This is an optimization exercise on Yosys and OpenROAD, whose aim is small area and a short achievable clock period, not a production implementation. RTL that was checked went through simulation tests only; none was proved equivalent to the original. Not every run is shown, and edits may drop behaviour that the tests do not exercise. No functional check of the RTL was part of runs 1 to 5. No activity file was given, so power comes from the tool's default toggle rates.

run_1/layout.png
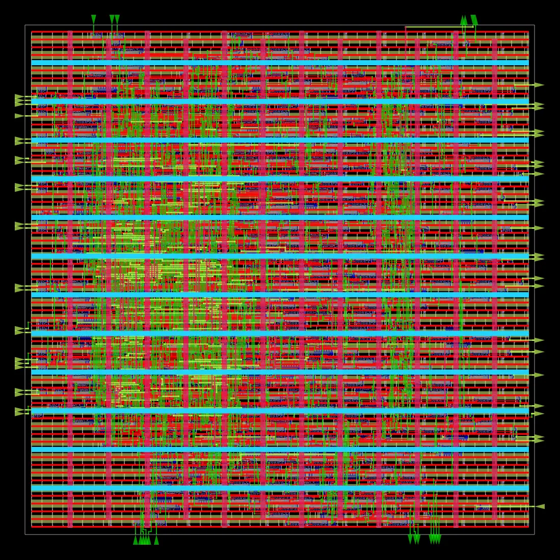
run_1/io_fan.png
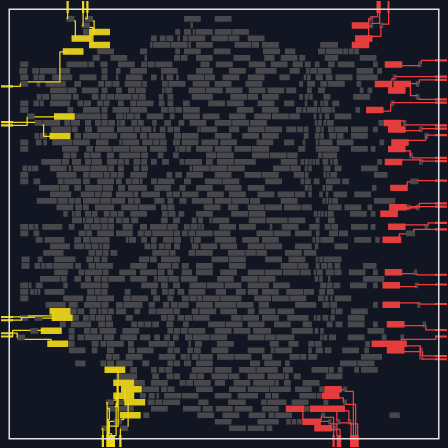
run_1/clocks.png
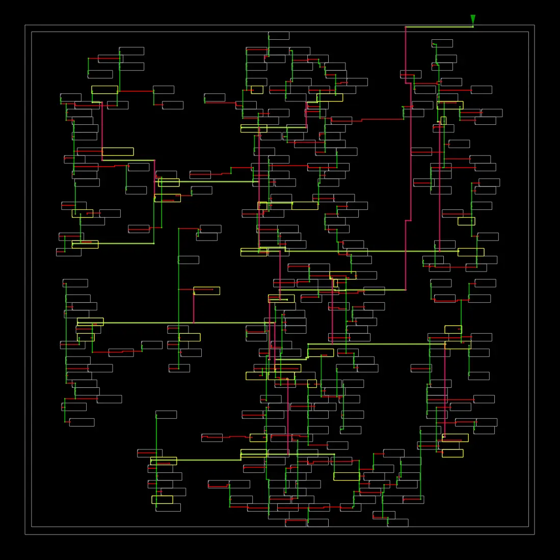
<file path="config.mk">
export PLATFORM = sky130hd
export DESIGN_NAME = multiplier_logic
export DESIGN_NICKNAME = multiplier_logic
export VERILOG_FILES = /design/flow/design.v
export SDC_FILE = /design/flow/constraint.sdc
export NUM_CORES = 4
export LEC_CHECK = 0
export CAP_MARGIN = 20
export CORE_MARGIN = 2
export CORE_UTILIZATION = 40
export CTS_CLUSTER_DIAMETER = 60
export CTS_CLUSTER_SIZE = 50
export SETUP_SLACK_MARGIN = 2.5
export SLEW_MARGIN = 20
export SYNTH_HIERARCHICAL = 1
export SYNTH_MINIMUM_KEEP_SIZE = 0
</file>
<file path="constraint.sdc">
create_clock -name core_clock -period 4.5 [get_ports {clk}]
set_input_delay 0.9000 -clock core_clock [delete_from_list [all_inputs] [get_ports {clk}]]
set_output_delay 0.9000 -clock core_clock [all_outputs]
set_load 0.01 [all_outputs]
</file>
<file path="design.v">
module multiplier_logic (
    input  wire        clk,
    input  wire        rst_n,
    input  wire [15:0] a,
    input  wire [15:0] b,
    output reg  [31:0] y
);
  reg r1_a0;
  reg r1_a1;
  reg r1_a2;
  reg r1_a3;
  reg r1_a4;
  reg r1_a5;
  reg r1_a6;
  reg r1_a7;
  reg r1_a8;
  reg r1_a9;
  reg r1_a10;
  reg r1_a11;
  reg r1_a12;
  reg r1_a13;
  reg r1_a14;
  reg r1_a15;
  reg r1_b15;
  reg r1_one1;
  reg r1_two2;
  reg r1_neg3;
  reg r1_one4;
  reg r1_two5;
  reg r1_neg6;
  reg r1_one7;
  reg r1_two8;
  reg r1_neg9;
  reg r1_one10;
  reg r1_two11;
  reg r1_neg12;
  reg r1_one13;
  reg r1_two14;
  reg r1_neg15;
  reg r1_one16;
  reg r1_two17;
  reg r1_neg18;
  reg r1_one19;
  reg r1_two20;
  reg r1_neg21;
  reg r1_one22;
  reg r1_two23;
  reg r1_neg24;
  reg r2_s351;
  reg r2_s353;
  reg r2_s355;
  reg r2_s289;
  reg r2_c356;
  reg r2_p63;
  reg r2_s195;
  reg r2_c290;
  reg r2_c196;
  reg r2_s197;
  reg r2_s199;
  reg r2_s291;
  reg r2_c292;
  reg r2_s293;
  reg r2_c294;
  reg r2_s295;
  reg r2_c206;
  reg r2_s207;
  reg r2_c296;
  reg r2_s297;
  reg r2_s211;
  reg r2_c298;
  reg r2_s299;
  reg r2_s215;
  reg r2_c300;
  reg r2_s301;
  reg r2_c302;
  reg r2_s303;
  reg r2_s305;
  reg r2_s221;
  reg r2_s223;
  reg r2_c304;
  reg r2_c306;
  reg r2_s307;
  reg r2_s227;
  reg r2_s229;
  reg r2_c308;
  reg r2_s309;
  reg r2_s233;
  reg r2_c310;
  reg r2_s311;
  reg r2_s313;
  reg r2_s237;
  reg r2_s239;
  reg r2_c312;
  reg r2_c314;
  reg r2_s315;
  reg r2_s245;
  reg r2_c316;
  reg r2_s317;
  reg r2_s319;
  reg r2_c318;
  reg r2_c320;
  reg r2_s321;
  reg r2_s323;
  reg r2_s255;
  reg r2_c322;
  reg r2_c324;
  reg r2_s325;
  reg r2_s327;
  reg r2_c326;
  reg r2_c328;
  reg r2_s329;
  reg r2_s331;
  reg r2_s261;
  reg r2_s263;
  reg r2_c330;
  reg r2_c332;
  reg r2_s333;
  reg r2_s265;
  reg r2_s267;
  reg r2_c334;
  reg r2_s335;
  reg r2_s271;
  reg r2_c336;
  reg r2_s337;
  reg r2_s275;
  reg r2_c338;
  reg r2_s339;
  reg r2_c276;
  reg r2_s277;
  reg r2_c340;
  reg r2_s341;
  reg r2_s279;
  reg r2_c342;
  reg r2_s343;
  reg r2_c344;
  reg r2_s345;
  reg r2_c346;
  reg r2_s347;
  reg r2_c284;
  reg r2_s285;
  reg r2_c348;
  reg r2_c286;
  reg r2_s287;
  reg r2_s349;
  reg r3_r2_s351;
  reg r3_r2_s353;
  reg r3_r2_s355;
  reg r3_r2_c356;
  reg r3_r2_s289;
  reg r3_r2_s195;
  reg r3_s413;
  reg r3_c414;
  reg r3_s415;
  reg r3_c416;
  reg r3_s417;
  reg r3_c418;
  reg r3_s419;
  reg r3_c420;
  reg r3_s421;
  reg r3_c422;
  reg r3_s423;
  reg r3_c424;
  reg r3_s425;
  reg r3_c426;
  reg r3_s427;
  reg r3_c428;
  reg r3_s429;
  reg r3_c430;
  reg r3_s431;
  reg r3_c432;
  reg r3_s433;
  reg r3_c434;
  reg r3_s435;
  reg r3_c436;
  reg r3_s437;
  reg r3_c438;
  reg r3_s439;
  reg r3_c440;
  reg r3_s441;
  reg r3_c442;
  reg r3_s443;
  reg r3_c444;
  reg r3_s445;
  reg r3_c446;
  reg r3_s447;
  reg r3_c448;
  reg r3_s449;
  reg r3_c450;
  reg r3_s451;
  reg r3_s453;
  reg r3_c452;
  reg r3_c454;
  reg r3_s455;
  reg r3_c456;
  reg r3_s457;
  reg r3_s459;
  reg r3_c458;
  reg r3_s461;
  reg r3_c460;
  reg r3_c462;
  reg r3_s463;
  reg r3_s465;
  reg r3_c464;
  reg r3_r2_s349;
  reg r3_c466;
  wire one1 = b[0] ^ 1'b0;
  wire two2 = (b[1] & ~b[0] & ~1'b0) | (~b[1] & b[0] & 1'b0);
  wire neg3 = b[1];
  wire one4 = b[2] ^ b[1];
  wire two5 = (b[3] & ~b[2] & ~b[1]) | (~b[3] & b[2] & b[1]);
  wire neg6 = b[3];
  wire one7 = b[4] ^ b[3];
  wire two8 = (b[5] & ~b[4] & ~b[3]) | (~b[5] & b[4] & b[3]);
  wire neg9 = b[5];
  wire one10 = b[6] ^ b[5];
  wire two11 = (b[7] & ~b[6] & ~b[5]) | (~b[7] & b[6] & b[5]);
  wire neg12 = b[7];
  wire one13 = b[8] ^ b[7];
  wire two14 = (b[9] & ~b[8] & ~b[7]) | (~b[9] & b[8] & b[7]);
  wire neg15 = b[9];
  wire one16 = b[10] ^ b[9];
  wire two17 = (b[11] & ~b[10] & ~b[9]) | (~b[11] & b[10] & b[9]);
  wire neg18 = b[11];
  wire one19 = b[12] ^ b[11];
  wire two20 = (b[13] & ~b[12] & ~b[11]) | (~b[13] & b[12] & b[11]);
  wire neg21 = b[13];
  wire one22 = b[14] ^ b[13];
  wire two23 = (b[15] & ~b[14] & ~b[13]) | (~b[15] & b[14] & b[13]);
  wire neg24 = b[15];
  wire p25 = ((r1_one1 & r1_a0) | (r1_two2 & 1'b0)) ^ r1_neg3;
  wire p26 = ((r1_one1 & r1_a1) | (r1_two2 & r1_a0)) ^ r1_neg3;
  wire p27 = ((r1_one1 & r1_a2) | (r1_two2 & r1_a1)) ^ r1_neg3;
  wire p28 = ((r1_one1 & r1_a3) | (r1_two2 & r1_a2)) ^ r1_neg3;
  wire p29 = ((r1_one1 & r1_a4) | (r1_two2 & r1_a3)) ^ r1_neg3;
  wire p30 = ((r1_one1 & r1_a5) | (r1_two2 & r1_a4)) ^ r1_neg3;
  wire p31 = ((r1_one1 & r1_a6) | (r1_two2 & r1_a5)) ^ r1_neg3;
  wire p32 = ((r1_one1 & r1_a7) | (r1_two2 & r1_a6)) ^ r1_neg3;
  wire p33 = ((r1_one1 & r1_a8) | (r1_two2 & r1_a7)) ^ r1_neg3;
  wire p34 = ((r1_one1 & r1_a9) | (r1_two2 & r1_a8)) ^ r1_neg3;
  wire p35 = ((r1_one1 & r1_a10) | (r1_two2 & r1_a9)) ^ r1_neg3;
  wire p36 = ((r1_one1 & r1_a11) | (r1_two2 & r1_a10)) ^ r1_neg3;
  wire p37 = ((r1_one1 & r1_a12) | (r1_two2 & r1_a11)) ^ r1_neg3;
  wire p38 = ((r1_one1 & r1_a13) | (r1_two2 & r1_a12)) ^ r1_neg3;
  wire p39 = ((r1_one1 & r1_a14) | (r1_two2 & r1_a13)) ^ r1_neg3;
  wire p40 = ((r1_one1 & r1_a15) | (r1_two2 & r1_a14)) ^ r1_neg3;
  wire p41 = ((r1_one1 & 1'b0) | (r1_two2 & r1_a15)) ^ r1_neg3;
  wire ns42 = ~r1_neg3;
  wire ng43 = r1_neg3;
  wire p44 = ((r1_one4 & r1_a0) | (r1_two5 & 1'b0)) ^ r1_neg6;
  wire p45 = ((r1_one4 & r1_a1) | (r1_two5 & r1_a0)) ^ r1_neg6;
  wire p46 = ((r1_one4 & r1_a2) | (r1_two5 & r1_a1)) ^ r1_neg6;
  wire p47 = ((r1_one4 & r1_a3) | (r1_two5 & r1_a2)) ^ r1_neg6;
  wire p48 = ((r1_one4 & r1_a4) | (r1_two5 & r1_a3)) ^ r1_neg6;
  wire p49 = ((r1_one4 & r1_a5) | (r1_two5 & r1_a4)) ^ r1_neg6;
  wire p50 = ((r1_one4 & r1_a6) | (r1_two5 & r1_a5)) ^ r1_neg6;
  wire p51 = ((r1_one4 & r1_a7) | (r1_two5 & r1_a6)) ^ r1_neg6;
  wire p52 = ((r1_one4 & r1_a8) | (r1_two5 & r1_a7)) ^ r1_neg6;
  wire p53 = ((r1_one4 & r1_a9) | (r1_two5 & r1_a8)) ^ r1_neg6;
  wire p54 = ((r1_one4 & r1_a10) | (r1_two5 & r1_a9)) ^ r1_neg6;
  wire p55 = ((r1_one4 & r1_a11) | (r1_two5 & r1_a10)) ^ r1_neg6;
  wire p56 = ((r1_one4 & r1_a12) | (r1_two5 & r1_a11)) ^ r1_neg6;
  wire p57 = ((r1_one4 & r1_a13) | (r1_two5 & r1_a12)) ^ r1_neg6;
  wire p58 = ((r1_one4 & r1_a14) | (r1_two5 & r1_a13)) ^ r1_neg6;
  wire p59 = ((r1_one4 & r1_a15) | (r1_two5 & r1_a14)) ^ r1_neg6;
  wire p60 = ((r1_one4 & 1'b0) | (r1_two5 & r1_a15)) ^ r1_neg6;
  wire ns61 = ~r1_neg6;
  wire ng62 = r1_neg6;
  wire p63 = ((r1_one7 & r1_a0) | (r1_two8 & 1'b0)) ^ r1_neg9;
  wire p64 = ((r1_one7 & r1_a1) | (r1_two8 & r1_a0)) ^ r1_neg9;
  wire p65 = ((r1_one7 & r1_a2) | (r1_two8 & r1_a1)) ^ r1_neg9;
  wire p66 = ((r1_one7 & r1_a3) | (r1_two8 & r1_a2)) ^ r1_neg9;
  wire p67 = ((r1_one7 & r1_a4) | (r1_two8 & r1_a3)) ^ r1_neg9;
  wire p68 = ((r1_one7 & r1_a5) | (r1_two8 & r1_a4)) ^ r1_neg9;
  wire p69 = ((r1_one7 & r1_a6) | (r1_two8 & r1_a5)) ^ r1_neg9;
  wire p70 = ((r1_one7 & r1_a7) | (r1_two8 & r1_a6)) ^ r1_neg9;
  wire p71 = ((r1_one7 & r1_a8) | (r1_two8 & r1_a7)) ^ r1_neg9;
  wire p72 = ((r1_one7 & r1_a9) | (r1_two8 & r1_a8)) ^ r1_neg9;
  wire p73 = ((r1_one7 & r1_a10) | (r1_two8 & r1_a9)) ^ r1_neg9;
  wire p74 = ((r1_one7 & r1_a11) | (r1_two8 & r1_a10)) ^ r1_neg9;
  wire p75 = ((r1_one7 & r1_a12) | (r1_two8 & r1_a11)) ^ r1_neg9;
  wire p76 = ((r1_one7 & r1_a13) | (r1_two8 & r1_a12)) ^ r1_neg9;
  wire p77 = ((r1_one7 & r1_a14) | (r1_two8 & r1_a13)) ^ r1_neg9;
  wire p78 = ((r1_one7 & r1_a15) | (r1_two8 & r1_a14)) ^ r1_neg9;
  wire p79 = ((r1_one7 & 1'b0) | (r1_two8 & r1_a15)) ^ r1_neg9;
  wire ns80 = ~r1_neg9;
  wire ng81 = r1_neg9;
  wire p82 = ((r1_one10 & r1_a0) | (r1_two11 & 1'b0)) ^ r1_neg12;
  wire p83 = ((r1_one10 & r1_a1) | (r1_two11 & r1_a0)) ^ r1_neg12;
  wire p84 = ((r1_one10 & r1_a2) | (r1_two11 & r1_a1)) ^ r1_neg12;
  wire p85 = ((r1_one10 & r1_a3) | (r1_two11 & r1_a2)) ^ r1_neg12;
  wire p86 = ((r1_one10 & r1_a4) | (r1_two11 & r1_a3)) ^ r1_neg12;
  wire p87 = ((r1_one10 & r1_a5) | (r1_two11 & r1_a4)) ^ r1_neg12;
  wire p88 = ((r1_one10 & r1_a6) | (r1_two11 & r1_a5)) ^ r1_neg12;
  wire p89 = ((r1_one10 & r1_a7) | (r1_two11 & r1_a6)) ^ r1_neg12;
  wire p90 = ((r1_one10 & r1_a8) | (r1_two11 & r1_a7)) ^ r1_neg12;
  wire p91 = ((r1_one10 & r1_a9) | (r1_two11 & r1_a8)) ^ r1_neg12;
  wire p92 = ((r1_one10 & r1_a10) | (r1_two11 & r1_a9)) ^ r1_neg12;
  wire p93 = ((r1_one10 & r1_a11) | (r1_two11 & r1_a10)) ^ r1_neg12;
  wire p94 = ((r1_one10 & r1_a12) | (r1_two11 & r1_a11)) ^ r1_neg12;
  wire p95 = ((r1_one10 & r1_a13) | (r1_two11 & r1_a12)) ^ r1_neg12;
  wire p96 = ((r1_one10 & r1_a14) | (r1_two11 & r1_a13)) ^ r1_neg12;
  wire p97 = ((r1_one10 & r1_a15) | (r1_two11 & r1_a14)) ^ r1_neg12;
  wire p98 = ((r1_one10 & 1'b0) | (r1_two11 & r1_a15)) ^ r1_neg12;
  wire ns99 = ~r1_neg12;
  wire ng100 = r1_neg12;
  wire p101 = ((r1_one13 & r1_a0) | (r1_two14 & 1'b0)) ^ r1_neg15;
  wire p102 = ((r1_one13 & r1_a1) | (r1_two14 & r1_a0)) ^ r1_neg15;
  wire p103 = ((r1_one13 & r1_a2) | (r1_two14 & r1_a1)) ^ r1_neg15;
  wire p104 = ((r1_one13 & r1_a3) | (r1_two14 & r1_a2)) ^ r1_neg15;
  wire p105 = ((r1_one13 & r1_a4) | (r1_two14 & r1_a3)) ^ r1_neg15;
  wire p106 = ((r1_one13 & r1_a5) | (r1_two14 & r1_a4)) ^ r1_neg15;
  wire p107 = ((r1_one13 & r1_a6) | (r1_two14 & r1_a5)) ^ r1_neg15;
  wire p108 = ((r1_one13 & r1_a7) | (r1_two14 & r1_a6)) ^ r1_neg15;
  wire p109 = ((r1_one13 & r1_a8) | (r1_two14 & r1_a7)) ^ r1_neg15;
  wire p110 = ((r1_one13 & r1_a9) | (r1_two14 & r1_a8)) ^ r1_neg15;
  wire p111 = ((r1_one13 & r1_a10) | (r1_two14 & r1_a9)) ^ r1_neg15;
  wire p112 = ((r1_one13 & r1_a11) | (r1_two14 & r1_a10)) ^ r1_neg15;
  wire p113 = ((r1_one13 & r1_a12) | (r1_two14 & r1_a11)) ^ r1_neg15;
  wire p114 = ((r1_one13 & r1_a13) | (r1_two14 & r1_a12)) ^ r1_neg15;
  wire p115 = ((r1_one13 & r1_a14) | (r1_two14 & r1_a13)) ^ r1_neg15;
  wire p116 = ((r1_one13 & r1_a15) | (r1_two14 & r1_a14)) ^ r1_neg15;
  wire p117 = ((r1_one13 & 1'b0) | (r1_two14 & r1_a15)) ^ r1_neg15;
  wire ns118 = ~r1_neg15;
  wire ng119 = r1_neg15;
  wire p120 = ((r1_one16 & r1_a0) | (r1_two17 & 1'b0)) ^ r1_neg18;
  wire p121 = ((r1_one16 & r1_a1) | (r1_two17 & r1_a0)) ^ r1_neg18;
  wire p122 = ((r1_one16 & r1_a2) | (r1_two17 & r1_a1)) ^ r1_neg18;
  wire p123 = ((r1_one16 & r1_a3) | (r1_two17 & r1_a2)) ^ r1_neg18;
  wire p124 = ((r1_one16 & r1_a4) | (r1_two17 & r1_a3)) ^ r1_neg18;
  wire p125 = ((r1_one16 & r1_a5) | (r1_two17 & r1_a4)) ^ r1_neg18;
  wire p126 = ((r1_one16 & r1_a6) | (r1_two17 & r1_a5)) ^ r1_neg18;
  wire p127 = ((r1_one16 & r1_a7) | (r1_two17 & r1_a6)) ^ r1_neg18;
  wire p128 = ((r1_one16 & r1_a8) | (r1_two17 & r1_a7)) ^ r1_neg18;
  wire p129 = ((r1_one16 & r1_a9) | (r1_two17 & r1_a8)) ^ r1_neg18;
  wire p130 = ((r1_one16 & r1_a10) | (r1_two17 & r1_a9)) ^ r1_neg18;
  wire p131 = ((r1_one16 & r1_a11) | (r1_two17 & r1_a10)) ^ r1_neg18;
  wire p132 = ((r1_one16 & r1_a12) | (r1_two17 & r1_a11)) ^ r1_neg18;
  wire p133 = ((r1_one16 & r1_a13) | (r1_two17 & r1_a12)) ^ r1_neg18;
  wire p134 = ((r1_one16 & r1_a14) | (r1_two17 & r1_a13)) ^ r1_neg18;
  wire p135 = ((r1_one16 & r1_a15) | (r1_two17 & r1_a14)) ^ r1_neg18;
  wire p136 = ((r1_one16 & 1'b0) | (r1_two17 & r1_a15)) ^ r1_neg18;
  wire ns137 = ~r1_neg18;
  wire ng138 = r1_neg18;
  wire p139 = ((r1_one19 & r1_a0) | (r1_two20 & 1'b0)) ^ r1_neg21;
  wire p140 = ((r1_one19 & r1_a1) | (r1_two20 & r1_a0)) ^ r1_neg21;
  wire p141 = ((r1_one19 & r1_a2) | (r1_two20 & r1_a1)) ^ r1_neg21;
  wire p142 = ((r1_one19 & r1_a3) | (r1_two20 & r1_a2)) ^ r1_neg21;
  wire p143 = ((r1_one19 & r1_a4) | (r1_two20 & r1_a3)) ^ r1_neg21;
  wire p144 = ((r1_one19 & r1_a5) | (r1_two20 & r1_a4)) ^ r1_neg21;
  wire p145 = ((r1_one19 & r1_a6) | (r1_two20 & r1_a5)) ^ r1_neg21;
  wire p146 = ((r1_one19 & r1_a7) | (r1_two20 & r1_a6)) ^ r1_neg21;
  wire p147 = ((r1_one19 & r1_a8) | (r1_two20 & r1_a7)) ^ r1_neg21;
  wire p148 = ((r1_one19 & r1_a9) | (r1_two20 & r1_a8)) ^ r1_neg21;
  wire p149 = ((r1_one19 & r1_a10) | (r1_two20 & r1_a9)) ^ r1_neg21;
  wire p150 = ((r1_one19 & r1_a11) | (r1_two20 & r1_a10)) ^ r1_neg21;
  wire p151 = ((r1_one19 & r1_a12) | (r1_two20 & r1_a11)) ^ r1_neg21;
  wire p152 = ((r1_one19 & r1_a13) | (r1_two20 & r1_a12)) ^ r1_neg21;
  wire p153 = ((r1_one19 & r1_a14) | (r1_two20 & r1_a13)) ^ r1_neg21;
  wire p154 = ((r1_one19 & r1_a15) | (r1_two20 & r1_a14)) ^ r1_neg21;
  wire p155 = ((r1_one19 & 1'b0) | (r1_two20 & r1_a15)) ^ r1_neg21;
  wire ns156 = ~r1_neg21;
  wire ng157 = r1_neg21;
  wire p158 = ((r1_one22 & r1_a0) | (r1_two23 & 1'b0)) ^ r1_neg24;
  wire p159 = ((r1_one22 & r1_a1) | (r1_two23 & r1_a0)) ^ r1_neg24;
  wire p160 = ((r1_one22 & r1_a2) | (r1_two23 & r1_a1)) ^ r1_neg24;
  wire p161 = ((r1_one22 & r1_a3) | (r1_two23 & r1_a2)) ^ r1_neg24;
  wire p162 = ((r1_one22 & r1_a4) | (r1_two23 & r1_a3)) ^ r1_neg24;
  wire p163 = ((r1_one22 & r1_a5) | (r1_two23 & r1_a4)) ^ r1_neg24;
  wire p164 = ((r1_one22 & r1_a6) | (r1_two23 & r1_a5)) ^ r1_neg24;
  wire p165 = ((r1_one22 & r1_a7) | (r1_two23 & r1_a6)) ^ r1_neg24;
  wire p166 = ((r1_one22 & r1_a8) | (r1_two23 & r1_a7)) ^ r1_neg24;
  wire p167 = ((r1_one22 & r1_a9) | (r1_two23 & r1_a8)) ^ r1_neg24;
  wire p168 = ((r1_one22 & r1_a10) | (r1_two23 & r1_a9)) ^ r1_neg24;
  wire p169 = ((r1_one22 & r1_a11) | (r1_two23 & r1_a10)) ^ r1_neg24;
  wire p170 = ((r1_one22 & r1_a12) | (r1_two23 & r1_a11)) ^ r1_neg24;
  wire p171 = ((r1_one22 & r1_a13) | (r1_two23 & r1_a12)) ^ r1_neg24;
  wire p172 = ((r1_one22 & r1_a14) | (r1_two23 & r1_a13)) ^ r1_neg24;
  wire p173 = ((r1_one22 & r1_a15) | (r1_two23 & r1_a14)) ^ r1_neg24;
  wire p174 = ((r1_one22 & 1'b0) | (r1_two23 & r1_a15)) ^ r1_neg24;
  wire ns175 = ~r1_neg24;
  wire ng176 = r1_neg24;
  wire p177 = r1_a0 & r1_b15;
  wire p178 = r1_a1 & r1_b15;
  wire p179 = r1_a2 & r1_b15;
  wire p180 = r1_a3 & r1_b15;
  wire p181 = r1_a4 & r1_b15;
  wire p182 = r1_a5 & r1_b15;
  wire p183 = r1_a6 & r1_b15;
  wire p184 = r1_a7 & r1_b15;
  wire p185 = r1_a8 & r1_b15;
  wire p186 = r1_a9 & r1_b15;
  wire p187 = r1_a10 & r1_b15;
  wire p188 = r1_a11 & r1_b15;
  wire p189 = r1_a12 & r1_b15;
  wire p190 = r1_a13 & r1_b15;
  wire p191 = r1_a14 & r1_b15;
  wire p192 = r1_a15 & r1_b15;
  wire s193, c194;
  mult_fa u_s193 (.x(ng62), .y(p27), .z(p44), .s(s193), .c(c194));
  wire s195, c196;
  mult_fa u_s195 (.x(ng81), .y(p29), .z(p46), .s(s195), .c(c196));
  wire s197, c198;
  mult_fa u_s197 (.x(p30), .y(p47), .z(p64), .s(s197), .c(c198));
  wire s199, c200;
  mult_fa u_s199 (.x(ng100), .y(p31), .z(p48), .s(s199), .c(c200));
  wire s201, c202;
  mult_fa u_s201 (.x(p32), .y(p49), .z(p66), .s(s201), .c(c202));
  wire s203, c204;
  mult_fa u_s203 (.x(ng119), .y(p101), .z(p33), .s(s203), .c(c204));
  wire s205, c206;
  mult_fa u_s205 (.x(p50), .y(p67), .z(p84), .s(s205), .c(c206));
  wire s207, c208;
  mult_fa u_s207 (.x(p102), .y(p34), .z(p51), .s(s207), .c(c208));
  wire s209, c210;
  mult_fa u_s209 (.x(ng138), .y(p103), .z(p120), .s(s209), .c(c210));
  wire s211, c212;
  mult_fa u_s211 (.x(p35), .y(p52), .z(p69), .s(s211), .c(c212));
  wire s213, c214;
  mult_fa u_s213 (.x(p104), .y(p121), .z(p36), .s(s213), .c(c214));
  wire s215, c216;
  mult_fa u_s215 (.x(p53), .y(p70), .z(p87), .s(s215), .c(c216));
  wire s217, c218;
  mult_fa u_s217 (.x(ng157), .y(p105), .z(p122), .s(s217), .c(c218));
  wire s219, c220;
  mult_fa u_s219 (.x(p139), .y(p37), .z(p54), .s(s219), .c(c220));
  wire s221, c222;
  mult_fa u_s221 (.x(p106), .y(p123), .z(p140), .s(s221), .c(c222));
  wire s223, c224;
  mult_fa u_s223 (.x(p38), .y(p55), .z(p72), .s(s223), .c(c224));
  wire s225, c226;
  mult_fa u_s225 (.x(ng176), .y(p107), .z(p124), .s(s225), .c(c226));
  wire s227, c228;
  mult_fa u_s227 (.x(p141), .y(p158), .z(p39), .s(s227), .c(c228));
  wire s229, c230;
  mult_fa u_s229 (.x(p56), .y(p73), .z(p90), .s(s229), .c(c230));
  wire s231, c232;
  mult_fa u_s231 (.x(p108), .y(p125), .z(p142), .s(s231), .c(c232));
  wire s233, c234;
  mult_fa u_s233 (.x(p159), .y(p40), .z(p57), .s(s233), .c(c234));
  wire s235, c236;
  mult_fa u_s235 (.x(p177), .y(p109), .z(p126), .s(s235), .c(c236));
  wire s237, c238;
  mult_fa u_s237 (.x(p143), .y(p160), .z(p41), .s(s237), .c(c238));
  wire s239, c240;
  mult_fa u_s239 (.x(p58), .y(p75), .z(p92), .s(s239), .c(c240));
  wire s241, c242;
  mult_fa u_s241 (.x(1'b1), .y(ns42), .z(p178), .s(s241), .c(c242));
  wire s243, c244;
  mult_fa u_s243 (.x(p110), .y(p127), .z(p144), .s(s243), .c(c244));
  wire s245, c246;
  mult_fa u_s245 (.x(p161), .y(p59), .z(p76), .s(s245), .c(c246));
  wire s247, c248;
  mult_fa u_s247 (.x(1'b1), .y(p179), .z(p111), .s(s247), .c(c248));
  wire s249, c250;
  mult_fa u_s249 (.x(p128), .y(p145), .z(p162), .s(s249), .c(c250));
  wire s251, c252;
  mult_fa u_s251 (.x(p60), .y(p77), .z(p94), .s(s251), .c(c252));
  wire s253, c254;
  mult_fa u_s253 (.x(ns61), .y(p180), .z(p112), .s(s253), .c(c254));
  wire s255, c256;
  mult_fa u_s255 (.x(p129), .y(p146), .z(p163), .s(s255), .c(c256));
  wire s257, c258;
  mult_fa u_s257 (.x(1'b1), .y(p181), .z(p113), .s(s257), .c(c258));
  wire s259, c260;
  mult_fa u_s259 (.x(p130), .y(p147), .z(p164), .s(s259), .c(c260));
  wire s261, c262;
  mult_fa u_s261 (.x(ns80), .y(p182), .z(p114), .s(s261), .c(c262));
  wire s263, c264;
  mult_fa u_s263 (.x(p131), .y(p148), .z(p165), .s(s263), .c(c264));
  wire s265, c266;
  mult_fa u_s265 (.x(1'b1), .y(p183), .z(p115), .s(s265), .c(c266));
  wire s267, c268;
  mult_fa u_s267 (.x(p132), .y(p149), .z(p166), .s(s267), .c(c268));
  wire s269, c270;
  mult_fa u_s269 (.x(ns99), .y(p184), .z(p116), .s(s269), .c(c270));
  wire s271, c272;
  mult_fa u_s271 (.x(p133), .y(p150), .z(p167), .s(s271), .c(c272));
  wire s273, c274;
  mult_fa u_s273 (.x(1'b1), .y(p185), .z(p117), .s(s273), .c(c274));
  wire s275, c276;
  mult_fa u_s275 (.x(p134), .y(p151), .z(p168), .s(s275), .c(c276));
  wire s277, c278;
  mult_fa u_s277 (.x(ns118), .y(p186), .z(p135), .s(s277), .c(c278));
  wire s279, c280;
  mult_fa u_s279 (.x(1'b1), .y(p187), .z(p136), .s(s279), .c(c280));
  wire s281, c282;
  mult_fa u_s281 (.x(ns137), .y(p188), .z(p154), .s(s281), .c(c282));
  wire s283, c284;
  mult_fa u_s283 (.x(1'b1), .y(p189), .z(p155), .s(s283), .c(c284));
  wire s285, c286;
  mult_fa u_s285 (.x(ns156), .y(p190), .z(p173), .s(s285), .c(c286));
  wire s287, c288;
  mult_fa u_s287 (.x(1'b1), .y(p191), .z(p174), .s(s287), .c(c288));
  wire s289, c290;
  mult_fa u_s289 (.x(p28), .y(p45), .z(c194), .s(s289), .c(c290));
  wire s291, c292;
  mult_fa u_s291 (.x(p65), .y(p82), .z(c198), .s(s291), .c(c292));
  wire s293, c294;
  mult_fa u_s293 (.x(p83), .y(c200), .z(s201), .s(s293), .c(c294));
  wire s295, c296;
  mult_fa u_s295 (.x(c202), .y(s203), .z(s205), .s(s295), .c(c296));
  wire s297, c298;
  mult_fa u_s297 (.x(p68), .y(p85), .z(c204), .s(s297), .c(c298));
  wire s299, c300;
  mult_fa u_s299 (.x(p86), .y(c208), .z(s209), .s(s299), .c(c300));
  wire s301, c302;
  mult_fa u_s301 (.x(c210), .y(c212), .z(s213), .s(s301), .c(c302));
  wire s303, c304;
  mult_fa u_s303 (.x(p71), .y(p88), .z(c214), .s(s303), .c(c304));
  wire s305, c306;
  mult_fa u_s305 (.x(c216), .y(s217), .z(s219), .s(s305), .c(c306));
  wire s307, c308;
  mult_fa u_s307 (.x(p89), .y(c218), .z(c220), .s(s307), .c(c308));
  wire s309, c310;
  mult_fa u_s309 (.x(c222), .y(c224), .z(s225), .s(s309), .c(c310));
  wire s311, c312;
  mult_fa u_s311 (.x(p74), .y(p91), .z(c226), .s(s311), .c(c312));
  wire s313, c314;
  mult_fa u_s313 (.x(c228), .y(c230), .z(s231), .s(s313), .c(c314));
  wire s315, c316;
  mult_fa u_s315 (.x(c232), .y(c234), .z(s235), .s(s315), .c(c316));
  wire s317, c318;
  mult_fa u_s317 (.x(p93), .y(s241), .z(c236), .s(s317), .c(c318));
  wire s319, c320;
  mult_fa u_s319 (.x(c238), .y(c240), .z(s243), .s(s319), .c(c320));
  wire s321, c322;
  mult_fa u_s321 (.x(c242), .y(c244), .z(c246), .s(s321), .c(c322));
  wire s323, c324;
  mult_fa u_s323 (.x(s247), .y(s249), .z(s251), .s(s323), .c(c324));
  wire s325, c326;
  mult_fa u_s325 (.x(p78), .y(p95), .z(c248), .s(s325), .c(c326));
  wire s327, c328;
  mult_fa u_s327 (.x(c250), .y(c252), .z(s253), .s(s327), .c(c328));
  wire s329, c330;
  mult_fa u_s329 (.x(p79), .y(p96), .z(c254), .s(s329), .c(c330));
  wire s331, c332;
  mult_fa u_s331 (.x(c256), .y(s257), .z(s259), .s(s331), .c(c332));
  wire s333, c334;
  mult_fa u_s333 (.x(p97), .y(c258), .z(c260), .s(s333), .c(c334));
  wire s335, c336;
  mult_fa u_s335 (.x(p98), .y(c262), .z(c264), .s(s335), .c(c336));
  wire s337, c338;
  mult_fa u_s337 (.x(c266), .y(c268), .z(s269), .s(s337), .c(c338));
  wire s339, c340;
  mult_fa u_s339 (.x(c270), .y(c272), .z(s273), .s(s339), .c(c340));
  wire s341, c342;
  mult_fa u_s341 (.x(p152), .y(p169), .z(c274), .s(s341), .c(c342));
  wire s343, c344;
  mult_fa u_s343 (.x(p153), .y(p170), .z(c278), .s(s343), .c(c344));
  wire s345, c346;
  mult_fa u_s345 (.x(p171), .y(c280), .z(s281), .s(s345), .c(c346));
  wire s347, c348;
  mult_fa u_s347 (.x(p172), .y(c282), .z(s283), .s(s347), .c(c348));
  wire s349, c350;
  mult_fa u_s349 (.x(ns175), .y(p192), .z(c288), .s(s349), .c(c350));
  wire s351 = ng43 ^ p25;
  wire c352 = ng43 & p25;
  wire s353 = p26 ^ c352;
  wire c354 = p26 & c352;
  wire s355 = c354 ^ s193;
  wire c356 = c354 & s193;
  wire s357 = r2_c304 ^ r2_c306;
  wire c358 = r2_c304 & r2_c306;
  wire s359 = r2_c308 ^ r2_s227;
  wire c360 = r2_c308 & r2_s227;
  wire s361 = r2_c310 ^ r2_s233;
  wire c362 = r2_c310 & r2_s233;
  wire s363, c364;
  mult_fa u_s363 (.x(r2_c312), .y(r2_c314), .z(r2_s237), .s(s363), .c(c364));
  wire s365 = r2_c316 ^ r2_s245;
  wire c366 = r2_c316 & r2_s245;
  wire s367 = r2_c318 ^ r2_c320;
  wire c368 = r2_c318 & r2_c320;
  wire s369, c370;
  mult_fa u_s369 (.x(r2_c322), .y(r2_c324), .z(r2_s255), .s(s369), .c(c370));
  wire s371 = r2_c326 ^ r2_c328;
  wire c372 = r2_c326 & r2_c328;
  wire s373, c374;
  mult_fa u_s373 (.x(r2_c330), .y(r2_c332), .z(r2_s261), .s(s373), .c(c374));
  wire s375 = r2_c334 ^ r2_s265;
  wire c376 = r2_c334 & r2_s265;
  wire s377 = r2_c206 ^ r2_c296;
  wire c378 = r2_c206 & r2_c296;
  wire s379 = r2_c298 ^ r2_s211;
  wire c380 = r2_c298 & r2_s211;
  wire s381 = r2_c300 ^ r2_s215;
  wire c382 = r2_c300 & r2_s215;
  wire s383 = r2_c302 ^ r2_s303;
  wire c384 = r2_c302 & r2_s303;
  wire s385, c386;
  mult_fa u_s385 (.x(r2_s221), .y(r2_s223), .z(r2_s307), .s(s385), .c(c386));
  wire s387, c388;
  mult_fa u_s387 (.x(r2_s229), .y(r2_s309), .z(c358), .s(s387), .c(c388));
  wire s389, c390;
  mult_fa u_s389 (.x(r2_s311), .y(r2_s313), .z(c360), .s(s389), .c(c390));
  wire s391, c392;
  mult_fa u_s391 (.x(r2_s239), .y(r2_s315), .z(c362), .s(s391), .c(c392));
  wire s393, c394;
  mult_fa u_s393 (.x(r2_s317), .y(r2_s319), .z(s365), .s(s393), .c(c394));
  wire s395, c396;
  mult_fa u_s395 (.x(r2_s321), .y(r2_s323), .z(c366), .s(s395), .c(c396));
  wire s397, c398;
  mult_fa u_s397 (.x(r2_s325), .y(r2_s327), .z(c368), .s(s397), .c(c398));
  wire s399, c400;
  mult_fa u_s399 (.x(r2_s329), .y(r2_s331), .z(s371), .s(s399), .c(c400));
  wire s401, c402;
  mult_fa u_s401 (.x(r2_s263), .y(r2_s333), .z(c372), .s(s401), .c(c402));
  wire s403, c404;
  mult_fa u_s403 (.x(r2_s267), .y(r2_s335), .z(s375), .s(s403), .c(c404));
  wire s405, c406;
  mult_fa u_s405 (.x(r2_c336), .y(r2_s271), .z(r2_s337), .s(s405), .c(c406));
  wire s407 = r2_c338 ^ r2_s275;
  wire c408 = r2_c338 & r2_s275;
  wire s409, c410;
  mult_fa u_s409 (.x(r2_c276), .y(r2_c340), .z(r2_s277), .s(s409), .c(c410));
  wire s411 = r2_c342 ^ r2_s279;
  wire c412 = r2_c342 & r2_s279;
  wire s413 = r2_c290 ^ r2_p63;
  wire c414 = r2_c290 & r2_p63;
  wire s415 = r2_c196 ^ r2_s197;
  wire c416 = r2_c196 & r2_s197;
  wire s417 = r2_s199 ^ r2_s291;
  wire c418 = r2_s199 & r2_s291;
  wire s419 = r2_c292 ^ r2_s293;
  wire c420 = r2_c292 & r2_s293;
  wire s421 = r2_c294 ^ r2_s295;
  wire c422 = r2_c294 & r2_s295;
  wire s423, c424;
  mult_fa u_s423 (.x(r2_s207), .y(r2_s297), .z(s377), .s(s423), .c(c424));
  wire s425, c426;
  mult_fa u_s425 (.x(r2_s299), .y(c378), .z(s379), .s(s425), .c(c426));
  wire s427, c428;
  mult_fa u_s427 (.x(r2_s301), .y(c380), .z(s381), .s(s427), .c(c428));
  wire s429, c430;
  mult_fa u_s429 (.x(r2_s305), .y(c382), .z(s383), .s(s429), .c(c430));
  wire s431, c432;
  mult_fa u_s431 (.x(c384), .y(s357), .z(s385), .s(s431), .c(c432));
  wire s433, c434;
  mult_fa u_s433 (.x(s359), .y(c386), .z(s387), .s(s433), .c(c434));
  wire s435, c436;
  mult_fa u_s435 (.x(s361), .y(c388), .z(s389), .s(s435), .c(c436));
  wire s437, c438;
  mult_fa u_s437 (.x(s363), .y(c390), .z(s391), .s(s437), .c(c438));
  wire s439, c440;
  mult_fa u_s439 (.x(c364), .y(c392), .z(s393), .s(s439), .c(c440));
  wire s441, c442;
  mult_fa u_s441 (.x(s367), .y(c394), .z(s395), .s(s441), .c(c442));
  wire s443, c444;
  mult_fa u_s443 (.x(s369), .y(c396), .z(s397), .s(s443), .c(c444));
  wire s445, c446;
  mult_fa u_s445 (.x(c370), .y(c398), .z(s399), .s(s445), .c(c446));
  wire s447, c448;
  mult_fa u_s447 (.x(s373), .y(c400), .z(s401), .s(s447), .c(c448));
  wire s449, c450;
  mult_fa u_s449 (.x(c374), .y(c402), .z(s403), .s(s449), .c(c450));
  wire s451, c452;
  mult_fa u_s451 (.x(c376), .y(s405), .z(c404), .s(s451), .c(c452));
  wire s453, c454;
  mult_fa u_s453 (.x(r2_s339), .y(s407), .z(c406), .s(s453), .c(c454));
  wire s455, c456;
  mult_fa u_s455 (.x(r2_s341), .y(c408), .z(s409), .s(s455), .c(c456));
  wire s457, c458;
  mult_fa u_s457 (.x(r2_s343), .y(s411), .z(c410), .s(s457), .c(c458));
  wire s459, c460;
  mult_fa u_s459 (.x(r2_c344), .y(r2_s345), .z(c412), .s(s459), .c(c460));
  wire s461 = r2_c346 ^ r2_s347;
  wire c462 = r2_c346 & r2_s347;
  wire s463, c464;
  mult_fa u_s463 (.x(r2_c284), .y(r2_c348), .z(r2_s285), .s(s463), .c(c464));
  wire s465 = r2_c286 ^ r2_s287;
  wire c466 = r2_c286 & r2_s287;
  wire [31:0] ra = {r3_c466, r3_c464, r3_c462, r3_c460, r3_c458, r3_c456, r3_c454, r3_c452, r3_c450, r3_c448, r3_c446, r3_c444, r3_c442, r3_c440, r3_c438, r3_c436, r3_c434, r3_c432, r3_c430, r3_c428, r3_c426, r3_c424, r3_c422, r3_c420, r3_c418, r3_c416, r3_c414, r3_r2_s195, r3_r2_c356, r3_r2_s355, r3_r2_s353, r3_r2_s351};
  wire [31:0] rb = {r3_r2_s349, r3_s465, r3_s463, r3_s461, r3_s459, r3_s457, r3_s455, r3_s453, r3_s451, r3_s449, r3_s447, r3_s445, r3_s443, r3_s441, r3_s439, r3_s437, r3_s435, r3_s433, r3_s431, r3_s429, r3_s427, r3_s425, r3_s423, r3_s421, r3_s419, r3_s417, r3_s415, r3_s413, r3_r2_s289, 1'b0, 1'b0, 1'b0};
  wire [31:0] prod = ra + rb;
  reg [31:0] q4;
  always @(posedge clk) q4 <= prod;
  always @(posedge clk) begin
    r1_a0 <= a[0];
    r1_a1 <= a[1];
    r1_a2 <= a[2];
    r1_a3 <= a[3];
    r1_a4 <= a[4];
    r1_a5 <= a[5];
    r1_a6 <= a[6];
    r1_a7 <= a[7];
    r1_a8 <= a[8];
    r1_a9 <= a[9];
    r1_a10 <= a[10];
    r1_a11 <= a[11];
    r1_a12 <= a[12];
    r1_a13 <= a[13];
    r1_a14 <= a[14];
    r1_a15 <= a[15];
    r1_b15 <= b[15];
    r1_one1 <= one1;
    r1_two2 <= two2;
    r1_neg3 <= neg3;
    r1_one4 <= one4;
    r1_two5 <= two5;
    r1_neg6 <= neg6;
    r1_one7 <= one7;
    r1_two8 <= two8;
    r1_neg9 <= neg9;
    r1_one10 <= one10;
    r1_two11 <= two11;
    r1_neg12 <= neg12;
    r1_one13 <= one13;
    r1_two14 <= two14;
    r1_neg15 <= neg15;
    r1_one16 <= one16;
    r1_two17 <= two17;
    r1_neg18 <= neg18;
    r1_one19 <= one19;
    r1_two20 <= two20;
    r1_neg21 <= neg21;
    r1_one22 <= one22;
    r1_two23 <= two23;
    r1_neg24 <= neg24;
    r2_s351 <= s351;
    r2_s353 <= s353;
    r2_s355 <= s355;
    r2_s289 <= s289;
    r2_c356 <= c356;
    r2_p63 <= p63;
    r2_s195 <= s195;
    r2_c290 <= c290;
    r2_c196 <= c196;
    r2_s197 <= s197;
    r2_s199 <= s199;
    r2_s291 <= s291;
    r2_c292 <= c292;
    r2_s293 <= s293;
    r2_c294 <= c294;
    r2_s295 <= s295;
    r2_c206 <= c206;
    r2_s207 <= s207;
    r2_c296 <= c296;
    r2_s297 <= s297;
    r2_s211 <= s211;
    r2_c298 <= c298;
    r2_s299 <= s299;
    r2_s215 <= s215;
    r2_c300 <= c300;
    r2_s301 <= s301;
    r2_c302 <= c302;
    r2_s303 <= s303;
    r2_s305 <= s305;
    r2_s221 <= s221;
    r2_s223 <= s223;
    r2_c304 <= c304;
    r2_c306 <= c306;
    r2_s307 <= s307;
    r2_s227 <= s227;
    r2_s229 <= s229;
    r2_c308 <= c308;
    r2_s309 <= s309;
    r2_s233 <= s233;
    r2_c310 <= c310;
    r2_s311 <= s311;
    r2_s313 <= s313;
    r2_s237 <= s237;
    r2_s239 <= s239;
    r2_c312 <= c312;
    r2_c314 <= c314;
    r2_s315 <= s315;
    r2_s245 <= s245;
    r2_c316 <= c316;
    r2_s317 <= s317;
    r2_s319 <= s319;
    r2_c318 <= c318;
    r2_c320 <= c320;
    r2_s321 <= s321;
    r2_s323 <= s323;
    r2_s255 <= s255;
    r2_c322 <= c322;
    r2_c324 <= c324;
    r2_s325 <= s325;
    r2_s327 <= s327;
    r2_c326 <= c326;
    r2_c328 <= c328;
    r2_s329 <= s329;
    r2_s331 <= s331;
    r2_s261 <= s261;
    r2_s263 <= s263;
    r2_c330 <= c330;
    r2_c332 <= c332;
    r2_s333 <= s333;
    r2_s265 <= s265;
    r2_s267 <= s267;
    r2_c334 <= c334;
    r2_s335 <= s335;
    r2_s271 <= s271;
    r2_c336 <= c336;
    r2_s337 <= s337;
    r2_s275 <= s275;
    r2_c338 <= c338;
    r2_s339 <= s339;
    r2_c276 <= c276;
    r2_s277 <= s277;
    r2_c340 <= c340;
    r2_s341 <= s341;
    r2_s279 <= s279;
    r2_c342 <= c342;
    r2_s343 <= s343;
    r2_c344 <= c344;
    r2_s345 <= s345;
    r2_c346 <= c346;
    r2_s347 <= s347;
    r2_c284 <= c284;
    r2_s285 <= s285;
    r2_c348 <= c348;
    r2_c286 <= c286;
    r2_s287 <= s287;
    r2_s349 <= s349;
    r3_r2_s351 <= r2_s351;
    r3_r2_s353 <= r2_s353;
    r3_r2_s355 <= r2_s355;
    r3_r2_c356 <= r2_c356;
    r3_r2_s289 <= r2_s289;
    r3_r2_s195 <= r2_s195;
    r3_s413 <= s413;
    r3_c414 <= c414;
    r3_s415 <= s415;
    r3_c416 <= c416;
    r3_s417 <= s417;
    r3_c418 <= c418;
    r3_s419 <= s419;
    r3_c420 <= c420;
    r3_s421 <= s421;
    r3_c422 <= c422;
    r3_s423 <= s423;
    r3_c424 <= c424;
    r3_s425 <= s425;
    r3_c426 <= c426;
    r3_s427 <= s427;
    r3_c428 <= c428;
    r3_s429 <= s429;
    r3_c430 <= c430;
    r3_s431 <= s431;
    r3_c432 <= c432;
    r3_s433 <= s433;
    r3_c434 <= c434;
    r3_s435 <= s435;
    r3_c436 <= c436;
    r3_s437 <= s437;
    r3_c438 <= c438;
    r3_s439 <= s439;
    r3_c440 <= c440;
    r3_s441 <= s441;
    r3_c442 <= c442;
    r3_s443 <= s443;
    r3_c444 <= c444;
    r3_s445 <= s445;
    r3_c446 <= c446;
    r3_s447 <= s447;
    r3_c448 <= c448;
    r3_s449 <= s449;
    r3_c450 <= c450;
    r3_s451 <= s451;
    r3_s453 <= s453;
    r3_c452 <= c452;
    r3_c454 <= c454;
    r3_s455 <= s455;
    r3_c456 <= c456;
    r3_s457 <= s457;
    r3_s459 <= s459;
    r3_c458 <= c458;
    r3_s461 <= s461;
    r3_c460 <= c460;
    r3_c462 <= c462;
    r3_s463 <= s463;
    r3_s465 <= s465;
    r3_c464 <= c464;
    r3_r2_s349 <= r2_s349;
    r3_c466 <= c466;
  end
  reg [3:0] v;
  always @(posedge clk) begin
    if (!rst_n) begin
      v <= 4'd0;
      y <= 32'd0;
    end else begin
      v <= {v[2:0], 1'b1};
      y <= v[3] ? q4 : 32'd0;
    end
  end
endmodule
module mult_fa (input wire x, input wire y, input wire z, output wire s, output wire c);
  assign s = x ^ y ^ z;
  assign c = (x & y) | (x & z) | (y & z);
endmodule
</file>
<file path="run.sh">
#!/bin/bash
# synth_recipe.tcl (not shown) runs the flow's synth.tcl, then flattens the netlist and writes it again
# the make line also repeats each setting of config.mk as NAME=value (left out here)
make -C /OpenROAD-flow-scripts/flow DESIGN_CONFIG=/design/flow/config.mk WORK_HOME=/design/flow/orfs CLKGATE_MAP_FILE= SYNTH_SCRIPT=/design/flow/synth_recipe.tcl finish
</file>
==> run summary, run 1 <==
Logic synthesis:
- In the synthesized netlist, mux cells make up 0% of the area.
- The cell type with the largest total area after synthesis is sky130_fd_sc_hd__dfxtp_1.
- Sequential cells were found to cover between 40 and 50% of the synthesized design area.
- The number of different library cells used by synthesis comes to 43.
- The largest family of logic cells by synthesized area is adder cells.
- The post-synthesis share of cell area spent on full adders, half adders and majority gates is 23.85%.
- The number of warnings printed during yosys synthesis is 7.
- Sorting the synthesized cells by how often they occur yields sky130_fd_sc_hd__dfxtp_1, sky130_fd_sc_hd__xnor2_1, sky130_fd_sc_hd__a22oi_1.
- Among all flip-flop cells after synthesis, the most frequent one is sky130_fd_sc_hd__dfxtp_1.
- In this run, synthesis produced a sequential element count of between 200 and 300.
- The count of flip-flops with a built-in enable after synthesis is 0.
- The post-synthesis cell area is approximately 12000 um^2.
- The share of the synthesized area in the top cell type is a little over two fifths.
- Sorting the synthesized cells by area gives the leading types as sky130_fd_sc_hd__dfxtp_1, sky130_fd_sc_hd__fa_1, sky130_fd_sc_hd__xnor2_1, sky130_fd_sc_hd__a22oi_1, sky130_fd_sc_hd__ha_1.
- Summing the areas of all xor and xnor instances in the mapped netlist gives around an eighth of the synthesized area.
- The number of instances in the synthesized netlist is around 1000.
- Summing the areas of all and, or, nand and nor instances in the mapped netlist gives just under 6% of the synthesized area.
- The library cell with the highest instance count after synthesis is sky130_fd_sc_hd__dfxtp_1.
- The fraction of synthesis flops using an asynchronous set or reset pin is 0%.
- The post-synthesis compound-gate area fraction is a little under an eighth.
- Each instance of the synthesized netlist takes up on average ~12 um^2.

Pwr:
- Summed over all sequential cells, the power is 3.63 mW.
- Per report_power, the sequential group accounts for between 30% and 40% of the total.
- The leakage power figure is about 6.2 nW.
- The heaviest power group is combinational logic.
- The switching share of total power is roughly 37%.
- In this run, power in combinational logic comes to approximately 4.3 mW.
- The maximum vdd ir drop is 0.2359 mV.
- Per report_power, the clock group accounts for 20.5% of the total.
- The cell-internal power is about 6.3 mW.
- The total power is approximately 9.9 mW.
- The analysis attributes to net switching a power of around 3.6 mW.
- Combinational cells account for a little over two fifths of the total power.
- In this run the power density over the cells is approximately 650 nW/um^2.

Clocking:
- TritonCTS built the clock tree.
- The CTS root buffer is sky130_fd_sc_hd__clkbuf_16.
- The maximum number of buffers from clock root to sink is 3.
- The number of clock buffers added by TritonCTS is 21.
- The post-cts resize count is roughly 170.
- The clock transition at the register clock pins on the worst setup and hold paths after CTS is approximately 90 ps.
- The hold buffer count at CTS is 0.
- The number of H-tree levels is 1.

Global route:
- The number of global-route vias before repair is 7863.
- The initial antenna violation count is 0.
- The global-route wire length before repair is about 43000 um.
- Global routing used around 17% of the available tracks across all layers.
- The overflow left after global routing is 0.
- The largest net degree at the start of global routing is 37.

Layout:
- In the final layout, the share of cells above drive strength 1 is between 20 and 25%.
- The final layout net count is around 1300.
- In the layout the commonest cells are sky130_fd_sc_hd__dfxtp_1, sky130_fd_sc_hd__xnor2_1, sky130_fd_sc_hd__fa_1, sky130_fd_sc_hd__a22oi_1, sky130_fd_sc_hd__buf_4.
- Summing all multi-input logic gate instances after layout gives around 7000 um^2.
- The sequential cells in the finished layout cover a total of 5458 um^2.
- The most frequent standard cell in the layout excluding fill and tap cells is sky130_fd_sc_hd__dfxtp_1.
- After routing the design area is ~15000 um^2.
- The largest registers in the layout are q4 (32), y (32), v (4).
- The diode insertion count for antenna repair is 0.
- The filler cells instantiated in the layout total 2648.

Setup path:
- The critical path contains buffers and inverters numbering 0 combined.
- The logic depth of the worst register-to-register path is 8.
- The critical path's top delay family is compound AO/OA/AOI/OAI gates.
- The worst reg2reg path startpoint is r3_s413.
- The largest fanout on the critical path is 3.
- The kind of start point of the critical path is a flip-flop.
- For the worst setup path, the data arrival time is approximately 2600 ps.
- Across all register-to-register paths, the minimum setup slack is 2280 ps.
- Walking the worst path, the cells encountered are ha_4, a211oi_4, o21bai_2, a211o_1, a41o_4, a2111oi_4, nor2_1, xor2_1.
- For the worst setup path, the data required time is between 4000 and 5000 ps.
- The kind of capture point of the worst setup path is a flip-flop.
- The endpoint of the worst setup timing path is q4[28].
- The endpoint identified for the worst register-to-register timing path is q4[28].
- Tracing the worst setup path back leads to its startpoint at r3_s413.
- The worst stage delay on the critical path is 370 ps.
- The count of cell instances traversed by the critical path is 8.
- The slowest stage cell on the critical path is sky130_fd_sc_hd__dfxtp_4.
- The category of the critical setup timing path is reg -> reg.

STA:
- For the pin with the worst max-slew slack, the measured transition is between 800 and 900 ps.
- Setup repair after global routing could not meet its margin everywhere.
- Across all hold checks on the routed design, the worst slack comes to 314.5 ps.
- Based on the critical path, the design can be clocked at up to between 0.4 and 0.5 GHz.
- Setup violations remaining at the end of the flow were counted as 0.
- The clock period could shrink to 2217 ps.
- The final-report hold violation count is 0.
- The worst pin sits at a relative slew slack of between 30% and 40%.
- The clock skew after layout is 18.96 ps.
- The final-report max-slew violation count is 0.
- The total negative slack for setup checks is 0 ps.
- Setup slack closes at approximately 2300 ps.

Run status:
- The run finished with no timing, DRC or antenna violations.

Routing:
- The pre-antenna-repair detailed-routing pass consisted of 7 iterations.
- Dividing the detail-routed wire length by the instance count gives about 19 um.
- Detailed routing inserted a total of between 8000 and 9000 vias.
- The aggregate routed wire length is approximately 29000 um.
- The remaining number of nets flagged by the antenna check after routing is 0.
- The detailed router finished its first iteration with 700 violations.
- The number of remaining DRC errors is 0.
- The number of vias per cell is between 5 and 6.

Placed design:
- After legalization and detailed placement, the total HPWL measured roughly 18000 um.
- Timing analysis after detailed placement gives a worst setup slack of around 2000 ps.
- The number of placed instances, taps included is 1426.
- The post-placement cell area is 13230 um^2.
- The congestion estimate from routability-driven global placement came to roughly 0.84.

Floorplanning:
- The initial cell density of the core is about 40%.
- The floorplan has between 60 and 70 rows.
- The floorplan core area is ~30000 um^2.

Min path:
- The class of the most critical hold timing path is reg -> reg.

Run:
- Across the run, the number of max-cap violations was 0.
## Picture notes: layout.png
die span in x: 179.2 um
full die area: 32110 um^2
Final Non-Filler Cells: 1554
post-route core utilization: 50.08%

## Picture notes: io_fan.png
`a` -> yellow  # direction input, edge 7 left, 6 bottom, 3 top, end cells 16, buffers 16, wire 297 um
`y` -> red  # direction output, edge 22 right, 7 bottom, 3 top, end cells 32, buffers 32, wire 521 um
PortBufs: 65
boundary pin count: 66

## Picture notes: clocks.png
reported clock group power: 2.03 mW
number of clock buffer instances in the layout: 22
num sequential: 265
Clock Sinks: 265
source-to-sink clock delay at the later pin of the worst-skew pair: 530 ps

==> run 1: cell type report <==
class,count,area share (%)
multi-input cells,682,46.40
flip-flops and latches,265,35.81
repair buffers,163,9.163
clock buffers,22,3.473
well taps,396,3.251
clock inverters,15,1.634
inverters,11,0.2709
==> run 1: worst min path at each step <==
stage	from	to	slack, ps	depth (start not counted)
floorplan	r3_r2_s351	q4[0]	310	0
global placement	r2_s353	r3_r2_s353	310	0
detailed placement	r2_s349	r3_r2_s349	310	0
CTS	r2_s195	r3_r2_s195	320	0
global route	r2_s195	r3_r2_s195	320	0
finish	r2_s195	r3_r2_s195	310	0
==> run 1: routing by layer <==
| metal | vias up | GRT usage, % | wire (um) | part of all wire (%) |
|---|---|---|---|---|
| met4 | 0 | 4.906 | 957 | 3.3 |
| met3 | 94 | 3.329 | 2161 | 7.4 |
| met2 | 346 | 27.02 | 12770 | 44 |
| met5 | - | 0 | 0 | 0 |
| li1 | 3720 | - | - | - |
| met1 | 3848 | 24.43 | 13210 | 45 |
==> run 1: modules after synthesis, one instance, submodules excluded <==
module            flip-flops and latches  cells inside  copies in the design
mult_fa                                0             1                   114
multiplier_logic                     265           931                     1
run_1/detail.png
The bar under the picture is 20 um long. Region (20, 109) to (70, 159) um. Cells in grey, sequential cells in the stronger grey; small squares are vias.
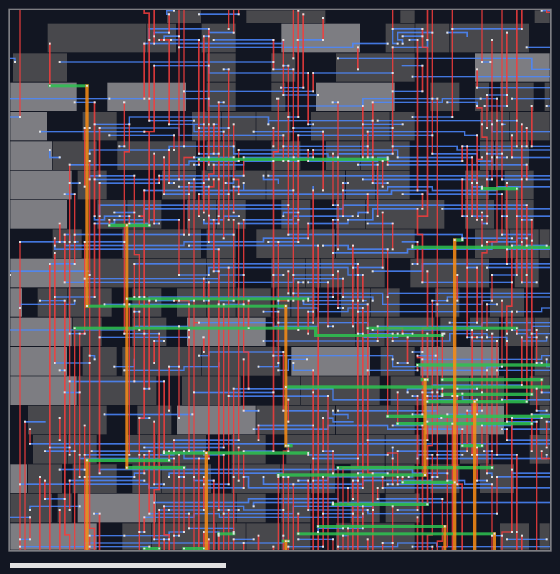

--- run 2 (diff from run 1) ---
--- a/design.v
+++ b/design.v
@@ -671,9 +671,12 @@
   wire c466 = r2_c286 & r2_s287;
   wire [31:0] ra = {r3_c466, r3_c464, r3_c462, r3_c460, r3_c458, r3_c456, r3_c454, r3_c452, r3_c450, r3_c448, r3_c446, r3_c444, r3_c442, r3_c440, r3_c438, r3_c436, r3_c434, r3_c432, r3_c430, r3_c428, r3_c426, r3_c424, r3_c422, r3_c420, r3_c418, r3_c416, r3_c414, r3_r2_s195, r3_r2_c356, r3_r2_s355, r3_r2_s353, r3_r2_s351};
   wire [31:0] rb = {r3_r2_s349, r3_s465, r3_s463, r3_s461, r3_s459, r3_s457, r3_s455, r3_s453, r3_s451, r3_s449, r3_s447, r3_s445, r3_s443, r3_s441, r3_s439, r3_s437, r3_s435, r3_s433, r3_s431, r3_s429, r3_s427, r3_s425, r3_s423, r3_s421, r3_s419, r3_s417, r3_s415, r3_s413, r3_r2_s289, 1'b0, 1'b0, 1'b0};
-  wire [31:0] prod = ra + rb;
-  reg [31:0] q4;
-  always @(posedge clk) q4 <= prod;
+  wire [24:0] plo = ra[23:0] + rb[23:0];
+  reg [24:0] r4_plo;
+  reg [7:0] r4_ha, r4_hb;
+  always @(posedge clk) begin r4_plo <= plo; r4_ha <= ra[31:24]; r4_hb <= rb[31:24]; end
+  wire [7:0] phi = r4_ha + r4_hb + r4_plo[24];
+  wire [31:0] prod = {phi, r4_plo[23:0]};
   always @(posedge clk) begin
     r1_a0 <= a[0];
     r1_a1 <= a[1];
@@ -881,7 +884,7 @@
       y <= 32'd0;
     end else begin
       v <= {v[2:0], 1'b1};
-      y <= v[3] ? q4 : 32'd0;
+      y <= v[3] ? prod : 32'd0;
     end
   end
 endmodule
run_2/detail.png
The bar under the picture is 20 um long. Region (20, 110) to (70, 160) um. Cells in grey, sequential cells in the stronger grey; small squares are vias.
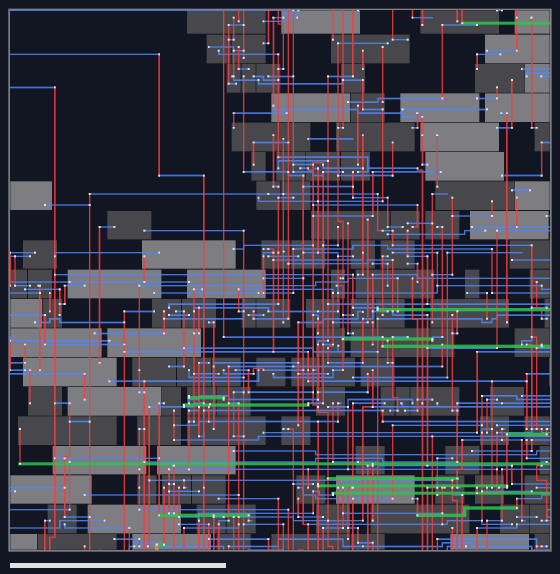
metal 1 -> blue
metal 2 -> red
metal 4 -> orange
metal 3 -> green
cells with their middle in the window = 114
most frequent = xnor2_1 (23), a22oi_1 (19), fa_1 (14)
sequential cells in the window = 22

run_2/placement_by_type.png
The bar under the picture is 50 um long.
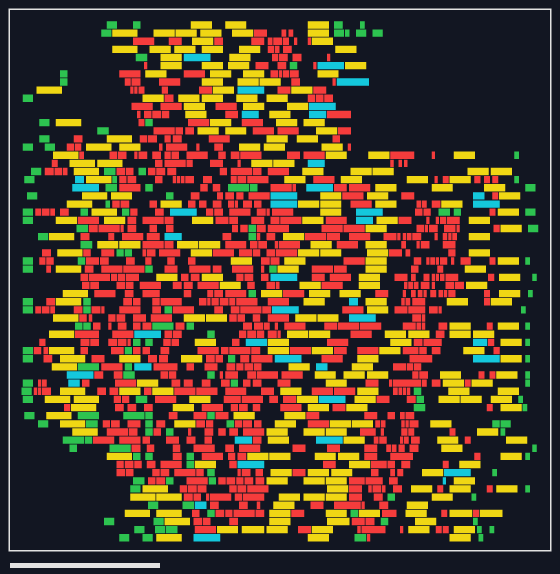
other buffers and delay cells -> green  # cells 145
combinational and other logic -> red  # cells 690
flops -> yellow  # cells 274
clock drivers and dummy loads -> cyan  # cells 40
Placement Rows: 64
final non-filler cell area: 15090 um^2
register fraction of the total cell area: 37.36%

run_2/clocks.png
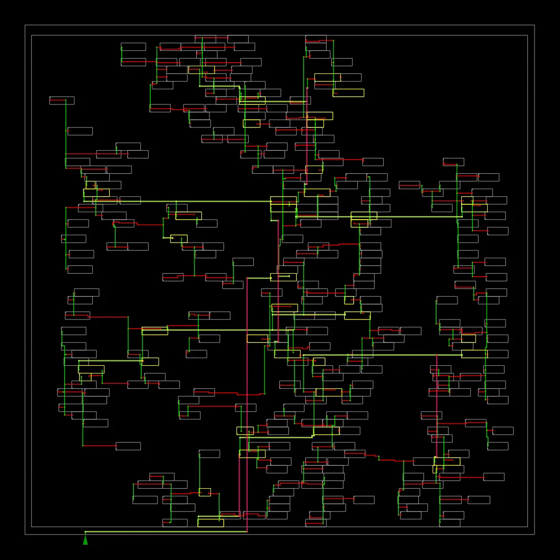
Layout Skew: 20.53 ps
number of clock buffer instances in the layout: 25
Clock Sinks: 274

run_2/cell_density.png
18 x 18 tiles, from white (low) to dark blue (high), 0 to 100% covered.
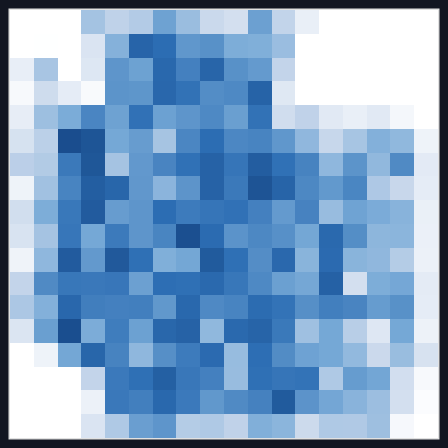
nearly empty tiles = 13%
densest ninth of the die = centre
fullest tile = 88%
emptiest ninth of the die = upper right
Initial Utilization: 40.71%
post-route core utilization: 49.32%
floorplan core area: 30590 um^2

==> run summary, run 2 <==
Logic synthesis:
- The sequential fraction of the synthesis area is 44.05% (+0.83 points).
- The xor/xnor cell area share of the yosys netlist was 11.60% (-0.52 points).
- After synthesis, the most frequently instantiated cells are sky130_fd_sc_hd__dfxtp_1, sky130_fd_sc_hd__xnor2_1, sky130_fd_sc_hd__a22oi_1.
- The post-synthesis compound-gate area fraction is 10.92% (-0.84 points).
- The multiplexer fraction of the synthesized cell area is 0% (unchanged).
- Summed over all instances, the cell type with the most area after synthesis is sky130_fd_sc_hd__dfxtp_1.
- The post-synthesis simple-gate area fraction is 6.099% (+0.30 points).
- The count of cell types in the netlist is 48 (+12%).
- The post-synthesis share of cell area spent on full adders, half adders and majority gates is 23.73% (-0.12 points).
- The synthesized area divided by synthesized cell count came to 11.88 um^2 (+1.1%).
- The share of the synthesized area in the top cell type is 44.05% (+0.83 points).
- The fraction of synthesis flops using an asynchronous set or reset pin is 0% (unchanged).
- The post-synthesis cell area is 12450 um^2 (+1.4%).
- The post-synthesis register bit count was 274 (+3.4%).
- The number of instances in the synthesized netlist is 1048 (+0.29%).
- In the post-synthesis netlist, the biggest area contributors are sky130_fd_sc_hd__dfxtp_1, sky130_fd_sc_hd__fa_1, sky130_fd_sc_hd__xnor2_1, sky130_fd_sc_hd__a22oi_1, sky130_fd_sc_hd__ha_1.

Pwr:
- The part of the total power dissipated in the clock network is 21.8% (+1.3 points).
- The combinational group share of total power is 39.5% (-3.4 points).
- The sequential group share of total power came to 38.8% (+2.2 points).
- The sequential power is 3.73 mW (+3%).
- The total net switching power came to 3.492 mW (-4.3%).
- The switching share of total power is 36.25% (-0.57 points).
- The cell-internal power is 6.142 mW (-2.0%).
- The leakage power figure was 6.057 nW (-1.7%).
- The power consumed by the clock network was 2.10 mW (+3%).
- The power density of the placed cells is 638.6 nW/um^2 (-1.8%).

Layout:
- The largest registers in the layout are y (32), r4_plo (25).
- The diode insertion count for antenna repair is 0 (unchanged).
- The final layout net count is 1333 (-0.74%).
- The area taken by multi-input logic gates is 6792 um^2 (-3.9%).
- The fraction of layout cells with a size suffix above 1 was 20.89% (-4.0 points).
- The library cell used most frequently in the layout, excluding fill and tap cells, is sky130_fd_sc_hd__dfxtp_1.
- The register area is 5637 um^2 (+3.3%).
- In the layout the commonest cells are sky130_fd_sc_hd__dfxtp_1, sky130_fd_sc_hd__xnor2_1, sky130_fd_sc_hd__fa_1, sky130_fd_sc_hd__a22oi_1, sky130_fd_sc_hd__buf_4.
- The number of fill cells in the layout is 2748 (+3.8%).

Routing:
- The wire length on met3 is 2463 um (+14%).
- The via count of the routed design is 7948 (-0.75%).
- The detailed router's first-iteration violation count was 734 (+4.9%).
- The detailed router used layers up to and including met4.
- The aggregate routed wire length came to 29110 um (about the same).
- The routed wirelength normalized by instance count is 18.84 um (+0.61%).
- The remaining number of nets flagged by the antenna check after routing came to 0 (unchanged).
- The number of vias per cell is 5.144 (-0.17%).
- The count of TritonRoute iterations in the first routing pass is 6 (-1).
- The total routed wire length on the met1 layer came to 13250 um (+0.27%).
- The number of remaining DRC errors came to 0 (unchanged).
- The amount of wire on met2 after detailed routing was 12820 um (+0.38%).

Setup path:
- The slowest stage cell on the critical path is sky130_fd_sc_hd__fa_1.
- The worst stage delay on the critical path is 490 ps (+120 ps).
- The worst reg2reg path startpoint is r1_two14.
- The endpoint of the worst setup timing path is r2_s301.
- On the critical path the largest part of the delay comes from adder cells.
- STA classifies the critical path endpoint as a flip-flop.
- The arrival time at the worst endpoint is 2490 ps (-150 ps).
- The endpoint of the worst-slack reg-to-reg timing path is r2_s301.
- The launching element of the worst setup path is r1_two14.
- Walking the worst path, the cells encountered are buf_4, a22oi_2, xnor2_1, fa_1, fa_1.
- The category of the critical setup timing path is reg -> reg.
- The largest fanout on the critical path was 9 (+6).
- The count of cell instances traversed by the critical path is 5 (-3).
- The reg-to-reg setup timing slack was 2410 ps (+120 ps).
- The buffering stage count on the worst path with inverters included is 1 (+1).
- The data required time of the worst path is 4900 ps (-20 ps).

Global route:
- The global-route wire length before repair is 43270 um (-0.52%).
- The number of global-route vias before repair is 7857 (-0.076%).
- met2 is the most crowded layer.
- The overflow left after global routing is 0 (unchanged).
- The met1 track utilization from global routing came to 23.90% (-0.53 points).

STA:
- The maximum operating frequency came to 0.4774 GHz (+5.8%).
- The worst slew margin relative to its limit is 55.67% (+16 points).
- The final setup violation count is 0 (unchanged).
- The final critical path time including I/O delays and setup came to 2095 ps (-122.2 ps).
- The final-report max-slew violation count is 0 (unchanged).
- Setup repair after global routing could not meet its margin everywhere.
- The final-report hold violation count is 0 (unchanged).
- The slew at the pin with the worst max-slew slack was 664.0 ps (-234.6 ps).

Floorplanning:
- The die width is 180.4 um (+0.70%).
- The I/O pin count was 66 (unchanged).

Run:
- The max-cap check violation count is 0 (unchanged).

Clocking:
- The TritonCTS clock tree is yes.
- The maximum number of buffers from clock root to sink is 3 (unchanged).
- The hold buffer count at CTS is 0 (unchanged).
- The number of clock buffers inserted by TritonCTS came to 22 (+4.8%).
- The post-cts resize count is 164 (-1.8%).
- The clock transition at the register clock pins on the worst setup and hold paths after CTS is 80 ps (about the same).

Min path:
- In this run the most critical hold path is launched from r2_s289.
- The path with the worst hold slack has its endpoint at r3_r2_s289.
- The class of the most critical hold timing path is reg -> reg.
- The cell count of the worst hold path was 0 (unchanged).

Run status:
- The run finished with no timing, DRC or antenna violations.

Placed design:
- The final weighted congestion in routability-driven placement came to 0.8296 (-1.3%).
- The quantity of I/O buffers inserted on ports is 65 (unchanged).
==> run 2: cell types whose count changed after synthesis, sizes merged, moves of 5 or more <==
cell / delta
a21oi: -8
and3: -12
buf: +9
clkbuf: -12
dfxtp: +9
inv: +10
nand2: -5
nor2: +10
==> run 2: through the flow <==
step           total power [mW]  cell area [um^2]  instances  util (%)  setup slack (ps)
5_1_grt                   10.44             15090       1545     49.32              2299
3_3_place_gp              7.099             13300       1430     43.49              2038
3_5_place_dp              7.196             13300       1430     43.49              1981
4_1_cts                   9.439             14410       1479     47.11              2426
6_report                  9.634             15090       1545     49.32              2405
2_1_floorplan             6.251             12630       1055         -              2487
==> run 2: kinds of logic after synthesis <==
kind of cell,count (synthesis)
buffers and inverters,112
AND/OR/NAND/NOR,141
other,1
XOR/XNOR,165
flip-flops,274
AO/OA/AOI/OAI,189
adder cells (fa/ha/maj),166
==> run 2: layout make-up <==
class | count | area share (%)
Tap cell | 396 | 3.284
Clock inverter | 15 | 1.501
Timing Repair Buffer | 145 | 8.377
Multi-Input combinational cell | 669 | 45.02
Inverter | 21 | 0.5225
Sequential cell | 274 | 37.36
Clock buffer | 25 | 3.931
run_2/layout.png
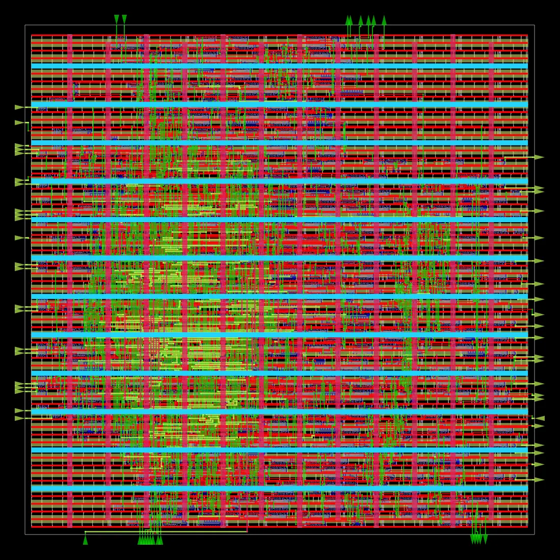

--- run 3 (changed files replaced; the others as in run 2) ---
==> design.v <==
module multiplier_logic (
    input  wire        clk,
    input  wire        rst_n,
    input  wire [15:0] a,
    input  wire [15:0] b,
    output reg  [31:0] y
);
  reg r1_a0;
  reg r1_a1;
  reg r1_a2;
  reg r1_a3;
  reg r1_a4;
  reg r1_a5;
  reg r1_a6;
  reg r1_a7;
  reg r1_a8;
  reg r1_a9;
  reg r1_a10;
  reg r1_a11;
  reg r1_a12;
  reg r1_a13;
  reg r1_a14;
  reg r1_a15;
  reg r1_b15;
  reg r1_one1;
  reg r1_two2;
  reg r1_neg3;
  reg r1_one4;
  reg r1_two5;
  reg r1_neg6;
  reg r1_one7;
  reg r1_two8;
  reg r1_neg9;
  reg r1_one10;
  reg r1_two11;
  reg r1_neg12;
  reg r1_one13;
  reg r1_two14;
  reg r1_neg15;
  reg r1_one16;
  reg r1_two17;
  reg r1_neg18;
  reg r1_one19;
  reg r1_two20;
  reg r1_neg21;
  reg r1_one22;
  reg r1_two23;
  reg r1_neg24;
  reg r2_s193;
  reg r2_s195;
  reg r2_s199;
  reg r2_s203;
  reg r2_c204;
  reg r2_s207;
  reg r2_c206;
  reg r2_s209;
  reg r2_c208;
  reg r2_s211;
  reg r2_s213;
  reg r2_c214;
  reg r2_s217;
  reg r2_c218;
  reg r2_s223;
  reg r2_s227;
  reg r2_s229;
  reg r2_s233;
  reg r2_c228;
  reg r2_s235;
  reg r2_c230;
  reg r2_s239;
  reg r2_c236;
  reg r2_s241;
  reg r2_c242;
  reg r2_s247;
  reg r2_s249;
  reg r2_c250;
  reg r2_s255;
  reg r2_s257;
  reg r2_s265;
  reg r2_c258;
  reg r2_s267;
  reg r2_s275;
  reg r2_c268;
  reg r2_s277;
  reg r2_c276;
  reg r2_s285;
  reg r2_c278;
  reg r2_s287;
  reg r2_s297;
  reg r2_c288;
  reg r2_s299;
  reg r2_s309;
  reg r2_c300;
  reg r2_s311;
  reg r2_s317;
  reg r2_s319;
  reg r2_c312;
  reg r2_s321;
  reg r2_s329;
  reg r2_c322;
  reg r2_s331;
  reg r2_c330;
  reg r2_s337;
  reg r2_c332;
  reg r2_s339;
  reg r2_s345;
  reg r2_c340;
  reg r2_s347;
  reg r2_s351;
  reg r2_c346;
  reg r2_s353;
  reg r2_c348;
  reg r2_s357;
  reg r2_c354;
  reg r2_s359;
  reg r2_s363;
  reg r2_s365;
  reg r2_c366;
  reg r2_s371;
  reg r2_c370;
  reg r2_s375;
  reg r2_c372;
  reg r2_c376;
  reg r2_s379;
  reg r2_s383;
  reg r2_c382;
  reg r2_s385;
  reg r2_c384;
  reg r2_s387;
  reg r3_r2_s193;
  reg r3_r2_s195;
  reg r3_r2_s199;
  reg r3_r2_s203;
  reg r3_s389;
  reg r3_s393;
  reg r3_s397;
  reg r3_s401;
  reg r3_c402;
  reg r3_s403;
  reg r3_r2_s227;
  reg r3_r2_s229;
  reg r3_c404;
  reg r3_r2_s235;
  reg r3_s405;
  reg r3_c406;
  reg r3_s407;
  reg r3_c408;
  reg r3_s409;
  reg r3_c410;
  reg r3_s411;
  reg r3_c412;
  reg r3_s413;
  reg r3_c414;
  reg r3_s415;
  reg r3_s419;
  reg r3_s423;
  reg r3_s427;
  reg r3_s431;
  reg r3_c428;
  reg r3_s435;
  reg r3_s439;
  reg r3_c436;
  reg r3_s443;
  reg r3_s447;
  reg r3_c444;
  reg r3_s451;
  reg r3_s453;
  reg r3_c452;
  reg r3_s455;
  reg r3_s457;
  reg r3_c456;
  reg r3_s459;
  reg r3_r2_s383;
  reg r3_c460;
  reg r3_s461;
  reg r3_r2_s387;
  reg r3_c462;
  wire one1 = b[0] ^ 1'b0;
  wire two2 = (b[1] & ~b[0] & ~1'b0) | (~b[1] & b[0] & 1'b0);
  wire neg3 = b[1];
  wire one4 = b[2] ^ b[1];
  wire two5 = (b[3] & ~b[2] & ~b[1]) | (~b[3] & b[2] & b[1]);
  wire neg6 = b[3];
  wire one7 = b[4] ^ b[3];
  wire two8 = (b[5] & ~b[4] & ~b[3]) | (~b[5] & b[4] & b[3]);
  wire neg9 = b[5];
  wire one10 = b[6] ^ b[5];
  wire two11 = (b[7] & ~b[6] & ~b[5]) | (~b[7] & b[6] & b[5]);
  wire neg12 = b[7];
  wire one13 = b[8] ^ b[7];
  wire two14 = (b[9] & ~b[8] & ~b[7]) | (~b[9] & b[8] & b[7]);
  wire neg15 = b[9];
  wire one16 = b[10] ^ b[9];
  wire two17 = (b[11] & ~b[10] & ~b[9]) | (~b[11] & b[10] & b[9]);
  wire neg18 = b[11];
  wire one19 = b[12] ^ b[11];
  wire two20 = (b[13] & ~b[12] & ~b[11]) | (~b[13] & b[12] & b[11]);
  wire neg21 = b[13];
  wire one22 = b[14] ^ b[13];
  wire two23 = (b[15] & ~b[14] & ~b[13]) | (~b[15] & b[14] & b[13]);
  wire neg24 = b[15];
  wire p25 = ((r1_one1 & r1_a0) | (r1_two2 & 1'b0)) ^ r1_neg3;
  wire p26 = ((r1_one1 & r1_a1) | (r1_two2 & r1_a0)) ^ r1_neg3;
  wire p27 = ((r1_one1 & r1_a2) | (r1_two2 & r1_a1)) ^ r1_neg3;
  wire p28 = ((r1_one1 & r1_a3) | (r1_two2 & r1_a2)) ^ r1_neg3;
  wire p29 = ((r1_one1 & r1_a4) | (r1_two2 & r1_a3)) ^ r1_neg3;
  wire p30 = ((r1_one1 & r1_a5) | (r1_two2 & r1_a4)) ^ r1_neg3;
  wire p31 = ((r1_one1 & r1_a6) | (r1_two2 & r1_a5)) ^ r1_neg3;
  wire p32 = ((r1_one1 & r1_a7) | (r1_two2 & r1_a6)) ^ r1_neg3;
  wire p33 = ((r1_one1 & r1_a8) | (r1_two2 & r1_a7)) ^ r1_neg3;
  wire p34 = ((r1_one1 & r1_a9) | (r1_two2 & r1_a8)) ^ r1_neg3;
  wire p35 = ((r1_one1 & r1_a10) | (r1_two2 & r1_a9)) ^ r1_neg3;
  wire p36 = ((r1_one1 & r1_a11) | (r1_two2 & r1_a10)) ^ r1_neg3;
  wire p37 = ((r1_one1 & r1_a12) | (r1_two2 & r1_a11)) ^ r1_neg3;
  wire p38 = ((r1_one1 & r1_a13) | (r1_two2 & r1_a12)) ^ r1_neg3;
  wire p39 = ((r1_one1 & r1_a14) | (r1_two2 & r1_a13)) ^ r1_neg3;
  wire p40 = ((r1_one1 & r1_a15) | (r1_two2 & r1_a14)) ^ r1_neg3;
  wire p41 = ((r1_one1 & 1'b0) | (r1_two2 & r1_a15)) ^ r1_neg3;
  wire ns42 = ~r1_neg3;
  wire ng43 = r1_neg3;
  wire p44 = ((r1_one4 & r1_a0) | (r1_two5 & 1'b0)) ^ r1_neg6;
  wire p45 = ((r1_one4 & r1_a1) | (r1_two5 & r1_a0)) ^ r1_neg6;
  wire p46 = ((r1_one4 & r1_a2) | (r1_two5 & r1_a1)) ^ r1_neg6;
  wire p47 = ((r1_one4 & r1_a3) | (r1_two5 & r1_a2)) ^ r1_neg6;
  wire p48 = ((r1_one4 & r1_a4) | (r1_two5 & r1_a3)) ^ r1_neg6;
  wire p49 = ((r1_one4 & r1_a5) | (r1_two5 & r1_a4)) ^ r1_neg6;
  wire p50 = ((r1_one4 & r1_a6) | (r1_two5 & r1_a5)) ^ r1_neg6;
  wire p51 = ((r1_one4 & r1_a7) | (r1_two5 & r1_a6)) ^ r1_neg6;
  wire p52 = ((r1_one4 & r1_a8) | (r1_two5 & r1_a7)) ^ r1_neg6;
  wire p53 = ((r1_one4 & r1_a9) | (r1_two5 & r1_a8)) ^ r1_neg6;
  wire p54 = ((r1_one4 & r1_a10) | (r1_two5 & r1_a9)) ^ r1_neg6;
  wire p55 = ((r1_one4 & r1_a11) | (r1_two5 & r1_a10)) ^ r1_neg6;
  wire p56 = ((r1_one4 & r1_a12) | (r1_two5 & r1_a11)) ^ r1_neg6;
  wire p57 = ((r1_one4 & r1_a13) | (r1_two5 & r1_a12)) ^ r1_neg6;
  wire p58 = ((r1_one4 & r1_a14) | (r1_two5 & r1_a13)) ^ r1_neg6;
  wire p59 = ((r1_one4 & r1_a15) | (r1_two5 & r1_a14)) ^ r1_neg6;
  wire p60 = ((r1_one4 & 1'b0) | (r1_two5 & r1_a15)) ^ r1_neg6;
  wire ns61 = ~r1_neg6;
  wire ng62 = r1_neg6;
  wire p63 = ((r1_one7 & r1_a0) | (r1_two8 & 1'b0)) ^ r1_neg9;
  wire p64 = ((r1_one7 & r1_a1) | (r1_two8 & r1_a0)) ^ r1_neg9;
  wire p65 = ((r1_one7 & r1_a2) | (r1_two8 & r1_a1)) ^ r1_neg9;
  wire p66 = ((r1_one7 & r1_a3) | (r1_two8 & r1_a2)) ^ r1_neg9;
  wire p67 = ((r1_one7 & r1_a4) | (r1_two8 & r1_a3)) ^ r1_neg9;
  wire p68 = ((r1_one7 & r1_a5) | (r1_two8 & r1_a4)) ^ r1_neg9;
  wire p69 = ((r1_one7 & r1_a6) | (r1_two8 & r1_a5)) ^ r1_neg9;
  wire p70 = ((r1_one7 & r1_a7) | (r1_two8 & r1_a6)) ^ r1_neg9;
  wire p71 = ((r1_one7 & r1_a8) | (r1_two8 & r1_a7)) ^ r1_neg9;
  wire p72 = ((r1_one7 & r1_a9) | (r1_two8 & r1_a8)) ^ r1_neg9;
  wire p73 = ((r1_one7 & r1_a10) | (r1_two8 & r1_a9)) ^ r1_neg9;
  wire p74 = ((r1_one7 & r1_a11) | (r1_two8 & r1_a10)) ^ r1_neg9;
  wire p75 = ((r1_one7 & r1_a12) | (r1_two8 & r1_a11)) ^ r1_neg9;
  wire p76 = ((r1_one7 & r1_a13) | (r1_two8 & r1_a12)) ^ r1_neg9;
  wire p77 = ((r1_one7 & r1_a14) | (r1_two8 & r1_a13)) ^ r1_neg9;
  wire p78 = ((r1_one7 & r1_a15) | (r1_two8 & r1_a14)) ^ r1_neg9;
  wire p79 = ((r1_one7 & 1'b0) | (r1_two8 & r1_a15)) ^ r1_neg9;
  wire ns80 = ~r1_neg9;
  wire ng81 = r1_neg9;
  wire p82 = ((r1_one10 & r1_a0) | (r1_two11 & 1'b0)) ^ r1_neg12;
  wire p83 = ((r1_one10 & r1_a1) | (r1_two11 & r1_a0)) ^ r1_neg12;
  wire p84 = ((r1_one10 & r1_a2) | (r1_two11 & r1_a1)) ^ r1_neg12;
  wire p85 = ((r1_one10 & r1_a3) | (r1_two11 & r1_a2)) ^ r1_neg12;
  wire p86 = ((r1_one10 & r1_a4) | (r1_two11 & r1_a3)) ^ r1_neg12;
  wire p87 = ((r1_one10 & r1_a5) | (r1_two11 & r1_a4)) ^ r1_neg12;
  wire p88 = ((r1_one10 & r1_a6) | (r1_two11 & r1_a5)) ^ r1_neg12;
  wire p89 = ((r1_one10 & r1_a7) | (r1_two11 & r1_a6)) ^ r1_neg12;
  wire p90 = ((r1_one10 & r1_a8) | (r1_two11 & r1_a7)) ^ r1_neg12;
  wire p91 = ((r1_one10 & r1_a9) | (r1_two11 & r1_a8)) ^ r1_neg12;
  wire p92 = ((r1_one10 & r1_a10) | (r1_two11 & r1_a9)) ^ r1_neg12;
  wire p93 = ((r1_one10 & r1_a11) | (r1_two11 & r1_a10)) ^ r1_neg12;
  wire p94 = ((r1_one10 & r1_a12) | (r1_two11 & r1_a11)) ^ r1_neg12;
  wire p95 = ((r1_one10 & r1_a13) | (r1_two11 & r1_a12)) ^ r1_neg12;
  wire p96 = ((r1_one10 & r1_a14) | (r1_two11 & r1_a13)) ^ r1_neg12;
  wire p97 = ((r1_one10 & r1_a15) | (r1_two11 & r1_a14)) ^ r1_neg12;
  wire p98 = ((r1_one10 & 1'b0) | (r1_two11 & r1_a15)) ^ r1_neg12;
  wire ns99 = ~r1_neg12;
  wire ng100 = r1_neg12;
  wire p101 = ((r1_one13 & r1_a0) | (r1_two14 & 1'b0)) ^ r1_neg15;
  wire p102 = ((r1_one13 & r1_a1) | (r1_two14 & r1_a0)) ^ r1_neg15;
  wire p103 = ((r1_one13 & r1_a2) | (r1_two14 & r1_a1)) ^ r1_neg15;
  wire p104 = ((r1_one13 & r1_a3) | (r1_two14 & r1_a2)) ^ r1_neg15;
  wire p105 = ((r1_one13 & r1_a4) | (r1_two14 & r1_a3)) ^ r1_neg15;
  wire p106 = ((r1_one13 & r1_a5) | (r1_two14 & r1_a4)) ^ r1_neg15;
  wire p107 = ((r1_one13 & r1_a6) | (r1_two14 & r1_a5)) ^ r1_neg15;
  wire p108 = ((r1_one13 & r1_a7) | (r1_two14 & r1_a6)) ^ r1_neg15;
  wire p109 = ((r1_one13 & r1_a8) | (r1_two14 & r1_a7)) ^ r1_neg15;
  wire p110 = ((r1_one13 & r1_a9) | (r1_two14 & r1_a8)) ^ r1_neg15;
  wire p111 = ((r1_one13 & r1_a10) | (r1_two14 & r1_a9)) ^ r1_neg15;
  wire p112 = ((r1_one13 & r1_a11) | (r1_two14 & r1_a10)) ^ r1_neg15;
  wire p113 = ((r1_one13 & r1_a12) | (r1_two14 & r1_a11)) ^ r1_neg15;
  wire p114 = ((r1_one13 & r1_a13) | (r1_two14 & r1_a12)) ^ r1_neg15;
  wire p115 = ((r1_one13 & r1_a14) | (r1_two14 & r1_a13)) ^ r1_neg15;
  wire p116 = ((r1_one13 & r1_a15) | (r1_two14 & r1_a14)) ^ r1_neg15;
  wire p117 = ((r1_one13 & 1'b0) | (r1_two14 & r1_a15)) ^ r1_neg15;
  wire ns118 = ~r1_neg15;
  wire ng119 = r1_neg15;
  wire p120 = ((r1_one16 & r1_a0) | (r1_two17 & 1'b0)) ^ r1_neg18;
  wire p121 = ((r1_one16 & r1_a1) | (r1_two17 & r1_a0)) ^ r1_neg18;
  wire p122 = ((r1_one16 & r1_a2) | (r1_two17 & r1_a1)) ^ r1_neg18;
  wire p123 = ((r1_one16 & r1_a3) | (r1_two17 & r1_a2)) ^ r1_neg18;
  wire p124 = ((r1_one16 & r1_a4) | (r1_two17 & r1_a3)) ^ r1_neg18;
  wire p125 = ((r1_one16 & r1_a5) | (r1_two17 & r1_a4)) ^ r1_neg18;
  wire p126 = ((r1_one16 & r1_a6) | (r1_two17 & r1_a5)) ^ r1_neg18;
  wire p127 = ((r1_one16 & r1_a7) | (r1_two17 & r1_a6)) ^ r1_neg18;
  wire p128 = ((r1_one16 & r1_a8) | (r1_two17 & r1_a7)) ^ r1_neg18;
  wire p129 = ((r1_one16 & r1_a9) | (r1_two17 & r1_a8)) ^ r1_neg18;
  wire p130 = ((r1_one16 & r1_a10) | (r1_two17 & r1_a9)) ^ r1_neg18;
  wire p131 = ((r1_one16 & r1_a11) | (r1_two17 & r1_a10)) ^ r1_neg18;
  wire p132 = ((r1_one16 & r1_a12) | (r1_two17 & r1_a11)) ^ r1_neg18;
  wire p133 = ((r1_one16 & r1_a13) | (r1_two17 & r1_a12)) ^ r1_neg18;
  wire p134 = ((r1_one16 & r1_a14) | (r1_two17 & r1_a13)) ^ r1_neg18;
  wire p135 = ((r1_one16 & r1_a15) | (r1_two17 & r1_a14)) ^ r1_neg18;
  wire p136 = ((r1_one16 & 1'b0) | (r1_two17 & r1_a15)) ^ r1_neg18;
  wire ns137 = ~r1_neg18;
  wire ng138 = r1_neg18;
  wire p139 = ((r1_one19 & r1_a0) | (r1_two20 & 1'b0)) ^ r1_neg21;
  wire p140 = ((r1_one19 & r1_a1) | (r1_two20 & r1_a0)) ^ r1_neg21;
  wire p141 = ((r1_one19 & r1_a2) | (r1_two20 & r1_a1)) ^ r1_neg21;
  wire p142 = ((r1_one19 & r1_a3) | (r1_two20 & r1_a2)) ^ r1_neg21;
  wire p143 = ((r1_one19 & r1_a4) | (r1_two20 & r1_a3)) ^ r1_neg21;
  wire p144 = ((r1_one19 & r1_a5) | (r1_two20 & r1_a4)) ^ r1_neg21;
  wire p145 = ((r1_one19 & r1_a6) | (r1_two20 & r1_a5)) ^ r1_neg21;
  wire p146 = ((r1_one19 & r1_a7) | (r1_two20 & r1_a6)) ^ r1_neg21;
  wire p147 = ((r1_one19 & r1_a8) | (r1_two20 & r1_a7)) ^ r1_neg21;
  wire p148 = ((r1_one19 & r1_a9) | (r1_two20 & r1_a8)) ^ r1_neg21;
  wire p149 = ((r1_one19 & r1_a10) | (r1_two20 & r1_a9)) ^ r1_neg21;
  wire p150 = ((r1_one19 & r1_a11) | (r1_two20 & r1_a10)) ^ r1_neg21;
  wire p151 = ((r1_one19 & r1_a12) | (r1_two20 & r1_a11)) ^ r1_neg21;
  wire p152 = ((r1_one19 & r1_a13) | (r1_two20 & r1_a12)) ^ r1_neg21;
  wire p153 = ((r1_one19 & r1_a14) | (r1_two20 & r1_a13)) ^ r1_neg21;
  wire p154 = ((r1_one19 & r1_a15) | (r1_two20 & r1_a14)) ^ r1_neg21;
  wire p155 = ((r1_one19 & 1'b0) | (r1_two20 & r1_a15)) ^ r1_neg21;
  wire ns156 = ~r1_neg21;
  wire ng157 = r1_neg21;
  wire p158 = ((r1_one22 & r1_a0) | (r1_two23 & 1'b0)) ^ r1_neg24;
  wire p159 = ((r1_one22 & r1_a1) | (r1_two23 & r1_a0)) ^ r1_neg24;
  wire p160 = ((r1_one22 & r1_a2) | (r1_two23 & r1_a1)) ^ r1_neg24;
  wire p161 = ((r1_one22 & r1_a3) | (r1_two23 & r1_a2)) ^ r1_neg24;
  wire p162 = ((r1_one22 & r1_a4) | (r1_two23 & r1_a3)) ^ r1_neg24;
  wire p163 = ((r1_one22 & r1_a5) | (r1_two23 & r1_a4)) ^ r1_neg24;
  wire p164 = ((r1_one22 & r1_a6) | (r1_two23 & r1_a5)) ^ r1_neg24;
  wire p165 = ((r1_one22 & r1_a7) | (r1_two23 & r1_a6)) ^ r1_neg24;
  wire p166 = ((r1_one22 & r1_a8) | (r1_two23 & r1_a7)) ^ r1_neg24;
  wire p167 = ((r1_one22 & r1_a9) | (r1_two23 & r1_a8)) ^ r1_neg24;
  wire p168 = ((r1_one22 & r1_a10) | (r1_two23 & r1_a9)) ^ r1_neg24;
  wire p169 = ((r1_one22 & r1_a11) | (r1_two23 & r1_a10)) ^ r1_neg24;
  wire p170 = ((r1_one22 & r1_a12) | (r1_two23 & r1_a11)) ^ r1_neg24;
  wire p171 = ((r1_one22 & r1_a13) | (r1_two23 & r1_a12)) ^ r1_neg24;
  wire p172 = ((r1_one22 & r1_a14) | (r1_two23 & r1_a13)) ^ r1_neg24;
  wire p173 = ((r1_one22 & r1_a15) | (r1_two23 & r1_a14)) ^ r1_neg24;
  wire p174 = ((r1_one22 & 1'b0) | (r1_two23 & r1_a15)) ^ r1_neg24;
  wire ns175 = ~r1_neg24;
  wire ng176 = r1_neg24;
  wire p177 = r1_a0 & r1_b15;
  wire p178 = r1_a1 & r1_b15;
  wire p179 = r1_a2 & r1_b15;
  wire p180 = r1_a3 & r1_b15;
  wire p181 = r1_a4 & r1_b15;
  wire p182 = r1_a5 & r1_b15;
  wire p183 = r1_a6 & r1_b15;
  wire p184 = r1_a7 & r1_b15;
  wire p185 = r1_a8 & r1_b15;
  wire p186 = r1_a9 & r1_b15;
  wire p187 = r1_a10 & r1_b15;
  wire p188 = r1_a11 & r1_b15;
  wire p189 = r1_a12 & r1_b15;
  wire p190 = r1_a13 & r1_b15;
  wire p191 = r1_a14 & r1_b15;
  wire p192 = r1_a15 & r1_b15;
  wire s193 = ng43 ^ p25;
  wire c194 = ng43 & p25;
  wire s195 = p26 ^ c194;
  wire c196 = p26 & c194;
  wire s197, c198;
  mult_fa u_s197 (.x(ng62), .y(p27), .z(p44), .s(s197), .c(c198));
  wire s199 = c196 ^ s197;
  wire c200 = c196 & s197;
  wire s201, c202;
  mult_fa u_s201 (.x(p28), .y(p45), .z(c198), .s(s201), .c(c202));
  wire s203 = c200 ^ s201;
  wire c204 = c200 & s201;
  wire s205, c206;
  mult_fa u_s205 (.x(ng81), .y(p29), .z(p46), .s(s205), .c(c206));
  wire s207, c208;
  mult_fa u_s207 (.x(p63), .y(s205), .z(c202), .s(s207), .c(c208));
  wire s209, c210;
  mult_fa u_s209 (.x(p30), .y(p47), .z(p64), .s(s209), .c(c210));
  wire s211, c212;
  mult_fa u_s211 (.x(ng100), .y(p31), .z(p48), .s(s211), .c(c212));
  wire s213, c214;
  mult_fa u_s213 (.x(p65), .y(p82), .z(c210), .s(s213), .c(c214));
  wire s215, c216;
  mult_fa u_s215 (.x(p32), .y(p49), .z(p66), .s(s215), .c(c216));
  wire s217, c218;
  mult_fa u_s217 (.x(p83), .y(c212), .z(s215), .s(s217), .c(c218));
  wire s219, c220;
  mult_fa u_s219 (.x(ng119), .y(p101), .z(p33), .s(s219), .c(c220));
  wire s221, c222;
  mult_fa u_s221 (.x(p50), .y(p67), .z(p84), .s(s221), .c(c222));
  wire s223, c224;
  mult_fa u_s223 (.x(c216), .y(s219), .z(s221), .s(s223), .c(c224));
  wire s225, c226;
  mult_fa u_s225 (.x(p102), .y(p34), .z(p51), .s(s225), .c(c226));
  wire s227, c228;
  mult_fa u_s227 (.x(p68), .y(p85), .z(c220), .s(s227), .c(c228));
  wire s229, c230;
  mult_fa u_s229 (.x(c222), .y(s225), .z(c224), .s(s229), .c(c230));
  wire s231, c232;
  mult_fa u_s231 (.x(ng138), .y(p103), .z(p120), .s(s231), .c(c232));
  wire s233, c234;
  mult_fa u_s233 (.x(p35), .y(p52), .z(p69), .s(s233), .c(c234));
  wire s235, c236;
  mult_fa u_s235 (.x(p86), .y(c226), .z(s231), .s(s235), .c(c236));
  wire s237, c238;
  mult_fa u_s237 (.x(p104), .y(p121), .z(p36), .s(s237), .c(c238));
  wire s239, c240;
  mult_fa u_s239 (.x(p53), .y(p70), .z(p87), .s(s239), .c(c240));
  wire s241, c242;
  mult_fa u_s241 (.x(c232), .y(c234), .z(s237), .s(s241), .c(c242));
  wire s243, c244;
  mult_fa u_s243 (.x(ng157), .y(p105), .z(p122), .s(s243), .c(c244));
  wire s245, c246;
  mult_fa u_s245 (.x(p139), .y(p37), .z(p54), .s(s245), .c(c246));
  wire s247, c248;
  mult_fa u_s247 (.x(p71), .y(p88), .z(c238), .s(s247), .c(c248));
  wire s249, c250;
  mult_fa u_s249 (.x(c240), .y(s243), .z(s245), .s(s249), .c(c250));
  wire s251, c252;
  mult_fa u_s251 (.x(p106), .y(p123), .z(p140), .s(s251), .c(c252));
  wire s253, c254;
  mult_fa u_s253 (.x(p38), .y(p55), .z(p72), .s(s253), .c(c254));
  wire s255, c256;
  mult_fa u_s255 (.x(p89), .y(c244), .z(c246), .s(s255), .c(c256));
  wire s257, c258;
  mult_fa u_s257 (.x(s251), .y(s253), .z(c248), .s(s257), .c(c258));
  wire s259, c260;
  mult_fa u_s259 (.x(ng176), .y(p107), .z(p124), .s(s259), .c(c260));
  wire s261, c262;
  mult_fa u_s261 (.x(p141), .y(p158), .z(p39), .s(s261), .c(c262));
  wire s263, c264;
  mult_fa u_s263 (.x(p56), .y(p73), .z(p90), .s(s263), .c(c264));
  wire s265, c266;
  mult_fa u_s265 (.x(c252), .y(c254), .z(s259), .s(s265), .c(c266));
  wire s267, c268;
  mult_fa u_s267 (.x(s261), .y(s263), .z(c256), .s(s267), .c(c268));
  wire s269, c270;
  mult_fa u_s269 (.x(p108), .y(p125), .z(p142), .s(s269), .c(c270));
  wire s271, c272;
  mult_fa u_s271 (.x(p159), .y(p40), .z(p57), .s(s271), .c(c272));
  wire s273, c274;
  mult_fa u_s273 (.x(p74), .y(p91), .z(c260), .s(s273), .c(c274));
  wire s275, c276;
  mult_fa u_s275 (.x(c262), .y(c264), .z(s269), .s(s275), .c(c276));
  wire s277, c278;
  mult_fa u_s277 (.x(s271), .y(c266), .z(s273), .s(s277), .c(c278));
  wire s279, c280;
  mult_fa u_s279 (.x(p177), .y(p109), .z(p126), .s(s279), .c(c280));
  wire s281, c282;
  mult_fa u_s281 (.x(p143), .y(p160), .z(p41), .s(s281), .c(c282));
  wire s283, c284;
  mult_fa u_s283 (.x(p58), .y(p75), .z(p92), .s(s283), .c(c284));
  wire s285, c286;
  mult_fa u_s285 (.x(c270), .y(c272), .z(s279), .s(s285), .c(c286));
  wire s287, c288;
  mult_fa u_s287 (.x(s281), .y(s283), .z(c274), .s(s287), .c(c288));
  wire s289, c290;
  mult_fa u_s289 (.x(1'b1), .y(ns42), .z(p178), .s(s289), .c(c290));
  wire s291, c292;
  mult_fa u_s291 (.x(p110), .y(p127), .z(p144), .s(s291), .c(c292));
  wire s293, c294;
  mult_fa u_s293 (.x(p161), .y(p59), .z(p76), .s(s293), .c(c294));
  wire s295, c296;
  mult_fa u_s295 (.x(p93), .y(s289), .z(c280), .s(s295), .c(c296));
  wire s297, c298;
  mult_fa u_s297 (.x(c282), .y(c284), .z(s291), .s(s297), .c(c298));
  wire s299, c300;
  mult_fa u_s299 (.x(s293), .y(c286), .z(s295), .s(s299), .c(c300));
  wire s301, c302;
  mult_fa u_s301 (.x(1'b1), .y(p179), .z(p111), .s(s301), .c(c302));
  wire s303, c304;
  mult_fa u_s303 (.x(p128), .y(p145), .z(p162), .s(s303), .c(c304));
  wire s305, c306;
  mult_fa u_s305 (.x(p60), .y(p77), .z(p94), .s(s305), .c(c306));
  wire s307, c308;
  mult_fa u_s307 (.x(c290), .y(c292), .z(c294), .s(s307), .c(c308));
  wire s309, c310;
  mult_fa u_s309 (.x(s301), .y(s303), .z(s305), .s(s309), .c(c310));
  wire s311, c312;
  mult_fa u_s311 (.x(c296), .y(c298), .z(s307), .s(s311), .c(c312));
  wire s313, c314;
  mult_fa u_s313 (.x(ns61), .y(p180), .z(p112), .s(s313), .c(c314));
  wire s315, c316;
  mult_fa u_s315 (.x(p129), .y(p146), .z(p163), .s(s315), .c(c316));
  wire s317, c318;
  mult_fa u_s317 (.x(p78), .y(p95), .z(c302), .s(s317), .c(c318));
  wire s319, c320;
  mult_fa u_s319 (.x(c304), .y(c306), .z(s313), .s(s319), .c(c320));
  wire s321, c322;
  mult_fa u_s321 (.x(s315), .y(c308), .z(c310), .s(s321), .c(c322));
  wire s323, c324;
  mult_fa u_s323 (.x(1'b1), .y(p181), .z(p113), .s(s323), .c(c324));
  wire s325, c326;
  mult_fa u_s325 (.x(p130), .y(p147), .z(p164), .s(s325), .c(c326));
  wire s327, c328;
  mult_fa u_s327 (.x(p79), .y(p96), .z(c314), .s(s327), .c(c328));
  wire s329, c330;
  mult_fa u_s329 (.x(c316), .y(s323), .z(s325), .s(s329), .c(c330));
  wire s331, c332;
  mult_fa u_s331 (.x(c318), .y(c320), .z(s327), .s(s331), .c(c332));
  wire s333, c334;
  mult_fa u_s333 (.x(ns80), .y(p182), .z(p114), .s(s333), .c(c334));
  wire s335, c336;
  mult_fa u_s335 (.x(p131), .y(p148), .z(p165), .s(s335), .c(c336));
  wire s337, c338;
  mult_fa u_s337 (.x(p97), .y(c324), .z(c326), .s(s337), .c(c338));
  wire s339, c340;
  mult_fa u_s339 (.x(s333), .y(s335), .z(c328), .s(s339), .c(c340));
  wire s341, c342;
  mult_fa u_s341 (.x(1'b1), .y(p183), .z(p115), .s(s341), .c(c342));
  wire s343, c344;
  mult_fa u_s343 (.x(p132), .y(p149), .z(p166), .s(s343), .c(c344));
  wire s345, c346;
  mult_fa u_s345 (.x(p98), .y(c334), .z(c336), .s(s345), .c(c346));
  wire s347, c348;
  mult_fa u_s347 (.x(s341), .y(s343), .z(c338), .s(s347), .c(c348));
  wire s349, c350;
  mult_fa u_s349 (.x(ns99), .y(p184), .z(p116), .s(s349), .c(c350));
  wire s351, c352;
  mult_fa u_s351 (.x(p133), .y(p150), .z(p167), .s(s351), .c(c352));
  wire s353, c354;
  mult_fa u_s353 (.x(c342), .y(c344), .z(s349), .s(s353), .c(c354));
  wire s355, c356;
  mult_fa u_s355 (.x(1'b1), .y(p185), .z(p117), .s(s355), .c(c356));
  wire s357, c358;
  mult_fa u_s357 (.x(p134), .y(p151), .z(p168), .s(s357), .c(c358));
  wire s359, c360;
  mult_fa u_s359 (.x(c350), .y(c352), .z(s355), .s(s359), .c(c360));
  wire s361, c362;
  mult_fa u_s361 (.x(ns118), .y(p186), .z(p135), .s(s361), .c(c362));
  wire s363, c364;
  mult_fa u_s363 (.x(p152), .y(p169), .z(c356), .s(s363), .c(c364));
  wire s365, c366;
  mult_fa u_s365 (.x(c358), .y(s361), .z(c360), .s(s365), .c(c366));
  wire s367, c368;
  mult_fa u_s367 (.x(1'b1), .y(p187), .z(p136), .s(s367), .c(c368));
  wire s369, c370;
  mult_fa u_s369 (.x(p153), .y(p170), .z(c362), .s(s369), .c(c370));
  wire s371, c372;
  mult_fa u_s371 (.x(s367), .y(c364), .z(s369), .s(s371), .c(c372));
  wire s373, c374;
  mult_fa u_s373 (.x(ns137), .y(p188), .z(p154), .s(s373), .c(c374));
  wire s375, c376;
  mult_fa u_s375 (.x(p171), .y(c368), .z(s373), .s(s375), .c(c376));
  wire s377, c378;
  mult_fa u_s377 (.x(1'b1), .y(p189), .z(p155), .s(s377), .c(c378));
  wire s379, c380;
  mult_fa u_s379 (.x(p172), .y(c374), .z(s377), .s(s379), .c(c380));
  wire s381, c382;
  mult_fa u_s381 (.x(ns156), .y(p190), .z(p173), .s(s381), .c(c382));
  wire s383, c384;
  mult_fa u_s383 (.x(c378), .y(s381), .z(c380), .s(s383), .c(c384));
  wire s385, c386;
  mult_fa u_s385 (.x(1'b1), .y(p191), .z(p174), .s(s385), .c(c386));
  wire s387, c388;
  mult_fa u_s387 (.x(ns175), .y(p192), .z(c386), .s(s387), .c(c388));
  wire s389 = r2_c204 ^ r2_s207;
  wire c390 = r2_c204 & r2_s207;
  wire s391, c392;
  mult_fa u_s391 (.x(r2_c206), .y(r2_c208), .z(r2_s209), .s(s391), .c(c392));
  wire s393 = c390 ^ s391;
  wire c394 = c390 & s391;
  wire s395, c396;
  mult_fa u_s395 (.x(r2_s211), .y(r2_s213), .z(c392), .s(s395), .c(c396));
  wire s397 = c394 ^ s395;
  wire c398 = c394 & s395;
  wire s399, c400;
  mult_fa u_s399 (.x(r2_c214), .y(r2_s217), .z(c396), .s(s399), .c(c400));
  wire s401 = c398 ^ s399;
  wire c402 = c398 & s399;
  wire s403, c404;
  mult_fa u_s403 (.x(r2_c218), .y(r2_s223), .z(c400), .s(s403), .c(c404));
  wire s405, c406;
  mult_fa u_s405 (.x(r2_c228), .y(r2_c230), .z(r2_s233), .s(s405), .c(c406));
  wire s407, c408;
  mult_fa u_s407 (.x(r2_c236), .y(r2_s239), .z(r2_s241), .s(s407), .c(c408));
  wire s409, c410;
  mult_fa u_s409 (.x(r2_c242), .y(r2_s247), .z(r2_s249), .s(s409), .c(c410));
  wire s411, c412;
  mult_fa u_s411 (.x(r2_c250), .y(r2_s255), .z(r2_s257), .s(s411), .c(c412));
  wire s413, c414;
  mult_fa u_s413 (.x(r2_c258), .y(r2_s265), .z(r2_s267), .s(s413), .c(c414));
  wire s415, c416;
  mult_fa u_s415 (.x(r2_c268), .y(r2_s275), .z(r2_s277), .s(s415), .c(c416));
  wire s417, c418;
  mult_fa u_s417 (.x(r2_c276), .y(r2_c278), .z(r2_s285), .s(s417), .c(c418));
  wire s419, c420;
  mult_fa u_s419 (.x(r2_s287), .y(c416), .z(s417), .s(s419), .c(c420));
  wire s421, c422;
  mult_fa u_s421 (.x(r2_c288), .y(r2_s297), .z(r2_s299), .s(s421), .c(c422));
  wire s423, c424;
  mult_fa u_s423 (.x(c418), .y(s421), .z(c420), .s(s423), .c(c424));
  wire s425, c426;
  mult_fa u_s425 (.x(r2_c300), .y(r2_s309), .z(r2_s311), .s(s425), .c(c426));
  wire s427, c428;
  mult_fa u_s427 (.x(c422), .y(s425), .z(c424), .s(s427), .c(c428));
  wire s429, c430;
  mult_fa u_s429 (.x(r2_c312), .y(r2_s317), .z(r2_s319), .s(s429), .c(c430));
  wire s431, c432;
  mult_fa u_s431 (.x(r2_s321), .y(c426), .z(s429), .s(s431), .c(c432));
  wire s433, c434;
  mult_fa u_s433 (.x(r2_c322), .y(r2_s329), .z(r2_s331), .s(s433), .c(c434));
  wire s435, c436;
  mult_fa u_s435 (.x(c430), .y(s433), .z(c432), .s(s435), .c(c436));
  wire s437, c438;
  mult_fa u_s437 (.x(r2_c330), .y(r2_c332), .z(r2_s337), .s(s437), .c(c438));
  wire s439, c440;
  mult_fa u_s439 (.x(r2_s339), .y(c434), .z(s437), .s(s439), .c(c440));
  wire s441, c442;
  mult_fa u_s441 (.x(r2_c340), .y(r2_s345), .z(r2_s347), .s(s441), .c(c442));
  wire s443, c444;
  mult_fa u_s443 (.x(c438), .y(s441), .z(c440), .s(s443), .c(c444));
  wire s445, c446;
  mult_fa u_s445 (.x(r2_c346), .y(r2_c348), .z(r2_s351), .s(s445), .c(c446));
  wire s447, c448;
  mult_fa u_s447 (.x(r2_s353), .y(c442), .z(s445), .s(s447), .c(c448));
  wire s449, c450;
  mult_fa u_s449 (.x(r2_c354), .y(r2_s357), .z(r2_s359), .s(s449), .c(c450));
  wire s451, c452;
  mult_fa u_s451 (.x(c446), .y(s449), .z(c448), .s(s451), .c(c452));
  wire s453, c454;
  mult_fa u_s453 (.x(r2_s363), .y(r2_s365), .z(c450), .s(s453), .c(c454));
  wire s455, c456;
  mult_fa u_s455 (.x(r2_c366), .y(r2_s371), .z(c454), .s(s455), .c(c456));
  wire s457, c458;
  mult_fa u_s457 (.x(r2_c370), .y(r2_c372), .z(r2_s375), .s(s457), .c(c458));
  wire s459, c460;
  mult_fa u_s459 (.x(r2_c376), .y(r2_s379), .z(c458), .s(s459), .c(c460));
  wire s461, c462;
  mult_fa u_s461 (.x(r2_c382), .y(r2_c384), .z(r2_s385), .s(s461), .c(c462));
  wire s463 = r3_c404 ^ r3_r2_s227;
  wire c464 = r3_c404 & r3_r2_s227;
  wire s465 = r3_r2_s235 ^ r3_s405;
  wire c466 = r3_r2_s235 & r3_s405;
  wire s467 = r3_c406 ^ r3_s407;
  wire c468 = r3_c406 & r3_s407;
  wire s469 = r3_c408 ^ r3_s409;
  wire c470 = r3_c408 & r3_s409;
  wire s471 = r3_c410 ^ r3_s411;
  wire c472 = r3_c410 & r3_s411;
  wire s473 = r3_c412 ^ r3_s413;
  wire c474 = r3_c412 & r3_s413;
  wire s475 = r3_c414 ^ r3_s415;
  wire c476 = r3_c414 & r3_s415;
  wire [31:0] ra = {r3_c462, r3_s461, r3_c460, r3_s459, r3_c456, r3_s455, r3_c452, r3_s451, r3_c444, r3_s443, r3_c436, r3_s435, r3_c428, r3_s427, r3_s423, r3_s419, c474, c472, c470, c468, c466, c464, r3_r2_s229, r3_c402, r3_s401, r3_s397, r3_s393, r3_s389, r3_r2_s203, r3_r2_s199, r3_r2_s195, r3_r2_s193};
  wire [31:0] rb = {r3_r2_s387, 1'b0, r3_r2_s383, 1'b0, r3_s457, 1'b0, r3_s453, 1'b0, r3_s447, 1'b0, r3_s439, 1'b0, r3_s431, 1'b0, 1'b0, c476, s475, s473, s471, s469, s467, s465, s463, r3_s403, 1'b0, 1'b0, 1'b0, 1'b0, 1'b0, 1'b0, 1'b0, 1'b0};
  wire [31:0] prod = ra + rb;
  reg [31:0] q4;
  always @(posedge clk) q4 <= prod;
  always @(posedge clk) begin
    r1_a0 <= a[0];
    r1_a1 <= a[1];
    r1_a2 <= a[2];
    r1_a3 <= a[3];
    r1_a4 <= a[4];
    r1_a5 <= a[5];
    r1_a6 <= a[6];
    r1_a7 <= a[7];
    r1_a8 <= a[8];
    r1_a9 <= a[9];
    r1_a10 <= a[10];
    r1_a11 <= a[11];
    r1_a12 <= a[12];
    r1_a13 <= a[13];
    r1_a14 <= a[14];
    r1_a15 <= a[15];
    r1_b15 <= b[15];
    r1_one1 <= one1;
    r1_two2 <= two2;
    r1_neg3 <= neg3;
    r1_one4 <= one4;
    r1_two5 <= two5;
    r1_neg6 <= neg6;
    r1_one7 <= one7;
    r1_two8 <= two8;
    r1_neg9 <= neg9;
    r1_one10 <= one10;
    r1_two11 <= two11;
    r1_neg12 <= neg12;
    r1_one13 <= one13;
    r1_two14 <= two14;
    r1_neg15 <= neg15;
    r1_one16 <= one16;
    r1_two17 <= two17;
    r1_neg18 <= neg18;
    r1_one19 <= one19;
    r1_two20 <= two20;
    r1_neg21 <= neg21;
    r1_one22 <= one22;
    r1_two23 <= two23;
    r1_neg24 <= neg24;
    r2_s193 <= s193;
    r2_s195 <= s195;
    r2_s199 <= s199;
    r2_s203 <= s203;
    r2_c204 <= c204;
    r2_s207 <= s207;
    r2_c206 <= c206;
    r2_s209 <= s209;
    r2_c208 <= c208;
    r2_s211 <= s211;
    r2_s213 <= s213;
    r2_c214 <= c214;
    r2_s217 <= s217;
    r2_c218 <= c218;
    r2_s223 <= s223;
    r2_s227 <= s227;
    r2_s229 <= s229;
    r2_s233 <= s233;
    r2_c228 <= c228;
    r2_s235 <= s235;
    r2_c230 <= c230;
    r2_s239 <= s239;
    r2_c236 <= c236;
    r2_s241 <= s241;
    r2_c242 <= c242;
    r2_s247 <= s247;
    r2_s249 <= s249;
    r2_c250 <= c250;
    r2_s255 <= s255;
    r2_s257 <= s257;
    r2_s265 <= s265;
    r2_c258 <= c258;
    r2_s267 <= s267;
    r2_s275 <= s275;
    r2_c268 <= c268;
    r2_s277 <= s277;
    r2_c276 <= c276;
    r2_s285 <= s285;
    r2_c278 <= c278;
    r2_s287 <= s287;
    r2_s297 <= s297;
    r2_c288 <= c288;
    r2_s299 <= s299;
    r2_s309 <= s309;
    r2_c300 <= c300;
    r2_s311 <= s311;
    r2_s317 <= s317;
    r2_s319 <= s319;
    r2_c312 <= c312;
    r2_s321 <= s321;
    r2_s329 <= s329;
    r2_c322 <= c322;
    r2_s331 <= s331;
    r2_c330 <= c330;
    r2_s337 <= s337;
    r2_c332 <= c332;
    r2_s339 <= s339;
    r2_s345 <= s345;
    r2_c340 <= c340;
    r2_s347 <= s347;
    r2_s351 <= s351;
    r2_c346 <= c346;
    r2_s353 <= s353;
    r2_c348 <= c348;
    r2_s357 <= s357;
    r2_c354 <= c354;
    r2_s359 <= s359;
    r2_s363 <= s363;
    r2_s365 <= s365;
    r2_c366 <= c366;
    r2_s371 <= s371;
    r2_c370 <= c370;
    r2_s375 <= s375;
    r2_c372 <= c372;
    r2_c376 <= c376;
    r2_s379 <= s379;
    r2_s383 <= s383;
    r2_c382 <= c382;
    r2_s385 <= s385;
    r2_c384 <= c384;
    r2_s387 <= s387;
    r3_r2_s193 <= r2_s193;
    r3_r2_s195 <= r2_s195;
    r3_r2_s199 <= r2_s199;
    r3_r2_s203 <= r2_s203;
    r3_s389 <= s389;
    r3_s393 <= s393;
    r3_s397 <= s397;
    r3_s401 <= s401;
    r3_c402 <= c402;
    r3_s403 <= s403;
    r3_r2_s227 <= r2_s227;
    r3_r2_s229 <= r2_s229;
    r3_c404 <= c404;
    r3_r2_s235 <= r2_s235;
    r3_s405 <= s405;
    r3_c406 <= c406;
    r3_s407 <= s407;
    r3_c408 <= c408;
    r3_s409 <= s409;
    r3_c410 <= c410;
    r3_s411 <= s411;
    r3_c412 <= c412;
    r3_s413 <= s413;
    r3_c414 <= c414;
    r3_s415 <= s415;
    r3_s419 <= s419;
    r3_s423 <= s423;
    r3_s427 <= s427;
    r3_s431 <= s431;
    r3_c428 <= c428;
    r3_s435 <= s435;
    r3_s439 <= s439;
    r3_c436 <= c436;
    r3_s443 <= s443;
    r3_s447 <= s447;
    r3_c444 <= c444;
    r3_s451 <= s451;
    r3_s453 <= s453;
    r3_c452 <= c452;
    r3_s455 <= s455;
    r3_s457 <= s457;
    r3_c456 <= c456;
    r3_s459 <= s459;
    r3_r2_s383 <= r2_s383;
    r3_c460 <= c460;
    r3_s461 <= s461;
    r3_r2_s387 <= r2_s387;
    r3_c462 <= c462;
  end
  reg [3:0] v;
  always @(posedge clk) begin
    if (!rst_n) begin
      v <= 4'd0;
      y <= 32'd0;
    end else begin
      v <= {v[2:0], 1'b1};
      y <= v[3] ? q4 : 32'd0;
    end
  end
endmodule
module mult_fa (input wire x, input wire y, input wire z, output wire s, output wire c);
  assign s = x ^ y ^ z;
  assign c = (x & y) | (x & z) | (y & z);
endmodule
==> config.mk <==
export PLATFORM = sky130hd
export DESIGN_NAME = multiplier_logic
export DESIGN_NICKNAME = multiplier_logic
export VERILOG_FILES = /design/flow/design.v
export SDC_FILE = /design/flow/constraint.sdc
export NUM_CORES = 4
export LEC_CHECK = 0
export CAP_MARGIN = 20
export CORE_MARGIN = 2
export CORE_UTILIZATION = 40
export SETUP_SLACK_MARGIN = 2.1
export SLEW_MARGIN = 20
export SYNTH_HIERARCHICAL = 1
export SYNTH_MINIMUM_KEEP_SIZE = 0
run_3/layout.png
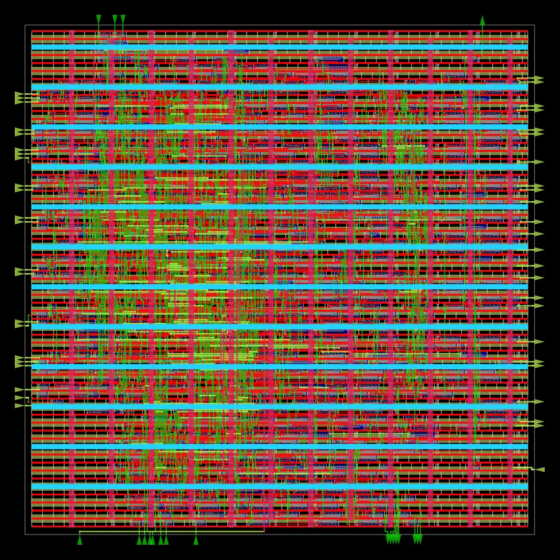
final non-filler cell area: 14030 um^2
Placement Rows: 62
Final Non-Filler Cells: 1426
full die area: 30080 um^2

run_3/io_fan.png
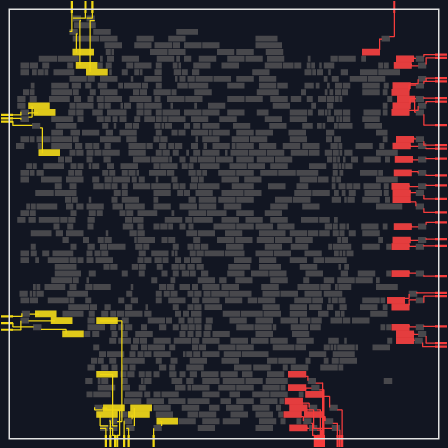
`y` -> red  # direction output, edge 23 right, 8 bottom, 1 top, end cells 32, buffers 32, wire 380 um
`a` -> yellow  # direction input, edge 7 bottom, 6 left, 3 top, end cells 16, buffers 16, wire 318 um

==> run summary, run 3 <==
Layout:
- The area taken by multi-input logic gates is 6486 um^2 (-4.5%).
- The total number of sequential cells came to 237 (-14%).
- The core utilization of the finished layout is 49.28% (about the same).
- The number of non-clock inverters was 15 (-29%).
- The top cell types in the final layout, fill and taps aside, are sky130_fd_sc_hd__dfxtp_1, sky130_fd_sc_hd__xnor2_1, sky130_fd_sc_hd__fa_1, sky130_fd_sc_hd__a22oi_1, sky130_fd_sc_hd__clkdlybuf4s50_1.
- The number of buffers other than clock buffers in the final layout came to 118 (-19%).
- The largest cell class by area is multi-input combinational cells.
- The data-path buffer share of cell area in the final layout was 8.089% (-0.29 points).
- The final layout net count is 1213 (-9.0%).
- The number of fill cells in the layout is 2555 (-7.0%).
- The diode insertion count for antenna repair is 0 (unchanged).
- The register area came to 4886 um^2 (-13%).
- The fraction of area in multi-input gates was 46.23% (+1.2 points).
- The multi-input logic cell count is 624 (-6.7%).
- The fraction of layout cells with a size suffix above 1 is 16.79% (-4.1 points).
- The largest registers in the layout are q4 (32), y (32), v (4).
- The most frequent standard cell in the layout excluding fill and tap cells is sky130_fd_sc_hd__dfxtp_1.
- The clock network contribution to total cell area was 7.028% (+1.6 points).
- The count of clock-net buffers in the final layout is 31 (+24%).

Floorplanning:
- The number of well taps is 384 (-3.0%).
- The die height is roughly 170 um.
- The initial cell density of the core was 40.34% (-0.38 points).
- The I/O pin count was 66 (unchanged).
- The die width is 173.4 um (-3.9%).

Min path:
- The end of the worst hold path is r3_r2_s195.
- The min-delay analysis places its worst path in the category reg -> reg.
- The startpoint of the lowest-slack hold path is r2_s195.
- The cell count of the worst hold path was 0 (unchanged).

STA:
- The worst slew margin relative to its limit is 40.72% (-15 points).
- The slew at the pin with the worst max-slew slack came to 886.4 ps (+222.4 ps).
- The final critical path time including I/O delays and setup was 2409 ps (+314.0 ps).
- The maximum operating frequency was 0.4152 GHz (-13%).
- The slack of the critical path is 2091 ps (-314.0 ps).
- The final critical path takes up around 54% of the cycle.
- The final setup violation count was 0 (unchanged).
- The final-report hold violation count was 0 (unchanged).
- The final-report max-slew violation count is 0 (unchanged).
- The clock skew after layout is 16.98 ps (-3.546 ps).
- Setup repair after global routing could not meet its margin everywhere.

Routing:
- The number of vias per cell was 4.980 (-3.2%).
- The aggregate routed wire length was 25370 um (-13%).
- The detailed router's first-iteration violation count is 441 (-40%).
- Routed signal wires occupy layers up through met4.
- The total routed wire length on the met1 layer is 12110 um (-8.6%).
- The count of TritonRoute iterations in the first routing pass is 5 (-1).
- The number of remaining DRC errors was 0 (unchanged).
- The amount of wire on met2 after detailed routing is 10830 um (-15%).
- The remaining number of nets flagged by the antenna check after routing is 0 (unchanged).
- The routed wirelength normalized by instance count was 17.79 um (-5.6%).
- The via count of the routed design is 7102 (-11%).
- The wire length on met3 is 1862 um (-24%).

Run:
- The max-cap check violation count was 0 (unchanged).

Setup path:
- The largest fanout on the critical path is 16 (+7).
- The reg-to-reg setup timing slack was 2090 ps (-310 ps).
- The endpoint of the worst-slack reg-to-reg timing path is r2_s321.
- The worst setup path is captured at a flip-flop.
- The buffering stage count on the worst path with inverters included is 0 (-1).
- The arrival time at the worst endpoint came to 2790 ps (+300 ps).
- The critical path's top delay family is adder cells.
- Traced cell by cell, the critical path runs through a22oi_2, xnor2_1, fa_1, fa_2, fa_1.
- The slowest stage cell on the critical path is sky130_fd_sc_hd__fa_1.
- The worst stage delay on the critical path came to 530 ps (+40 ps).
- The category of the critical setup timing path is reg -> reg.
- The worst register-to-register path begins at r1_one19.
- Following the worst setup path forward leads to its endpoint at r2_s321.
- The data required time of the worst path is 4880 ps (-20 ps).
- Tracing the worst setup path back leads to its startpoint at r1_one19.
- The count of cell instances traversed by the critical path is 5 (unchanged).

Clocking:
- The clock transition at the register clock pins on the worst setup and hold paths after CTS was 60 ps (-20 ps).
- In this run the number of H-tree levels came out at 1.
- The number of clock buffers inserted by TritonCTS came to 26 (+18%).
- TritonCTS built the clock tree.
- The maximum number of buffers from clock root to sink is 3 (unchanged).
- The clock insertion delay at the later pin of the skew report is roughly 520 ps.
- The hold buffer count at CTS is 0 (unchanged).

Placed design:
- The post-placement cell area was 12370 um^2 (-7.0%).
- The final weighted congestion in routability-driven placement is 0.8787 (+5.9%).
- The number of placed instances, taps included is 1331 (-6.9%).
- The wire-length estimate of the detail-placed layout is 17110 um.
- The pre-CTS setup slack is 1513 ps (-468.5 ps).
- The quantity of I/O buffers inserted on ports is 65 (unchanged).

Logic synthesis:
- The number of instances in the synthesized netlist is 957 (-8.7%).
- The synthesized area divided by synthesized cell count came to 12.00 um^2 (+0.98%).
- The post-synthesis share of cell area spent on full adders, half adders and majority gates is 25.47% (+1.7 points).
- sky130_fd_sc_hd__dfxtp_1 takes more of the synthesized area than any other cell.
- The post-synthesis simple-gate area fraction was 6.025% (-0.073 points).
- By area, the combinational part of the netlist is dominated by adder cells.
- The xor/xnor cell area share of the yosys netlist is 12.43% (+0.83 points).
- The post-synthesis cell area is 11480 um^2 (-7.8%).
- The post-synthesis compound-gate area fraction is 11.27% (+0.34 points).
- The count of cell types in the netlist is 47 (-2.1%).
- The sequential fraction of the synthesis area is 41.32% (-2.7 points).
- Sorting the synthesized cells by how often they occur yields sky130_fd_sc_hd__dfxtp_1, sky130_fd_sc_hd__xnor2_1, sky130_fd_sc_hd__fa_1.
- The fraction of synthesis flops using an asynchronous set or reset pin came to 0% (unchanged).
- Yosys attributes the largest share of cell area to sky130_fd_sc_hd__dfxtp_1, sky130_fd_sc_hd__fa_1, sky130_fd_sc_hd__xnor2_1, sky130_fd_sc_hd__a22oi_1, sky130_fd_sc_hd__ha_1.
- The multiplexer fraction of the synthesized cell area is 0% (unchanged).
- The share of the synthesized area in the top cell type came to 41.32% (-2.7 points).
- For this run, the number of Yosys warnings is 7.
- For this run, the leading register cell type out of synthesis is sky130_fd_sc_hd__dfxtp_1.
- The post-synthesis register bit count was 237 (-14%).

Pwr:
- The total power was 8.886 mW (-7.8%).
- The leakage power figure is 5.488 nW (-9.4%).
- The power density of the placed cells is 633.4 nW/um^2 (-0.82%).

Global route:
- The overflow left after global routing is 0 (unchanged).
- The global-route wire length before repair is 39140 um (-9.6%).
- The number of global-route vias before repair was 6913 (-12%).

Run status:
- The run finished with no timing, DRC or antenna violations.
run_3/clocks.png
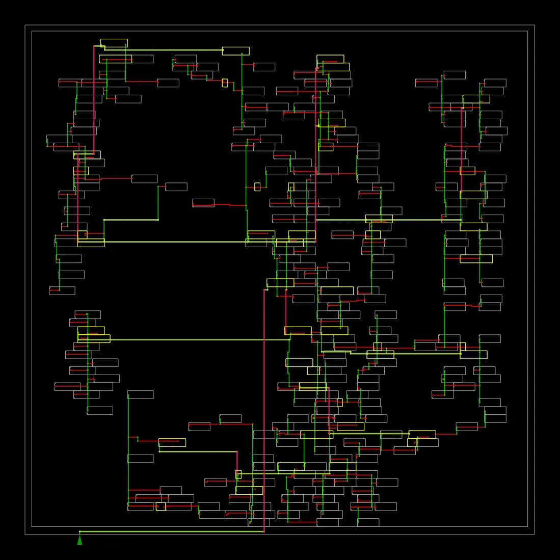
reported clock group power: 2.35 mW
Clock Sinks: 237

run_3/placement_by_type.png
The bar under the picture is 50 um long.
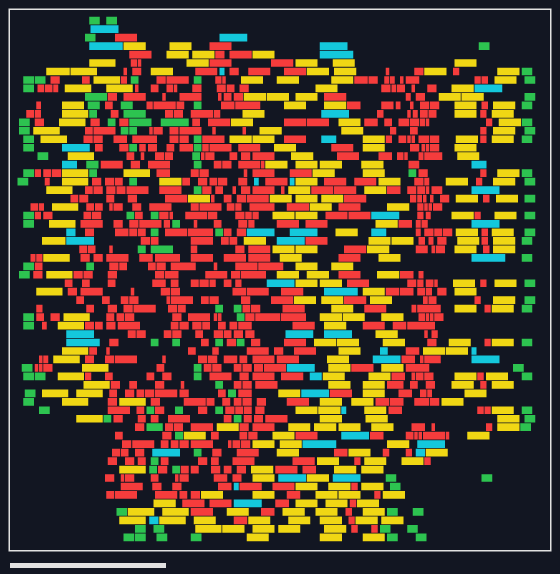
combinational and other logic -> red  # cells 639
clock drivers and dummy loads -> cyan  # cells 48
other buffers and delay cells -> green  # cells 118
flops -> yellow  # cells 237
floorplan core area: 28470 um^2
register fraction of the total cell area: 34.83%

[run 3: changes by cell type in the layout (fill, tap and decap cells not counted), sizes merged, moves of 6 or more]
| cell | delta |
|---|---|
| clkdlybuf4s50 | +32 |
| buf | -35 |
| inv | -14 |
| clkdlybuf4s15 | -6 |
| bufinv | +6 |
| clkbuf | -11 |
| o21ai | -7 |
| and3 | +11 |
| a21oi | -13 |
| ha | -20 |
| dfxtp | -37 |
| nor2 | -13 |
| fa | +11 |
[run 3: power by group]
group | internal [mW] | switching, mW | total, mW
sequential | 2.91 | 0.440 | 3.35
clock | 1.51 | 0.840 | 2.35
combinational | 1.55 | 1.64 | 3.19
total | 5.97 | 2.92 | 8.89
[run 3: per-layer routing]
metal	vias up	GRT usage (%)
met2	275	24.45
met3	45	2.303
li1	3324	-
met1	3458	24.54
met5	-	0
met4	0	4.802
[run 3: what timing repair did]
action | CTS | global route
pin swaps | 0 | 4
endpoints found under the setup margin | 58 | 20
resized for setup | 76 | 26
cloned | 0 | 1
buffers inserted | 3 | 43
hold endpoints to repair | 0 | 0
[run 3: modules after synthesis (local to each module, per instance)]
module	area [um^2]	cells
multiplier_logic	8941	830
mult_fa	20.02	1
run_3/cell_density.png
17 x 17 tiles, from white (low) to dark blue (high), 0 to 100% covered.
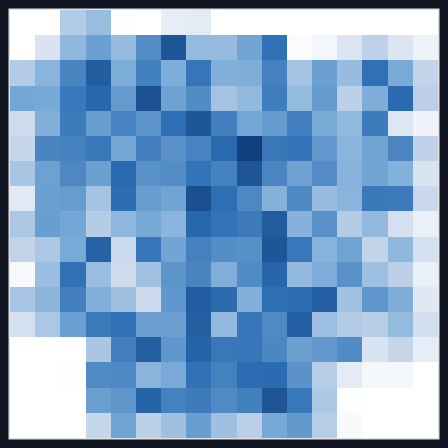

--- run 4 (changed files replaced; the others as in run 3) ---
==> design.v <==
module multiplier_logic (
    input  wire        clk,
    input  wire        rst_n,
    input  wire [15:0] a,
    input  wire [15:0] b,
    output reg  [31:0] y
);
  reg r1_a0;
  reg r1_a1;
  reg r1_a2;
  reg r1_a3;
  reg r1_a4;
  reg r1_a5;
  reg r1_a6;
  reg r1_a7;
  reg r1_a8;
  reg r1_a9;
  reg r1_a10;
  reg r1_a11;
  reg r1_a12;
  reg r1_a13;
  reg r1_a14;
  reg r1_a15;
  reg r1_b15;
  reg r1_one1;
  reg r1_two2;
  reg r1_neg3;
  reg r1_one4;
  reg r1_two5;
  reg r1_neg6;
  reg r1_one7;
  reg r1_two8;
  reg r1_neg9;
  reg r1_one10;
  reg r1_two11;
  reg r1_neg12;
  reg r1_one13;
  reg r1_two14;
  reg r1_neg15;
  reg r1_one16;
  reg r1_two17;
  reg r1_neg18;
  reg r1_one19;
  reg r1_two20;
  reg r1_neg21;
  reg r1_one22;
  reg r1_two23;
  reg r1_neg24;
  reg r2_s193;
  reg r2_s195;
  reg r2_s199;
  reg r2_s203;
  reg r2_c204;
  reg r2_s207;
  reg r2_c206;
  reg r2_s209;
  reg r2_c208;
  reg r2_s211;
  reg r2_s213;
  reg r2_c214;
  reg r2_s217;
  reg r2_c218;
  reg r2_s223;
  reg r2_s227;
  reg r2_s229;
  reg r2_s233;
  reg r2_c228;
  reg r2_s235;
  reg r2_c230;
  reg r2_s239;
  reg r2_c236;
  reg r2_s241;
  reg r2_c242;
  reg r2_s247;
  reg r2_s249;
  reg r2_c250;
  reg r2_s255;
  reg r2_s257;
  reg r2_s265;
  reg r2_c258;
  reg r2_s267;
  reg r2_s275;
  reg r2_c268;
  reg r2_s277;
  reg r2_c276;
  reg r2_s285;
  reg r2_c278;
  reg r2_s287;
  reg r2_s297;
  reg r2_c288;
  reg r2_s299;
  reg r2_s309;
  reg r2_c300;
  reg r2_s311;
  reg r2_s317;
  reg r2_s319;
  reg r2_c312;
  reg r2_s321;
  reg r2_s329;
  reg r2_c322;
  reg r2_s331;
  reg r2_c330;
  reg r2_s337;
  reg r2_c332;
  reg r2_s339;
  reg r2_s345;
  reg r2_c340;
  reg r2_s347;
  reg r2_s351;
  reg r2_c346;
  reg r2_s353;
  reg r2_c348;
  reg r2_s357;
  reg r2_c354;
  reg r2_s359;
  reg r2_s363;
  reg r2_s365;
  reg r2_c366;
  reg r2_s371;
  reg r2_c370;
  reg r2_s375;
  reg r2_c372;
  reg r2_c376;
  reg r2_s379;
  reg r2_s383;
  reg r2_c382;
  reg r2_s385;
  reg r2_c384;
  reg r2_s387;
  reg r3_r2_s193;
  reg r3_r2_s195;
  reg r3_r2_s199;
  reg r3_r2_s203;
  reg r3_s389;
  reg r3_s393;
  reg r3_s397;
  reg r3_s401;
  reg r3_c402;
  reg r3_s403;
  reg r3_r2_s227;
  reg r3_r2_s229;
  reg r3_c404;
  reg r3_r2_s235;
  reg r3_s405;
  reg r3_c406;
  reg r3_s407;
  reg r3_c408;
  reg r3_s409;
  reg r3_c410;
  reg r3_s411;
  reg r3_c412;
  reg r3_s413;
  reg r3_c414;
  reg r3_s415;
  reg r3_s419;
  reg r3_s423;
  reg r3_s427;
  reg r3_s431;
  reg r3_c428;
  reg r3_s435;
  reg r3_s439;
  reg r3_c436;
  reg r3_s443;
  reg r3_s447;
  reg r3_c444;
  reg r3_s451;
  reg r3_s453;
  reg r3_c452;
  reg r3_s455;
  reg r3_s457;
  reg r3_c456;
  reg r3_s459;
  reg r3_r2_s383;
  reg r3_c460;
  reg r3_s461;
  reg r3_r2_s387;
  reg r3_c462;
  wire one1 = b[0] ^ 1'b0;
  wire two2 = (b[1] & ~b[0] & ~1'b0) | (~b[1] & b[0] & 1'b0);
  wire neg3 = b[1];
  wire one4 = b[2] ^ b[1];
  wire two5 = (b[3] & ~b[2] & ~b[1]) | (~b[3] & b[2] & b[1]);
  wire neg6 = b[3];
  wire one7 = b[4] ^ b[3];
  wire two8 = (b[5] & ~b[4] & ~b[3]) | (~b[5] & b[4] & b[3]);
  wire neg9 = b[5];
  wire one10 = b[6] ^ b[5];
  wire two11 = (b[7] & ~b[6] & ~b[5]) | (~b[7] & b[6] & b[5]);
  wire neg12 = b[7];
  wire one13 = b[8] ^ b[7];
  wire two14 = (b[9] & ~b[8] & ~b[7]) | (~b[9] & b[8] & b[7]);
  wire neg15 = b[9];
  wire one16 = b[10] ^ b[9];
  wire two17 = (b[11] & ~b[10] & ~b[9]) | (~b[11] & b[10] & b[9]);
  wire neg18 = b[11];
  wire one19 = b[12] ^ b[11];
  wire two20 = (b[13] & ~b[12] & ~b[11]) | (~b[13] & b[12] & b[11]);
  wire neg21 = b[13];
  wire one22 = b[14] ^ b[13];
  wire two23 = (b[15] & ~b[14] & ~b[13]) | (~b[15] & b[14] & b[13]);
  wire neg24 = b[15];
  wire p25 = ((r1_one1 & r1_a0) | (r1_two2 & 1'b0)) ^ r1_neg3;
  wire p26 = ((r1_one1 & r1_a1) | (r1_two2 & r1_a0)) ^ r1_neg3;
  wire p27 = ((r1_one1 & r1_a2) | (r1_two2 & r1_a1)) ^ r1_neg3;
  wire p28 = ((r1_one1 & r1_a3) | (r1_two2 & r1_a2)) ^ r1_neg3;
  wire p29 = ((r1_one1 & r1_a4) | (r1_two2 & r1_a3)) ^ r1_neg3;
  wire p30 = ((r1_one1 & r1_a5) | (r1_two2 & r1_a4)) ^ r1_neg3;
  wire p31 = ((r1_one1 & r1_a6) | (r1_two2 & r1_a5)) ^ r1_neg3;
  wire p32 = ((r1_one1 & r1_a7) | (r1_two2 & r1_a6)) ^ r1_neg3;
  wire p33 = ((r1_one1 & r1_a8) | (r1_two2 & r1_a7)) ^ r1_neg3;
  wire p34 = ((r1_one1 & r1_a9) | (r1_two2 & r1_a8)) ^ r1_neg3;
  wire p35 = ((r1_one1 & r1_a10) | (r1_two2 & r1_a9)) ^ r1_neg3;
  wire p36 = ((r1_one1 & r1_a11) | (r1_two2 & r1_a10)) ^ r1_neg3;
  wire p37 = ((r1_one1 & r1_a12) | (r1_two2 & r1_a11)) ^ r1_neg3;
  wire p38 = ((r1_one1 & r1_a13) | (r1_two2 & r1_a12)) ^ r1_neg3;
  wire p39 = ((r1_one1 & r1_a14) | (r1_two2 & r1_a13)) ^ r1_neg3;
  wire p40 = ((r1_one1 & r1_a15) | (r1_two2 & r1_a14)) ^ r1_neg3;
  wire p41 = ((r1_one1 & 1'b0) | (r1_two2 & r1_a15)) ^ r1_neg3;
  wire ns42 = ~r1_neg3;
  wire ng43 = r1_neg3;
  wire p44 = ((r1_one4 & r1_a0) | (r1_two5 & 1'b0)) ^ r1_neg6;
  wire p45 = ((r1_one4 & r1_a1) | (r1_two5 & r1_a0)) ^ r1_neg6;
  wire p46 = ((r1_one4 & r1_a2) | (r1_two5 & r1_a1)) ^ r1_neg6;
  wire p47 = ((r1_one4 & r1_a3) | (r1_two5 & r1_a2)) ^ r1_neg6;
  wire p48 = ((r1_one4 & r1_a4) | (r1_two5 & r1_a3)) ^ r1_neg6;
  wire p49 = ((r1_one4 & r1_a5) | (r1_two5 & r1_a4)) ^ r1_neg6;
  wire p50 = ((r1_one4 & r1_a6) | (r1_two5 & r1_a5)) ^ r1_neg6;
  wire p51 = ((r1_one4 & r1_a7) | (r1_two5 & r1_a6)) ^ r1_neg6;
  wire p52 = ((r1_one4 & r1_a8) | (r1_two5 & r1_a7)) ^ r1_neg6;
  wire p53 = ((r1_one4 & r1_a9) | (r1_two5 & r1_a8)) ^ r1_neg6;
  wire p54 = ((r1_one4 & r1_a10) | (r1_two5 & r1_a9)) ^ r1_neg6;
  wire p55 = ((r1_one4 & r1_a11) | (r1_two5 & r1_a10)) ^ r1_neg6;
  wire p56 = ((r1_one4 & r1_a12) | (r1_two5 & r1_a11)) ^ r1_neg6;
  wire p57 = ((r1_one4 & r1_a13) | (r1_two5 & r1_a12)) ^ r1_neg6;
  wire p58 = ((r1_one4 & r1_a14) | (r1_two5 & r1_a13)) ^ r1_neg6;
  wire p59 = ((r1_one4 & r1_a15) | (r1_two5 & r1_a14)) ^ r1_neg6;
  wire p60 = ((r1_one4 & 1'b0) | (r1_two5 & r1_a15)) ^ r1_neg6;
  wire ns61 = ~r1_neg6;
  wire ng62 = r1_neg6;
  wire p63 = ((r1_one7 & r1_a0) | (r1_two8 & 1'b0)) ^ r1_neg9;
  wire p64 = ((r1_one7 & r1_a1) | (r1_two8 & r1_a0)) ^ r1_neg9;
  wire p65 = ((r1_one7 & r1_a2) | (r1_two8 & r1_a1)) ^ r1_neg9;
  wire p66 = ((r1_one7 & r1_a3) | (r1_two8 & r1_a2)) ^ r1_neg9;
  wire p67 = ((r1_one7 & r1_a4) | (r1_two8 & r1_a3)) ^ r1_neg9;
  wire p68 = ((r1_one7 & r1_a5) | (r1_two8 & r1_a4)) ^ r1_neg9;
  wire p69 = ((r1_one7 & r1_a6) | (r1_two8 & r1_a5)) ^ r1_neg9;
  wire p70 = ((r1_one7 & r1_a7) | (r1_two8 & r1_a6)) ^ r1_neg9;
  wire p71 = ((r1_one7 & r1_a8) | (r1_two8 & r1_a7)) ^ r1_neg9;
  wire p72 = ((r1_one7 & r1_a9) | (r1_two8 & r1_a8)) ^ r1_neg9;
  wire p73 = ((r1_one7 & r1_a10) | (r1_two8 & r1_a9)) ^ r1_neg9;
  wire p74 = ((r1_one7 & r1_a11) | (r1_two8 & r1_a10)) ^ r1_neg9;
  wire p75 = ((r1_one7 & r1_a12) | (r1_two8 & r1_a11)) ^ r1_neg9;
  wire p76 = ((r1_one7 & r1_a13) | (r1_two8 & r1_a12)) ^ r1_neg9;
  wire p77 = ((r1_one7 & r1_a14) | (r1_two8 & r1_a13)) ^ r1_neg9;
  wire p78 = ((r1_one7 & r1_a15) | (r1_two8 & r1_a14)) ^ r1_neg9;
  wire p79 = ((r1_one7 & 1'b0) | (r1_two8 & r1_a15)) ^ r1_neg9;
  wire ns80 = ~r1_neg9;
  wire ng81 = r1_neg9;
  wire p82 = ((r1_one10 & r1_a0) | (r1_two11 & 1'b0)) ^ r1_neg12;
  wire p83 = ((r1_one10 & r1_a1) | (r1_two11 & r1_a0)) ^ r1_neg12;
  wire p84 = ((r1_one10 & r1_a2) | (r1_two11 & r1_a1)) ^ r1_neg12;
  wire p85 = ((r1_one10 & r1_a3) | (r1_two11 & r1_a2)) ^ r1_neg12;
  wire p86 = ((r1_one10 & r1_a4) | (r1_two11 & r1_a3)) ^ r1_neg12;
  wire p87 = ((r1_one10 & r1_a5) | (r1_two11 & r1_a4)) ^ r1_neg12;
  wire p88 = ((r1_one10 & r1_a6) | (r1_two11 & r1_a5)) ^ r1_neg12;
  wire p89 = ((r1_one10 & r1_a7) | (r1_two11 & r1_a6)) ^ r1_neg12;
  wire p90 = ((r1_one10 & r1_a8) | (r1_two11 & r1_a7)) ^ r1_neg12;
  wire p91 = ((r1_one10 & r1_a9) | (r1_two11 & r1_a8)) ^ r1_neg12;
  wire p92 = ((r1_one10 & r1_a10) | (r1_two11 & r1_a9)) ^ r1_neg12;
  wire p93 = ((r1_one10 & r1_a11) | (r1_two11 & r1_a10)) ^ r1_neg12;
  wire p94 = ((r1_one10 & r1_a12) | (r1_two11 & r1_a11)) ^ r1_neg12;
  wire p95 = ((r1_one10 & r1_a13) | (r1_two11 & r1_a12)) ^ r1_neg12;
  wire p96 = ((r1_one10 & r1_a14) | (r1_two11 & r1_a13)) ^ r1_neg12;
  wire p97 = ((r1_one10 & r1_a15) | (r1_two11 & r1_a14)) ^ r1_neg12;
  wire p98 = ((r1_one10 & 1'b0) | (r1_two11 & r1_a15)) ^ r1_neg12;
  wire ns99 = ~r1_neg12;
  wire ng100 = r1_neg12;
  wire p101 = ((r1_one13 & r1_a0) | (r1_two14 & 1'b0)) ^ r1_neg15;
  wire p102 = ((r1_one13 & r1_a1) | (r1_two14 & r1_a0)) ^ r1_neg15;
  wire p103 = ((r1_one13 & r1_a2) | (r1_two14 & r1_a1)) ^ r1_neg15;
  wire p104 = ((r1_one13 & r1_a3) | (r1_two14 & r1_a2)) ^ r1_neg15;
  wire p105 = ((r1_one13 & r1_a4) | (r1_two14 & r1_a3)) ^ r1_neg15;
  wire p106 = ((r1_one13 & r1_a5) | (r1_two14 & r1_a4)) ^ r1_neg15;
  wire p107 = ((r1_one13 & r1_a6) | (r1_two14 & r1_a5)) ^ r1_neg15;
  wire p108 = ((r1_one13 & r1_a7) | (r1_two14 & r1_a6)) ^ r1_neg15;
  wire p109 = ((r1_one13 & r1_a8) | (r1_two14 & r1_a7)) ^ r1_neg15;
  wire p110 = ((r1_one13 & r1_a9) | (r1_two14 & r1_a8)) ^ r1_neg15;
  wire p111 = ((r1_one13 & r1_a10) | (r1_two14 & r1_a9)) ^ r1_neg15;
  wire p112 = ((r1_one13 & r1_a11) | (r1_two14 & r1_a10)) ^ r1_neg15;
  wire p113 = ((r1_one13 & r1_a12) | (r1_two14 & r1_a11)) ^ r1_neg15;
  wire p114 = ((r1_one13 & r1_a13) | (r1_two14 & r1_a12)) ^ r1_neg15;
  wire p115 = ((r1_one13 & r1_a14) | (r1_two14 & r1_a13)) ^ r1_neg15;
  wire p116 = ((r1_one13 & r1_a15) | (r1_two14 & r1_a14)) ^ r1_neg15;
  wire p117 = ((r1_one13 & 1'b0) | (r1_two14 & r1_a15)) ^ r1_neg15;
  wire ns118 = ~r1_neg15;
  wire ng119 = r1_neg15;
  wire p120 = ((r1_one16 & r1_a0) | (r1_two17 & 1'b0)) ^ r1_neg18;
  wire p121 = ((r1_one16 & r1_a1) | (r1_two17 & r1_a0)) ^ r1_neg18;
  wire p122 = ((r1_one16 & r1_a2) | (r1_two17 & r1_a1)) ^ r1_neg18;
  wire p123 = ((r1_one16 & r1_a3) | (r1_two17 & r1_a2)) ^ r1_neg18;
  wire p124 = ((r1_one16 & r1_a4) | (r1_two17 & r1_a3)) ^ r1_neg18;
  wire p125 = ((r1_one16 & r1_a5) | (r1_two17 & r1_a4)) ^ r1_neg18;
  wire p126 = ((r1_one16 & r1_a6) | (r1_two17 & r1_a5)) ^ r1_neg18;
  wire p127 = ((r1_one16 & r1_a7) | (r1_two17 & r1_a6)) ^ r1_neg18;
  wire p128 = ((r1_one16 & r1_a8) | (r1_two17 & r1_a7)) ^ r1_neg18;
  wire p129 = ((r1_one16 & r1_a9) | (r1_two17 & r1_a8)) ^ r1_neg18;
  wire p130 = ((r1_one16 & r1_a10) | (r1_two17 & r1_a9)) ^ r1_neg18;
  wire p131 = ((r1_one16 & r1_a11) | (r1_two17 & r1_a10)) ^ r1_neg18;
  wire p132 = ((r1_one16 & r1_a12) | (r1_two17 & r1_a11)) ^ r1_neg18;
  wire p133 = ((r1_one16 & r1_a13) | (r1_two17 & r1_a12)) ^ r1_neg18;
  wire p134 = ((r1_one16 & r1_a14) | (r1_two17 & r1_a13)) ^ r1_neg18;
  wire p135 = ((r1_one16 & r1_a15) | (r1_two17 & r1_a14)) ^ r1_neg18;
  wire p136 = ((r1_one16 & 1'b0) | (r1_two17 & r1_a15)) ^ r1_neg18;
  wire ns137 = ~r1_neg18;
  wire ng138 = r1_neg18;
  wire p139 = ((r1_one19 & r1_a0) | (r1_two20 & 1'b0)) ^ r1_neg21;
  wire p140 = ((r1_one19 & r1_a1) | (r1_two20 & r1_a0)) ^ r1_neg21;
  wire p141 = ((r1_one19 & r1_a2) | (r1_two20 & r1_a1)) ^ r1_neg21;
  wire p142 = ((r1_one19 & r1_a3) | (r1_two20 & r1_a2)) ^ r1_neg21;
  wire p143 = ((r1_one19 & r1_a4) | (r1_two20 & r1_a3)) ^ r1_neg21;
  wire p144 = ((r1_one19 & r1_a5) | (r1_two20 & r1_a4)) ^ r1_neg21;
  wire p145 = ((r1_one19 & r1_a6) | (r1_two20 & r1_a5)) ^ r1_neg21;
  wire p146 = ((r1_one19 & r1_a7) | (r1_two20 & r1_a6)) ^ r1_neg21;
  wire p147 = ((r1_one19 & r1_a8) | (r1_two20 & r1_a7)) ^ r1_neg21;
  wire p148 = ((r1_one19 & r1_a9) | (r1_two20 & r1_a8)) ^ r1_neg21;
  wire p149 = ((r1_one19 & r1_a10) | (r1_two20 & r1_a9)) ^ r1_neg21;
  wire p150 = ((r1_one19 & r1_a11) | (r1_two20 & r1_a10)) ^ r1_neg21;
  wire p151 = ((r1_one19 & r1_a12) | (r1_two20 & r1_a11)) ^ r1_neg21;
  wire p152 = ((r1_one19 & r1_a13) | (r1_two20 & r1_a12)) ^ r1_neg21;
  wire p153 = ((r1_one19 & r1_a14) | (r1_two20 & r1_a13)) ^ r1_neg21;
  wire p154 = ((r1_one19 & r1_a15) | (r1_two20 & r1_a14)) ^ r1_neg21;
  wire p155 = ((r1_one19 & 1'b0) | (r1_two20 & r1_a15)) ^ r1_neg21;
  wire ns156 = ~r1_neg21;
  wire ng157 = r1_neg21;
  wire p158 = ((r1_one22 & r1_a0) | (r1_two23 & 1'b0)) ^ r1_neg24;
  wire p159 = ((r1_one22 & r1_a1) | (r1_two23 & r1_a0)) ^ r1_neg24;
  wire p160 = ((r1_one22 & r1_a2) | (r1_two23 & r1_a1)) ^ r1_neg24;
  wire p161 = ((r1_one22 & r1_a3) | (r1_two23 & r1_a2)) ^ r1_neg24;
  wire p162 = ((r1_one22 & r1_a4) | (r1_two23 & r1_a3)) ^ r1_neg24;
  wire p163 = ((r1_one22 & r1_a5) | (r1_two23 & r1_a4)) ^ r1_neg24;
  wire p164 = ((r1_one22 & r1_a6) | (r1_two23 & r1_a5)) ^ r1_neg24;
  wire p165 = ((r1_one22 & r1_a7) | (r1_two23 & r1_a6)) ^ r1_neg24;
  wire p166 = ((r1_one22 & r1_a8) | (r1_two23 & r1_a7)) ^ r1_neg24;
  wire p167 = ((r1_one22 & r1_a9) | (r1_two23 & r1_a8)) ^ r1_neg24;
  wire p168 = ((r1_one22 & r1_a10) | (r1_two23 & r1_a9)) ^ r1_neg24;
  wire p169 = ((r1_one22 & r1_a11) | (r1_two23 & r1_a10)) ^ r1_neg24;
  wire p170 = ((r1_one22 & r1_a12) | (r1_two23 & r1_a11)) ^ r1_neg24;
  wire p171 = ((r1_one22 & r1_a13) | (r1_two23 & r1_a12)) ^ r1_neg24;
  wire p172 = ((r1_one22 & r1_a14) | (r1_two23 & r1_a13)) ^ r1_neg24;
  wire p173 = ((r1_one22 & r1_a15) | (r1_two23 & r1_a14)) ^ r1_neg24;
  wire p174 = ((r1_one22 & 1'b0) | (r1_two23 & r1_a15)) ^ r1_neg24;
  wire ns175 = ~r1_neg24;
  wire ng176 = r1_neg24;
  wire p177 = r1_a0 & r1_b15;
  wire p178 = r1_a1 & r1_b15;
  wire p179 = r1_a2 & r1_b15;
  wire p180 = r1_a3 & r1_b15;
  wire p181 = r1_a4 & r1_b15;
  wire p182 = r1_a5 & r1_b15;
  wire p183 = r1_a6 & r1_b15;
  wire p184 = r1_a7 & r1_b15;
  wire p185 = r1_a8 & r1_b15;
  wire p186 = r1_a9 & r1_b15;
  wire p187 = r1_a10 & r1_b15;
  wire p188 = r1_a11 & r1_b15;
  wire p189 = r1_a12 & r1_b15;
  wire p190 = r1_a13 & r1_b15;
  wire p191 = r1_a14 & r1_b15;
  wire p192 = r1_a15 & r1_b15;
  wire s193 = ng43 ^ p25;
  wire c194 = ng43 & p25;
  wire s195 = p26 ^ c194;
  wire c196 = p26 & c194;
  wire s197 = ng62 ^ p27 ^ p44;
  wire c198 = (ng62 & p27) | (ng62 & p44) | (p27 & p44);
  wire s199 = c196 ^ s197;
  wire c200 = c196 & s197;
  wire s201 = p28 ^ p45 ^ c198;
  wire c202 = (p28 & p45) | (p28 & c198) | (p45 & c198);
  wire s203 = c200 ^ s201;
  wire c204 = c200 & s201;
  wire s205 = ng81 ^ p29 ^ p46;
  wire c206 = (ng81 & p29) | (ng81 & p46) | (p29 & p46);
  wire s207 = p63 ^ s205 ^ c202;
  wire c208 = (p63 & s205) | (p63 & c202) | (s205 & c202);
  wire s209 = p30 ^ p47 ^ p64;
  wire c210 = (p30 & p47) | (p30 & p64) | (p47 & p64);
  wire s211 = ng100 ^ p31 ^ p48;
  wire c212 = (ng100 & p31) | (ng100 & p48) | (p31 & p48);
  wire s213 = p65 ^ p82 ^ c210;
  wire c214 = (p65 & p82) | (p65 & c210) | (p82 & c210);
  wire s215 = p32 ^ p49 ^ p66;
  wire c216 = (p32 & p49) | (p32 & p66) | (p49 & p66);
  wire s217 = p83 ^ c212 ^ s215;
  wire c218 = (p83 & c212) | (p83 & s215) | (c212 & s215);
  wire s219 = ng119 ^ p101 ^ p33;
  wire c220 = (ng119 & p101) | (ng119 & p33) | (p101 & p33);
  wire s221 = p50 ^ p67 ^ p84;
  wire c222 = (p50 & p67) | (p50 & p84) | (p67 & p84);
  wire s223 = c216 ^ s219 ^ s221;
  wire c224 = (c216 & s219) | (c216 & s221) | (s219 & s221);
  wire s225 = p102 ^ p34 ^ p51;
  wire c226 = (p102 & p34) | (p102 & p51) | (p34 & p51);
  wire s227 = p68 ^ p85 ^ c220;
  wire c228 = (p68 & p85) | (p68 & c220) | (p85 & c220);
  wire s229 = c222 ^ s225 ^ c224;
  wire c230 = (c222 & s225) | (c222 & c224) | (s225 & c224);
  wire s231 = ng138 ^ p103 ^ p120;
  wire c232 = (ng138 & p103) | (ng138 & p120) | (p103 & p120);
  wire s233 = p35 ^ p52 ^ p69;
  wire c234 = (p35 & p52) | (p35 & p69) | (p52 & p69);
  wire s235 = p86 ^ c226 ^ s231;
  wire c236 = (p86 & c226) | (p86 & s231) | (c226 & s231);
  wire s237 = p104 ^ p121 ^ p36;
  wire c238 = (p104 & p121) | (p104 & p36) | (p121 & p36);
  wire s239 = p53 ^ p70 ^ p87;
  wire c240 = (p53 & p70) | (p53 & p87) | (p70 & p87);
  wire s241 = c232 ^ c234 ^ s237;
  wire c242 = (c232 & c234) | (c232 & s237) | (c234 & s237);
  wire s243 = ng157 ^ p105 ^ p122;
  wire c244 = (ng157 & p105) | (ng157 & p122) | (p105 & p122);
  wire s245 = p139 ^ p37 ^ p54;
  wire c246 = (p139 & p37) | (p139 & p54) | (p37 & p54);
  wire s247 = p71 ^ p88 ^ c238;
  wire c248 = (p71 & p88) | (p71 & c238) | (p88 & c238);
  wire s249 = c240 ^ s243 ^ s245;
  wire c250 = (c240 & s243) | (c240 & s245) | (s243 & s245);
  wire s251 = p106 ^ p123 ^ p140;
  wire c252 = (p106 & p123) | (p106 & p140) | (p123 & p140);
  wire s253 = p38 ^ p55 ^ p72;
  wire c254 = (p38 & p55) | (p38 & p72) | (p55 & p72);
  wire s255 = p89 ^ c244 ^ c246;
  wire c256 = (p89 & c244) | (p89 & c246) | (c244 & c246);
  wire s257 = s251 ^ s253 ^ c248;
  wire c258 = (s251 & s253) | (s251 & c248) | (s253 & c248);
  wire s259 = ng176 ^ p107 ^ p124;
  wire c260 = (ng176 & p107) | (ng176 & p124) | (p107 & p124);
  wire s261 = p141 ^ p158 ^ p39;
  wire c262 = (p141 & p158) | (p141 & p39) | (p158 & p39);
  wire s263 = p56 ^ p73 ^ p90;
  wire c264 = (p56 & p73) | (p56 & p90) | (p73 & p90);
  wire s265 = c252 ^ c254 ^ s259;
  wire c266 = (c252 & c254) | (c252 & s259) | (c254 & s259);
  wire s267 = s261 ^ s263 ^ c256;
  wire c268 = (s261 & s263) | (s261 & c256) | (s263 & c256);
  wire s269 = p108 ^ p125 ^ p142;
  wire c270 = (p108 & p125) | (p108 & p142) | (p125 & p142);
  wire s271 = p159 ^ p40 ^ p57;
  wire c272 = (p159 & p40) | (p159 & p57) | (p40 & p57);
  wire s273 = p74 ^ p91 ^ c260;
  wire c274 = (p74 & p91) | (p74 & c260) | (p91 & c260);
  wire s275 = c262 ^ c264 ^ s269;
  wire c276 = (c262 & c264) | (c262 & s269) | (c264 & s269);
  wire s277 = s271 ^ c266 ^ s273;
  wire c278 = (s271 & c266) | (s271 & s273) | (c266 & s273);
  wire s279 = p177 ^ p109 ^ p126;
  wire c280 = (p177 & p109) | (p177 & p126) | (p109 & p126);
  wire s281 = p143 ^ p160 ^ p41;
  wire c282 = (p143 & p160) | (p143 & p41) | (p160 & p41);
  wire s283 = p58 ^ p75 ^ p92;
  wire c284 = (p58 & p75) | (p58 & p92) | (p75 & p92);
  wire s285 = c270 ^ c272 ^ s279;
  wire c286 = (c270 & c272) | (c270 & s279) | (c272 & s279);
  wire s287 = s281 ^ s283 ^ c274;
  wire c288 = (s281 & s283) | (s281 & c274) | (s283 & c274);
  wire s289 = 1'b1 ^ ns42 ^ p178;
  wire c290 = (1'b1 & ns42) | (1'b1 & p178) | (ns42 & p178);
  wire s291 = p110 ^ p127 ^ p144;
  wire c292 = (p110 & p127) | (p110 & p144) | (p127 & p144);
  wire s293 = p161 ^ p59 ^ p76;
  wire c294 = (p161 & p59) | (p161 & p76) | (p59 & p76);
  wire s295 = p93 ^ s289 ^ c280;
  wire c296 = (p93 & s289) | (p93 & c280) | (s289 & c280);
  wire s297 = c282 ^ c284 ^ s291;
  wire c298 = (c282 & c284) | (c282 & s291) | (c284 & s291);
  wire s299 = s293 ^ c286 ^ s295;
  wire c300 = (s293 & c286) | (s293 & s295) | (c286 & s295);
  wire s301 = 1'b1 ^ p179 ^ p111;
  wire c302 = (1'b1 & p179) | (1'b1 & p111) | (p179 & p111);
  wire s303 = p128 ^ p145 ^ p162;
  wire c304 = (p128 & p145) | (p128 & p162) | (p145 & p162);
  wire s305 = p60 ^ p77 ^ p94;
  wire c306 = (p60 & p77) | (p60 & p94) | (p77 & p94);
  wire s307 = c290 ^ c292 ^ c294;
  wire c308 = (c290 & c292) | (c290 & c294) | (c292 & c294);
  wire s309 = s301 ^ s303 ^ s305;
  wire c310 = (s301 & s303) | (s301 & s305) | (s303 & s305);
  wire s311 = c296 ^ c298 ^ s307;
  wire c312 = (c296 & c298) | (c296 & s307) | (c298 & s307);
  wire s313 = ns61 ^ p180 ^ p112;
  wire c314 = (ns61 & p180) | (ns61 & p112) | (p180 & p112);
  wire s315 = p129 ^ p146 ^ p163;
  wire c316 = (p129 & p146) | (p129 & p163) | (p146 & p163);
  wire s317 = p78 ^ p95 ^ c302;
  wire c318 = (p78 & p95) | (p78 & c302) | (p95 & c302);
  wire s319 = c304 ^ c306 ^ s313;
  wire c320 = (c304 & c306) | (c304 & s313) | (c306 & s313);
  wire s321 = s315 ^ c308 ^ c310;
  wire c322 = (s315 & c308) | (s315 & c310) | (c308 & c310);
  wire s323 = 1'b1 ^ p181 ^ p113;
  wire c324 = (1'b1 & p181) | (1'b1 & p113) | (p181 & p113);
  wire s325 = p130 ^ p147 ^ p164;
  wire c326 = (p130 & p147) | (p130 & p164) | (p147 & p164);
  wire s327 = p79 ^ p96 ^ c314;
  wire c328 = (p79 & p96) | (p79 & c314) | (p96 & c314);
  wire s329 = c316 ^ s323 ^ s325;
  wire c330 = (c316 & s323) | (c316 & s325) | (s323 & s325);
  wire s331 = c318 ^ c320 ^ s327;
  wire c332 = (c318 & c320) | (c318 & s327) | (c320 & s327);
  wire s333 = ns80 ^ p182 ^ p114;
  wire c334 = (ns80 & p182) | (ns80 & p114) | (p182 & p114);
  wire s335 = p131 ^ p148 ^ p165;
  wire c336 = (p131 & p148) | (p131 & p165) | (p148 & p165);
  wire s337 = p97 ^ c324 ^ c326;
  wire c338 = (p97 & c324) | (p97 & c326) | (c324 & c326);
  wire s339 = s333 ^ s335 ^ c328;
  wire c340 = (s333 & s335) | (s333 & c328) | (s335 & c328);
  wire s341 = 1'b1 ^ p183 ^ p115;
  wire c342 = (1'b1 & p183) | (1'b1 & p115) | (p183 & p115);
  wire s343 = p132 ^ p149 ^ p166;
  wire c344 = (p132 & p149) | (p132 & p166) | (p149 & p166);
  wire s345 = p98 ^ c334 ^ c336;
  wire c346 = (p98 & c334) | (p98 & c336) | (c334 & c336);
  wire s347 = s341 ^ s343 ^ c338;
  wire c348 = (s341 & s343) | (s341 & c338) | (s343 & c338);
  wire s349 = ns99 ^ p184 ^ p116;
  wire c350 = (ns99 & p184) | (ns99 & p116) | (p184 & p116);
  wire s351 = p133 ^ p150 ^ p167;
  wire c352 = (p133 & p150) | (p133 & p167) | (p150 & p167);
  wire s353 = c342 ^ c344 ^ s349;
  wire c354 = (c342 & c344) | (c342 & s349) | (c344 & s349);
  wire s355 = 1'b1 ^ p185 ^ p117;
  wire c356 = (1'b1 & p185) | (1'b1 & p117) | (p185 & p117);
  wire s357 = p134 ^ p151 ^ p168;
  wire c358 = (p134 & p151) | (p134 & p168) | (p151 & p168);
  wire s359 = c350 ^ c352 ^ s355;
  wire c360 = (c350 & c352) | (c350 & s355) | (c352 & s355);
  wire s361 = ns118 ^ p186 ^ p135;
  wire c362 = (ns118 & p186) | (ns118 & p135) | (p186 & p135);
  wire s363 = p152 ^ p169 ^ c356;
  wire c364 = (p152 & p169) | (p152 & c356) | (p169 & c356);
  wire s365 = c358 ^ s361 ^ c360;
  wire c366 = (c358 & s361) | (c358 & c360) | (s361 & c360);
  wire s367 = 1'b1 ^ p187 ^ p136;
  wire c368 = (1'b1 & p187) | (1'b1 & p136) | (p187 & p136);
  wire s369 = p153 ^ p170 ^ c362;
  wire c370 = (p153 & p170) | (p153 & c362) | (p170 & c362);
  wire s371 = s367 ^ c364 ^ s369;
  wire c372 = (s367 & c364) | (s367 & s369) | (c364 & s369);
  wire s373 = ns137 ^ p188 ^ p154;
  wire c374 = (ns137 & p188) | (ns137 & p154) | (p188 & p154);
  wire s375 = p171 ^ c368 ^ s373;
  wire c376 = (p171 & c368) | (p171 & s373) | (c368 & s373);
  wire s377 = 1'b1 ^ p189 ^ p155;
  wire c378 = (1'b1 & p189) | (1'b1 & p155) | (p189 & p155);
  wire s379 = p172 ^ c374 ^ s377;
  wire c380 = (p172 & c374) | (p172 & s377) | (c374 & s377);
  wire s381 = ns156 ^ p190 ^ p173;
  wire c382 = (ns156 & p190) | (ns156 & p173) | (p190 & p173);
  wire s383 = c378 ^ s381 ^ c380;
  wire c384 = (c378 & s381) | (c378 & c380) | (s381 & c380);
  wire s385 = 1'b1 ^ p191 ^ p174;
  wire c386 = (1'b1 & p191) | (1'b1 & p174) | (p191 & p174);
  wire s387 = ns175 ^ p192 ^ c386;
  wire c388 = (ns175 & p192) | (ns175 & c386) | (p192 & c386);
  wire s389 = r2_c204 ^ r2_s207;
  wire c390 = r2_c204 & r2_s207;
  wire s391 = r2_c206 ^ r2_c208 ^ r2_s209;
  wire c392 = (r2_c206 & r2_c208) | (r2_c206 & r2_s209) | (r2_c208 & r2_s209);
  wire s393 = c390 ^ s391;
  wire c394 = c390 & s391;
  wire s395 = r2_s211 ^ r2_s213 ^ c392;
  wire c396 = (r2_s211 & r2_s213) | (r2_s211 & c392) | (r2_s213 & c392);
  wire s397 = c394 ^ s395;
  wire c398 = c394 & s395;
  wire s399 = r2_c214 ^ r2_s217 ^ c396;
  wire c400 = (r2_c214 & r2_s217) | (r2_c214 & c396) | (r2_s217 & c396);
  wire s401 = c398 ^ s399;
  wire c402 = c398 & s399;
  wire s403 = r2_c218 ^ r2_s223 ^ c400;
  wire c404 = (r2_c218 & r2_s223) | (r2_c218 & c400) | (r2_s223 & c400);
  wire s405 = r2_c228 ^ r2_c230 ^ r2_s233;
  wire c406 = (r2_c228 & r2_c230) | (r2_c228 & r2_s233) | (r2_c230 & r2_s233);
  wire s407 = r2_c236 ^ r2_s239 ^ r2_s241;
  wire c408 = (r2_c236 & r2_s239) | (r2_c236 & r2_s241) | (r2_s239 & r2_s241);
  wire s409 = r2_c242 ^ r2_s247 ^ r2_s249;
  wire c410 = (r2_c242 & r2_s247) | (r2_c242 & r2_s249) | (r2_s247 & r2_s249);
  wire s411 = r2_c250 ^ r2_s255 ^ r2_s257;
  wire c412 = (r2_c250 & r2_s255) | (r2_c250 & r2_s257) | (r2_s255 & r2_s257);
  wire s413 = r2_c258 ^ r2_s265 ^ r2_s267;
  wire c414 = (r2_c258 & r2_s265) | (r2_c258 & r2_s267) | (r2_s265 & r2_s267);
  wire s415 = r2_c268 ^ r2_s275 ^ r2_s277;
  wire c416 = (r2_c268 & r2_s275) | (r2_c268 & r2_s277) | (r2_s275 & r2_s277);
  wire s417 = r2_c276 ^ r2_c278 ^ r2_s285;
  wire c418 = (r2_c276 & r2_c278) | (r2_c276 & r2_s285) | (r2_c278 & r2_s285);
  wire s419 = r2_s287 ^ c416 ^ s417;
  wire c420 = (r2_s287 & c416) | (r2_s287 & s417) | (c416 & s417);
  wire s421 = r2_c288 ^ r2_s297 ^ r2_s299;
  wire c422 = (r2_c288 & r2_s297) | (r2_c288 & r2_s299) | (r2_s297 & r2_s299);
  wire s423 = c418 ^ s421 ^ c420;
  wire c424 = (c418 & s421) | (c418 & c420) | (s421 & c420);
  wire s425 = r2_c300 ^ r2_s309 ^ r2_s311;
  wire c426 = (r2_c300 & r2_s309) | (r2_c300 & r2_s311) | (r2_s309 & r2_s311);
  wire s427 = c422 ^ s425 ^ c424;
  wire c428 = (c422 & s425) | (c422 & c424) | (s425 & c424);
  wire s429 = r2_c312 ^ r2_s317 ^ r2_s319;
  wire c430 = (r2_c312 & r2_s317) | (r2_c312 & r2_s319) | (r2_s317 & r2_s319);
  wire s431 = r2_s321 ^ c426 ^ s429;
  wire c432 = (r2_s321 & c426) | (r2_s321 & s429) | (c426 & s429);
  wire s433 = r2_c322 ^ r2_s329 ^ r2_s331;
  wire c434 = (r2_c322 & r2_s329) | (r2_c322 & r2_s331) | (r2_s329 & r2_s331);
  wire s435 = c430 ^ s433 ^ c432;
  wire c436 = (c430 & s433) | (c430 & c432) | (s433 & c432);
  wire s437 = r2_c330 ^ r2_c332 ^ r2_s337;
  wire c438 = (r2_c330 & r2_c332) | (r2_c330 & r2_s337) | (r2_c332 & r2_s337);
  wire s439 = r2_s339 ^ c434 ^ s437;
  wire c440 = (r2_s339 & c434) | (r2_s339 & s437) | (c434 & s437);
  wire s441 = r2_c340 ^ r2_s345 ^ r2_s347;
  wire c442 = (r2_c340 & r2_s345) | (r2_c340 & r2_s347) | (r2_s345 & r2_s347);
  wire s443 = c438 ^ s441 ^ c440;
  wire c444 = (c438 & s441) | (c438 & c440) | (s441 & c440);
  wire s445 = r2_c346 ^ r2_c348 ^ r2_s351;
  wire c446 = (r2_c346 & r2_c348) | (r2_c346 & r2_s351) | (r2_c348 & r2_s351);
  wire s447 = r2_s353 ^ c442 ^ s445;
  wire c448 = (r2_s353 & c442) | (r2_s353 & s445) | (c442 & s445);
  wire s449 = r2_c354 ^ r2_s357 ^ r2_s359;
  wire c450 = (r2_c354 & r2_s357) | (r2_c354 & r2_s359) | (r2_s357 & r2_s359);
  wire s451 = c446 ^ s449 ^ c448;
  wire c452 = (c446 & s449) | (c446 & c448) | (s449 & c448);
  wire s453 = r2_s363 ^ r2_s365 ^ c450;
  wire c454 = (r2_s363 & r2_s365) | (r2_s363 & c450) | (r2_s365 & c450);
  wire s455 = r2_c366 ^ r2_s371 ^ c454;
  wire c456 = (r2_c366 & r2_s371) | (r2_c366 & c454) | (r2_s371 & c454);
  wire s457 = r2_c370 ^ r2_c372 ^ r2_s375;
  wire c458 = (r2_c370 & r2_c372) | (r2_c370 & r2_s375) | (r2_c372 & r2_s375);
  wire s459 = r2_c376 ^ r2_s379 ^ c458;
  wire c460 = (r2_c376 & r2_s379) | (r2_c376 & c458) | (r2_s379 & c458);
  wire s461 = r2_c382 ^ r2_c384 ^ r2_s385;
  wire c462 = (r2_c382 & r2_c384) | (r2_c382 & r2_s385) | (r2_c384 & r2_s385);
  wire s463 = r3_c404 ^ r3_r2_s227;
  wire c464 = r3_c404 & r3_r2_s227;
  wire s465 = r3_r2_s235 ^ r3_s405;
  wire c466 = r3_r2_s235 & r3_s405;
  wire s467 = r3_c406 ^ r3_s407;
  wire c468 = r3_c406 & r3_s407;
  wire s469 = r3_c408 ^ r3_s409;
  wire c470 = r3_c408 & r3_s409;
  wire s471 = r3_c410 ^ r3_s411;
  wire c472 = r3_c410 & r3_s411;
  wire s473 = r3_c412 ^ r3_s413;
  wire c474 = r3_c412 & r3_s413;
  wire s475 = r3_c414 ^ r3_s415;
  wire c476 = r3_c414 & r3_s415;
  wire [31:0] ra = {r3_c462, r3_s461, r3_c460, r3_s459, r3_c456, r3_s455, r3_c452, r3_s451, r3_c444, r3_s443, r3_c436, r3_s435, r3_c428, r3_s427, r3_s423, r3_s419, c474, c472, c470, c468, c466, c464, r3_r2_s229, r3_c402, r3_s401, r3_s397, r3_s393, r3_s389, r3_r2_s203, r3_r2_s199, r3_r2_s195, r3_r2_s193};
  wire [31:0] rb = {r3_r2_s387, 1'b0, r3_r2_s383, 1'b0, r3_s457, 1'b0, r3_s453, 1'b0, r3_s447, 1'b0, r3_s439, 1'b0, r3_s431, 1'b0, 1'b0, c476, s475, s473, s471, s469, s467, s465, s463, r3_s403, 1'b0, 1'b0, 1'b0, 1'b0, 1'b0, 1'b0, 1'b0, 1'b0};
  wire [31:0] prod = ra + rb;
  reg [31:0] q4;
  always @(posedge clk) q4 <= prod;
  always @(posedge clk) begin
    r1_a0 <= a[0];
    r1_a1 <= a[1];
    r1_a2 <= a[2];
    r1_a3 <= a[3];
    r1_a4 <= a[4];
    r1_a5 <= a[5];
    r1_a6 <= a[6];
    r1_a7 <= a[7];
    r1_a8 <= a[8];
    r1_a9 <= a[9];
    r1_a10 <= a[10];
    r1_a11 <= a[11];
    r1_a12 <= a[12];
    r1_a13 <= a[13];
    r1_a14 <= a[14];
    r1_a15 <= a[15];
    r1_b15 <= b[15];
    r1_one1 <= one1;
    r1_two2 <= two2;
    r1_neg3 <= neg3;
    r1_one4 <= one4;
    r1_two5 <= two5;
    r1_neg6 <= neg6;
    r1_one7 <= one7;
    r1_two8 <= two8;
    r1_neg9 <= neg9;
    r1_one10 <= one10;
    r1_two11 <= two11;
    r1_neg12 <= neg12;
    r1_one13 <= one13;
    r1_two14 <= two14;
    r1_neg15 <= neg15;
    r1_one16 <= one16;
    r1_two17 <= two17;
    r1_neg18 <= neg18;
    r1_one19 <= one19;
    r1_two20 <= two20;
    r1_neg21 <= neg21;
    r1_one22 <= one22;
    r1_two23 <= two23;
    r1_neg24 <= neg24;
    r2_s193 <= s193;
    r2_s195 <= s195;
    r2_s199 <= s199;
    r2_s203 <= s203;
    r2_c204 <= c204;
    r2_s207 <= s207;
    r2_c206 <= c206;
    r2_s209 <= s209;
    r2_c208 <= c208;
    r2_s211 <= s211;
    r2_s213 <= s213;
    r2_c214 <= c214;
    r2_s217 <= s217;
    r2_c218 <= c218;
    r2_s223 <= s223;
    r2_s227 <= s227;
    r2_s229 <= s229;
    r2_s233 <= s233;
    r2_c228 <= c228;
    r2_s235 <= s235;
    r2_c230 <= c230;
    r2_s239 <= s239;
    r2_c236 <= c236;
    r2_s241 <= s241;
    r2_c242 <= c242;
    r2_s247 <= s247;
    r2_s249 <= s249;
    r2_c250 <= c250;
    r2_s255 <= s255;
    r2_s257 <= s257;
    r2_s265 <= s265;
    r2_c258 <= c258;
    r2_s267 <= s267;
    r2_s275 <= s275;
    r2_c268 <= c268;
    r2_s277 <= s277;
    r2_c276 <= c276;
    r2_s285 <= s285;
    r2_c278 <= c278;
    r2_s287 <= s287;
    r2_s297 <= s297;
    r2_c288 <= c288;
    r2_s299 <= s299;
    r2_s309 <= s309;
    r2_c300 <= c300;
    r2_s311 <= s311;
    r2_s317 <= s317;
    r2_s319 <= s319;
    r2_c312 <= c312;
    r2_s321 <= s321;
    r2_s329 <= s329;
    r2_c322 <= c322;
    r2_s331 <= s331;
    r2_c330 <= c330;
    r2_s337 <= s337;
    r2_c332 <= c332;
    r2_s339 <= s339;
    r2_s345 <= s345;
    r2_c340 <= c340;
    r2_s347 <= s347;
    r2_s351 <= s351;
    r2_c346 <= c346;
    r2_s353 <= s353;
    r2_c348 <= c348;
    r2_s357 <= s357;
    r2_c354 <= c354;
    r2_s359 <= s359;
    r2_s363 <= s363;
    r2_s365 <= s365;
    r2_c366 <= c366;
    r2_s371 <= s371;
    r2_c370 <= c370;
    r2_s375 <= s375;
    r2_c372 <= c372;
    r2_c376 <= c376;
    r2_s379 <= s379;
    r2_s383 <= s383;
    r2_c382 <= c382;
    r2_s385 <= s385;
    r2_c384 <= c384;
    r2_s387 <= s387;
    r3_r2_s193 <= r2_s193;
    r3_r2_s195 <= r2_s195;
    r3_r2_s199 <= r2_s199;
    r3_r2_s203 <= r2_s203;
    r3_s389 <= s389;
    r3_s393 <= s393;
    r3_s397 <= s397;
    r3_s401 <= s401;
    r3_c402 <= c402;
    r3_s403 <= s403;
    r3_r2_s227 <= r2_s227;
    r3_r2_s229 <= r2_s229;
    r3_c404 <= c404;
    r3_r2_s235 <= r2_s235;
    r3_s405 <= s405;
    r3_c406 <= c406;
    r3_s407 <= s407;
    r3_c408 <= c408;
    r3_s409 <= s409;
    r3_c410 <= c410;
    r3_s411 <= s411;
    r3_c412 <= c412;
    r3_s413 <= s413;
    r3_c414 <= c414;
    r3_s415 <= s415;
    r3_s419 <= s419;
    r3_s423 <= s423;
    r3_s427 <= s427;
    r3_s431 <= s431;
    r3_c428 <= c428;
    r3_s435 <= s435;
    r3_s439 <= s439;
    r3_c436 <= c436;
    r3_s443 <= s443;
    r3_s447 <= s447;
    r3_c444 <= c444;
    r3_s451 <= s451;
    r3_s453 <= s453;
    r3_c452 <= c452;
    r3_s455 <= s455;
    r3_s457 <= s457;
    r3_c456 <= c456;
    r3_s459 <= s459;
    r3_r2_s383 <= r2_s383;
    r3_c460 <= c460;
    r3_s461 <= s461;
    r3_r2_s387 <= r2_s387;
    r3_c462 <= c462;
  end
  reg [3:0] v;
  always @(posedge clk) begin
    if (!rst_n) begin
      v <= 4'd0;
      y <= 32'd0;
    end else begin
      v <= {v[2:0], 1'b1};
      y <= v[3] ? q4 : 32'd0;
    end
  end
endmodule
==> config.mk <==
export PLATFORM = sky130hd
export DESIGN_NAME = multiplier_logic
export DESIGN_NICKNAME = multiplier_logic
export VERILOG_FILES = /design/flow/design.v
export SDC_FILE = /design/flow/constraint.sdc
export NUM_CORES = 4
export LEC_CHECK = 0
export CAP_MARGIN = 20
export CORE_MARGIN = 2
export CORE_UTILIZATION = 40
export SLEW_MARGIN = 20
run_4/cell_density.png
18 x 18 tiles, from white (low) to dark blue (high), 0 to 100% covered.
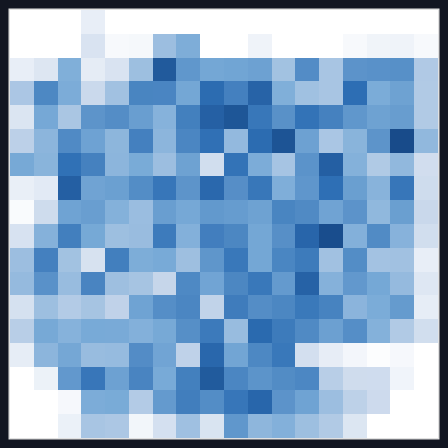
mean over tiles = 42%
nearly empty tiles = 12%
tiles over 75% full = 5.6%
fullest tile = 89%
Initial Utilization: 40.33%
floorplan core area: 29480 um^2
post-route core utilization: 46.09%

run_4/clocks.png
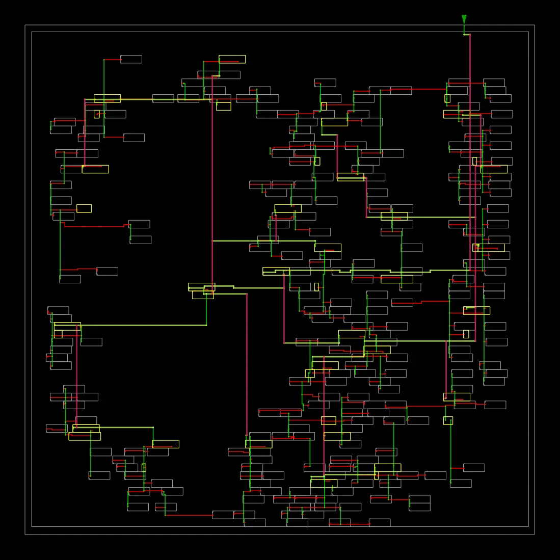
clock buffers created by TritonCTS: 25
number of clock buffer instances in the layout: 32

run_4/placement_by_type.png
The bar under the picture is 50 um long.
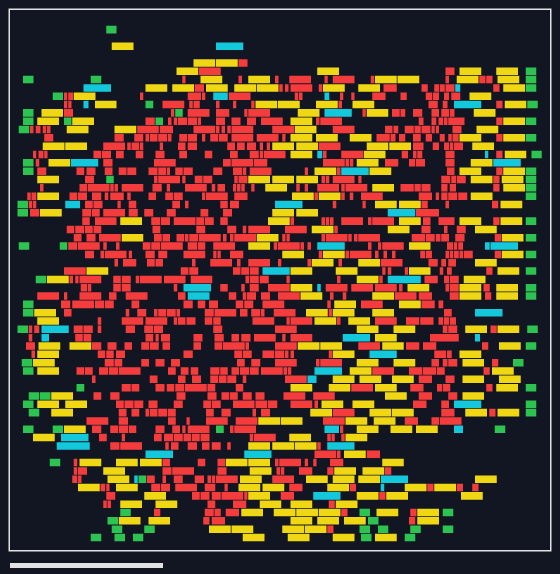
combinational and other logic -> red  # cells 781
clock drivers and dummy loads -> cyan  # cells 44
other buffers and delay cells -> green  # cells 74
flops -> yellow  # cells 237
Placement Rows: 63
final non-filler cell area: 13590 um^2
register fraction of the total cell area: 34.92%

run_4/detail.png
The bar under the picture is 20 um long. Region (19, 107) to (69, 157) um. Cells in grey, sequential cells in the stronger grey; small squares are vias.
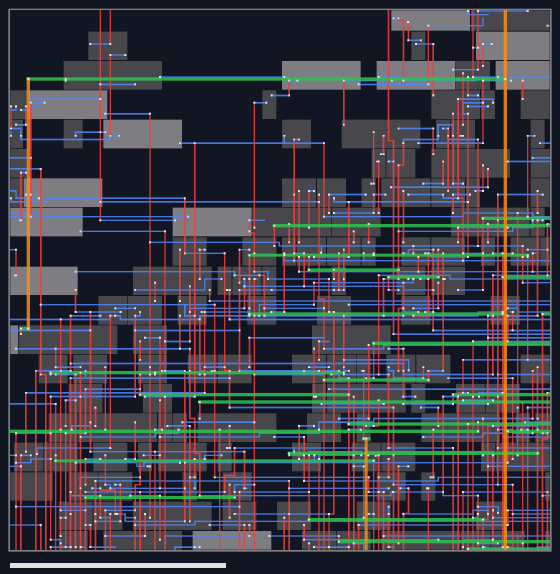
metal 2 -> red
metal 1 -> blue
metal 4 -> orange
metal 3 -> green
most frequent = a22oi_1 (27), inv_1 (19), xnor2_1 (19)
cells with their middle in the window = 131
sequential cells in the window = 12

==> run summary, run 4 <==
STA:
- The maximum operating frequency is 0.3384 GHz (-18%).
- The slack of the critical path is 1545 ps (-546.5 ps).
- The final-report hold violation count came to 0 (unchanged).
- The slew at the pin with the worst max-slew slack is 899.3 ps (+12.81 ps).
- The final setup violation count was 0 (unchanged).
- The final critical path time including I/O delays and setup is 2955 ps (+546.5 ps).

Clocking:
- The clock insertion delay at the later pin of the skew report is 550 ps (+30 ps).
- The clock transition at the register clock pins on the worst setup and hold paths after CTS is 60 ps (about the same).

Global route:
- The global-route wire length before repair was 41680 um (+6.5%).
- The overflow left after global routing was 0 (unchanged).
- The met1 track utilization from global routing was 24.87% (+0.33 points).
- The number of global-route vias before repair is 7527 (+8.9%).
- met2 is the most crowded layer.
- The fraction of met2 tracks used by global routing is 25.44% (+0.99 points).

Routing:
- The number of remaining DRC errors is 0 (unchanged).
- The detailed router's first-iteration violation count is 500 (+13%).
- The wire length on met3 was 1967 um (+5.6%).
- The via count of the routed design came to 7357 (+3.6%).
- The aggregate routed wire length is 25520 um (+0.58%).
- The remaining number of nets flagged by the antenna check after routing was 0 (unchanged).

Layout:
- The non-filler instance count after layout is 1526 (+7.0%).
- The most frequent standard cell in the layout excluding fill and tap cells is sky130_fd_sc_hd__dfxtp_1.
- The total number of sequential cells came to 237 (unchanged).
- The data-path buffer share of cell area in the final layout is 5.286% (-2.8 points).
- The fraction of layout cells with a size suffix above 1 is 5.458% (-11 points).
- The clock network contribution to total cell area was 6.013% (-1.0 points).
- The multi-input logic cell count is 629 (+0.80%).
- The area taken by multi-input logic gates is 6248 um^2 (-3.7%).

Floorplanning:
- The I/O pin count is 66 (unchanged).
- The die width was 176.4 um (+1.7%).
- The die height is 176.4 um (+1.7%).
- The area of the die was 31120 um^2 (+3.5%).

Setup path:
- The buffering stage count on the worst path with inverters included was 2 (+2).
- The critical path's top delay family is adder cells.
- The signal on the critical path passes through inv_1, xnor2_1, fa_1, inv_1, fa_1, fa_1.
- By startpoint and endpoint, the worst setup path is classified as reg -> reg.
- The arrival time at the worst endpoint is 3360 ps (+570 ps).

Pwr:
- The total power is 8.719 mW (-1.9%).
- The power density of the placed cells is 641.7 nW/um^2 (+1.3%).

Logic synthesis:
- The share of the synthesized area in the top cell type came to 39.90% (-1.4 points).
- In the post-synthesis netlist, the biggest area contributors are sky130_fd_sc_hd__dfxtp_1, sky130_fd_sc_hd__fa_1, sky130_fd_sc_hd__xnor2_1, sky130_fd_sc_hd__a22oi_1, sky130_fd_sc_hd__inv_1.
- The fraction of synthesis flops using an asynchronous set or reset pin was 0% (unchanged).
- The post-synthesis compound-gate area fraction was 11.24% (-0.028 points).
- The post-synthesis register bit count was 237 (unchanged).
- The number of warnings printed during yosys synthesis is 1 (-6).
- The number of instances in the synthesized netlist is 1103 (+15%).
- The xor/xnor cell area share of the yosys netlist was 12.01% (-0.43 points).
- The post-synthesis cell area is 11890 um^2 (+3.5%).
- After synthesis, the largest family of logic cells by area is adder cells.

Run:
- The max-cap check violation count is 0 (unchanged).

Placed design:
- The post-placement cell area was 12770 um^2 (+3.2%).

Run status:
- The flow ran to the end and the layout has no timing, DRC or antenna violations.
[run 4: cell count changes in the layout (fill, tap and decap cells not counted), moves of 12 or more]
cell / before / now
sky130_fd_sc_hd__xnor2_1: 147 / 111
sky130_fd_sc_hd__xor2_1: 16 / 52
sky130_fd_sc_hd__buf_4: 43 / 9
sky130_fd_sc_hd__dfxtp_1: 198 / 237
sky130_fd_sc_hd__a22oi_2: 12 / 0
sky130_fd_sc_hd__and2_1: 23 / 8
sky130_fd_sc_hd__dfxtp_4: 37 / 0
sky130_fd_sc_hd__a22oi_1: 108 / 121
sky130_fd_sc_hd__inv_1: 15 / 150
sky130_fd_sc_hd__nand2_1: 29 / 51
[run 4: path summary, 6_finish.rpt]
kind	startpoint	endpoint	slack, ps	cells past startpoint
max	r1_neg6	r2_s229	1540	6
min	r3_r2_s203	q4[3]	330	0
max reg2reg	r1_neg6	r2_s229	1540	6
min reg2reg	r3_r2_s203	q4[3]	330	0
[run 4: where the power goes]
part,switching (mW),internal (mW)
clock,0.831,1.19
sequential,0.399,2.90
combinational,1.91,1.49
run_4/layout.png
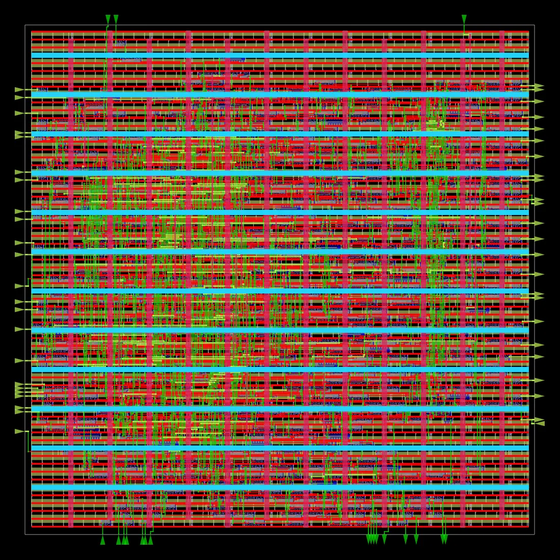

## Run 5: large edit since run 4, in outline
design.v: 841 -> 890 lines; modules unchanged: 0
  multiplier_logic: edited, 841 -> 886 lines
  mult_fa: new, 4 lines
==> module mult_fa as of run 5 <==
module mult_fa (input wire x, input wire y, input wire z, output wire s, output wire c);
  assign s = x ^ y ^ z;
  assign c = (x & y) | (x & z) | (y & z);
endmodule
--- a/config.mk
+++ b/config.mk
@@ -9,3 +9,6 @@
 export CORE_MARGIN = 2
 export CORE_UTILIZATION = 40
+export SETUP_SLACK_MARGIN = 2.3
 export SLEW_MARGIN = 20
+export SYNTH_HIERARCHICAL = 1
+export SYNTH_MINIMUM_KEEP_SIZE = 0
run_5/layout.png
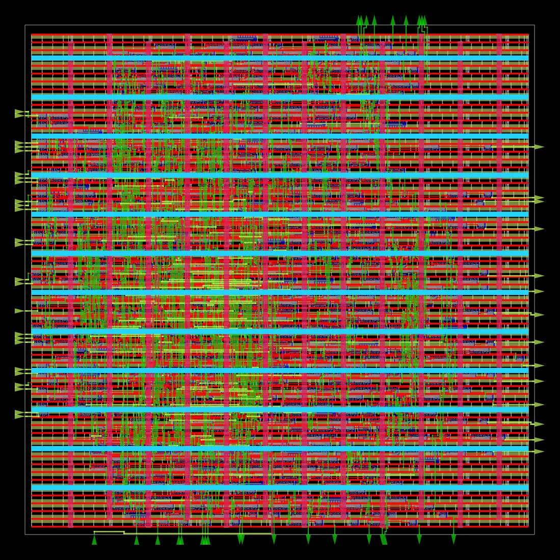
die span in x: 177.4 um
die height: 177.4 um
Routed Wire Length: 24570 um
final non-filler cell area: 13940 um^2
post-route core utilization: 47.04%

run_5/flops_by_reg.png
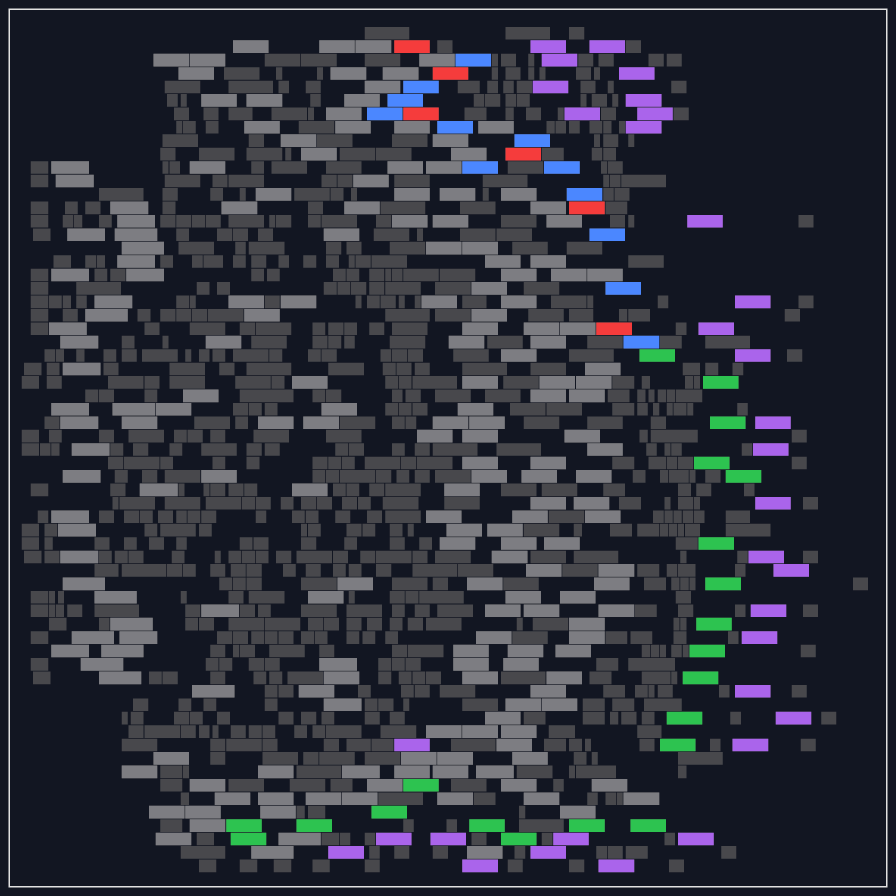
`r4_hb` -> red  # flops 6, where top centre
`y` -> purple  # flops 32
`r4_ha` -> blue  # flops 12, where top centre
`r4_plo` -> green  # flops 21
not coloured = 195
Seq. pwr: 3.72 mW
register fraction of the total cell area: 38.81%
Sequential cell area: 5411 um^2

run_5/clocks.png
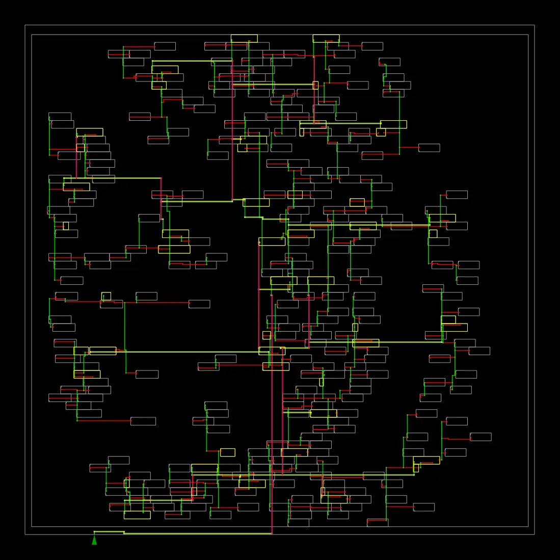
Layout Skew: 10.21 ps
clock buffers created by TritonCTS: 28
number of clock buffer instances in the layout: 38

run_5/placement_by_type.png
The bar under the picture is 50 um long.
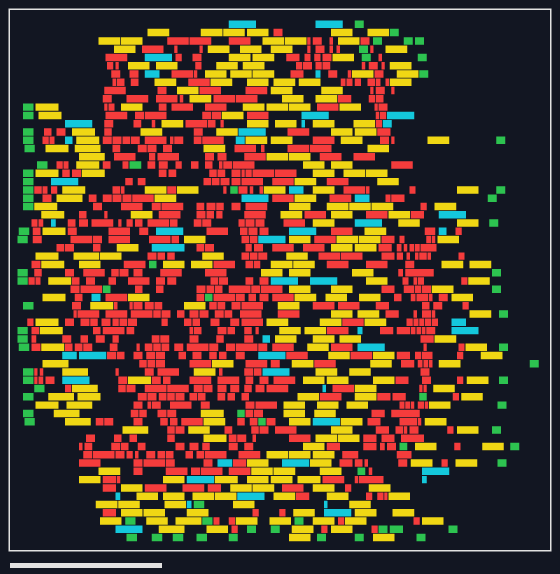
combinational and other logic -> red  # cells 638
flops -> yellow  # cells 266
other buffers and delay cells -> green  # cells 75
clock drivers and dummy loads -> cyan  # cells 51
floorplan core area: 29640 um^2

==> run summary, run 5 <==
Routing:
- The wire length on met3 is 1874 um (-4.7%).
- The via count of the routed design was 7066 (-4.0%).
- The detailed router's first-iteration violation count is 524 (+4.8%).
- The remaining number of nets flagged by the antenna check after routing is 0 (unchanged).
- Using the TritonRoute via totals, the vias-per-cell ratio works out to 4.976.
- The number of remaining DRC errors came to 0 (unchanged).
- The highest layer touched by signal routing is met4.

Layout:
- The largest register by flop count is y.
- The data-path buffer share of cell area in the final layout was 4.962% (-0.32 points).
- The area taken by multi-input logic gates is 6364 um^2 (+1.8%).
- The multi-input logic cell count is 622 (-1.1%).
- The fraction of layout cells with a size suffix above 1 is 10.87% (+5.4 points).
- The non-filler instance count after layout is 1420 (-6.9%).
- The total number of sequential cells is 266 (+12%).
- The clock network contribution to total cell area is 6.658% (+0.64 points).
- Leaving out fill and tap cells, the most frequent cell in the layout is sky130_fd_sc_hd__dfxtp_1.

Floorplanning:
- The number of cell rows came to 63 (unchanged).
- The number of well taps is a little under 400.
- The initial cell density of the core is 40.59% (+0.26 points).
- The area of the die is 31480 um^2 (+1.2%).
- The I/O pin count was 66 (unchanged).

Run:
- The max-cap check violation count is 0 (unchanged).

Logic synthesis:
- The share of the synthesized area in the top cell type is 44.26% (+4.4 points).
- By area, the combinational part of the netlist is dominated by adder cells.
- A synthesized cell averages 12.21 um^2.
- Ranked by total cell area, the synthesized netlist is headed by sky130_fd_sc_hd__dfxtp_1, sky130_fd_sc_hd__fa_1, sky130_fd_sc_hd__xnor2_1, sky130_fd_sc_hd__a22oi_1, sky130_fd_sc_hd__ha_1.
- In the synthesized netlist, mux cells make up less than 1% of the area.
- The fraction of synthesis flops using an asynchronous set or reset pin came to 0% (unchanged).
- The post-synthesis cell area is 12030 um^2 (+1.2%).
- Yosys mapped a number of flops with a built-in enable equal to 0.
- The post-synthesis register bit count is 266 (+12%).
- The post-synthesis compound-gate area fraction was 9.848% (-1.4 points).
- The number of warnings printed during yosys synthesis came to 7 (+6).
- The xor/xnor cell area share of the yosys netlist is 11.65% (-0.36 points).

STA:
- The final-report hold violation count is 0 (unchanged).
- The maximum operating frequency is 0.4242 GHz (+25%).
- The slew at the pin with the worst max-slew slack is 788.2 ps (-111.1 ps).
- The slack of the critical path is 2143 ps (+597.7 ps).
- The final setup violation count is 0 (unchanged).
- The final critical path time including I/O delays and setup is 2357 ps (-597.7 ps).

Global route:
- The fraction of met2 tracks used by global routing came to 25.06% (-0.38 points).
- The met1 track utilization from global routing came to 22.61% (-2.3 points).
- The overflow left after global routing is 0 (unchanged).
- The most used routing layer in global routing is met2.
- The global-route wire length before repair came to 39520 um (-5.2%).
- The largest net degree at the start of global routing is 28.
- The number of global-route vias before repair is 7273 (-3.4%).

Clocking:
- The clock net in this run drives a total of between 200 and 300 sinks.
- The clock insertion delay at the later pin of the skew report is 530 ps (-20 ps).
- In this run the number of H-tree levels came out at 1.
- The clock transition at the register clock pins on the worst setup and hold paths after CTS was 60 ps (about the same).
- The CTS root buffer is sky130_fd_sc_hd__clkbuf_16.

Placed design:
- The post-placement cell area is 12900 um^2 (+1.0%).
- Counting tap cells, the placed design contains a total of ~1400 instances.

Setup path:
- The arrival time at the worst endpoint was 2780 ps (-580 ps).
- The critical path goes through fa_1, ha_2, inv_2, fa_2, nor2b_4, o2111ai_4, nand4b_1, mux2i_1, nand2_1.
- The setup path with the least slack is of type reg -> reg.
- The critical path's top delay family is adder cells.
- Along the worst path, the maximum fanout reaches 2.
- The buffering stage count on the worst path with inverters included is 1 (-1).

Run status:
- The run finished with no timing, DRC or antenna violations.

Pwr:
- The power density of the placed cells is 670.2 nW/um^2 (+4.4%).
- The total power is 9.345 mW (+7.2%).
[run 5: changes by cell type after synthesis, moves of 8 or more]
cell	delta
sky130_fd_sc_hd__inv_1	-134
sky130_fd_sc_hd__and2_1	+12
sky130_fd_sc_hd__buf_2	+9
sky130_fd_sc_hd__a21oi_1	-8
sky130_fd_sc_hd__xnor2_1	+36
sky130_fd_sc_hd__nand2_1	-21
sky130_fd_sc_hd__dfxtp_1	+29
sky130_fd_sc_hd__and3_1	-11
sky130_fd_sc_hd__xor2_1	-39
sky130_fd_sc_hd__fa_1	+11
sky130_fd_sc_hd__nor2_1	+9
[run 5: timing repair]
item,CTS,global route
endpoints found under the hold margin,0,0
setup buffers,2,1
cloned,0,0
pin swaps,2,8
endpoints found under the setup margin,98,27
gates resized for setup,75,21
[run 5: power breakdown]
group | internal, mW | switching (mW)
Combinational | 1.61 | 1.76
Clock | 1.33 | 0.918
Sequential | 3.23 | 0.491
[run 5: final timing paths]
kind	to	slack, ps	depth (start not counted)	start
hold reg to reg	r4_ha[7]	320	0	r3_c438
hold / removal	r4_ha[7]	320	0	r3_c438
setup / recovery	r4_plo[19]	2140	9	r3_c368
setup reg to reg	r4_plo[19]	2140	9	r3_c368
run_5/cell_density.png
18 x 18 tiles, from white (low) to dark blue (high), 0 to 100% covered.
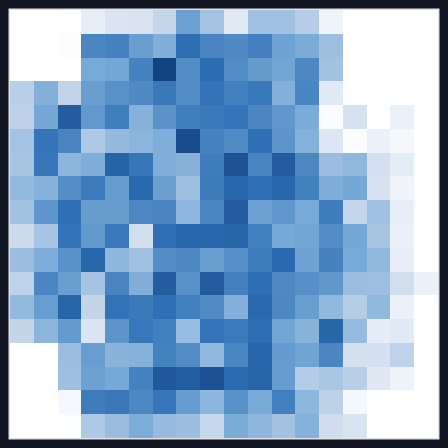

==> run 6: too many edits to list; what changed since run 5 <==
design.v: 890 -> 888 lines; modules unchanged: 1
  multiplier_logic: edited, 886 -> 884 lines
--- a/config.mk
+++ b/config.mk
@@ -8,6 +8,8 @@
 export CAP_MARGIN = 20
 export CORE_MARGIN = 2
-export CORE_UTILIZATION = 40
-export SETUP_SLACK_MARGIN = 2.3
+export CORE_UTILIZATION = 60
+export CTS_BUF_LIST = sky130_fd_sc_hd__clkbuf_4 sky130_fd_sc_hd__clkbuf_8
+export PLACE_DENSITY = 0.7
+export SETUP_SLACK_MARGIN = 2.5
 export SLEW_MARGIN = 20
 export SYNTH_HIERARCHICAL = 1
run_6/cell_density.png
15 x 15 tiles, from white (low) to dark blue (high), 0 to 100% covered.
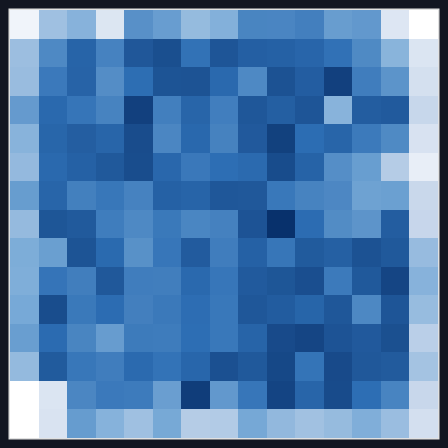
Initial Utilization: 60.75%
floorplan core area: 20040 um^2

run_6/layout.png
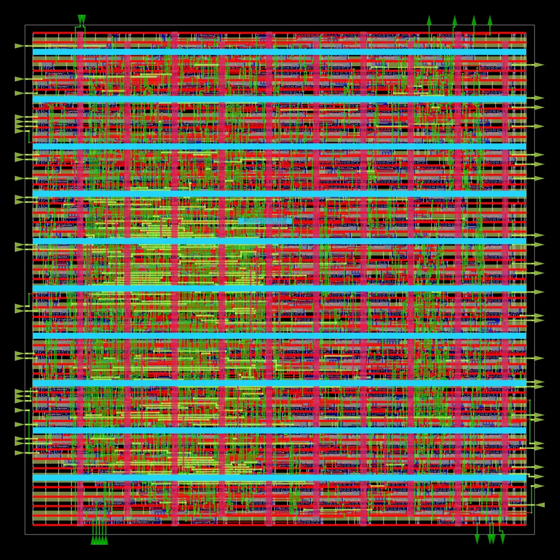
die height: 146.4 um
Routed Wire Length: 25710 um
Final Non-Filler Cells: 1385
final non-filler cell area: 14440 um^2

==> run summary, run 6 <==
STA:
- The maximum operating frequency was 0.4963 GHz (+17%).
- The worst slew margin relative to its limit is about three fifths.
- The post-route worst hold slack is 320.6 ps.
- Setup repair after global routing could not meet its margin everywhere.
- Adding up every negative setup slack in the final design gives 0 ps.
- The final critical path time including I/O delays and setup was 2015 ps (-342.5 ps).
- The slew at the pin with the worst max-slew slack came to 615.2 ps (-173.0 ps).
- The final-report hold violation count is 0 (unchanged).
- The final-report max-slew violation count is 0.
- The final setup violation count is 0 (unchanged).
- The clock skew after layout is 17.22 ps (+7.000 ps).

Pwr:
- The combinational logic power is 3.61 mW (+7.1%).
- The total net switching power was 3.218 mW (+1.6%).
- The switching share of total power was 33.73% (-0.16 points).
- The maximum vdd ir drop is just over 0.3 mV.
- The part of the total power dissipated in the clock network was 22.8% (-1.3 points).
- The cell-internal power came to 6.325 mW (+2.4%).
- The power density of the placed cells is 660.7 nW/um^2 (-1.4%).
- The total power is 9.543 mW (+2.1%).
- The sequential group share of total power was 39.4% (-0.4 points).
- The analysis attributes to cell leakage a power of approximately 5.8 nW.
- The power consumed by the clock network is 2.18 mW (-3%).
- The combinational group share of total power came to 37.8% (+1.7 points).
- The biggest slice of the total power is consumed by sequential cells.

Layout:
- Leaving out fill and tap cells, the most frequent cells in the layout are sky130_fd_sc_hd__dfxtp_1, sky130_fd_sc_hd__xnor2_1, sky130_fd_sc_hd__fa_1, sky130_fd_sc_hd__a22oi_1, sky130_fd_sc_hd__clkbuf_8.
- The area taken by multi-input logic gates is 6629 um^2 (+4.2%).
- The largest registers in the layout are y (32), r4_plo (21), r4_ha (12).
- Leaving out fill and tap cells, the most frequent cell in the layout is sky130_fd_sc_hd__dfxtp_1.
- The largest register by flop count is y.
- 0 antenna diodes ended up in the layout.
- The final layout net count is between 1000 and 1500.
- The number of flip-flops under the largest register name is 32.
- After filler insertion, the fill cell instance count of the layout stands at 1462.
- The fraction of layout cells with a size suffix above 1 is 22.24% (+11 points).
- The area added between synthesis and finish is 18.66%.

Global route:
- The overflow left after global routing is 0 (unchanged).
- The most used routing layer in global routing is met2.
- The fraction of met2 tracks used by global routing is 36.13% (+11 points).
- The met3 demand-to-capacity share in global routing is between 5 and 6%.
- The largest net degree at the start of global routing was 29 (+3.6%).
- The met1 track utilization from global routing came to 34.00% (+11 points).
- The number of global-route vias before repair is 7612 (+4.7%).
- The global-route wire length before repair came to 40120 um (+1.5%).

Logic synthesis:
- The count of cell types in the netlist is between 40 and 50.
- The post-synthesis register bit count came to 269 (+1.1%).
- The library cell with the highest instance count after synthesis is sky130_fd_sc_hd__dfxtp_1.
- The post-synthesis compound-gate area fraction was 10.85% (+1.0 points).
- The synthesized netlist devotes 24.34% of its cell area to adder and majority cells.
- The post-synthesis cell area is 12170 um^2 (+1.2%).
- The biggest area contributor in the post-synthesis netlist is sky130_fd_sc_hd__dfxtp_1.
- By area, the combinational part of the netlist is dominated by adder cells.
- The share of the Yosys chip area taken by registers is approximately 44%.
- Synthesis handed over a netlist of about 1000 instances.
- The xor/xnor cell area share of the yosys netlist was 11.01% (-0.64 points).
- The fraction of synthesis flops using an asynchronous set or reset pin is 0% (unchanged).
- The multiplexer fraction of the synthesized cell area is 0.2878% (+0.038 points).
- The synthesized netlist devotes under 10% of its cell area to simple gates.
- The most instantiated flip-flop cell in the synthesis netlist is sky130_fd_sc_hd__dfxtp_1.
- The number of warnings printed during yosys synthesis was 7 (unchanged).
- The count of flip-flops with a built-in enable after synthesis is 0 (unchanged).
- Ranked by instance count, the synthesized netlist is headed by sky130_fd_sc_hd__dfxtp_1, sky130_fd_sc_hd__xnor2_1, sky130_fd_sc_hd__fa_1.
- The share of the synthesized area in the top cell type is 44.24% (about the same).
- The synthesized area divided by synthesized cell count was 12.11 um^2 (-0.84%).
- Ranked by total cell area, the synthesized netlist is headed by sky130_fd_sc_hd__dfxtp_1, sky130_fd_sc_hd__fa_1, sky130_fd_sc_hd__xnor2_1, sky130_fd_sc_hd__a22oi_1, sky130_fd_sc_hd__ha_1.

Min path:
- In this run the most critical hold path is launched from r3_s421.
- The end of the worst hold path is r4_ha[2].
- The cell count of the worst hold path was 0 (unchanged).
- The path class of the tightest hold or removal check is reg -> reg.

Clocking:
- The number of clock buffers inserted by TritonCTS is 42 (+50%).
- The clock passes through at most 3 buffers.
- The buffers inserted during post-CTS setup optimization was 2 (unchanged).
- The number of H-tree levels is 2 (+1).
- The clock insertion delay at the later pin of the skew report is 550 ps (+20 ps).
- The clock transition at the register clock pins on the worst setup and hold paths after CTS came to 60 ps (about the same).
- Clock tree synthesis selected as its root buffer the cell sky130_fd_sc_hd__clkbuf_8.
- The TritonCTS clock tree is yes.
- The hold buffer count at CTS is 0.
- The CTS sink count is 269 (+1.1%).
- The post-cts resize count is 193 (+160%).

Setup path:
- The logic depth of the worst register-to-register path is 5 (-4).
- The startpoint identified for the worst register-to-register timing path is r1_a11.
- The endpoint of the worst-slack reg-to-reg timing path is r2_s345.
- The largest fanout on the critical path was 8 (+6).
- The kind of start point of the critical path is a flip-flop.
- The reg-to-reg setup timing slack came to 2490 ps (+340 ps).
- The endpoint of the worst setup timing path is r2_s345.
- The critical path starts at r1_a11.
- The category of the critical setup timing path is reg -> reg.
- The arrival time at the worst endpoint is 2450 ps (-330 ps).

Routing:
- The detailed router's first-iteration violation count is 576 (+9.9%).
- The number of vias per cell came to 5.490 (+10%).
- For this run, the detailed router's first-pass iteration total came to 6.
- The wire length on met3 is 2461 um (+31%).
- The via count of the routed design is 7603 (+7.6%).
- The top routing layer in use is met5.
- The remaining number of nets flagged by the antenna check after routing is 0 (unchanged).
- The number of remaining DRC errors is 0 (unchanged).

Placed design:
- Once detailed placement completed, the half-perimeter wirelength came to ~16000 um.

Floorplanning:
- The area of the die is 21440 um^2 (-32%).
- The die width is 146.4 um (-17%).
- The number of cell rows is 52 (-17%).
- The I/O pin count is 66 (unchanged).

Run status:
- The run finished with no timing, DRC or antenna violations.

Run:
- The max-cap check violation count came to 0 (unchanged).
run_6/flops_by_reg.png
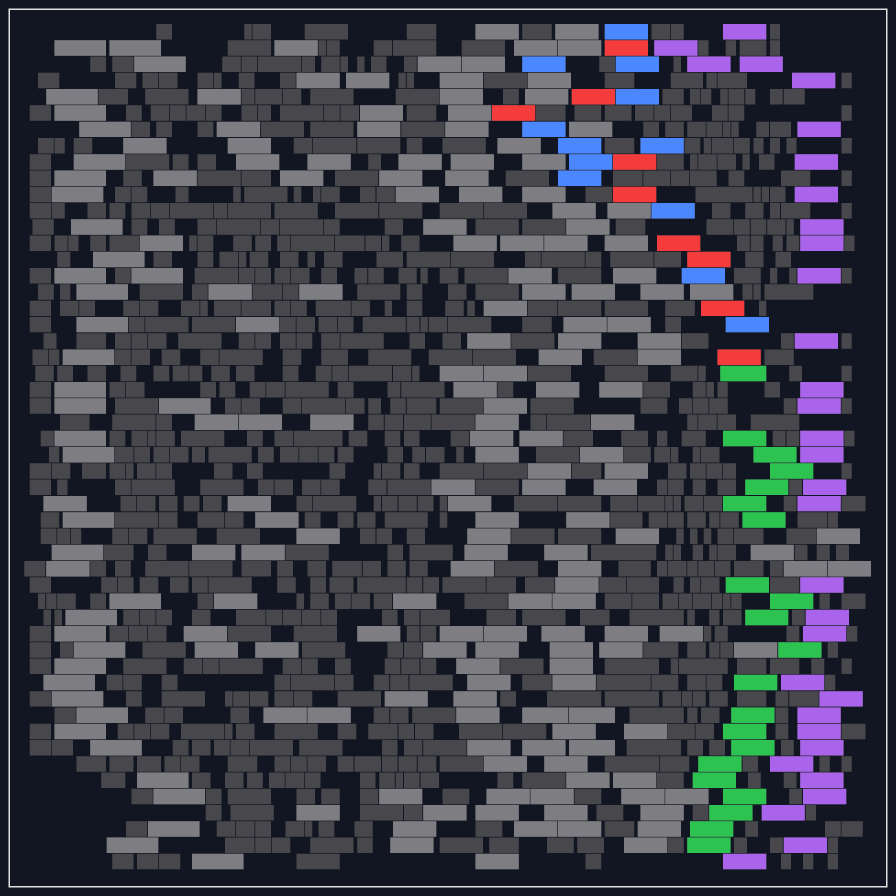
Seq. pwr: 3.76 mW
register fraction of the total cell area: 38.31%
Sequential cell area: 5533 um^2
post-route core utilization: 72.08%

run_6/detail.png
The bar under the picture is 20 um long. Region (12, 85) to (62, 135) um. Cells in grey, sequential cells in the stronger grey; small squares are vias.
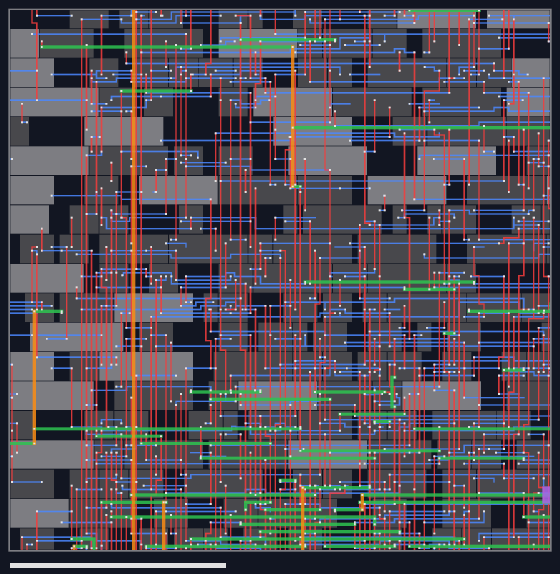

run 6: cell types whose count changed in the layout (fill, tap and decap cells not counted), sizes merged, moves of 7 or more:
cell	delta
buf	+64
clkbuf	+36
dlygate4sd2	-32
a21oi	+9
nor2	-8
a31oi	-7
ha	+7
xnor2	-7
run 6: critical path: stages (launching register included):
cell and delay, ps:
sky130_fd_sc_hd__dfxtp_4 390, sky130_fd_sc_hd__buf_4 190, sky130_fd_sc_hd__buf_4 160, sky130_fd_sc_hd__and2_1 170
sky130_fd_sc_hd__fa_1 580, sky130_fd_sc_hd__fa_1 410
run 6: area by class of cell:
type                            instances  area share, %
Clock buffer                           71          5.942
Inverter                               17         0.4418
Clock inverter                          6         0.5197
Tap cell                              270          2.339
Multi-Input combinational cell        639          45.89
Timing Repair Buffer                  113          6.557
Sequential cell                       269          38.31
run 6: stage by stage:
step | cells | util [%] | area [um^2] | setup WS, ps
finish | 1385 | 72.08 | 14440 | 2485
global route | 1385 | 72.08 | 14440 | 2425
CTS | 1345 | 70.14 | 14050 | 2501
detailed placement | 1266 | 64.34 | 12890 | 2027
global placement | 1266 | 64.34 | 12890 | 2059
floorplan | 1012 | - | 12350 | 2487
run_6/placement_by_type.png
The bar under the picture is 50 um long.
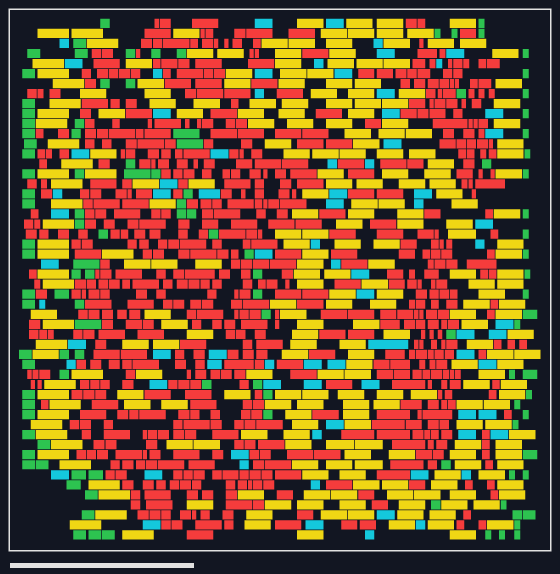

--- run 7 (diff from run 6) ---
==> config.mk (replaced) <==
export PLATFORM = sky130hd
export DESIGN_NAME = multiplier_logic
export DESIGN_NICKNAME = multiplier_logic
export VERILOG_FILES = /design/flow/design.v
export SDC_FILE = /design/flow/constraint.sdc
export NUM_CORES = 4
export LEC_CHECK = 0
export CAP_MARGIN = 20
export CORE_MARGIN = 2
export CORE_UTILIZATION = 40
export SETUP_SLACK_MARGIN = 2.65
export SLEW_MARGIN = 20
export SYNTH_HIERARCHICAL = 1
export SYNTH_MINIMUM_KEEP_SIZE = 0
run_7/placement_by_type.png
The bar under the picture is 50 um long.
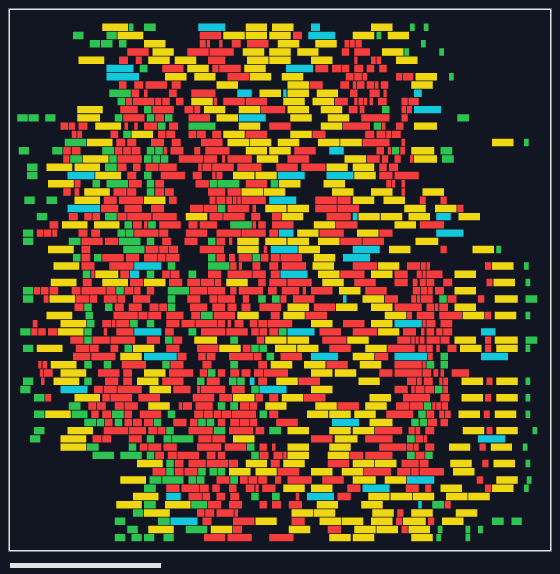
flops -> yellow  # cells 269
other buffers and delay cells -> green  # cells 210
combinational and other logic -> red  # cells 656
clock drivers and dummy loads -> cyan  # cells 47
final non-filler cell area: 16260 um^2
register fraction of the total cell area: 34.12%
floorplan core area: 29800 um^2

run_7/flops_by_reg.png
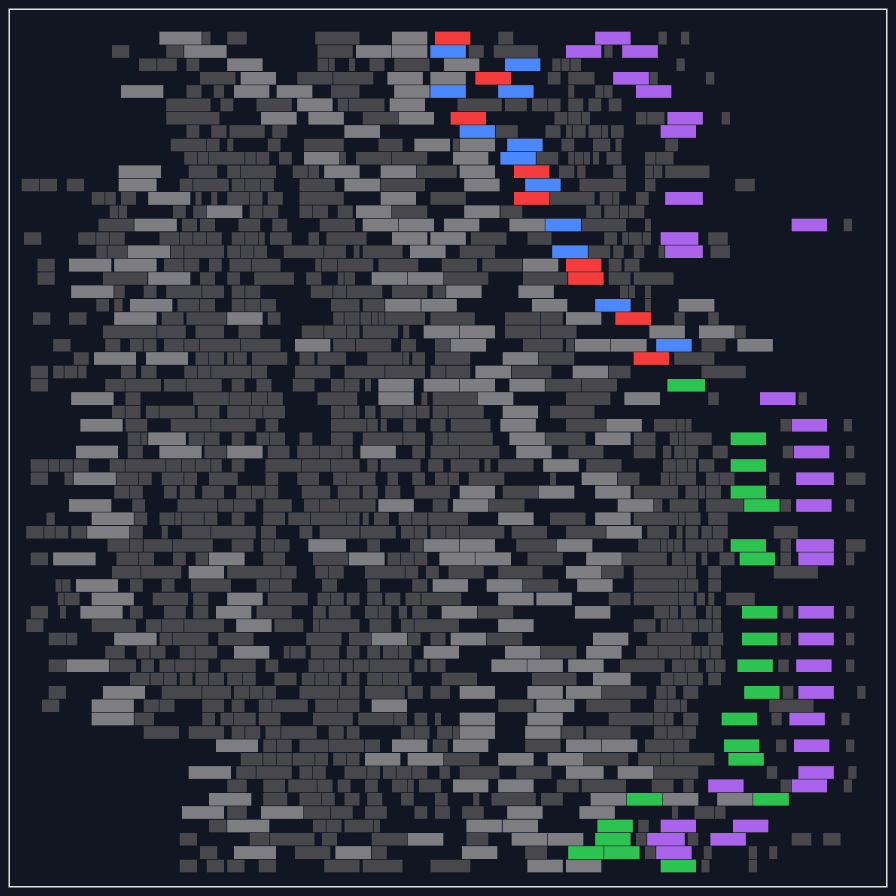
Seq. pwr: 3.75 mW
post-route core utilization: 54.57%
Sequential cell area: 5548 um^2

==> run summary, run 7 <==
STA:
- The worst slew margin relative to its limit came to 56.04% (-2.9 points).
- The slew at the pin with the worst max-slew slack is 658.5 ps (+43.25 ps).
- The final critical path time including I/O delays and setup is 1981 ps (-34.19 ps).
- The final-report hold violation count is 0 (unchanged).
- The final setup violation count came to 0 (unchanged).
- The maximum operating frequency came to 0.5049 GHz (+1.7%).
- The slack of the critical path is 2519 ps (+34.19 ps).

Logic synthesis:
- The multiplexer fraction of the synthesized cell area is 0.2878% (unchanged).
- The post-synthesis compound-gate area fraction is 10.85% (unchanged).
- By area, the combinational part of the netlist is dominated by adder cells.
- The count of cell types in the netlist came to 48 (unchanged).
- The most used flip-flop cell after synthesis is sky130_fd_sc_hd__dfxtp_1.
- The post-synthesis share of cell area spent on full adders, half adders and majority gates came to 24.34% (unchanged).
- The number of warnings printed during yosys synthesis was 7 (unchanged).
- The xor/xnor cell area share of the yosys netlist is 11.01% (unchanged).
- The synthesized area divided by synthesized cell count is 12.11 um^2 (unchanged).
- The post-synthesis cell area is 12170 um^2 (unchanged).
- The count of flip-flops with a built-in enable after synthesis was 0 (unchanged).
- After synthesis, the cell types taking the most area are sky130_fd_sc_hd__dfxtp_1, sky130_fd_sc_hd__fa_1, sky130_fd_sc_hd__xnor2_1, sky130_fd_sc_hd__a22oi_1, sky130_fd_sc_hd__ha_1.
- Sorting the synthesized cells by how often they occur yields sky130_fd_sc_hd__dfxtp_1, sky130_fd_sc_hd__xnor2_1, sky130_fd_sc_hd__fa_1.

Layout:
- The fraction of layout cells with a size suffix above 1 is 38.58% (+16 points).
- The final layout net count came to 1362 (+6.5%).
- In the layout the commonest cells are sky130_fd_sc_hd__dfxtp_1, sky130_fd_sc_hd__xnor2_1, sky130_fd_sc_hd__buf_4, sky130_fd_sc_hd__fa_1, sky130_fd_sc_hd__a22oi_2.
- From synthesis to final layout, the design area changed by 33.58%.
- The number of fill cells in the layout is 2481 (+70%).

Floorplanning:
- The number of cell rows came to 63 (+21%).

Run status:
- The flow ran to the end and the layout has no timing, DRC or antenna violations.

Clocking:
- The clock transition at the register clock pins on the worst setup and hold paths after CTS is 60 ps (about the same).
- The number of H-tree levels is 1 (-1).
- The maximum number of buffers from clock root to sink is 3 (unchanged).
- The post-cts resize count came to 265 (+37%).
- The hold buffer count at CTS was 0 (unchanged).

Global route:
- The global-route wire length before repair was 43100 um (+7.4%).
- The met1 track utilization from global routing is 24.41% (-9.6 points).
- The fraction of met2 tracks used by global routing is 26.98% (-9.2 points).
- The met3 demand-to-capacity share in global routing is 3.453% (-2.0 points).
- The number of global-route vias before repair is 7855 (+3.2%).

Pwr:
- The combinational group share of total power was 40.8% (+3.0 points).
- The switching share of total power is 33.22% (-0.50 points).

Routing:
- The detailed router used layers up to and including met5.
- The wire length on met3 is 2375 um (-3.5%).
- The count of TritonRoute iterations in the first routing pass is 5 (-1).
- The aggregate routed wire length was 30030 um (+17%).
- The via count of the routed design is 7941 (+4.4%).
- The remaining number of nets flagged by the antenna check after routing is 0 (unchanged).
- The number of remaining DRC errors came to 0 (unchanged).

Setup path:
- The signal on the critical path passes through buf_12, a22oi_2, xnor2_1, fa_2, fa_2.
- The count of cell instances traversed by the critical path is 5 (unchanged).
- The worst stage delay on the critical path came to 530 ps (-50 ps).
- The critical path's top delay family is adder cells.
- The buffering stage count on the worst path with inverters included is 1 (-1).
- The worst register-to-register path begins at r1_a10.
- The reg-to-reg setup timing slack is 2520 ps (+30 ps).
- The largest fanout on the critical path is 8 (unchanged).

Placed design:
- The HPWL reported at the end of detailed placement is 17280 um (+6.5%).
- The post-placement cell area is 13340 um^2 (+3.4%).

Run:
- The max-cap check violation count is 0 (unchanged).

Min path:
- The startpoint of the lowest-slack hold path is r3_s365.
run_7/clocks.png
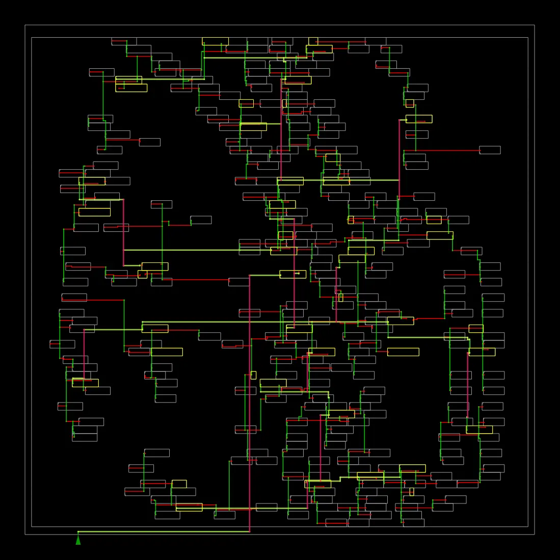
source-to-sink clock delay at the later pin of the worst-skew pair: 540 ps
Clock Sinks: 269
reported clock group power: 2.42 mW
num sequential: 269
Layout Skew: 12.19 ps

run_7/layout.png
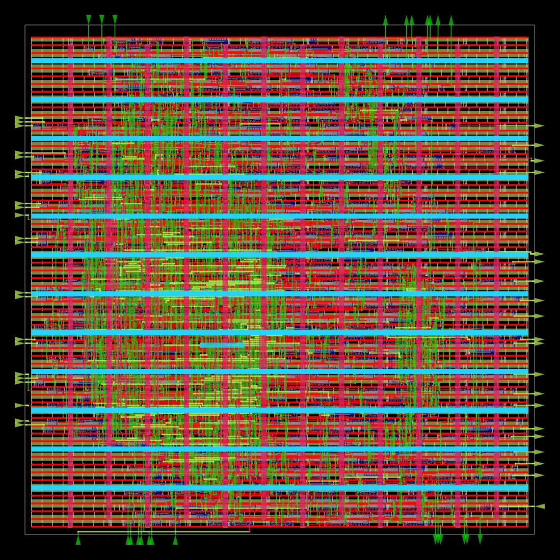
full die area: 31840 um^2
Final Non-Filler Cells: 1572
die height: 178.5 um
die span in x: 178.5 um

-- run 7: worst max path at each step --
stage          startpoint    endpoint
6_report           r1_a10     r2_s301
5_1_grt           r3_c384  r4_plo[19]
4_1_cts          r1_one13     r2_c310
3_5_place_dp     r1_neg18     r2_s283
3_3_place_gp        rst_n       y[28]
2_1_floorplan       r1_a7     r2_s213
-- run 7: worst register-to-register path, cell delays in order, from the launching register on --
cell and delay [ps]:
sky130_fd_sc_hd__dfxtp_4 420, sky130_fd_sc_hd__buf_12 180, sky130_fd_sc_hd__a22oi_2 170, sky130_fd_sc_hd__xnor2_1 160, sky130_fd_sc_hd__fa_2 470, sky130_fd_sc_hd__fa_2 530
-- run 7: area by class of cell --
| class | instances | area (um^2) | share of cell area (%) |
|---|---|---|---|
| clock buffers | 38 | 819.5 | 5.040 |
| clock inverters | 9 | 155.1 | 0.9541 |
| inverters | 17 | 63.81 | 0.3924 |
| multi-input cells | 639 | 7293 | 44.85 |
| flip-flops and latches | 269 | 5548 | 34.12 |
| well taps | 390 | 488.0 | 3.001 |
| repair buffers | 210 | 1893 | 11.64 |
run_7/cell_density.png
18 x 18 tiles, from white (low) to dark blue (high), 0 to 100% covered.
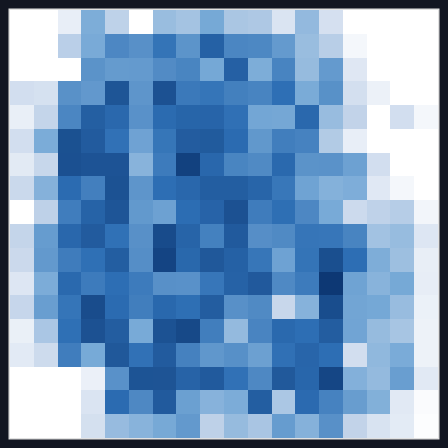

--- run 8 (diff from run 7) ---
--- a/config.mk
+++ b/config.mk
@@ -8,7 +8,7 @@
 export CAP_MARGIN = 20
 export CORE_MARGIN = 2
 export CORE_UTILIZATION = 40
-export SETUP_SLACK_MARGIN = 2.65
+export SETUP_SLACK_MARGIN = 2.3
 export SLEW_MARGIN = 20
 export SYNTH_HIERARCHICAL = 1
 export SYNTH_MINIMUM_KEEP_SIZE = 0
run_8/cell_density.png
18 x 18 tiles, from white (low) to dark blue (high), 0 to 100% covered.
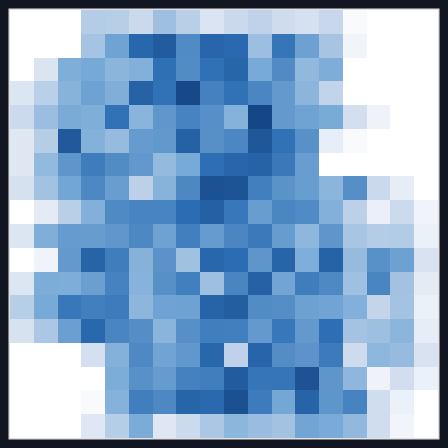
post-route core utilization: 47.08%
Initial Utilization: 40.85%

run_8/flops_by_reg.png
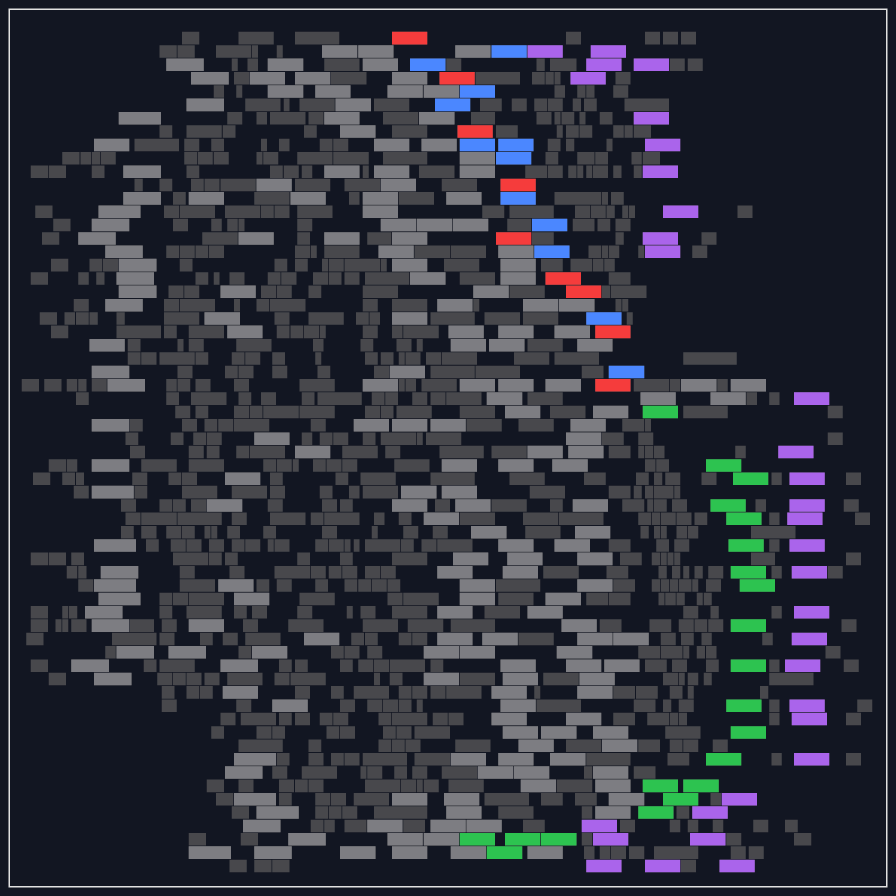
`r4_hb` -> red  # flops 9
`r4_ha` -> blue  # flops 12, where top centre
`y` -> purple  # flops 32, where a vertical strip on the right
`r4_plo` -> green  # flops 21
not coloured = 195
register fraction of the total cell area: 38.90%
Sequential cell area: 5458 um^2

run_8/clocks.png
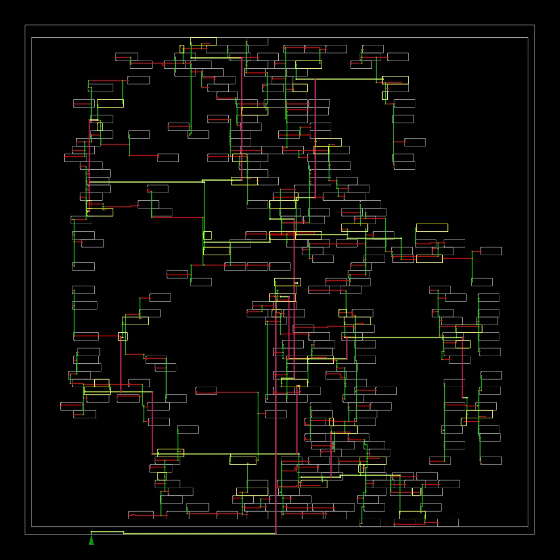
reported clock group power: 2.29 mW
Layout Skew: 11.44 ps
number of clock buffer instances in the layout: 37

run_8/placement_by_type.png
The bar under the picture is 50 um long.
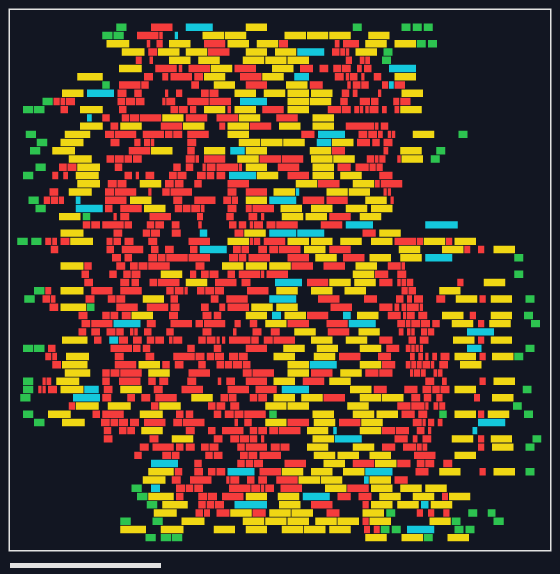
flops -> yellow  # cells 269
clock drivers and dummy loads -> cyan  # cells 50
combinational and other logic -> red  # cells 656
other buffers and delay cells -> green  # cells 71
final non-filler cell area: 14030 um^2

==> run summary, run 8 <==
Global route:
- The initial antenna violation count came to 1.
- The met1 track utilization from global routing is 22.97% (-1.4 points).
- The fraction of met2 tracks used by global routing came to 25.27% (-1.7 points).
- The met3 demand-to-capacity share in global routing is 2.749% (-0.70 points).
- The global-route wire length before repair came to 40400 um (-6.3%).
- The number of global-route vias before repair is 7431 (-5.4%).

Setup path:
- The worst setup path is launched from a flip-flop.
- The slowest stage cell on the critical path is sky130_fd_sc_hd__dfxtp_2.
- Among cell families on the critical path, the largest total delay comes from adder cells.
- The largest fanout on the critical path is 17 (+9).
- The reg-to-reg setup timing slack is 2360 ps (-160 ps).
- The endpoint of the worst setup timing path is r2_s301.
- Traced cell by cell, the critical path runs through a22oi_1, xnor2_1, fa_1, fa_1.
- The startpoint identified for the worst register-to-register timing path is r1_a11.
- The buffering stage count on the worst path with inverters included was 0 (-1).
- The count of cell instances traversed by the critical path was 4 (-1).
- The launching element of the worst setup path is r1_a11.

STA:
- The final critical path time including I/O delays and setup is 2140 ps (+159.2 ps).
- The final-report hold violation count was 0 (unchanged).
- The final setup violation count is 0 (unchanged).
- The slew at the pin with the worst max-slew slack is 671.2 ps (+12.73 ps).
- The slack of the critical path was 2360 ps (-159.2 ps).
- The maximum operating frequency is 0.4673 GHz (-7.4%).
- The worst slew margin relative to its limit is 55.19% (-0.85 points).

Layout:
- The non-filler instance count after layout is 1436 (-8.7%).
- The area added between synthesis and finish is 15.24%.
- The most frequent standard cell in the layout excluding fill and tap cells is sky130_fd_sc_hd__dfxtp_1.
- The number of fill cells in the layout was 2693 (+8.5%).
- In the layout the commonest cells are sky130_fd_sc_hd__dfxtp_1, sky130_fd_sc_hd__xnor2_1, sky130_fd_sc_hd__fa_1, sky130_fd_sc_hd__a22oi_1, sky130_fd_sc_hd__ha_1.
- The fraction of layout cells with a size suffix above 1 is 10.04% (-29 points).

Floorplanning:
- The number of cell rows is 63 (unchanged).
- The floorplan core area is 29800 um^2 (unchanged).
- The die width is 178.5 um (unchanged).
- The die height is 178.5 um (unchanged).

Run status:
- The run finished with no timing, DRC or antenna violations.

Routing:
- The count of TritonRoute iterations in the first routing pass is 5 (unchanged).
- The wire length on met3 is 1867 um (-21%).
- The via count of the routed design came to 7197 (-9.4%).
- The number of remaining DRC errors is 0 (unchanged).
- The aggregate routed wire length is 25110 um (-16%).
- The top routing layer in use is met4.
- The remaining number of nets flagged by the antenna check after routing is 0 (unchanged).

Min path:
- The startpoint of the lowest-slack hold path is r3_s417.
- The end of the worst hold path is r4_ha[1].

Run:
- The max-cap check violation count is 0 (unchanged).

Logic synthesis:
- By count the netlist is led by sky130_fd_sc_hd__dfxtp_1, sky130_fd_sc_hd__xnor2_1, sky130_fd_sc_hd__fa_1.
- The count of flip-flops with a built-in enable after synthesis is 0 (unchanged).
- The synthesized area divided by synthesized cell count is 12.11 um^2 (unchanged).
- The post-synthesis cell area was 12170 um^2 (unchanged).
- Ranked by total cell area, the synthesized netlist is headed by sky130_fd_sc_hd__dfxtp_1, sky130_fd_sc_hd__fa_1, sky130_fd_sc_hd__xnor2_1, sky130_fd_sc_hd__a22oi_1, sky130_fd_sc_hd__ha_1.
- The number of warnings printed during yosys synthesis is 7 (unchanged).

Clocking:
- The post-cts resize count was 69 (-74%).
- The hold buffer count at CTS is 0 (unchanged).
- The clock insertion delay at the later pin of the skew report is 540 ps (about the same).
- The clock transition at the register clock pins on the worst setup and hold paths after CTS is 60 ps (about the same).
- The maximum number of buffers from clock root to sink came to 3 (unchanged).
- The CTS sink count came to 269 (unchanged).

Placed design:
- The number of placed instances, taps included is about 1400.
- The post-placement cell area is 13030 um^2 (-2.3%).
- The HPWL reported at the end of detailed placement is 16920 um (-2.1%).
-- run 8: cell counts after synthesis --
No cell type changed its count.
-- run 8: power breakdown --
group | leakage [nW] | internal (mW) | switching, mW
Sequential | 2.26 | 3.26 | 0.483
Clock | 0.457 | 1.37 | 0.919
Combinational | 2.87 | 1.53 | 1.64
Total | 5.59 | 6.16 | 3.05
-- run 8: per-module statistics from Yosys (local to each module, per instance) --
module | cells inside | cell area, um^2
multiplier_logic | 885 | 9771
mult_fa | 1 | 20.02
-- run 8: area by class of cell --
cell class	count	area [um^2]	share of cell area, %
multi-input cells	639	6424	45.79
flip-flops and latches	269	5458	38.90
repair buffers	71	655.6	4.674
well taps	390	488.0	3.478
inverters	17	63.81	0.4549
clock buffers	37	805.8	5.744
clock inverters	13	133.9	0.9543
-- run 8: cells by family after synthesis --
family          after synthesis  synth area share [%]
buf+inv                     104                 3.351
mux                           3                0.2878
simple gates                130                 5.890
xor+xnor                    153                 11.01
flops                       269                 44.24
compound gates              182                 10.85
fa+ha+maj                   163                 24.34
other cells                   1               0.03081
run_8/detail.png
The bar under the picture is 20 um long. Region (20, 109) to (70, 159) um. Cells in grey, sequential cells in the stronger grey; small squares are vias.
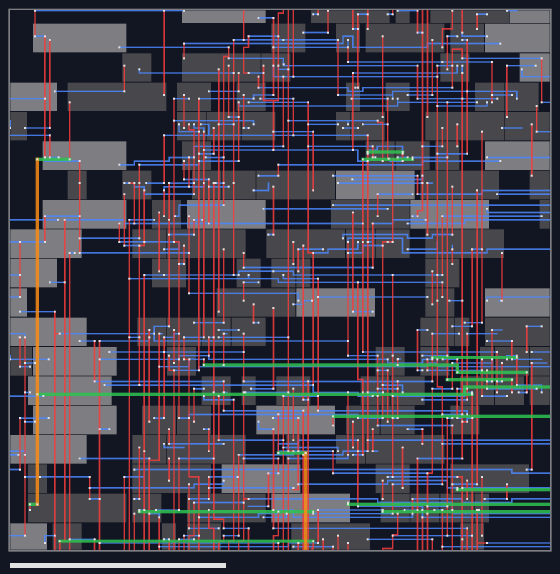

--- run 9 (diff from run 8) ---
--- a/config.mk
+++ b/config.mk
@@ -8,7 +8,7 @@
 export CAP_MARGIN = 20
 export CORE_MARGIN = 2
 export CORE_UTILIZATION = 40
-export SETUP_SLACK_MARGIN = 2.3
+export SETUP_SLACK_MARGIN = 2.4
 export SLEW_MARGIN = 20
 export SYNTH_HIERARCHICAL = 1
 export SYNTH_MINIMUM_KEEP_SIZE = 0
run_9/detail.png
The bar under the picture is 20 um long. Region (20, 109) to (70, 159) um. Cells in grey, sequential cells in the stronger grey; small squares are vias.
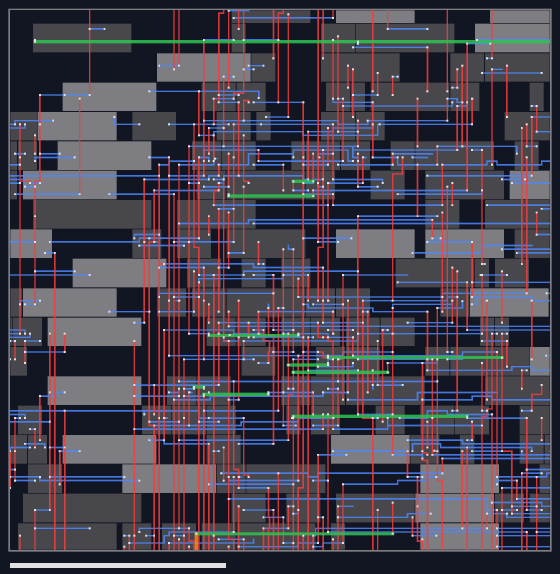

run_9/cell_density.png
18 x 18 tiles, from white (low) to dark blue (high), 0 to 100% covered.
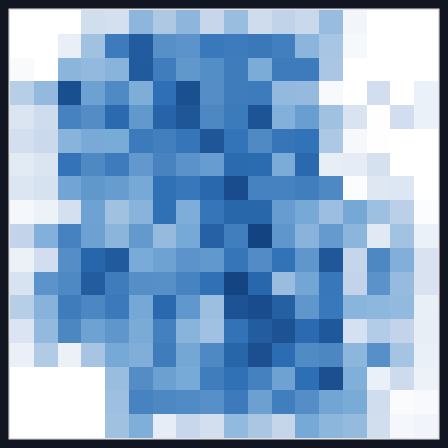
emptiest ninth of the die = upper right
mean over tiles = 44%
fullest tile = 92%
nearly empty tiles = 12%
post-route core utilization: 48.40%

==> run summary, run 9 <==
Run status:
- The flow ran to the end and the layout has no timing, DRC or antenna violations.

Placed design:
- The post-placement cell area is 13040 um^2 (about the same).

Pwr:
- The combinational logic power is 3.42 mW (+7.9%).
- The sequential power is 3.75 mW (about the same).
- The heaviest power group is sequential cells.
- The combinational group share of total power is 35.5% (+1.1 points).
- The sequential group share of total power is 39.0% (-1.7 points).
- The switching share of total power is 32.62% (-0.45 points).
- The part of the total power dissipated in the clock network is 25.5% (+0.6 points).

Min path:
- In this run the most critical hold path is launched from r3_s417.
- The path with the worst hold slack has its endpoint at r4_ha[1].

Layout:
- The fraction of layout cells with a size suffix above 1 is 13.28% (+3.2 points).
- The multi-input logic cell count came to 639 (unchanged).
- The area taken by multi-input logic gates is 6529 um^2 (+1.6%).
- The largest cell class by area is multi-input combinational cells.
- The fraction of area in multi-input gates is 45.27% (-0.52 points).
- The share of cell area taken by flip-flops and latches is 38.35% (-0.56 points).
- The total number of sequential cells is 269 (unchanged).
- The data-path buffer share of cell area in the final layout came to 5.483% (+0.81 points).
- The number of non-clock inverters was 17 (unchanged).
- The top cell types in the final layout, fill and taps aside, are sky130_fd_sc_hd__dfxtp_1, sky130_fd_sc_hd__xnor2_1, sky130_fd_sc_hd__fa_1, sky130_fd_sc_hd__a22oi_1, sky130_fd_sc_hd__dfxtp_4.

STA:
- The worst slew margin relative to its limit is 62.36% (+7.2 points).
- The slew at the pin with the worst max-slew slack was 564.5 ps (-106.7 ps).
- The final-report hold violation count is 0 (unchanged).
- The final setup violation count is 0 (unchanged).
- The slack of the critical path came to 2451 ps (+91.21 ps).

Routing:
- The remaining number of nets flagged by the antenna check after routing is 0 (unchanged).
- The top routing layer in use is met4.
- The number of remaining DRC errors came to 0 (unchanged).
- The count of TritonRoute iterations in the first routing pass was 6 (+1).

Clocking:
- The clock transition at the register clock pins on the worst setup and hold paths after CTS is 60 ps (about the same).
- The hold buffer count at CTS was 0 (unchanged).
- The CTS sink count is 269 (unchanged).
- The clock insertion delay at the later pin of the skew report is 530 ps (about the same).

Setup path:
- The critical path's top delay family is compound AO/OA/AOI/OAI gates.
- The largest fanout on the critical path is 3 (-14).
- The worst reg2reg path startpoint is r4_hb[0].
- The reg-to-reg setup timing slack is 2450 ps (+90 ps).

Logic synthesis:
- The number of warnings printed during yosys synthesis is 7 (unchanged).
- Sorting the synthesized cells by area gives the leading types as sky130_fd_sc_hd__dfxtp_1, sky130_fd_sc_hd__fa_1, sky130_fd_sc_hd__xnor2_1, sky130_fd_sc_hd__a22oi_1, sky130_fd_sc_hd__ha_1.
- By count the netlist is led by sky130_fd_sc_hd__dfxtp_1, sky130_fd_sc_hd__xnor2_1, sky130_fd_sc_hd__fa_1.

Global route:
- The fraction of met2 tracks used by global routing was 25.13% (-0.14 points).
- The met3 demand-to-capacity share in global routing is 2.749% (unchanged).
- The global-route wire length before repair was 40850 um (+1.1%).
- The number of global-route vias before repair was 7575 (+1.9%).
- The initial antenna violation count is 0 (-1).
- The met1 track utilization from global routing is 23.10% (+0.13 points).

Floorplanning:
- The number of cell rows is 63 (unchanged).
- The floorplan core area is 29800 um^2 (unchanged).
run_9/layout.png
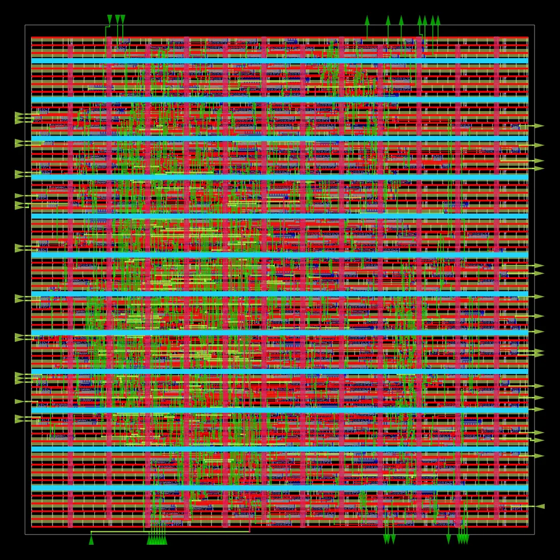
final non-filler cell area: 14420 um^2
Final Non-Filler Cells: 1452
Routed Wire Length: 25380 um

run_9/clocks.png
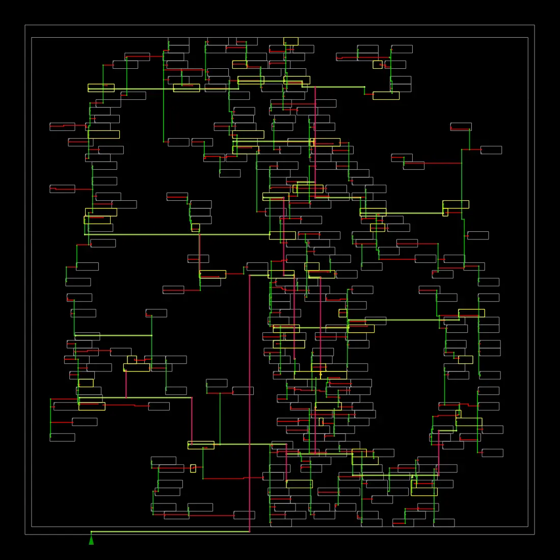
reported clock group power: 2.45 mW
Layout Skew: 11.59 ps

## run 9: cell counts after synthesis
No cell type changed its count.
## run 9: worst max-delay path by stage
stage	cells after the start	from	end
floorplan	6	r1_a12	r2_s243
global placement	3	r1_neg15	r2_s243
detailed placement	3	r1_neg18	r2_s235
CTS	7	r3_r2_c214	r4_plo[20]
global route	8	r4_hb[0]	y[30]
finish	8	r4_hb[0]	y[30]
## run 9: logic make-up (layout without fill, tap and decap cells)
family,after synthesis,after routing,share of synthesized area [%]
AO/OA/AOI/OAI,182,182,10.85
XOR/XNOR,153,153,11.01
adder cells (fa/ha/maj),163,163,24.34
buffers and inverters,104,154,3.351
flip-flops,269,269,44.24
multiplexers,3,3,0.2878
other,1,8,0.03081
AND/OR/NAND/NOR,130,130,5.890
## run 9: through the flow
| stage | power, mW | std cells |
|---|---|---|
| 6_report | 9.615 | 1452 |
| 5_1_grt | 10.46 | 1452 |
| 4_1_cts | 9.522 | 1438 |
| 3_5_place_dp | 6.973 | 1386 |
| 3_3_place_gp | 6.882 | 1386 |
| 2_1_floorplan | 6.060 | 1012 |
## run 9: repair_timing
item	CTS	global route
resized for setup	84	56
buffers inserted	0	14
pin swaps	1	7
setup endpoints to repair	100	38
run_9/placement_by_type.png
The bar under the picture is 50 um long.
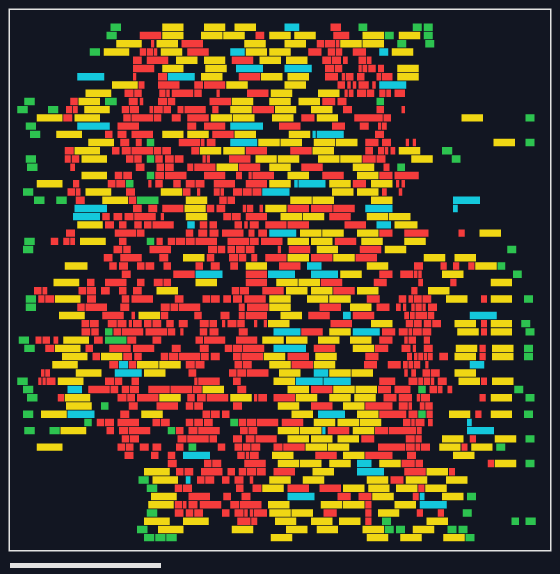

--- run 10 (diff from run 9) ---
--- a/config.mk
+++ b/config.mk
@@ -8,7 +8,7 @@
 export CAP_MARGIN = 20
 export CORE_MARGIN = 2
 export CORE_UTILIZATION = 40
-export SETUP_SLACK_MARGIN = 2.4
+export SETUP_SLACK_MARGIN = 2.5
 export SLEW_MARGIN = 20
 export SYNTH_HIERARCHICAL = 1
 export SYNTH_MINIMUM_KEEP_SIZE = 0
run_10/placement_by_type.png
The bar under the picture is 50 um long.
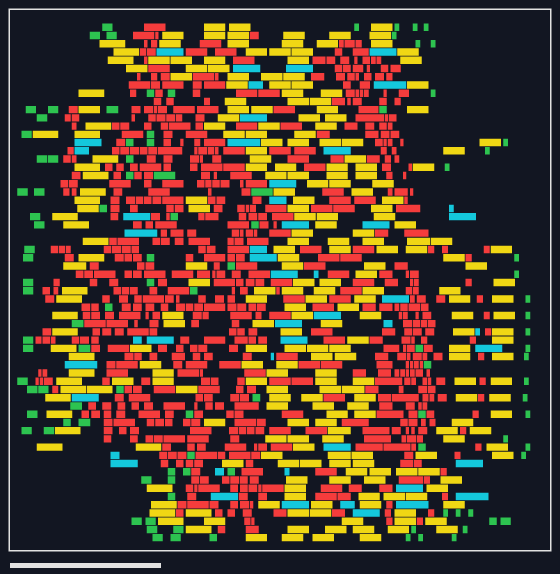
register fraction of the total cell area: 38.05%
post-route core utilization: 48.78%

run_10/layout.png
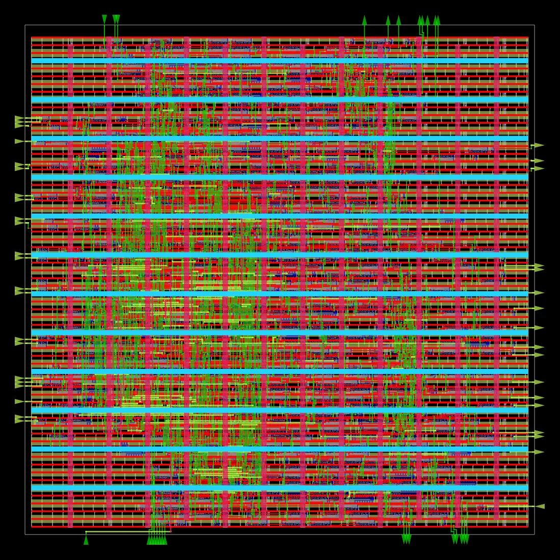
final non-filler cell area: 14530 um^2
Final Non-Filler Cells: 1467
Routed Wire Length: 25410 um

run_10/clocks.png
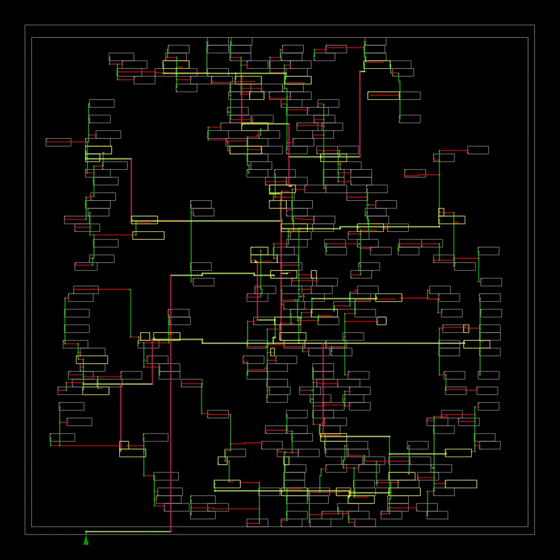
reported clock group power: 2.47 mW
source-to-sink clock delay at the later pin of the worst-skew pair: 550 ps

run_10/flops_by_reg.png
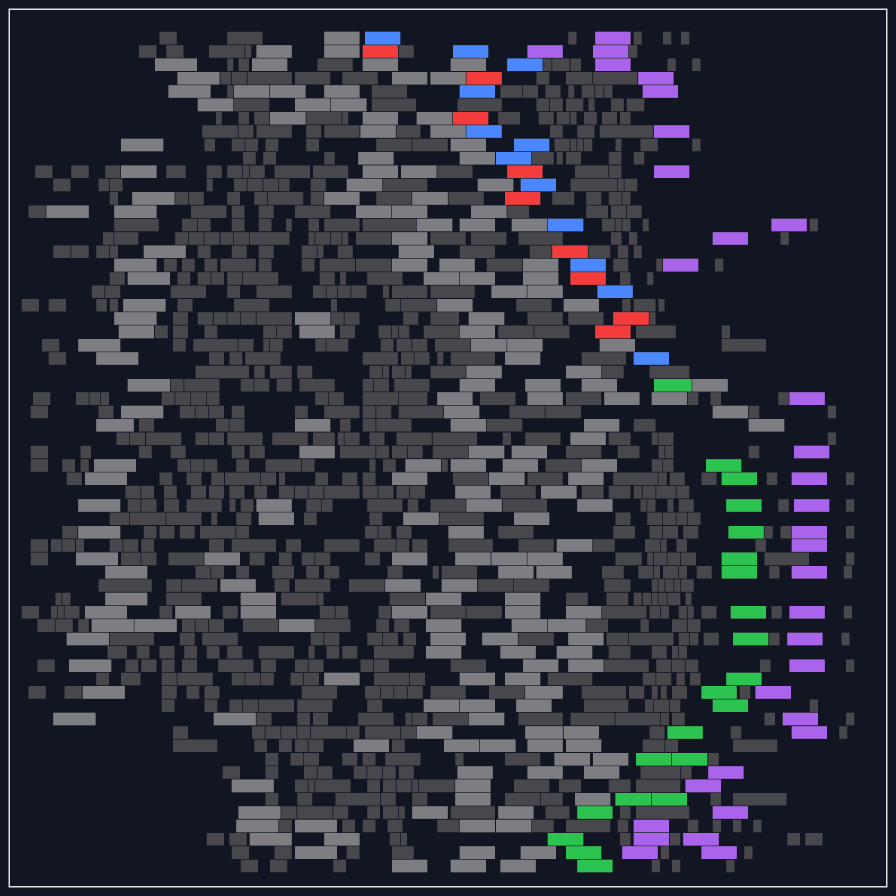
`r4_hb` -> red  # flops 9, where top centre
`r4_ha` -> blue  # flops 12, where top centre
`y` -> purple  # flops 32, where a vertical strip on the right
`r4_plo` -> green  # flops 21
Sequential cell area: 5530 um^2

==> run summary, run 10 <==
STA:
- The final setup violation count is 0 (unchanged).
- The final-report hold violation count was 0 (unchanged).
- The worst slew margin relative to its limit is 53.84% (-8.5 points).
- The maximum operating frequency is 0.4943 GHz.
- The total negative slack for setup checks is 0 ps.
- Setup repair after global routing could not meet its margin everywhere.
- The final critical path takes up between 40% and 50% of the cycle.
- The clock skew after layout came to 28.32 ps (+16.73 ps).
- The slew at the pin with the worst max-slew slack is 691.5 ps (+126.9 ps).
- The slack of the critical path is 2477 ps (+25.56 ps).

Global route:
- The met1 track utilization from global routing is 22.78% (-0.32 points).
- The global router's overall resource usage is ~16%.
- The met3 demand-to-capacity share in global routing is 2.856% (+0.11 points).
- The global routing stage identified its most utilized layer as met2.
- The initial antenna violation count is 0 (unchanged).
- The global-route wire length before repair is 39960 um (-2.2%).
- The number of global-route vias before repair came to 7425 (-2.0%).
- The fraction of met2 tracks used by global routing is 24.63% (-0.50 points).

Pwr:
- The heaviest power group is sequential cells.
- The total power is 9.753 mW (+1.4%).
- The sequential group share of total power came to 38.4% (-0.6 points).
- The sequential power is 3.75 mW (about the same).
- The switching share of total power is 32.67% (+0.051 points).
- The leakage power figure is 5.724 nW.
- The part of the total power dissipated in the clock network was 25.4% (about the same).
- The combinational logic power is 3.53 mW (+3%).
- The total net switching power is ~3.2 mW.
- The combinational group share of total power is 36.2% (+0.7 points).

Routing:
- Summed over all nets, wire length on met3 after detailed routing comes to between 1500 and 2000 um.
- Detailed routing placed a total of 11110 um of wire on met2.
- The highest metal layer carrying signal wires in the routed design is met4.
- The detailed router finished its first iteration with approximately 520 violations.
- The number of remaining DRC errors is 0 (unchanged).
- The count of TritonRoute iterations in the first routing pass is 5 (-1).
- The remaining number of nets flagged by the antenna check after routing is 0 (unchanged).
- The routed wirelength normalized by instance count is 17.32 um.

Logic synthesis:
- The share of the synthesized area in the top cell type is about 44%.
- The cell type with the largest total area after synthesis is sky130_fd_sc_hd__dfxtp_1.
- Sequential cells were found to cover between 40% and 50% of the synthesized design area.
- Summing every instance area after synthesis gives roughly 12000 um^2.
- The count of flip-flops with a built-in enable after synthesis is 0.
- Ranked by total cell area, the synthesized netlist is headed by sky130_fd_sc_hd__dfxtp_1, sky130_fd_sc_hd__fa_1, sky130_fd_sc_hd__xnor2_1, sky130_fd_sc_hd__a22oi_1, sky130_fd_sc_hd__ha_1.
- The synthesized area divided by synthesized cell count is ~12 um^2.
- The cell count after synthesis came out at about 1000.
- The number of warnings printed during yosys synthesis is 7 (unchanged).
- By count the netlist is led by sky130_fd_sc_hd__dfxtp_1, sky130_fd_sc_hd__xnor2_1, sky130_fd_sc_hd__fa_1.

Setup path:
- The launching element of the worst setup path is r1_a8.
- The critical path's top delay family is adder cells.
- The worst reg2reg path startpoint is r1_a8.
- Counting stages on the worst path, the most repeated cell is sky130_fd_sc_hd__fa_1.
- Together, buffers and inverters on the worst path number 1.
- The largest fanout on the critical path is 10 (+7).
- The reg-to-reg setup timing slack is 2480 ps (+30 ps).
- The most critical setup path has its endpoint at r2_s265.
- The number of cells on the worst reg-to-reg path is 5.
- The critical path is of the reg -> reg type.
- The count of cell instances traversed by the critical path came to 5 (-3).

Layout:
- The clock network contribution to total cell area is 6.973%.
- The fraction of area in multi-input gates is 45.49% (+0.22 points).
- The fraction of layout cells with a size suffix above 1 is 19.03% (+5.8 points).
- The filler cells instantiated in the layout total 2655.
- The total number of sequential cells is 269 (unchanged).
- The number of non-clock inverters is 17 (unchanged).
- The count of clock-net buffers in the final layout is 32.
- The most frequent standard cell in the layout excluding fill and tap cells is sky130_fd_sc_hd__dfxtp_1.
- The largest cell class by area is multi-input combinational cells.
- Compared with the post-synthesis result, the final layout area differs by 19.40%.
- In the final design database the tool counted around 1300 nets.
- The area taken by multi-input logic gates came to 6611 um^2 (+1.3%).
- The library cells used most frequently in the layout, excluding fill and tap cells, are sky130_fd_sc_hd__dfxtp_1, sky130_fd_sc_hd__xnor2_1, sky130_fd_sc_hd__fa_1, sky130_fd_sc_hd__a22oi_1, sky130_fd_sc_hd__dfxtp_4.
- The data-path buffer share of cell area in the final layout is 5.690% (+0.21 points).
- In the final layout, the registers with the most flip-flops are y (32), r4_plo (21), r4_ha (12).
- The multi-input logic cell count is 639 (unchanged).
- The number of flip-flops under the largest register name is 32.
- The plain and repair buffers instantiated in the layout total between 100 and 150.

Min path:
- The startpoint identified for the worst hold timing path is r3_s437.
- The end of the worst hold path is r4_hb[7].

Clocking:
- In this run the clock root is driven by a sky130_fd_sc_hd__clkbuf_16.
- The clock transition at the register clock pins on the worst setup and hold paths after CTS is 60 ps (about the same).
- The CTS sink count is 269 (unchanged).
- The TritonCTS clock tree is yes.
- The number of clock buffers inserted by TritonCTS is 28.
- The hold buffer count at CTS is 0 (unchanged).

Run status:
- The flow ran to the end and the layout has no timing, DRC or antenna violations.

Floorplanning:
- The die width is between 150 and 200 um.
- The number of well taps is 390.
- For this configuration, the core starts out at a cell density of between 40% and 50%.
- The die covers roughly 32000 um^2.
- The number of cell rows is 63 (unchanged).
- The floorplan core area is 29800 um^2 (unchanged).

Placed design:
- The HPWL reported at the end of detailed placement is 16680 um.
- Routability-driven placement finished with a final weighted congestion of 0.8151.
- Port buffering added 65 buffers.

Run:
- The max-cap check violation count is 0.
## run 10: cell counts after synthesis
No cell type changed its count.
## run 10: kinds of logic (layout without fill, tap and decap cells)
logic type,after synthesis,after routing,synth area share (%)
AOI/OAI and AO/OA,182,182,10.85
xor gates and xnor gates,153,153,11.01
adders and majority gates,163,163,24.34
buffers and inverters,104,169,3.351
DFF,269,269,44.24
muxes,3,3,0.2878
other,1,8,0.03081
and+or+nand+nor,130,130,5.890
## run 10: repair_timing
action	4_1_cts	5_1_grt
cloned	0	0
setup buffers	1	32
endpoints found under the setup margin	106	69
pin swaps	4	9
gates resized for setup	180	61
## run 10: per-stage QoR
| stage | cells | utilization, % | cell area (um^2) | hold WS, ps |
|---|---|---|---|---|
| 2_1_floorplan | 1012 | - | 12350 | 309.6 |
| 3_3_place_gp | 1386 | 43.78 | 13040 | 311.7 |
| 3_5_place_dp | 1386 | 43.78 | 13040 | 312.1 |
| 4_1_cts | 1435 | 48.11 | 14330 | 325.7 |
| 5_1_grt | 1467 | 48.78 | 14530 | 327.7 |
| 6_report | 1467 | 48.78 | 14530 | 324.8 |
## run 10: modules after synthesis (local to each module, per instance)
module | times used | flip-flops and latches
multiplier_logic | 1 | 269
mult_fa | 120 | 0
run_10/detail.png
The bar under the picture is 20 um long. Region (20, 109) to (70, 159) um. Cells in grey, sequential cells in the stronger grey; small squares are vias.
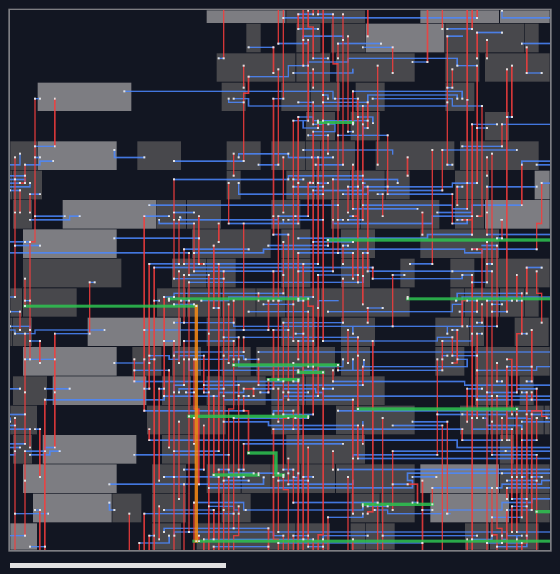

--- run 11 (diff from run 10) ---
--- a/config.mk
+++ b/config.mk
@@ -5,6 +5,7 @@
 export SDC_FILE = /design/flow/constraint.sdc
 export NUM_CORES = 4
 export LEC_CHECK = 0
+export ABC_AREA = 1
 export CAP_MARGIN = 20
 export CORE_MARGIN = 2
 export CORE_UTILIZATION = 40
run_11/detail.png
The bar under the picture is 20 um long. Region (20, 109) to (70, 159) um. Cells in grey, sequential cells in the stronger grey; small squares are vias.
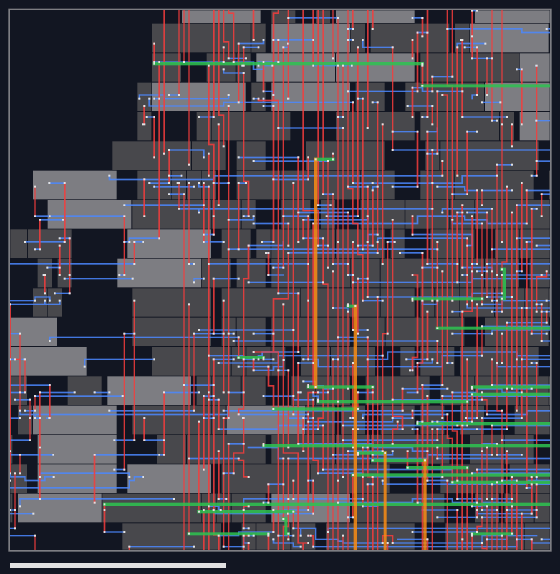
metal 2 -> red
metal 3 -> green
metal 1 -> blue
metal 4 -> orange
most frequent = nand2_1 (17), xor2_1 (15), buf_12 (12)
cells with their middle in the window = 152
sequential cells in the window = 21

run_11/layout.png
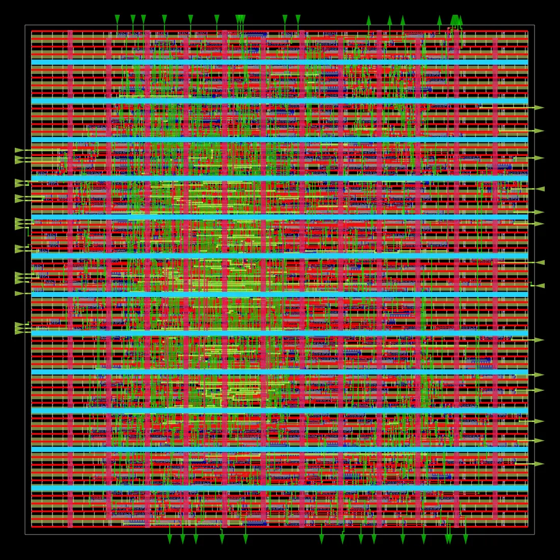
Placement Rows: 64
Final Non-Filler Cells: 1684
full die area: 32030 um^2

run_11/placement_by_type.png
The bar under the picture is 50 um long.
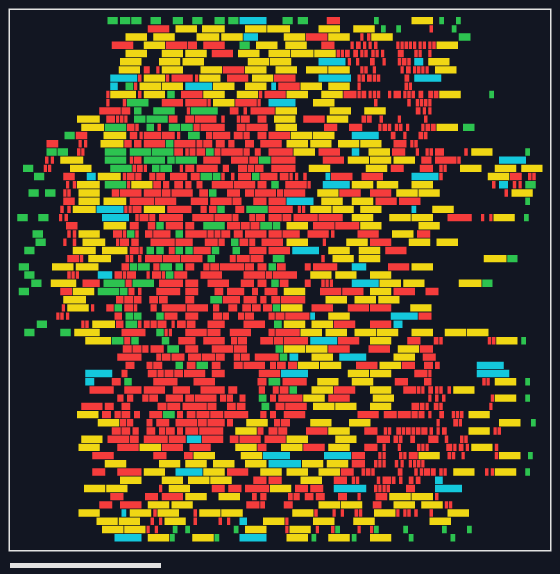
clock drivers and dummy loads -> cyan  # cells 50
other buffers and delay cells -> green  # cells 148
combinational and other logic -> red  # cells 821
flops -> yellow  # cells 269
register fraction of the total cell area: 34.32%
post-route core utilization: 52.14%
floorplan core area: 30350 um^2
final non-filler cell area: 15820 um^2

run_11/flops_by_reg.png
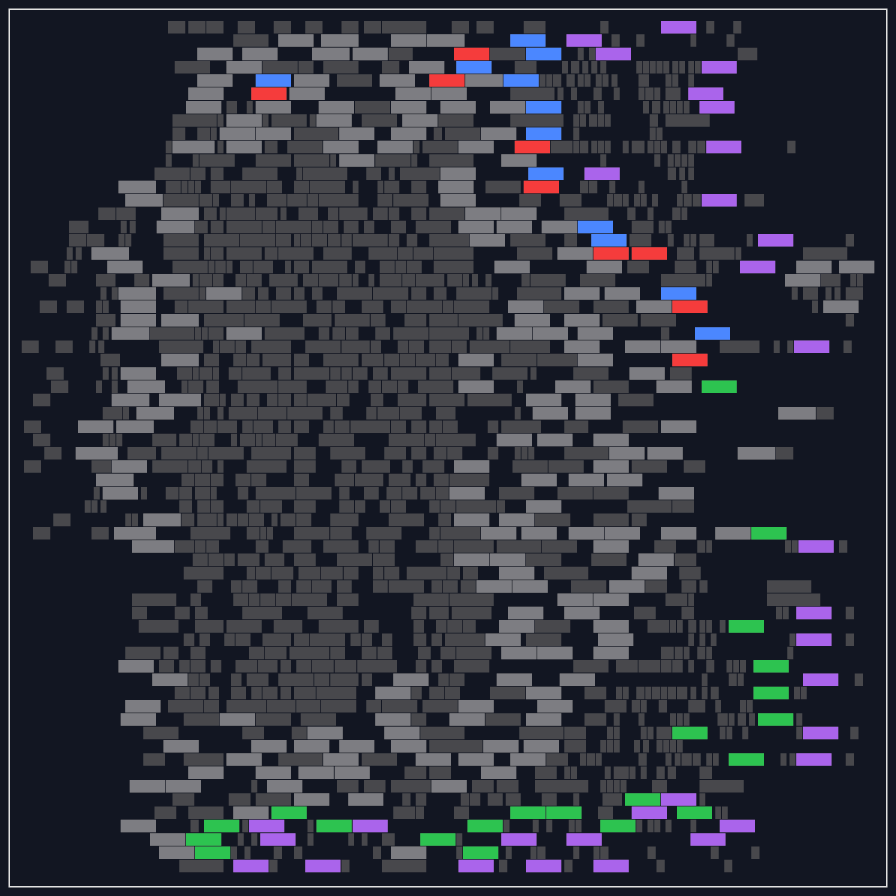
`r4_hb` -> red  # flops 9
`r4_plo` -> green  # flops 21
`r4_ha` -> blue  # flops 12, where top centre
`y` -> purple  # flops 32
not coloured = 195
Sequential cell area: 5431 um^2
Seq. pwr: 3.60 mW

==> run summary, run 11 <==
Run status:
- The run finished with no timing, DRC or antenna violations.

Routing:
- The remaining number of nets flagged by the antenna check after routing is 0 (unchanged).
- The routed wirelength normalized by instance count was 16.60 um (-4.1%).
- The number of remaining DRC errors is 0 (unchanged).
- The aggregate routed wire length is 27960 um (+10%).
- The detailed router's first-iteration violation count was 422 (-19%).

Clocking:
- The CTS root buffer is sky130_fd_sc_hd__clkbuf_16.
- The CTS sink count is 269 (unchanged).
- The hold buffer count at CTS is 0 (unchanged).
- The clock insertion delay at the later pin of the skew report is 540 ps (about the same).
- The buffers inserted during post-CTS setup optimization came to 61 (+60).
- The clock transition at the register clock pins on the worst setup and hold paths after CTS is 60 ps (about the same).
- The post-cts resize count came to 220 (+22%).
- The number of clock buffers inserted by TritonCTS is 27 (-3.6%).
- The TritonCTS clock tree is yes.

Logic synthesis:
- The number of warnings printed during yosys synthesis is 7 (unchanged).
- The number of instances in the synthesized netlist is 1134 (+13%).
- By count the netlist is led by sky130_fd_sc_hd__dfxtp_1, sky130_fd_sc_hd__xor2_1, sky130_fd_sc_hd__nand2_1.
- The post-synthesis cell area came to 12250 um^2 (+0.60%).
- The sequential fraction of the synthesis area is 43.98% (-0.26 points).
- The synthesized area divided by synthesized cell count is 10.80 um^2 (-11%).

Global route:
- The global router's overall resource usage was 17.25% (+1.4 points).
- The initial antenna violation count came to 0 (unchanged).

STA:
- The slack of the critical path is 2332 ps (-145.3 ps).
- Setup repair after global routing could not meet its margin everywhere.
- The maximum operating frequency is 0.4612 GHz (-6.7%).
- The clock skew after layout was 16.25 ps (-12.08 ps).
- The final-report hold violation count came to 0 (unchanged).
- The post-route worst hold slack is 322.7 ps (-2.124 ps).
- The final setup violation count came to 0 (unchanged).
- The total negative slack for setup checks was 0 ps (unchanged).

Layout:
- The data-path buffer share of cell area in the final layout was 8.998% (+3.3 points).
- The number of flip-flops under the largest register name was 32 (unchanged).
- The total number of sequential cells is 269 (unchanged).
- The multi-input logic cell count is 695 (+8.8%).
- The top cell types in the final layout, fill and taps aside, are sky130_fd_sc_hd__dfxtp_1, sky130_fd_sc_hd__nand2_1, sky130_fd_sc_hd__xor2_1, sky130_fd_sc_hd__fa_1, sky130_fd_sc_hd__inv_1.
- The number of buffers other than clock buffers in the final layout came to 148 (+42%).
- The number of non-clock inverters is 126 (+109).
- The number of fill cells in the layout came to 2547 (-4.1%).
- The largest registers in the layout are y (32), r4_plo (21), r4_ha (12).
- The clock network contribution to total cell area is 6.057% (-0.92 points).
- The fraction of layout cells with a size suffix above 1 is 28.49% (+9.5 points).
- The final layout net count is 1464 (+17%).
- From synthesis to final layout, the design area changed by 29.22%.

Setup path:
- The critical path's top delay family is adder cells.
- Counting stages on the worst path, the most repeated cell is sky130_fd_sc_hd__fa_2.
- The slowest stage cell on the critical path is sky130_fd_sc_hd__fa_2.
- The category of the critical setup timing path is reg -> reg.
- The endpoint of the worst setup timing path is r2_s265.
- The logic depth of the worst register-to-register path is 5 (unchanged).
- The reg-to-reg setup timing slack is 2330 ps (-150 ps).
- The worst reg2reg path startpoint is r1_one1.
- The buffering stage count on the worst path with inverters included came to 1 (unchanged).
- The count of cell instances traversed by the critical path was 5 (unchanged).
- The launching element of the worst setup path is r1_one1.

Placed design:
- The number of placed instances, taps included is 1556 (+12%).
- The final weighted congestion in routability-driven placement came to 0.8947 (+9.8%).
- The post-placement cell area is 13190 um^2 (+1.1%).

Floorplanning:
- The die width is 179.0 um (+0.29%).
- The number of well taps came to 396 (+1.5%).

Min path:
- The end of the worst hold path is r4_plo[5].
- The startpoint identified for the worst hold timing path is r3_s365.

Pwr:
- The leakage power figure is 6.913 nW (+21%).

Run:
- The max-cap check violation count is 0 (unchanged).
==> run 11: changes by cell type after synthesis, sizes merged, moves of 30 or more <==
cell	before	now
nand2	29	132
o22ai	0	120
clkbuf	68	3
xnor2	140	2
inv	17	125
xor2	13	142
nor2	12	67
a22oi	120	0
buf	19	49
==> run 11: per-layer routing <==
metal,GRT usage [%],up-vias,routed length (um)
met1,23.60,3896,12150
met2,27.16,287,12900
li1,-,3857,-
met5,0,-,0
met3,3.774,65,2138
met4,5.725,0,779
==> run 11: logic make-up (layout without fill, tap and decap cells) <==
logic type      Yosys count  after routing  synth area share [%]
flops                   269            269                 43.98
simple gates            227            227                 7.490
buf+inv                 177            324                 6.069
fa+ha+maj               163            163                 24.20
compound gates          146            146                 7.295
xor+xnor                144            144                 10.30
mux                       7              7                0.6437
other cells               1              8               0.03062
==> run 11: power breakdown <==
group          switching [mW]  total, mW  internal (mW)
combinational            2.06       3.60           1.54
sequential              0.349       3.60           3.25
clock                   0.934       2.34           1.41
==> run 11: metrics by stage <==
stage                     util, %  power, mW
final                       52.14      9.536
after CTS                   50.28      9.570
after global placement      43.46      6.940
after floorplan                 -      6.046
after detailed placement    43.46      7.018
after global routing        52.14      10.37

==> layout pictures side by side <==
Zoomed window.
shot_01.png
The bar under the picture is 20 um long. Region (19, 108) to (69, 158) um. Cells in grey, sequential cells in the stronger grey; small squares are vias.
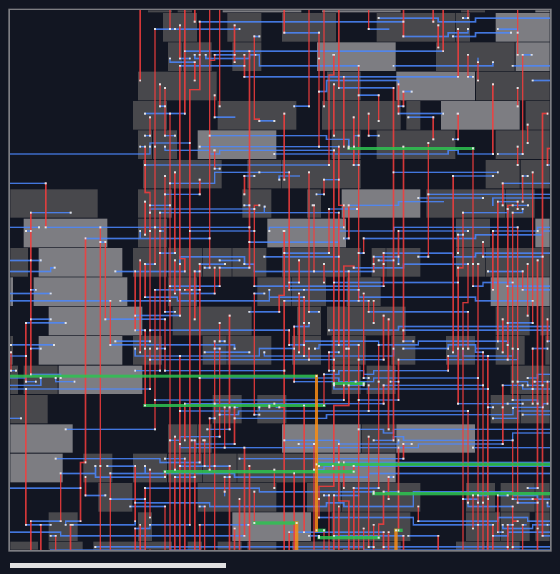
shot_02.png
The bar under the picture is 20 um long. Region (20, 109) to (70, 159) um. Cells in grey, sequential cells in the stronger grey; small squares are vias.
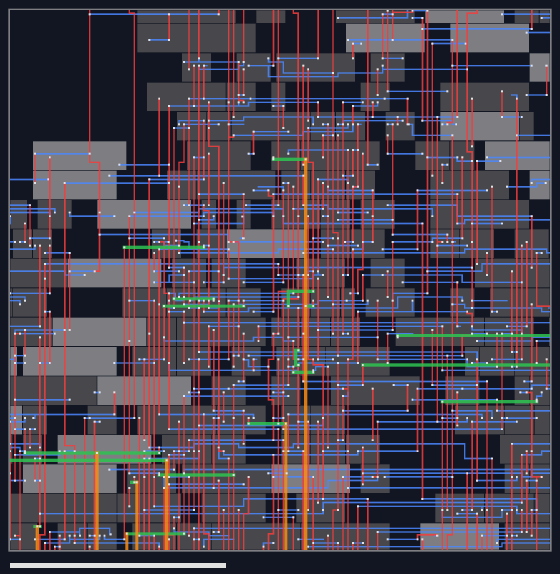
shot_03.png
The bar under the picture is 20 um long. Region (18, 105) to (68, 155) um. Cells in grey, sequential cells in the stronger grey; small squares are vias.
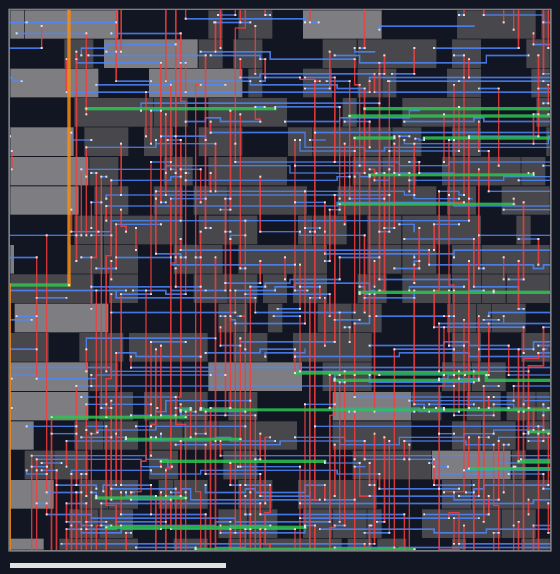
run 3: shot_03.png
run 7: shot_02.png
run 5: shot_01.png

Key to shot_02.png:
metal 1 -> blue
metal 2 -> red
metal 4 -> orange
metal 3 -> green
sequential cells in the window = 16
cells with their middle in the window = 135
most frequent = xnor2_1 (22), buf_4 (19), a22oi_1 (14)


==> screenshots <==
Local utilization.
18 x 18 tiles, from white (low) to dark blue (high), 0 to 100% covered.
Plate I
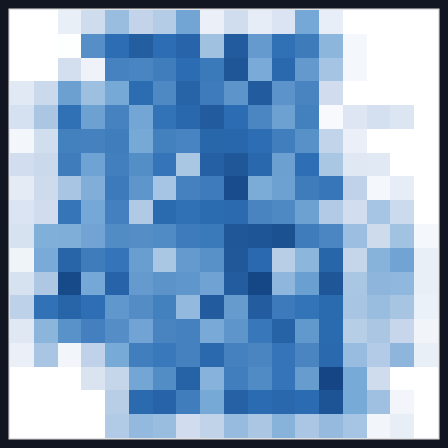
Plate II
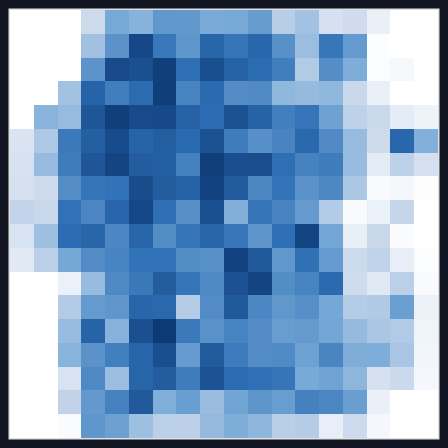
Plate III
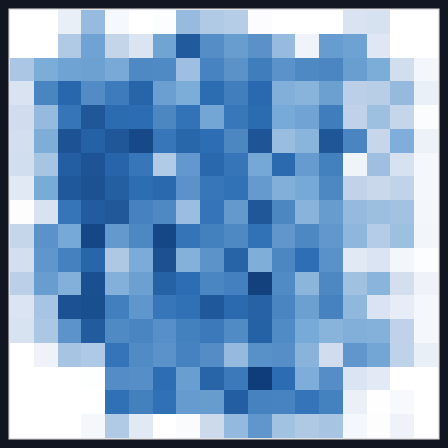
For run 11, see Plate II.
For run 1, see Plate III.
For run 10, see Plate I.

-- port drivers added, routing unchanged --
The results above use ideal ports. As a check the final layouts listed here were re-extracted and re-timed, cells and wires unchanged.
Step 1: set_driving_cell puts a clkbuf_16 on clk and a buf_2 on each other input, an assumption about the parent block.
Step 2 times the ports against the registers' clock, not the clock port: input delays grow and output delays shrink by t, the midpoint of the rising clock arrivals with the driver on.
Three values: ideal, step 1, step 2; two values: the first two.
| run | shift t [ns] | setup WS [ns] | latest minus earliest clock arrival (ns) | worst register clock-pin slew, ns | worst data-port slew with drivers (ns) |
|---|---|---|---|---|---|
| run 1 | 0.573 | 2.283 / 2.283 / 2.283 | 0.020 / 0.021 | 0.09 / 0.09 | 0.03 |
| run 2 | 0.561 | 2.405 / 2.405 / 2.339 | 0.028 / 0.027 | 0.09 / 0.09 | 0.04 |
| run 3 | 0.553 | 2.091 / 2.091 / 2.091 | 0.019 / 0.020 | 0.06 / 0.06 | 0.04 |
| run 4 | 0.587 | 1.545 / 1.545 / 1.545 | 0.025 / 0.025 | 0.06 / 0.06 | 0.04 |
| run 5 | 0.573 | 2.143 / 2.143 / 2.143 | 0.012 / 0.012 | 0.06 / 0.06 | 0.03 |
| run 6 | 0.589 | 2.485 / 2.485 / 2.161 | 0.022 / 0.021 | 0.07 / 0.07 | 0.03 |
| run 7 | 0.585 | 2.519 / 2.519 / 2.188 | 0.014 / 0.013 | 0.07 / 0.07 | 0.03 |
| run 8 | 0.574 | 2.360 / 2.360 / 2.017 | 0.012 / 0.012 | 0.06 / 0.06 | 0.04 |
| run 9 | 0.571 | 2.451 / 2.435 / 1.994 | 0.013 / 0.013 | 0.07 / 0.07 | 0.04 |
| run 10 | 0.589 | 2.477 / 2.477 / 2.094 | 0.032 / 0.032 | 0.07 / 0.07 | 0.04 |
| run 11 | 0.578 | 2.332 / 2.332 / 2.279 | 0.016 / 0.016 | 0.07 / 0.07 | 0.04 |
After both steps setup and hold are still met in every run listed. The setup slack of run 9, which loses most, moves by -0.016 ns with the drivers and by -0.457 ns with both steps.
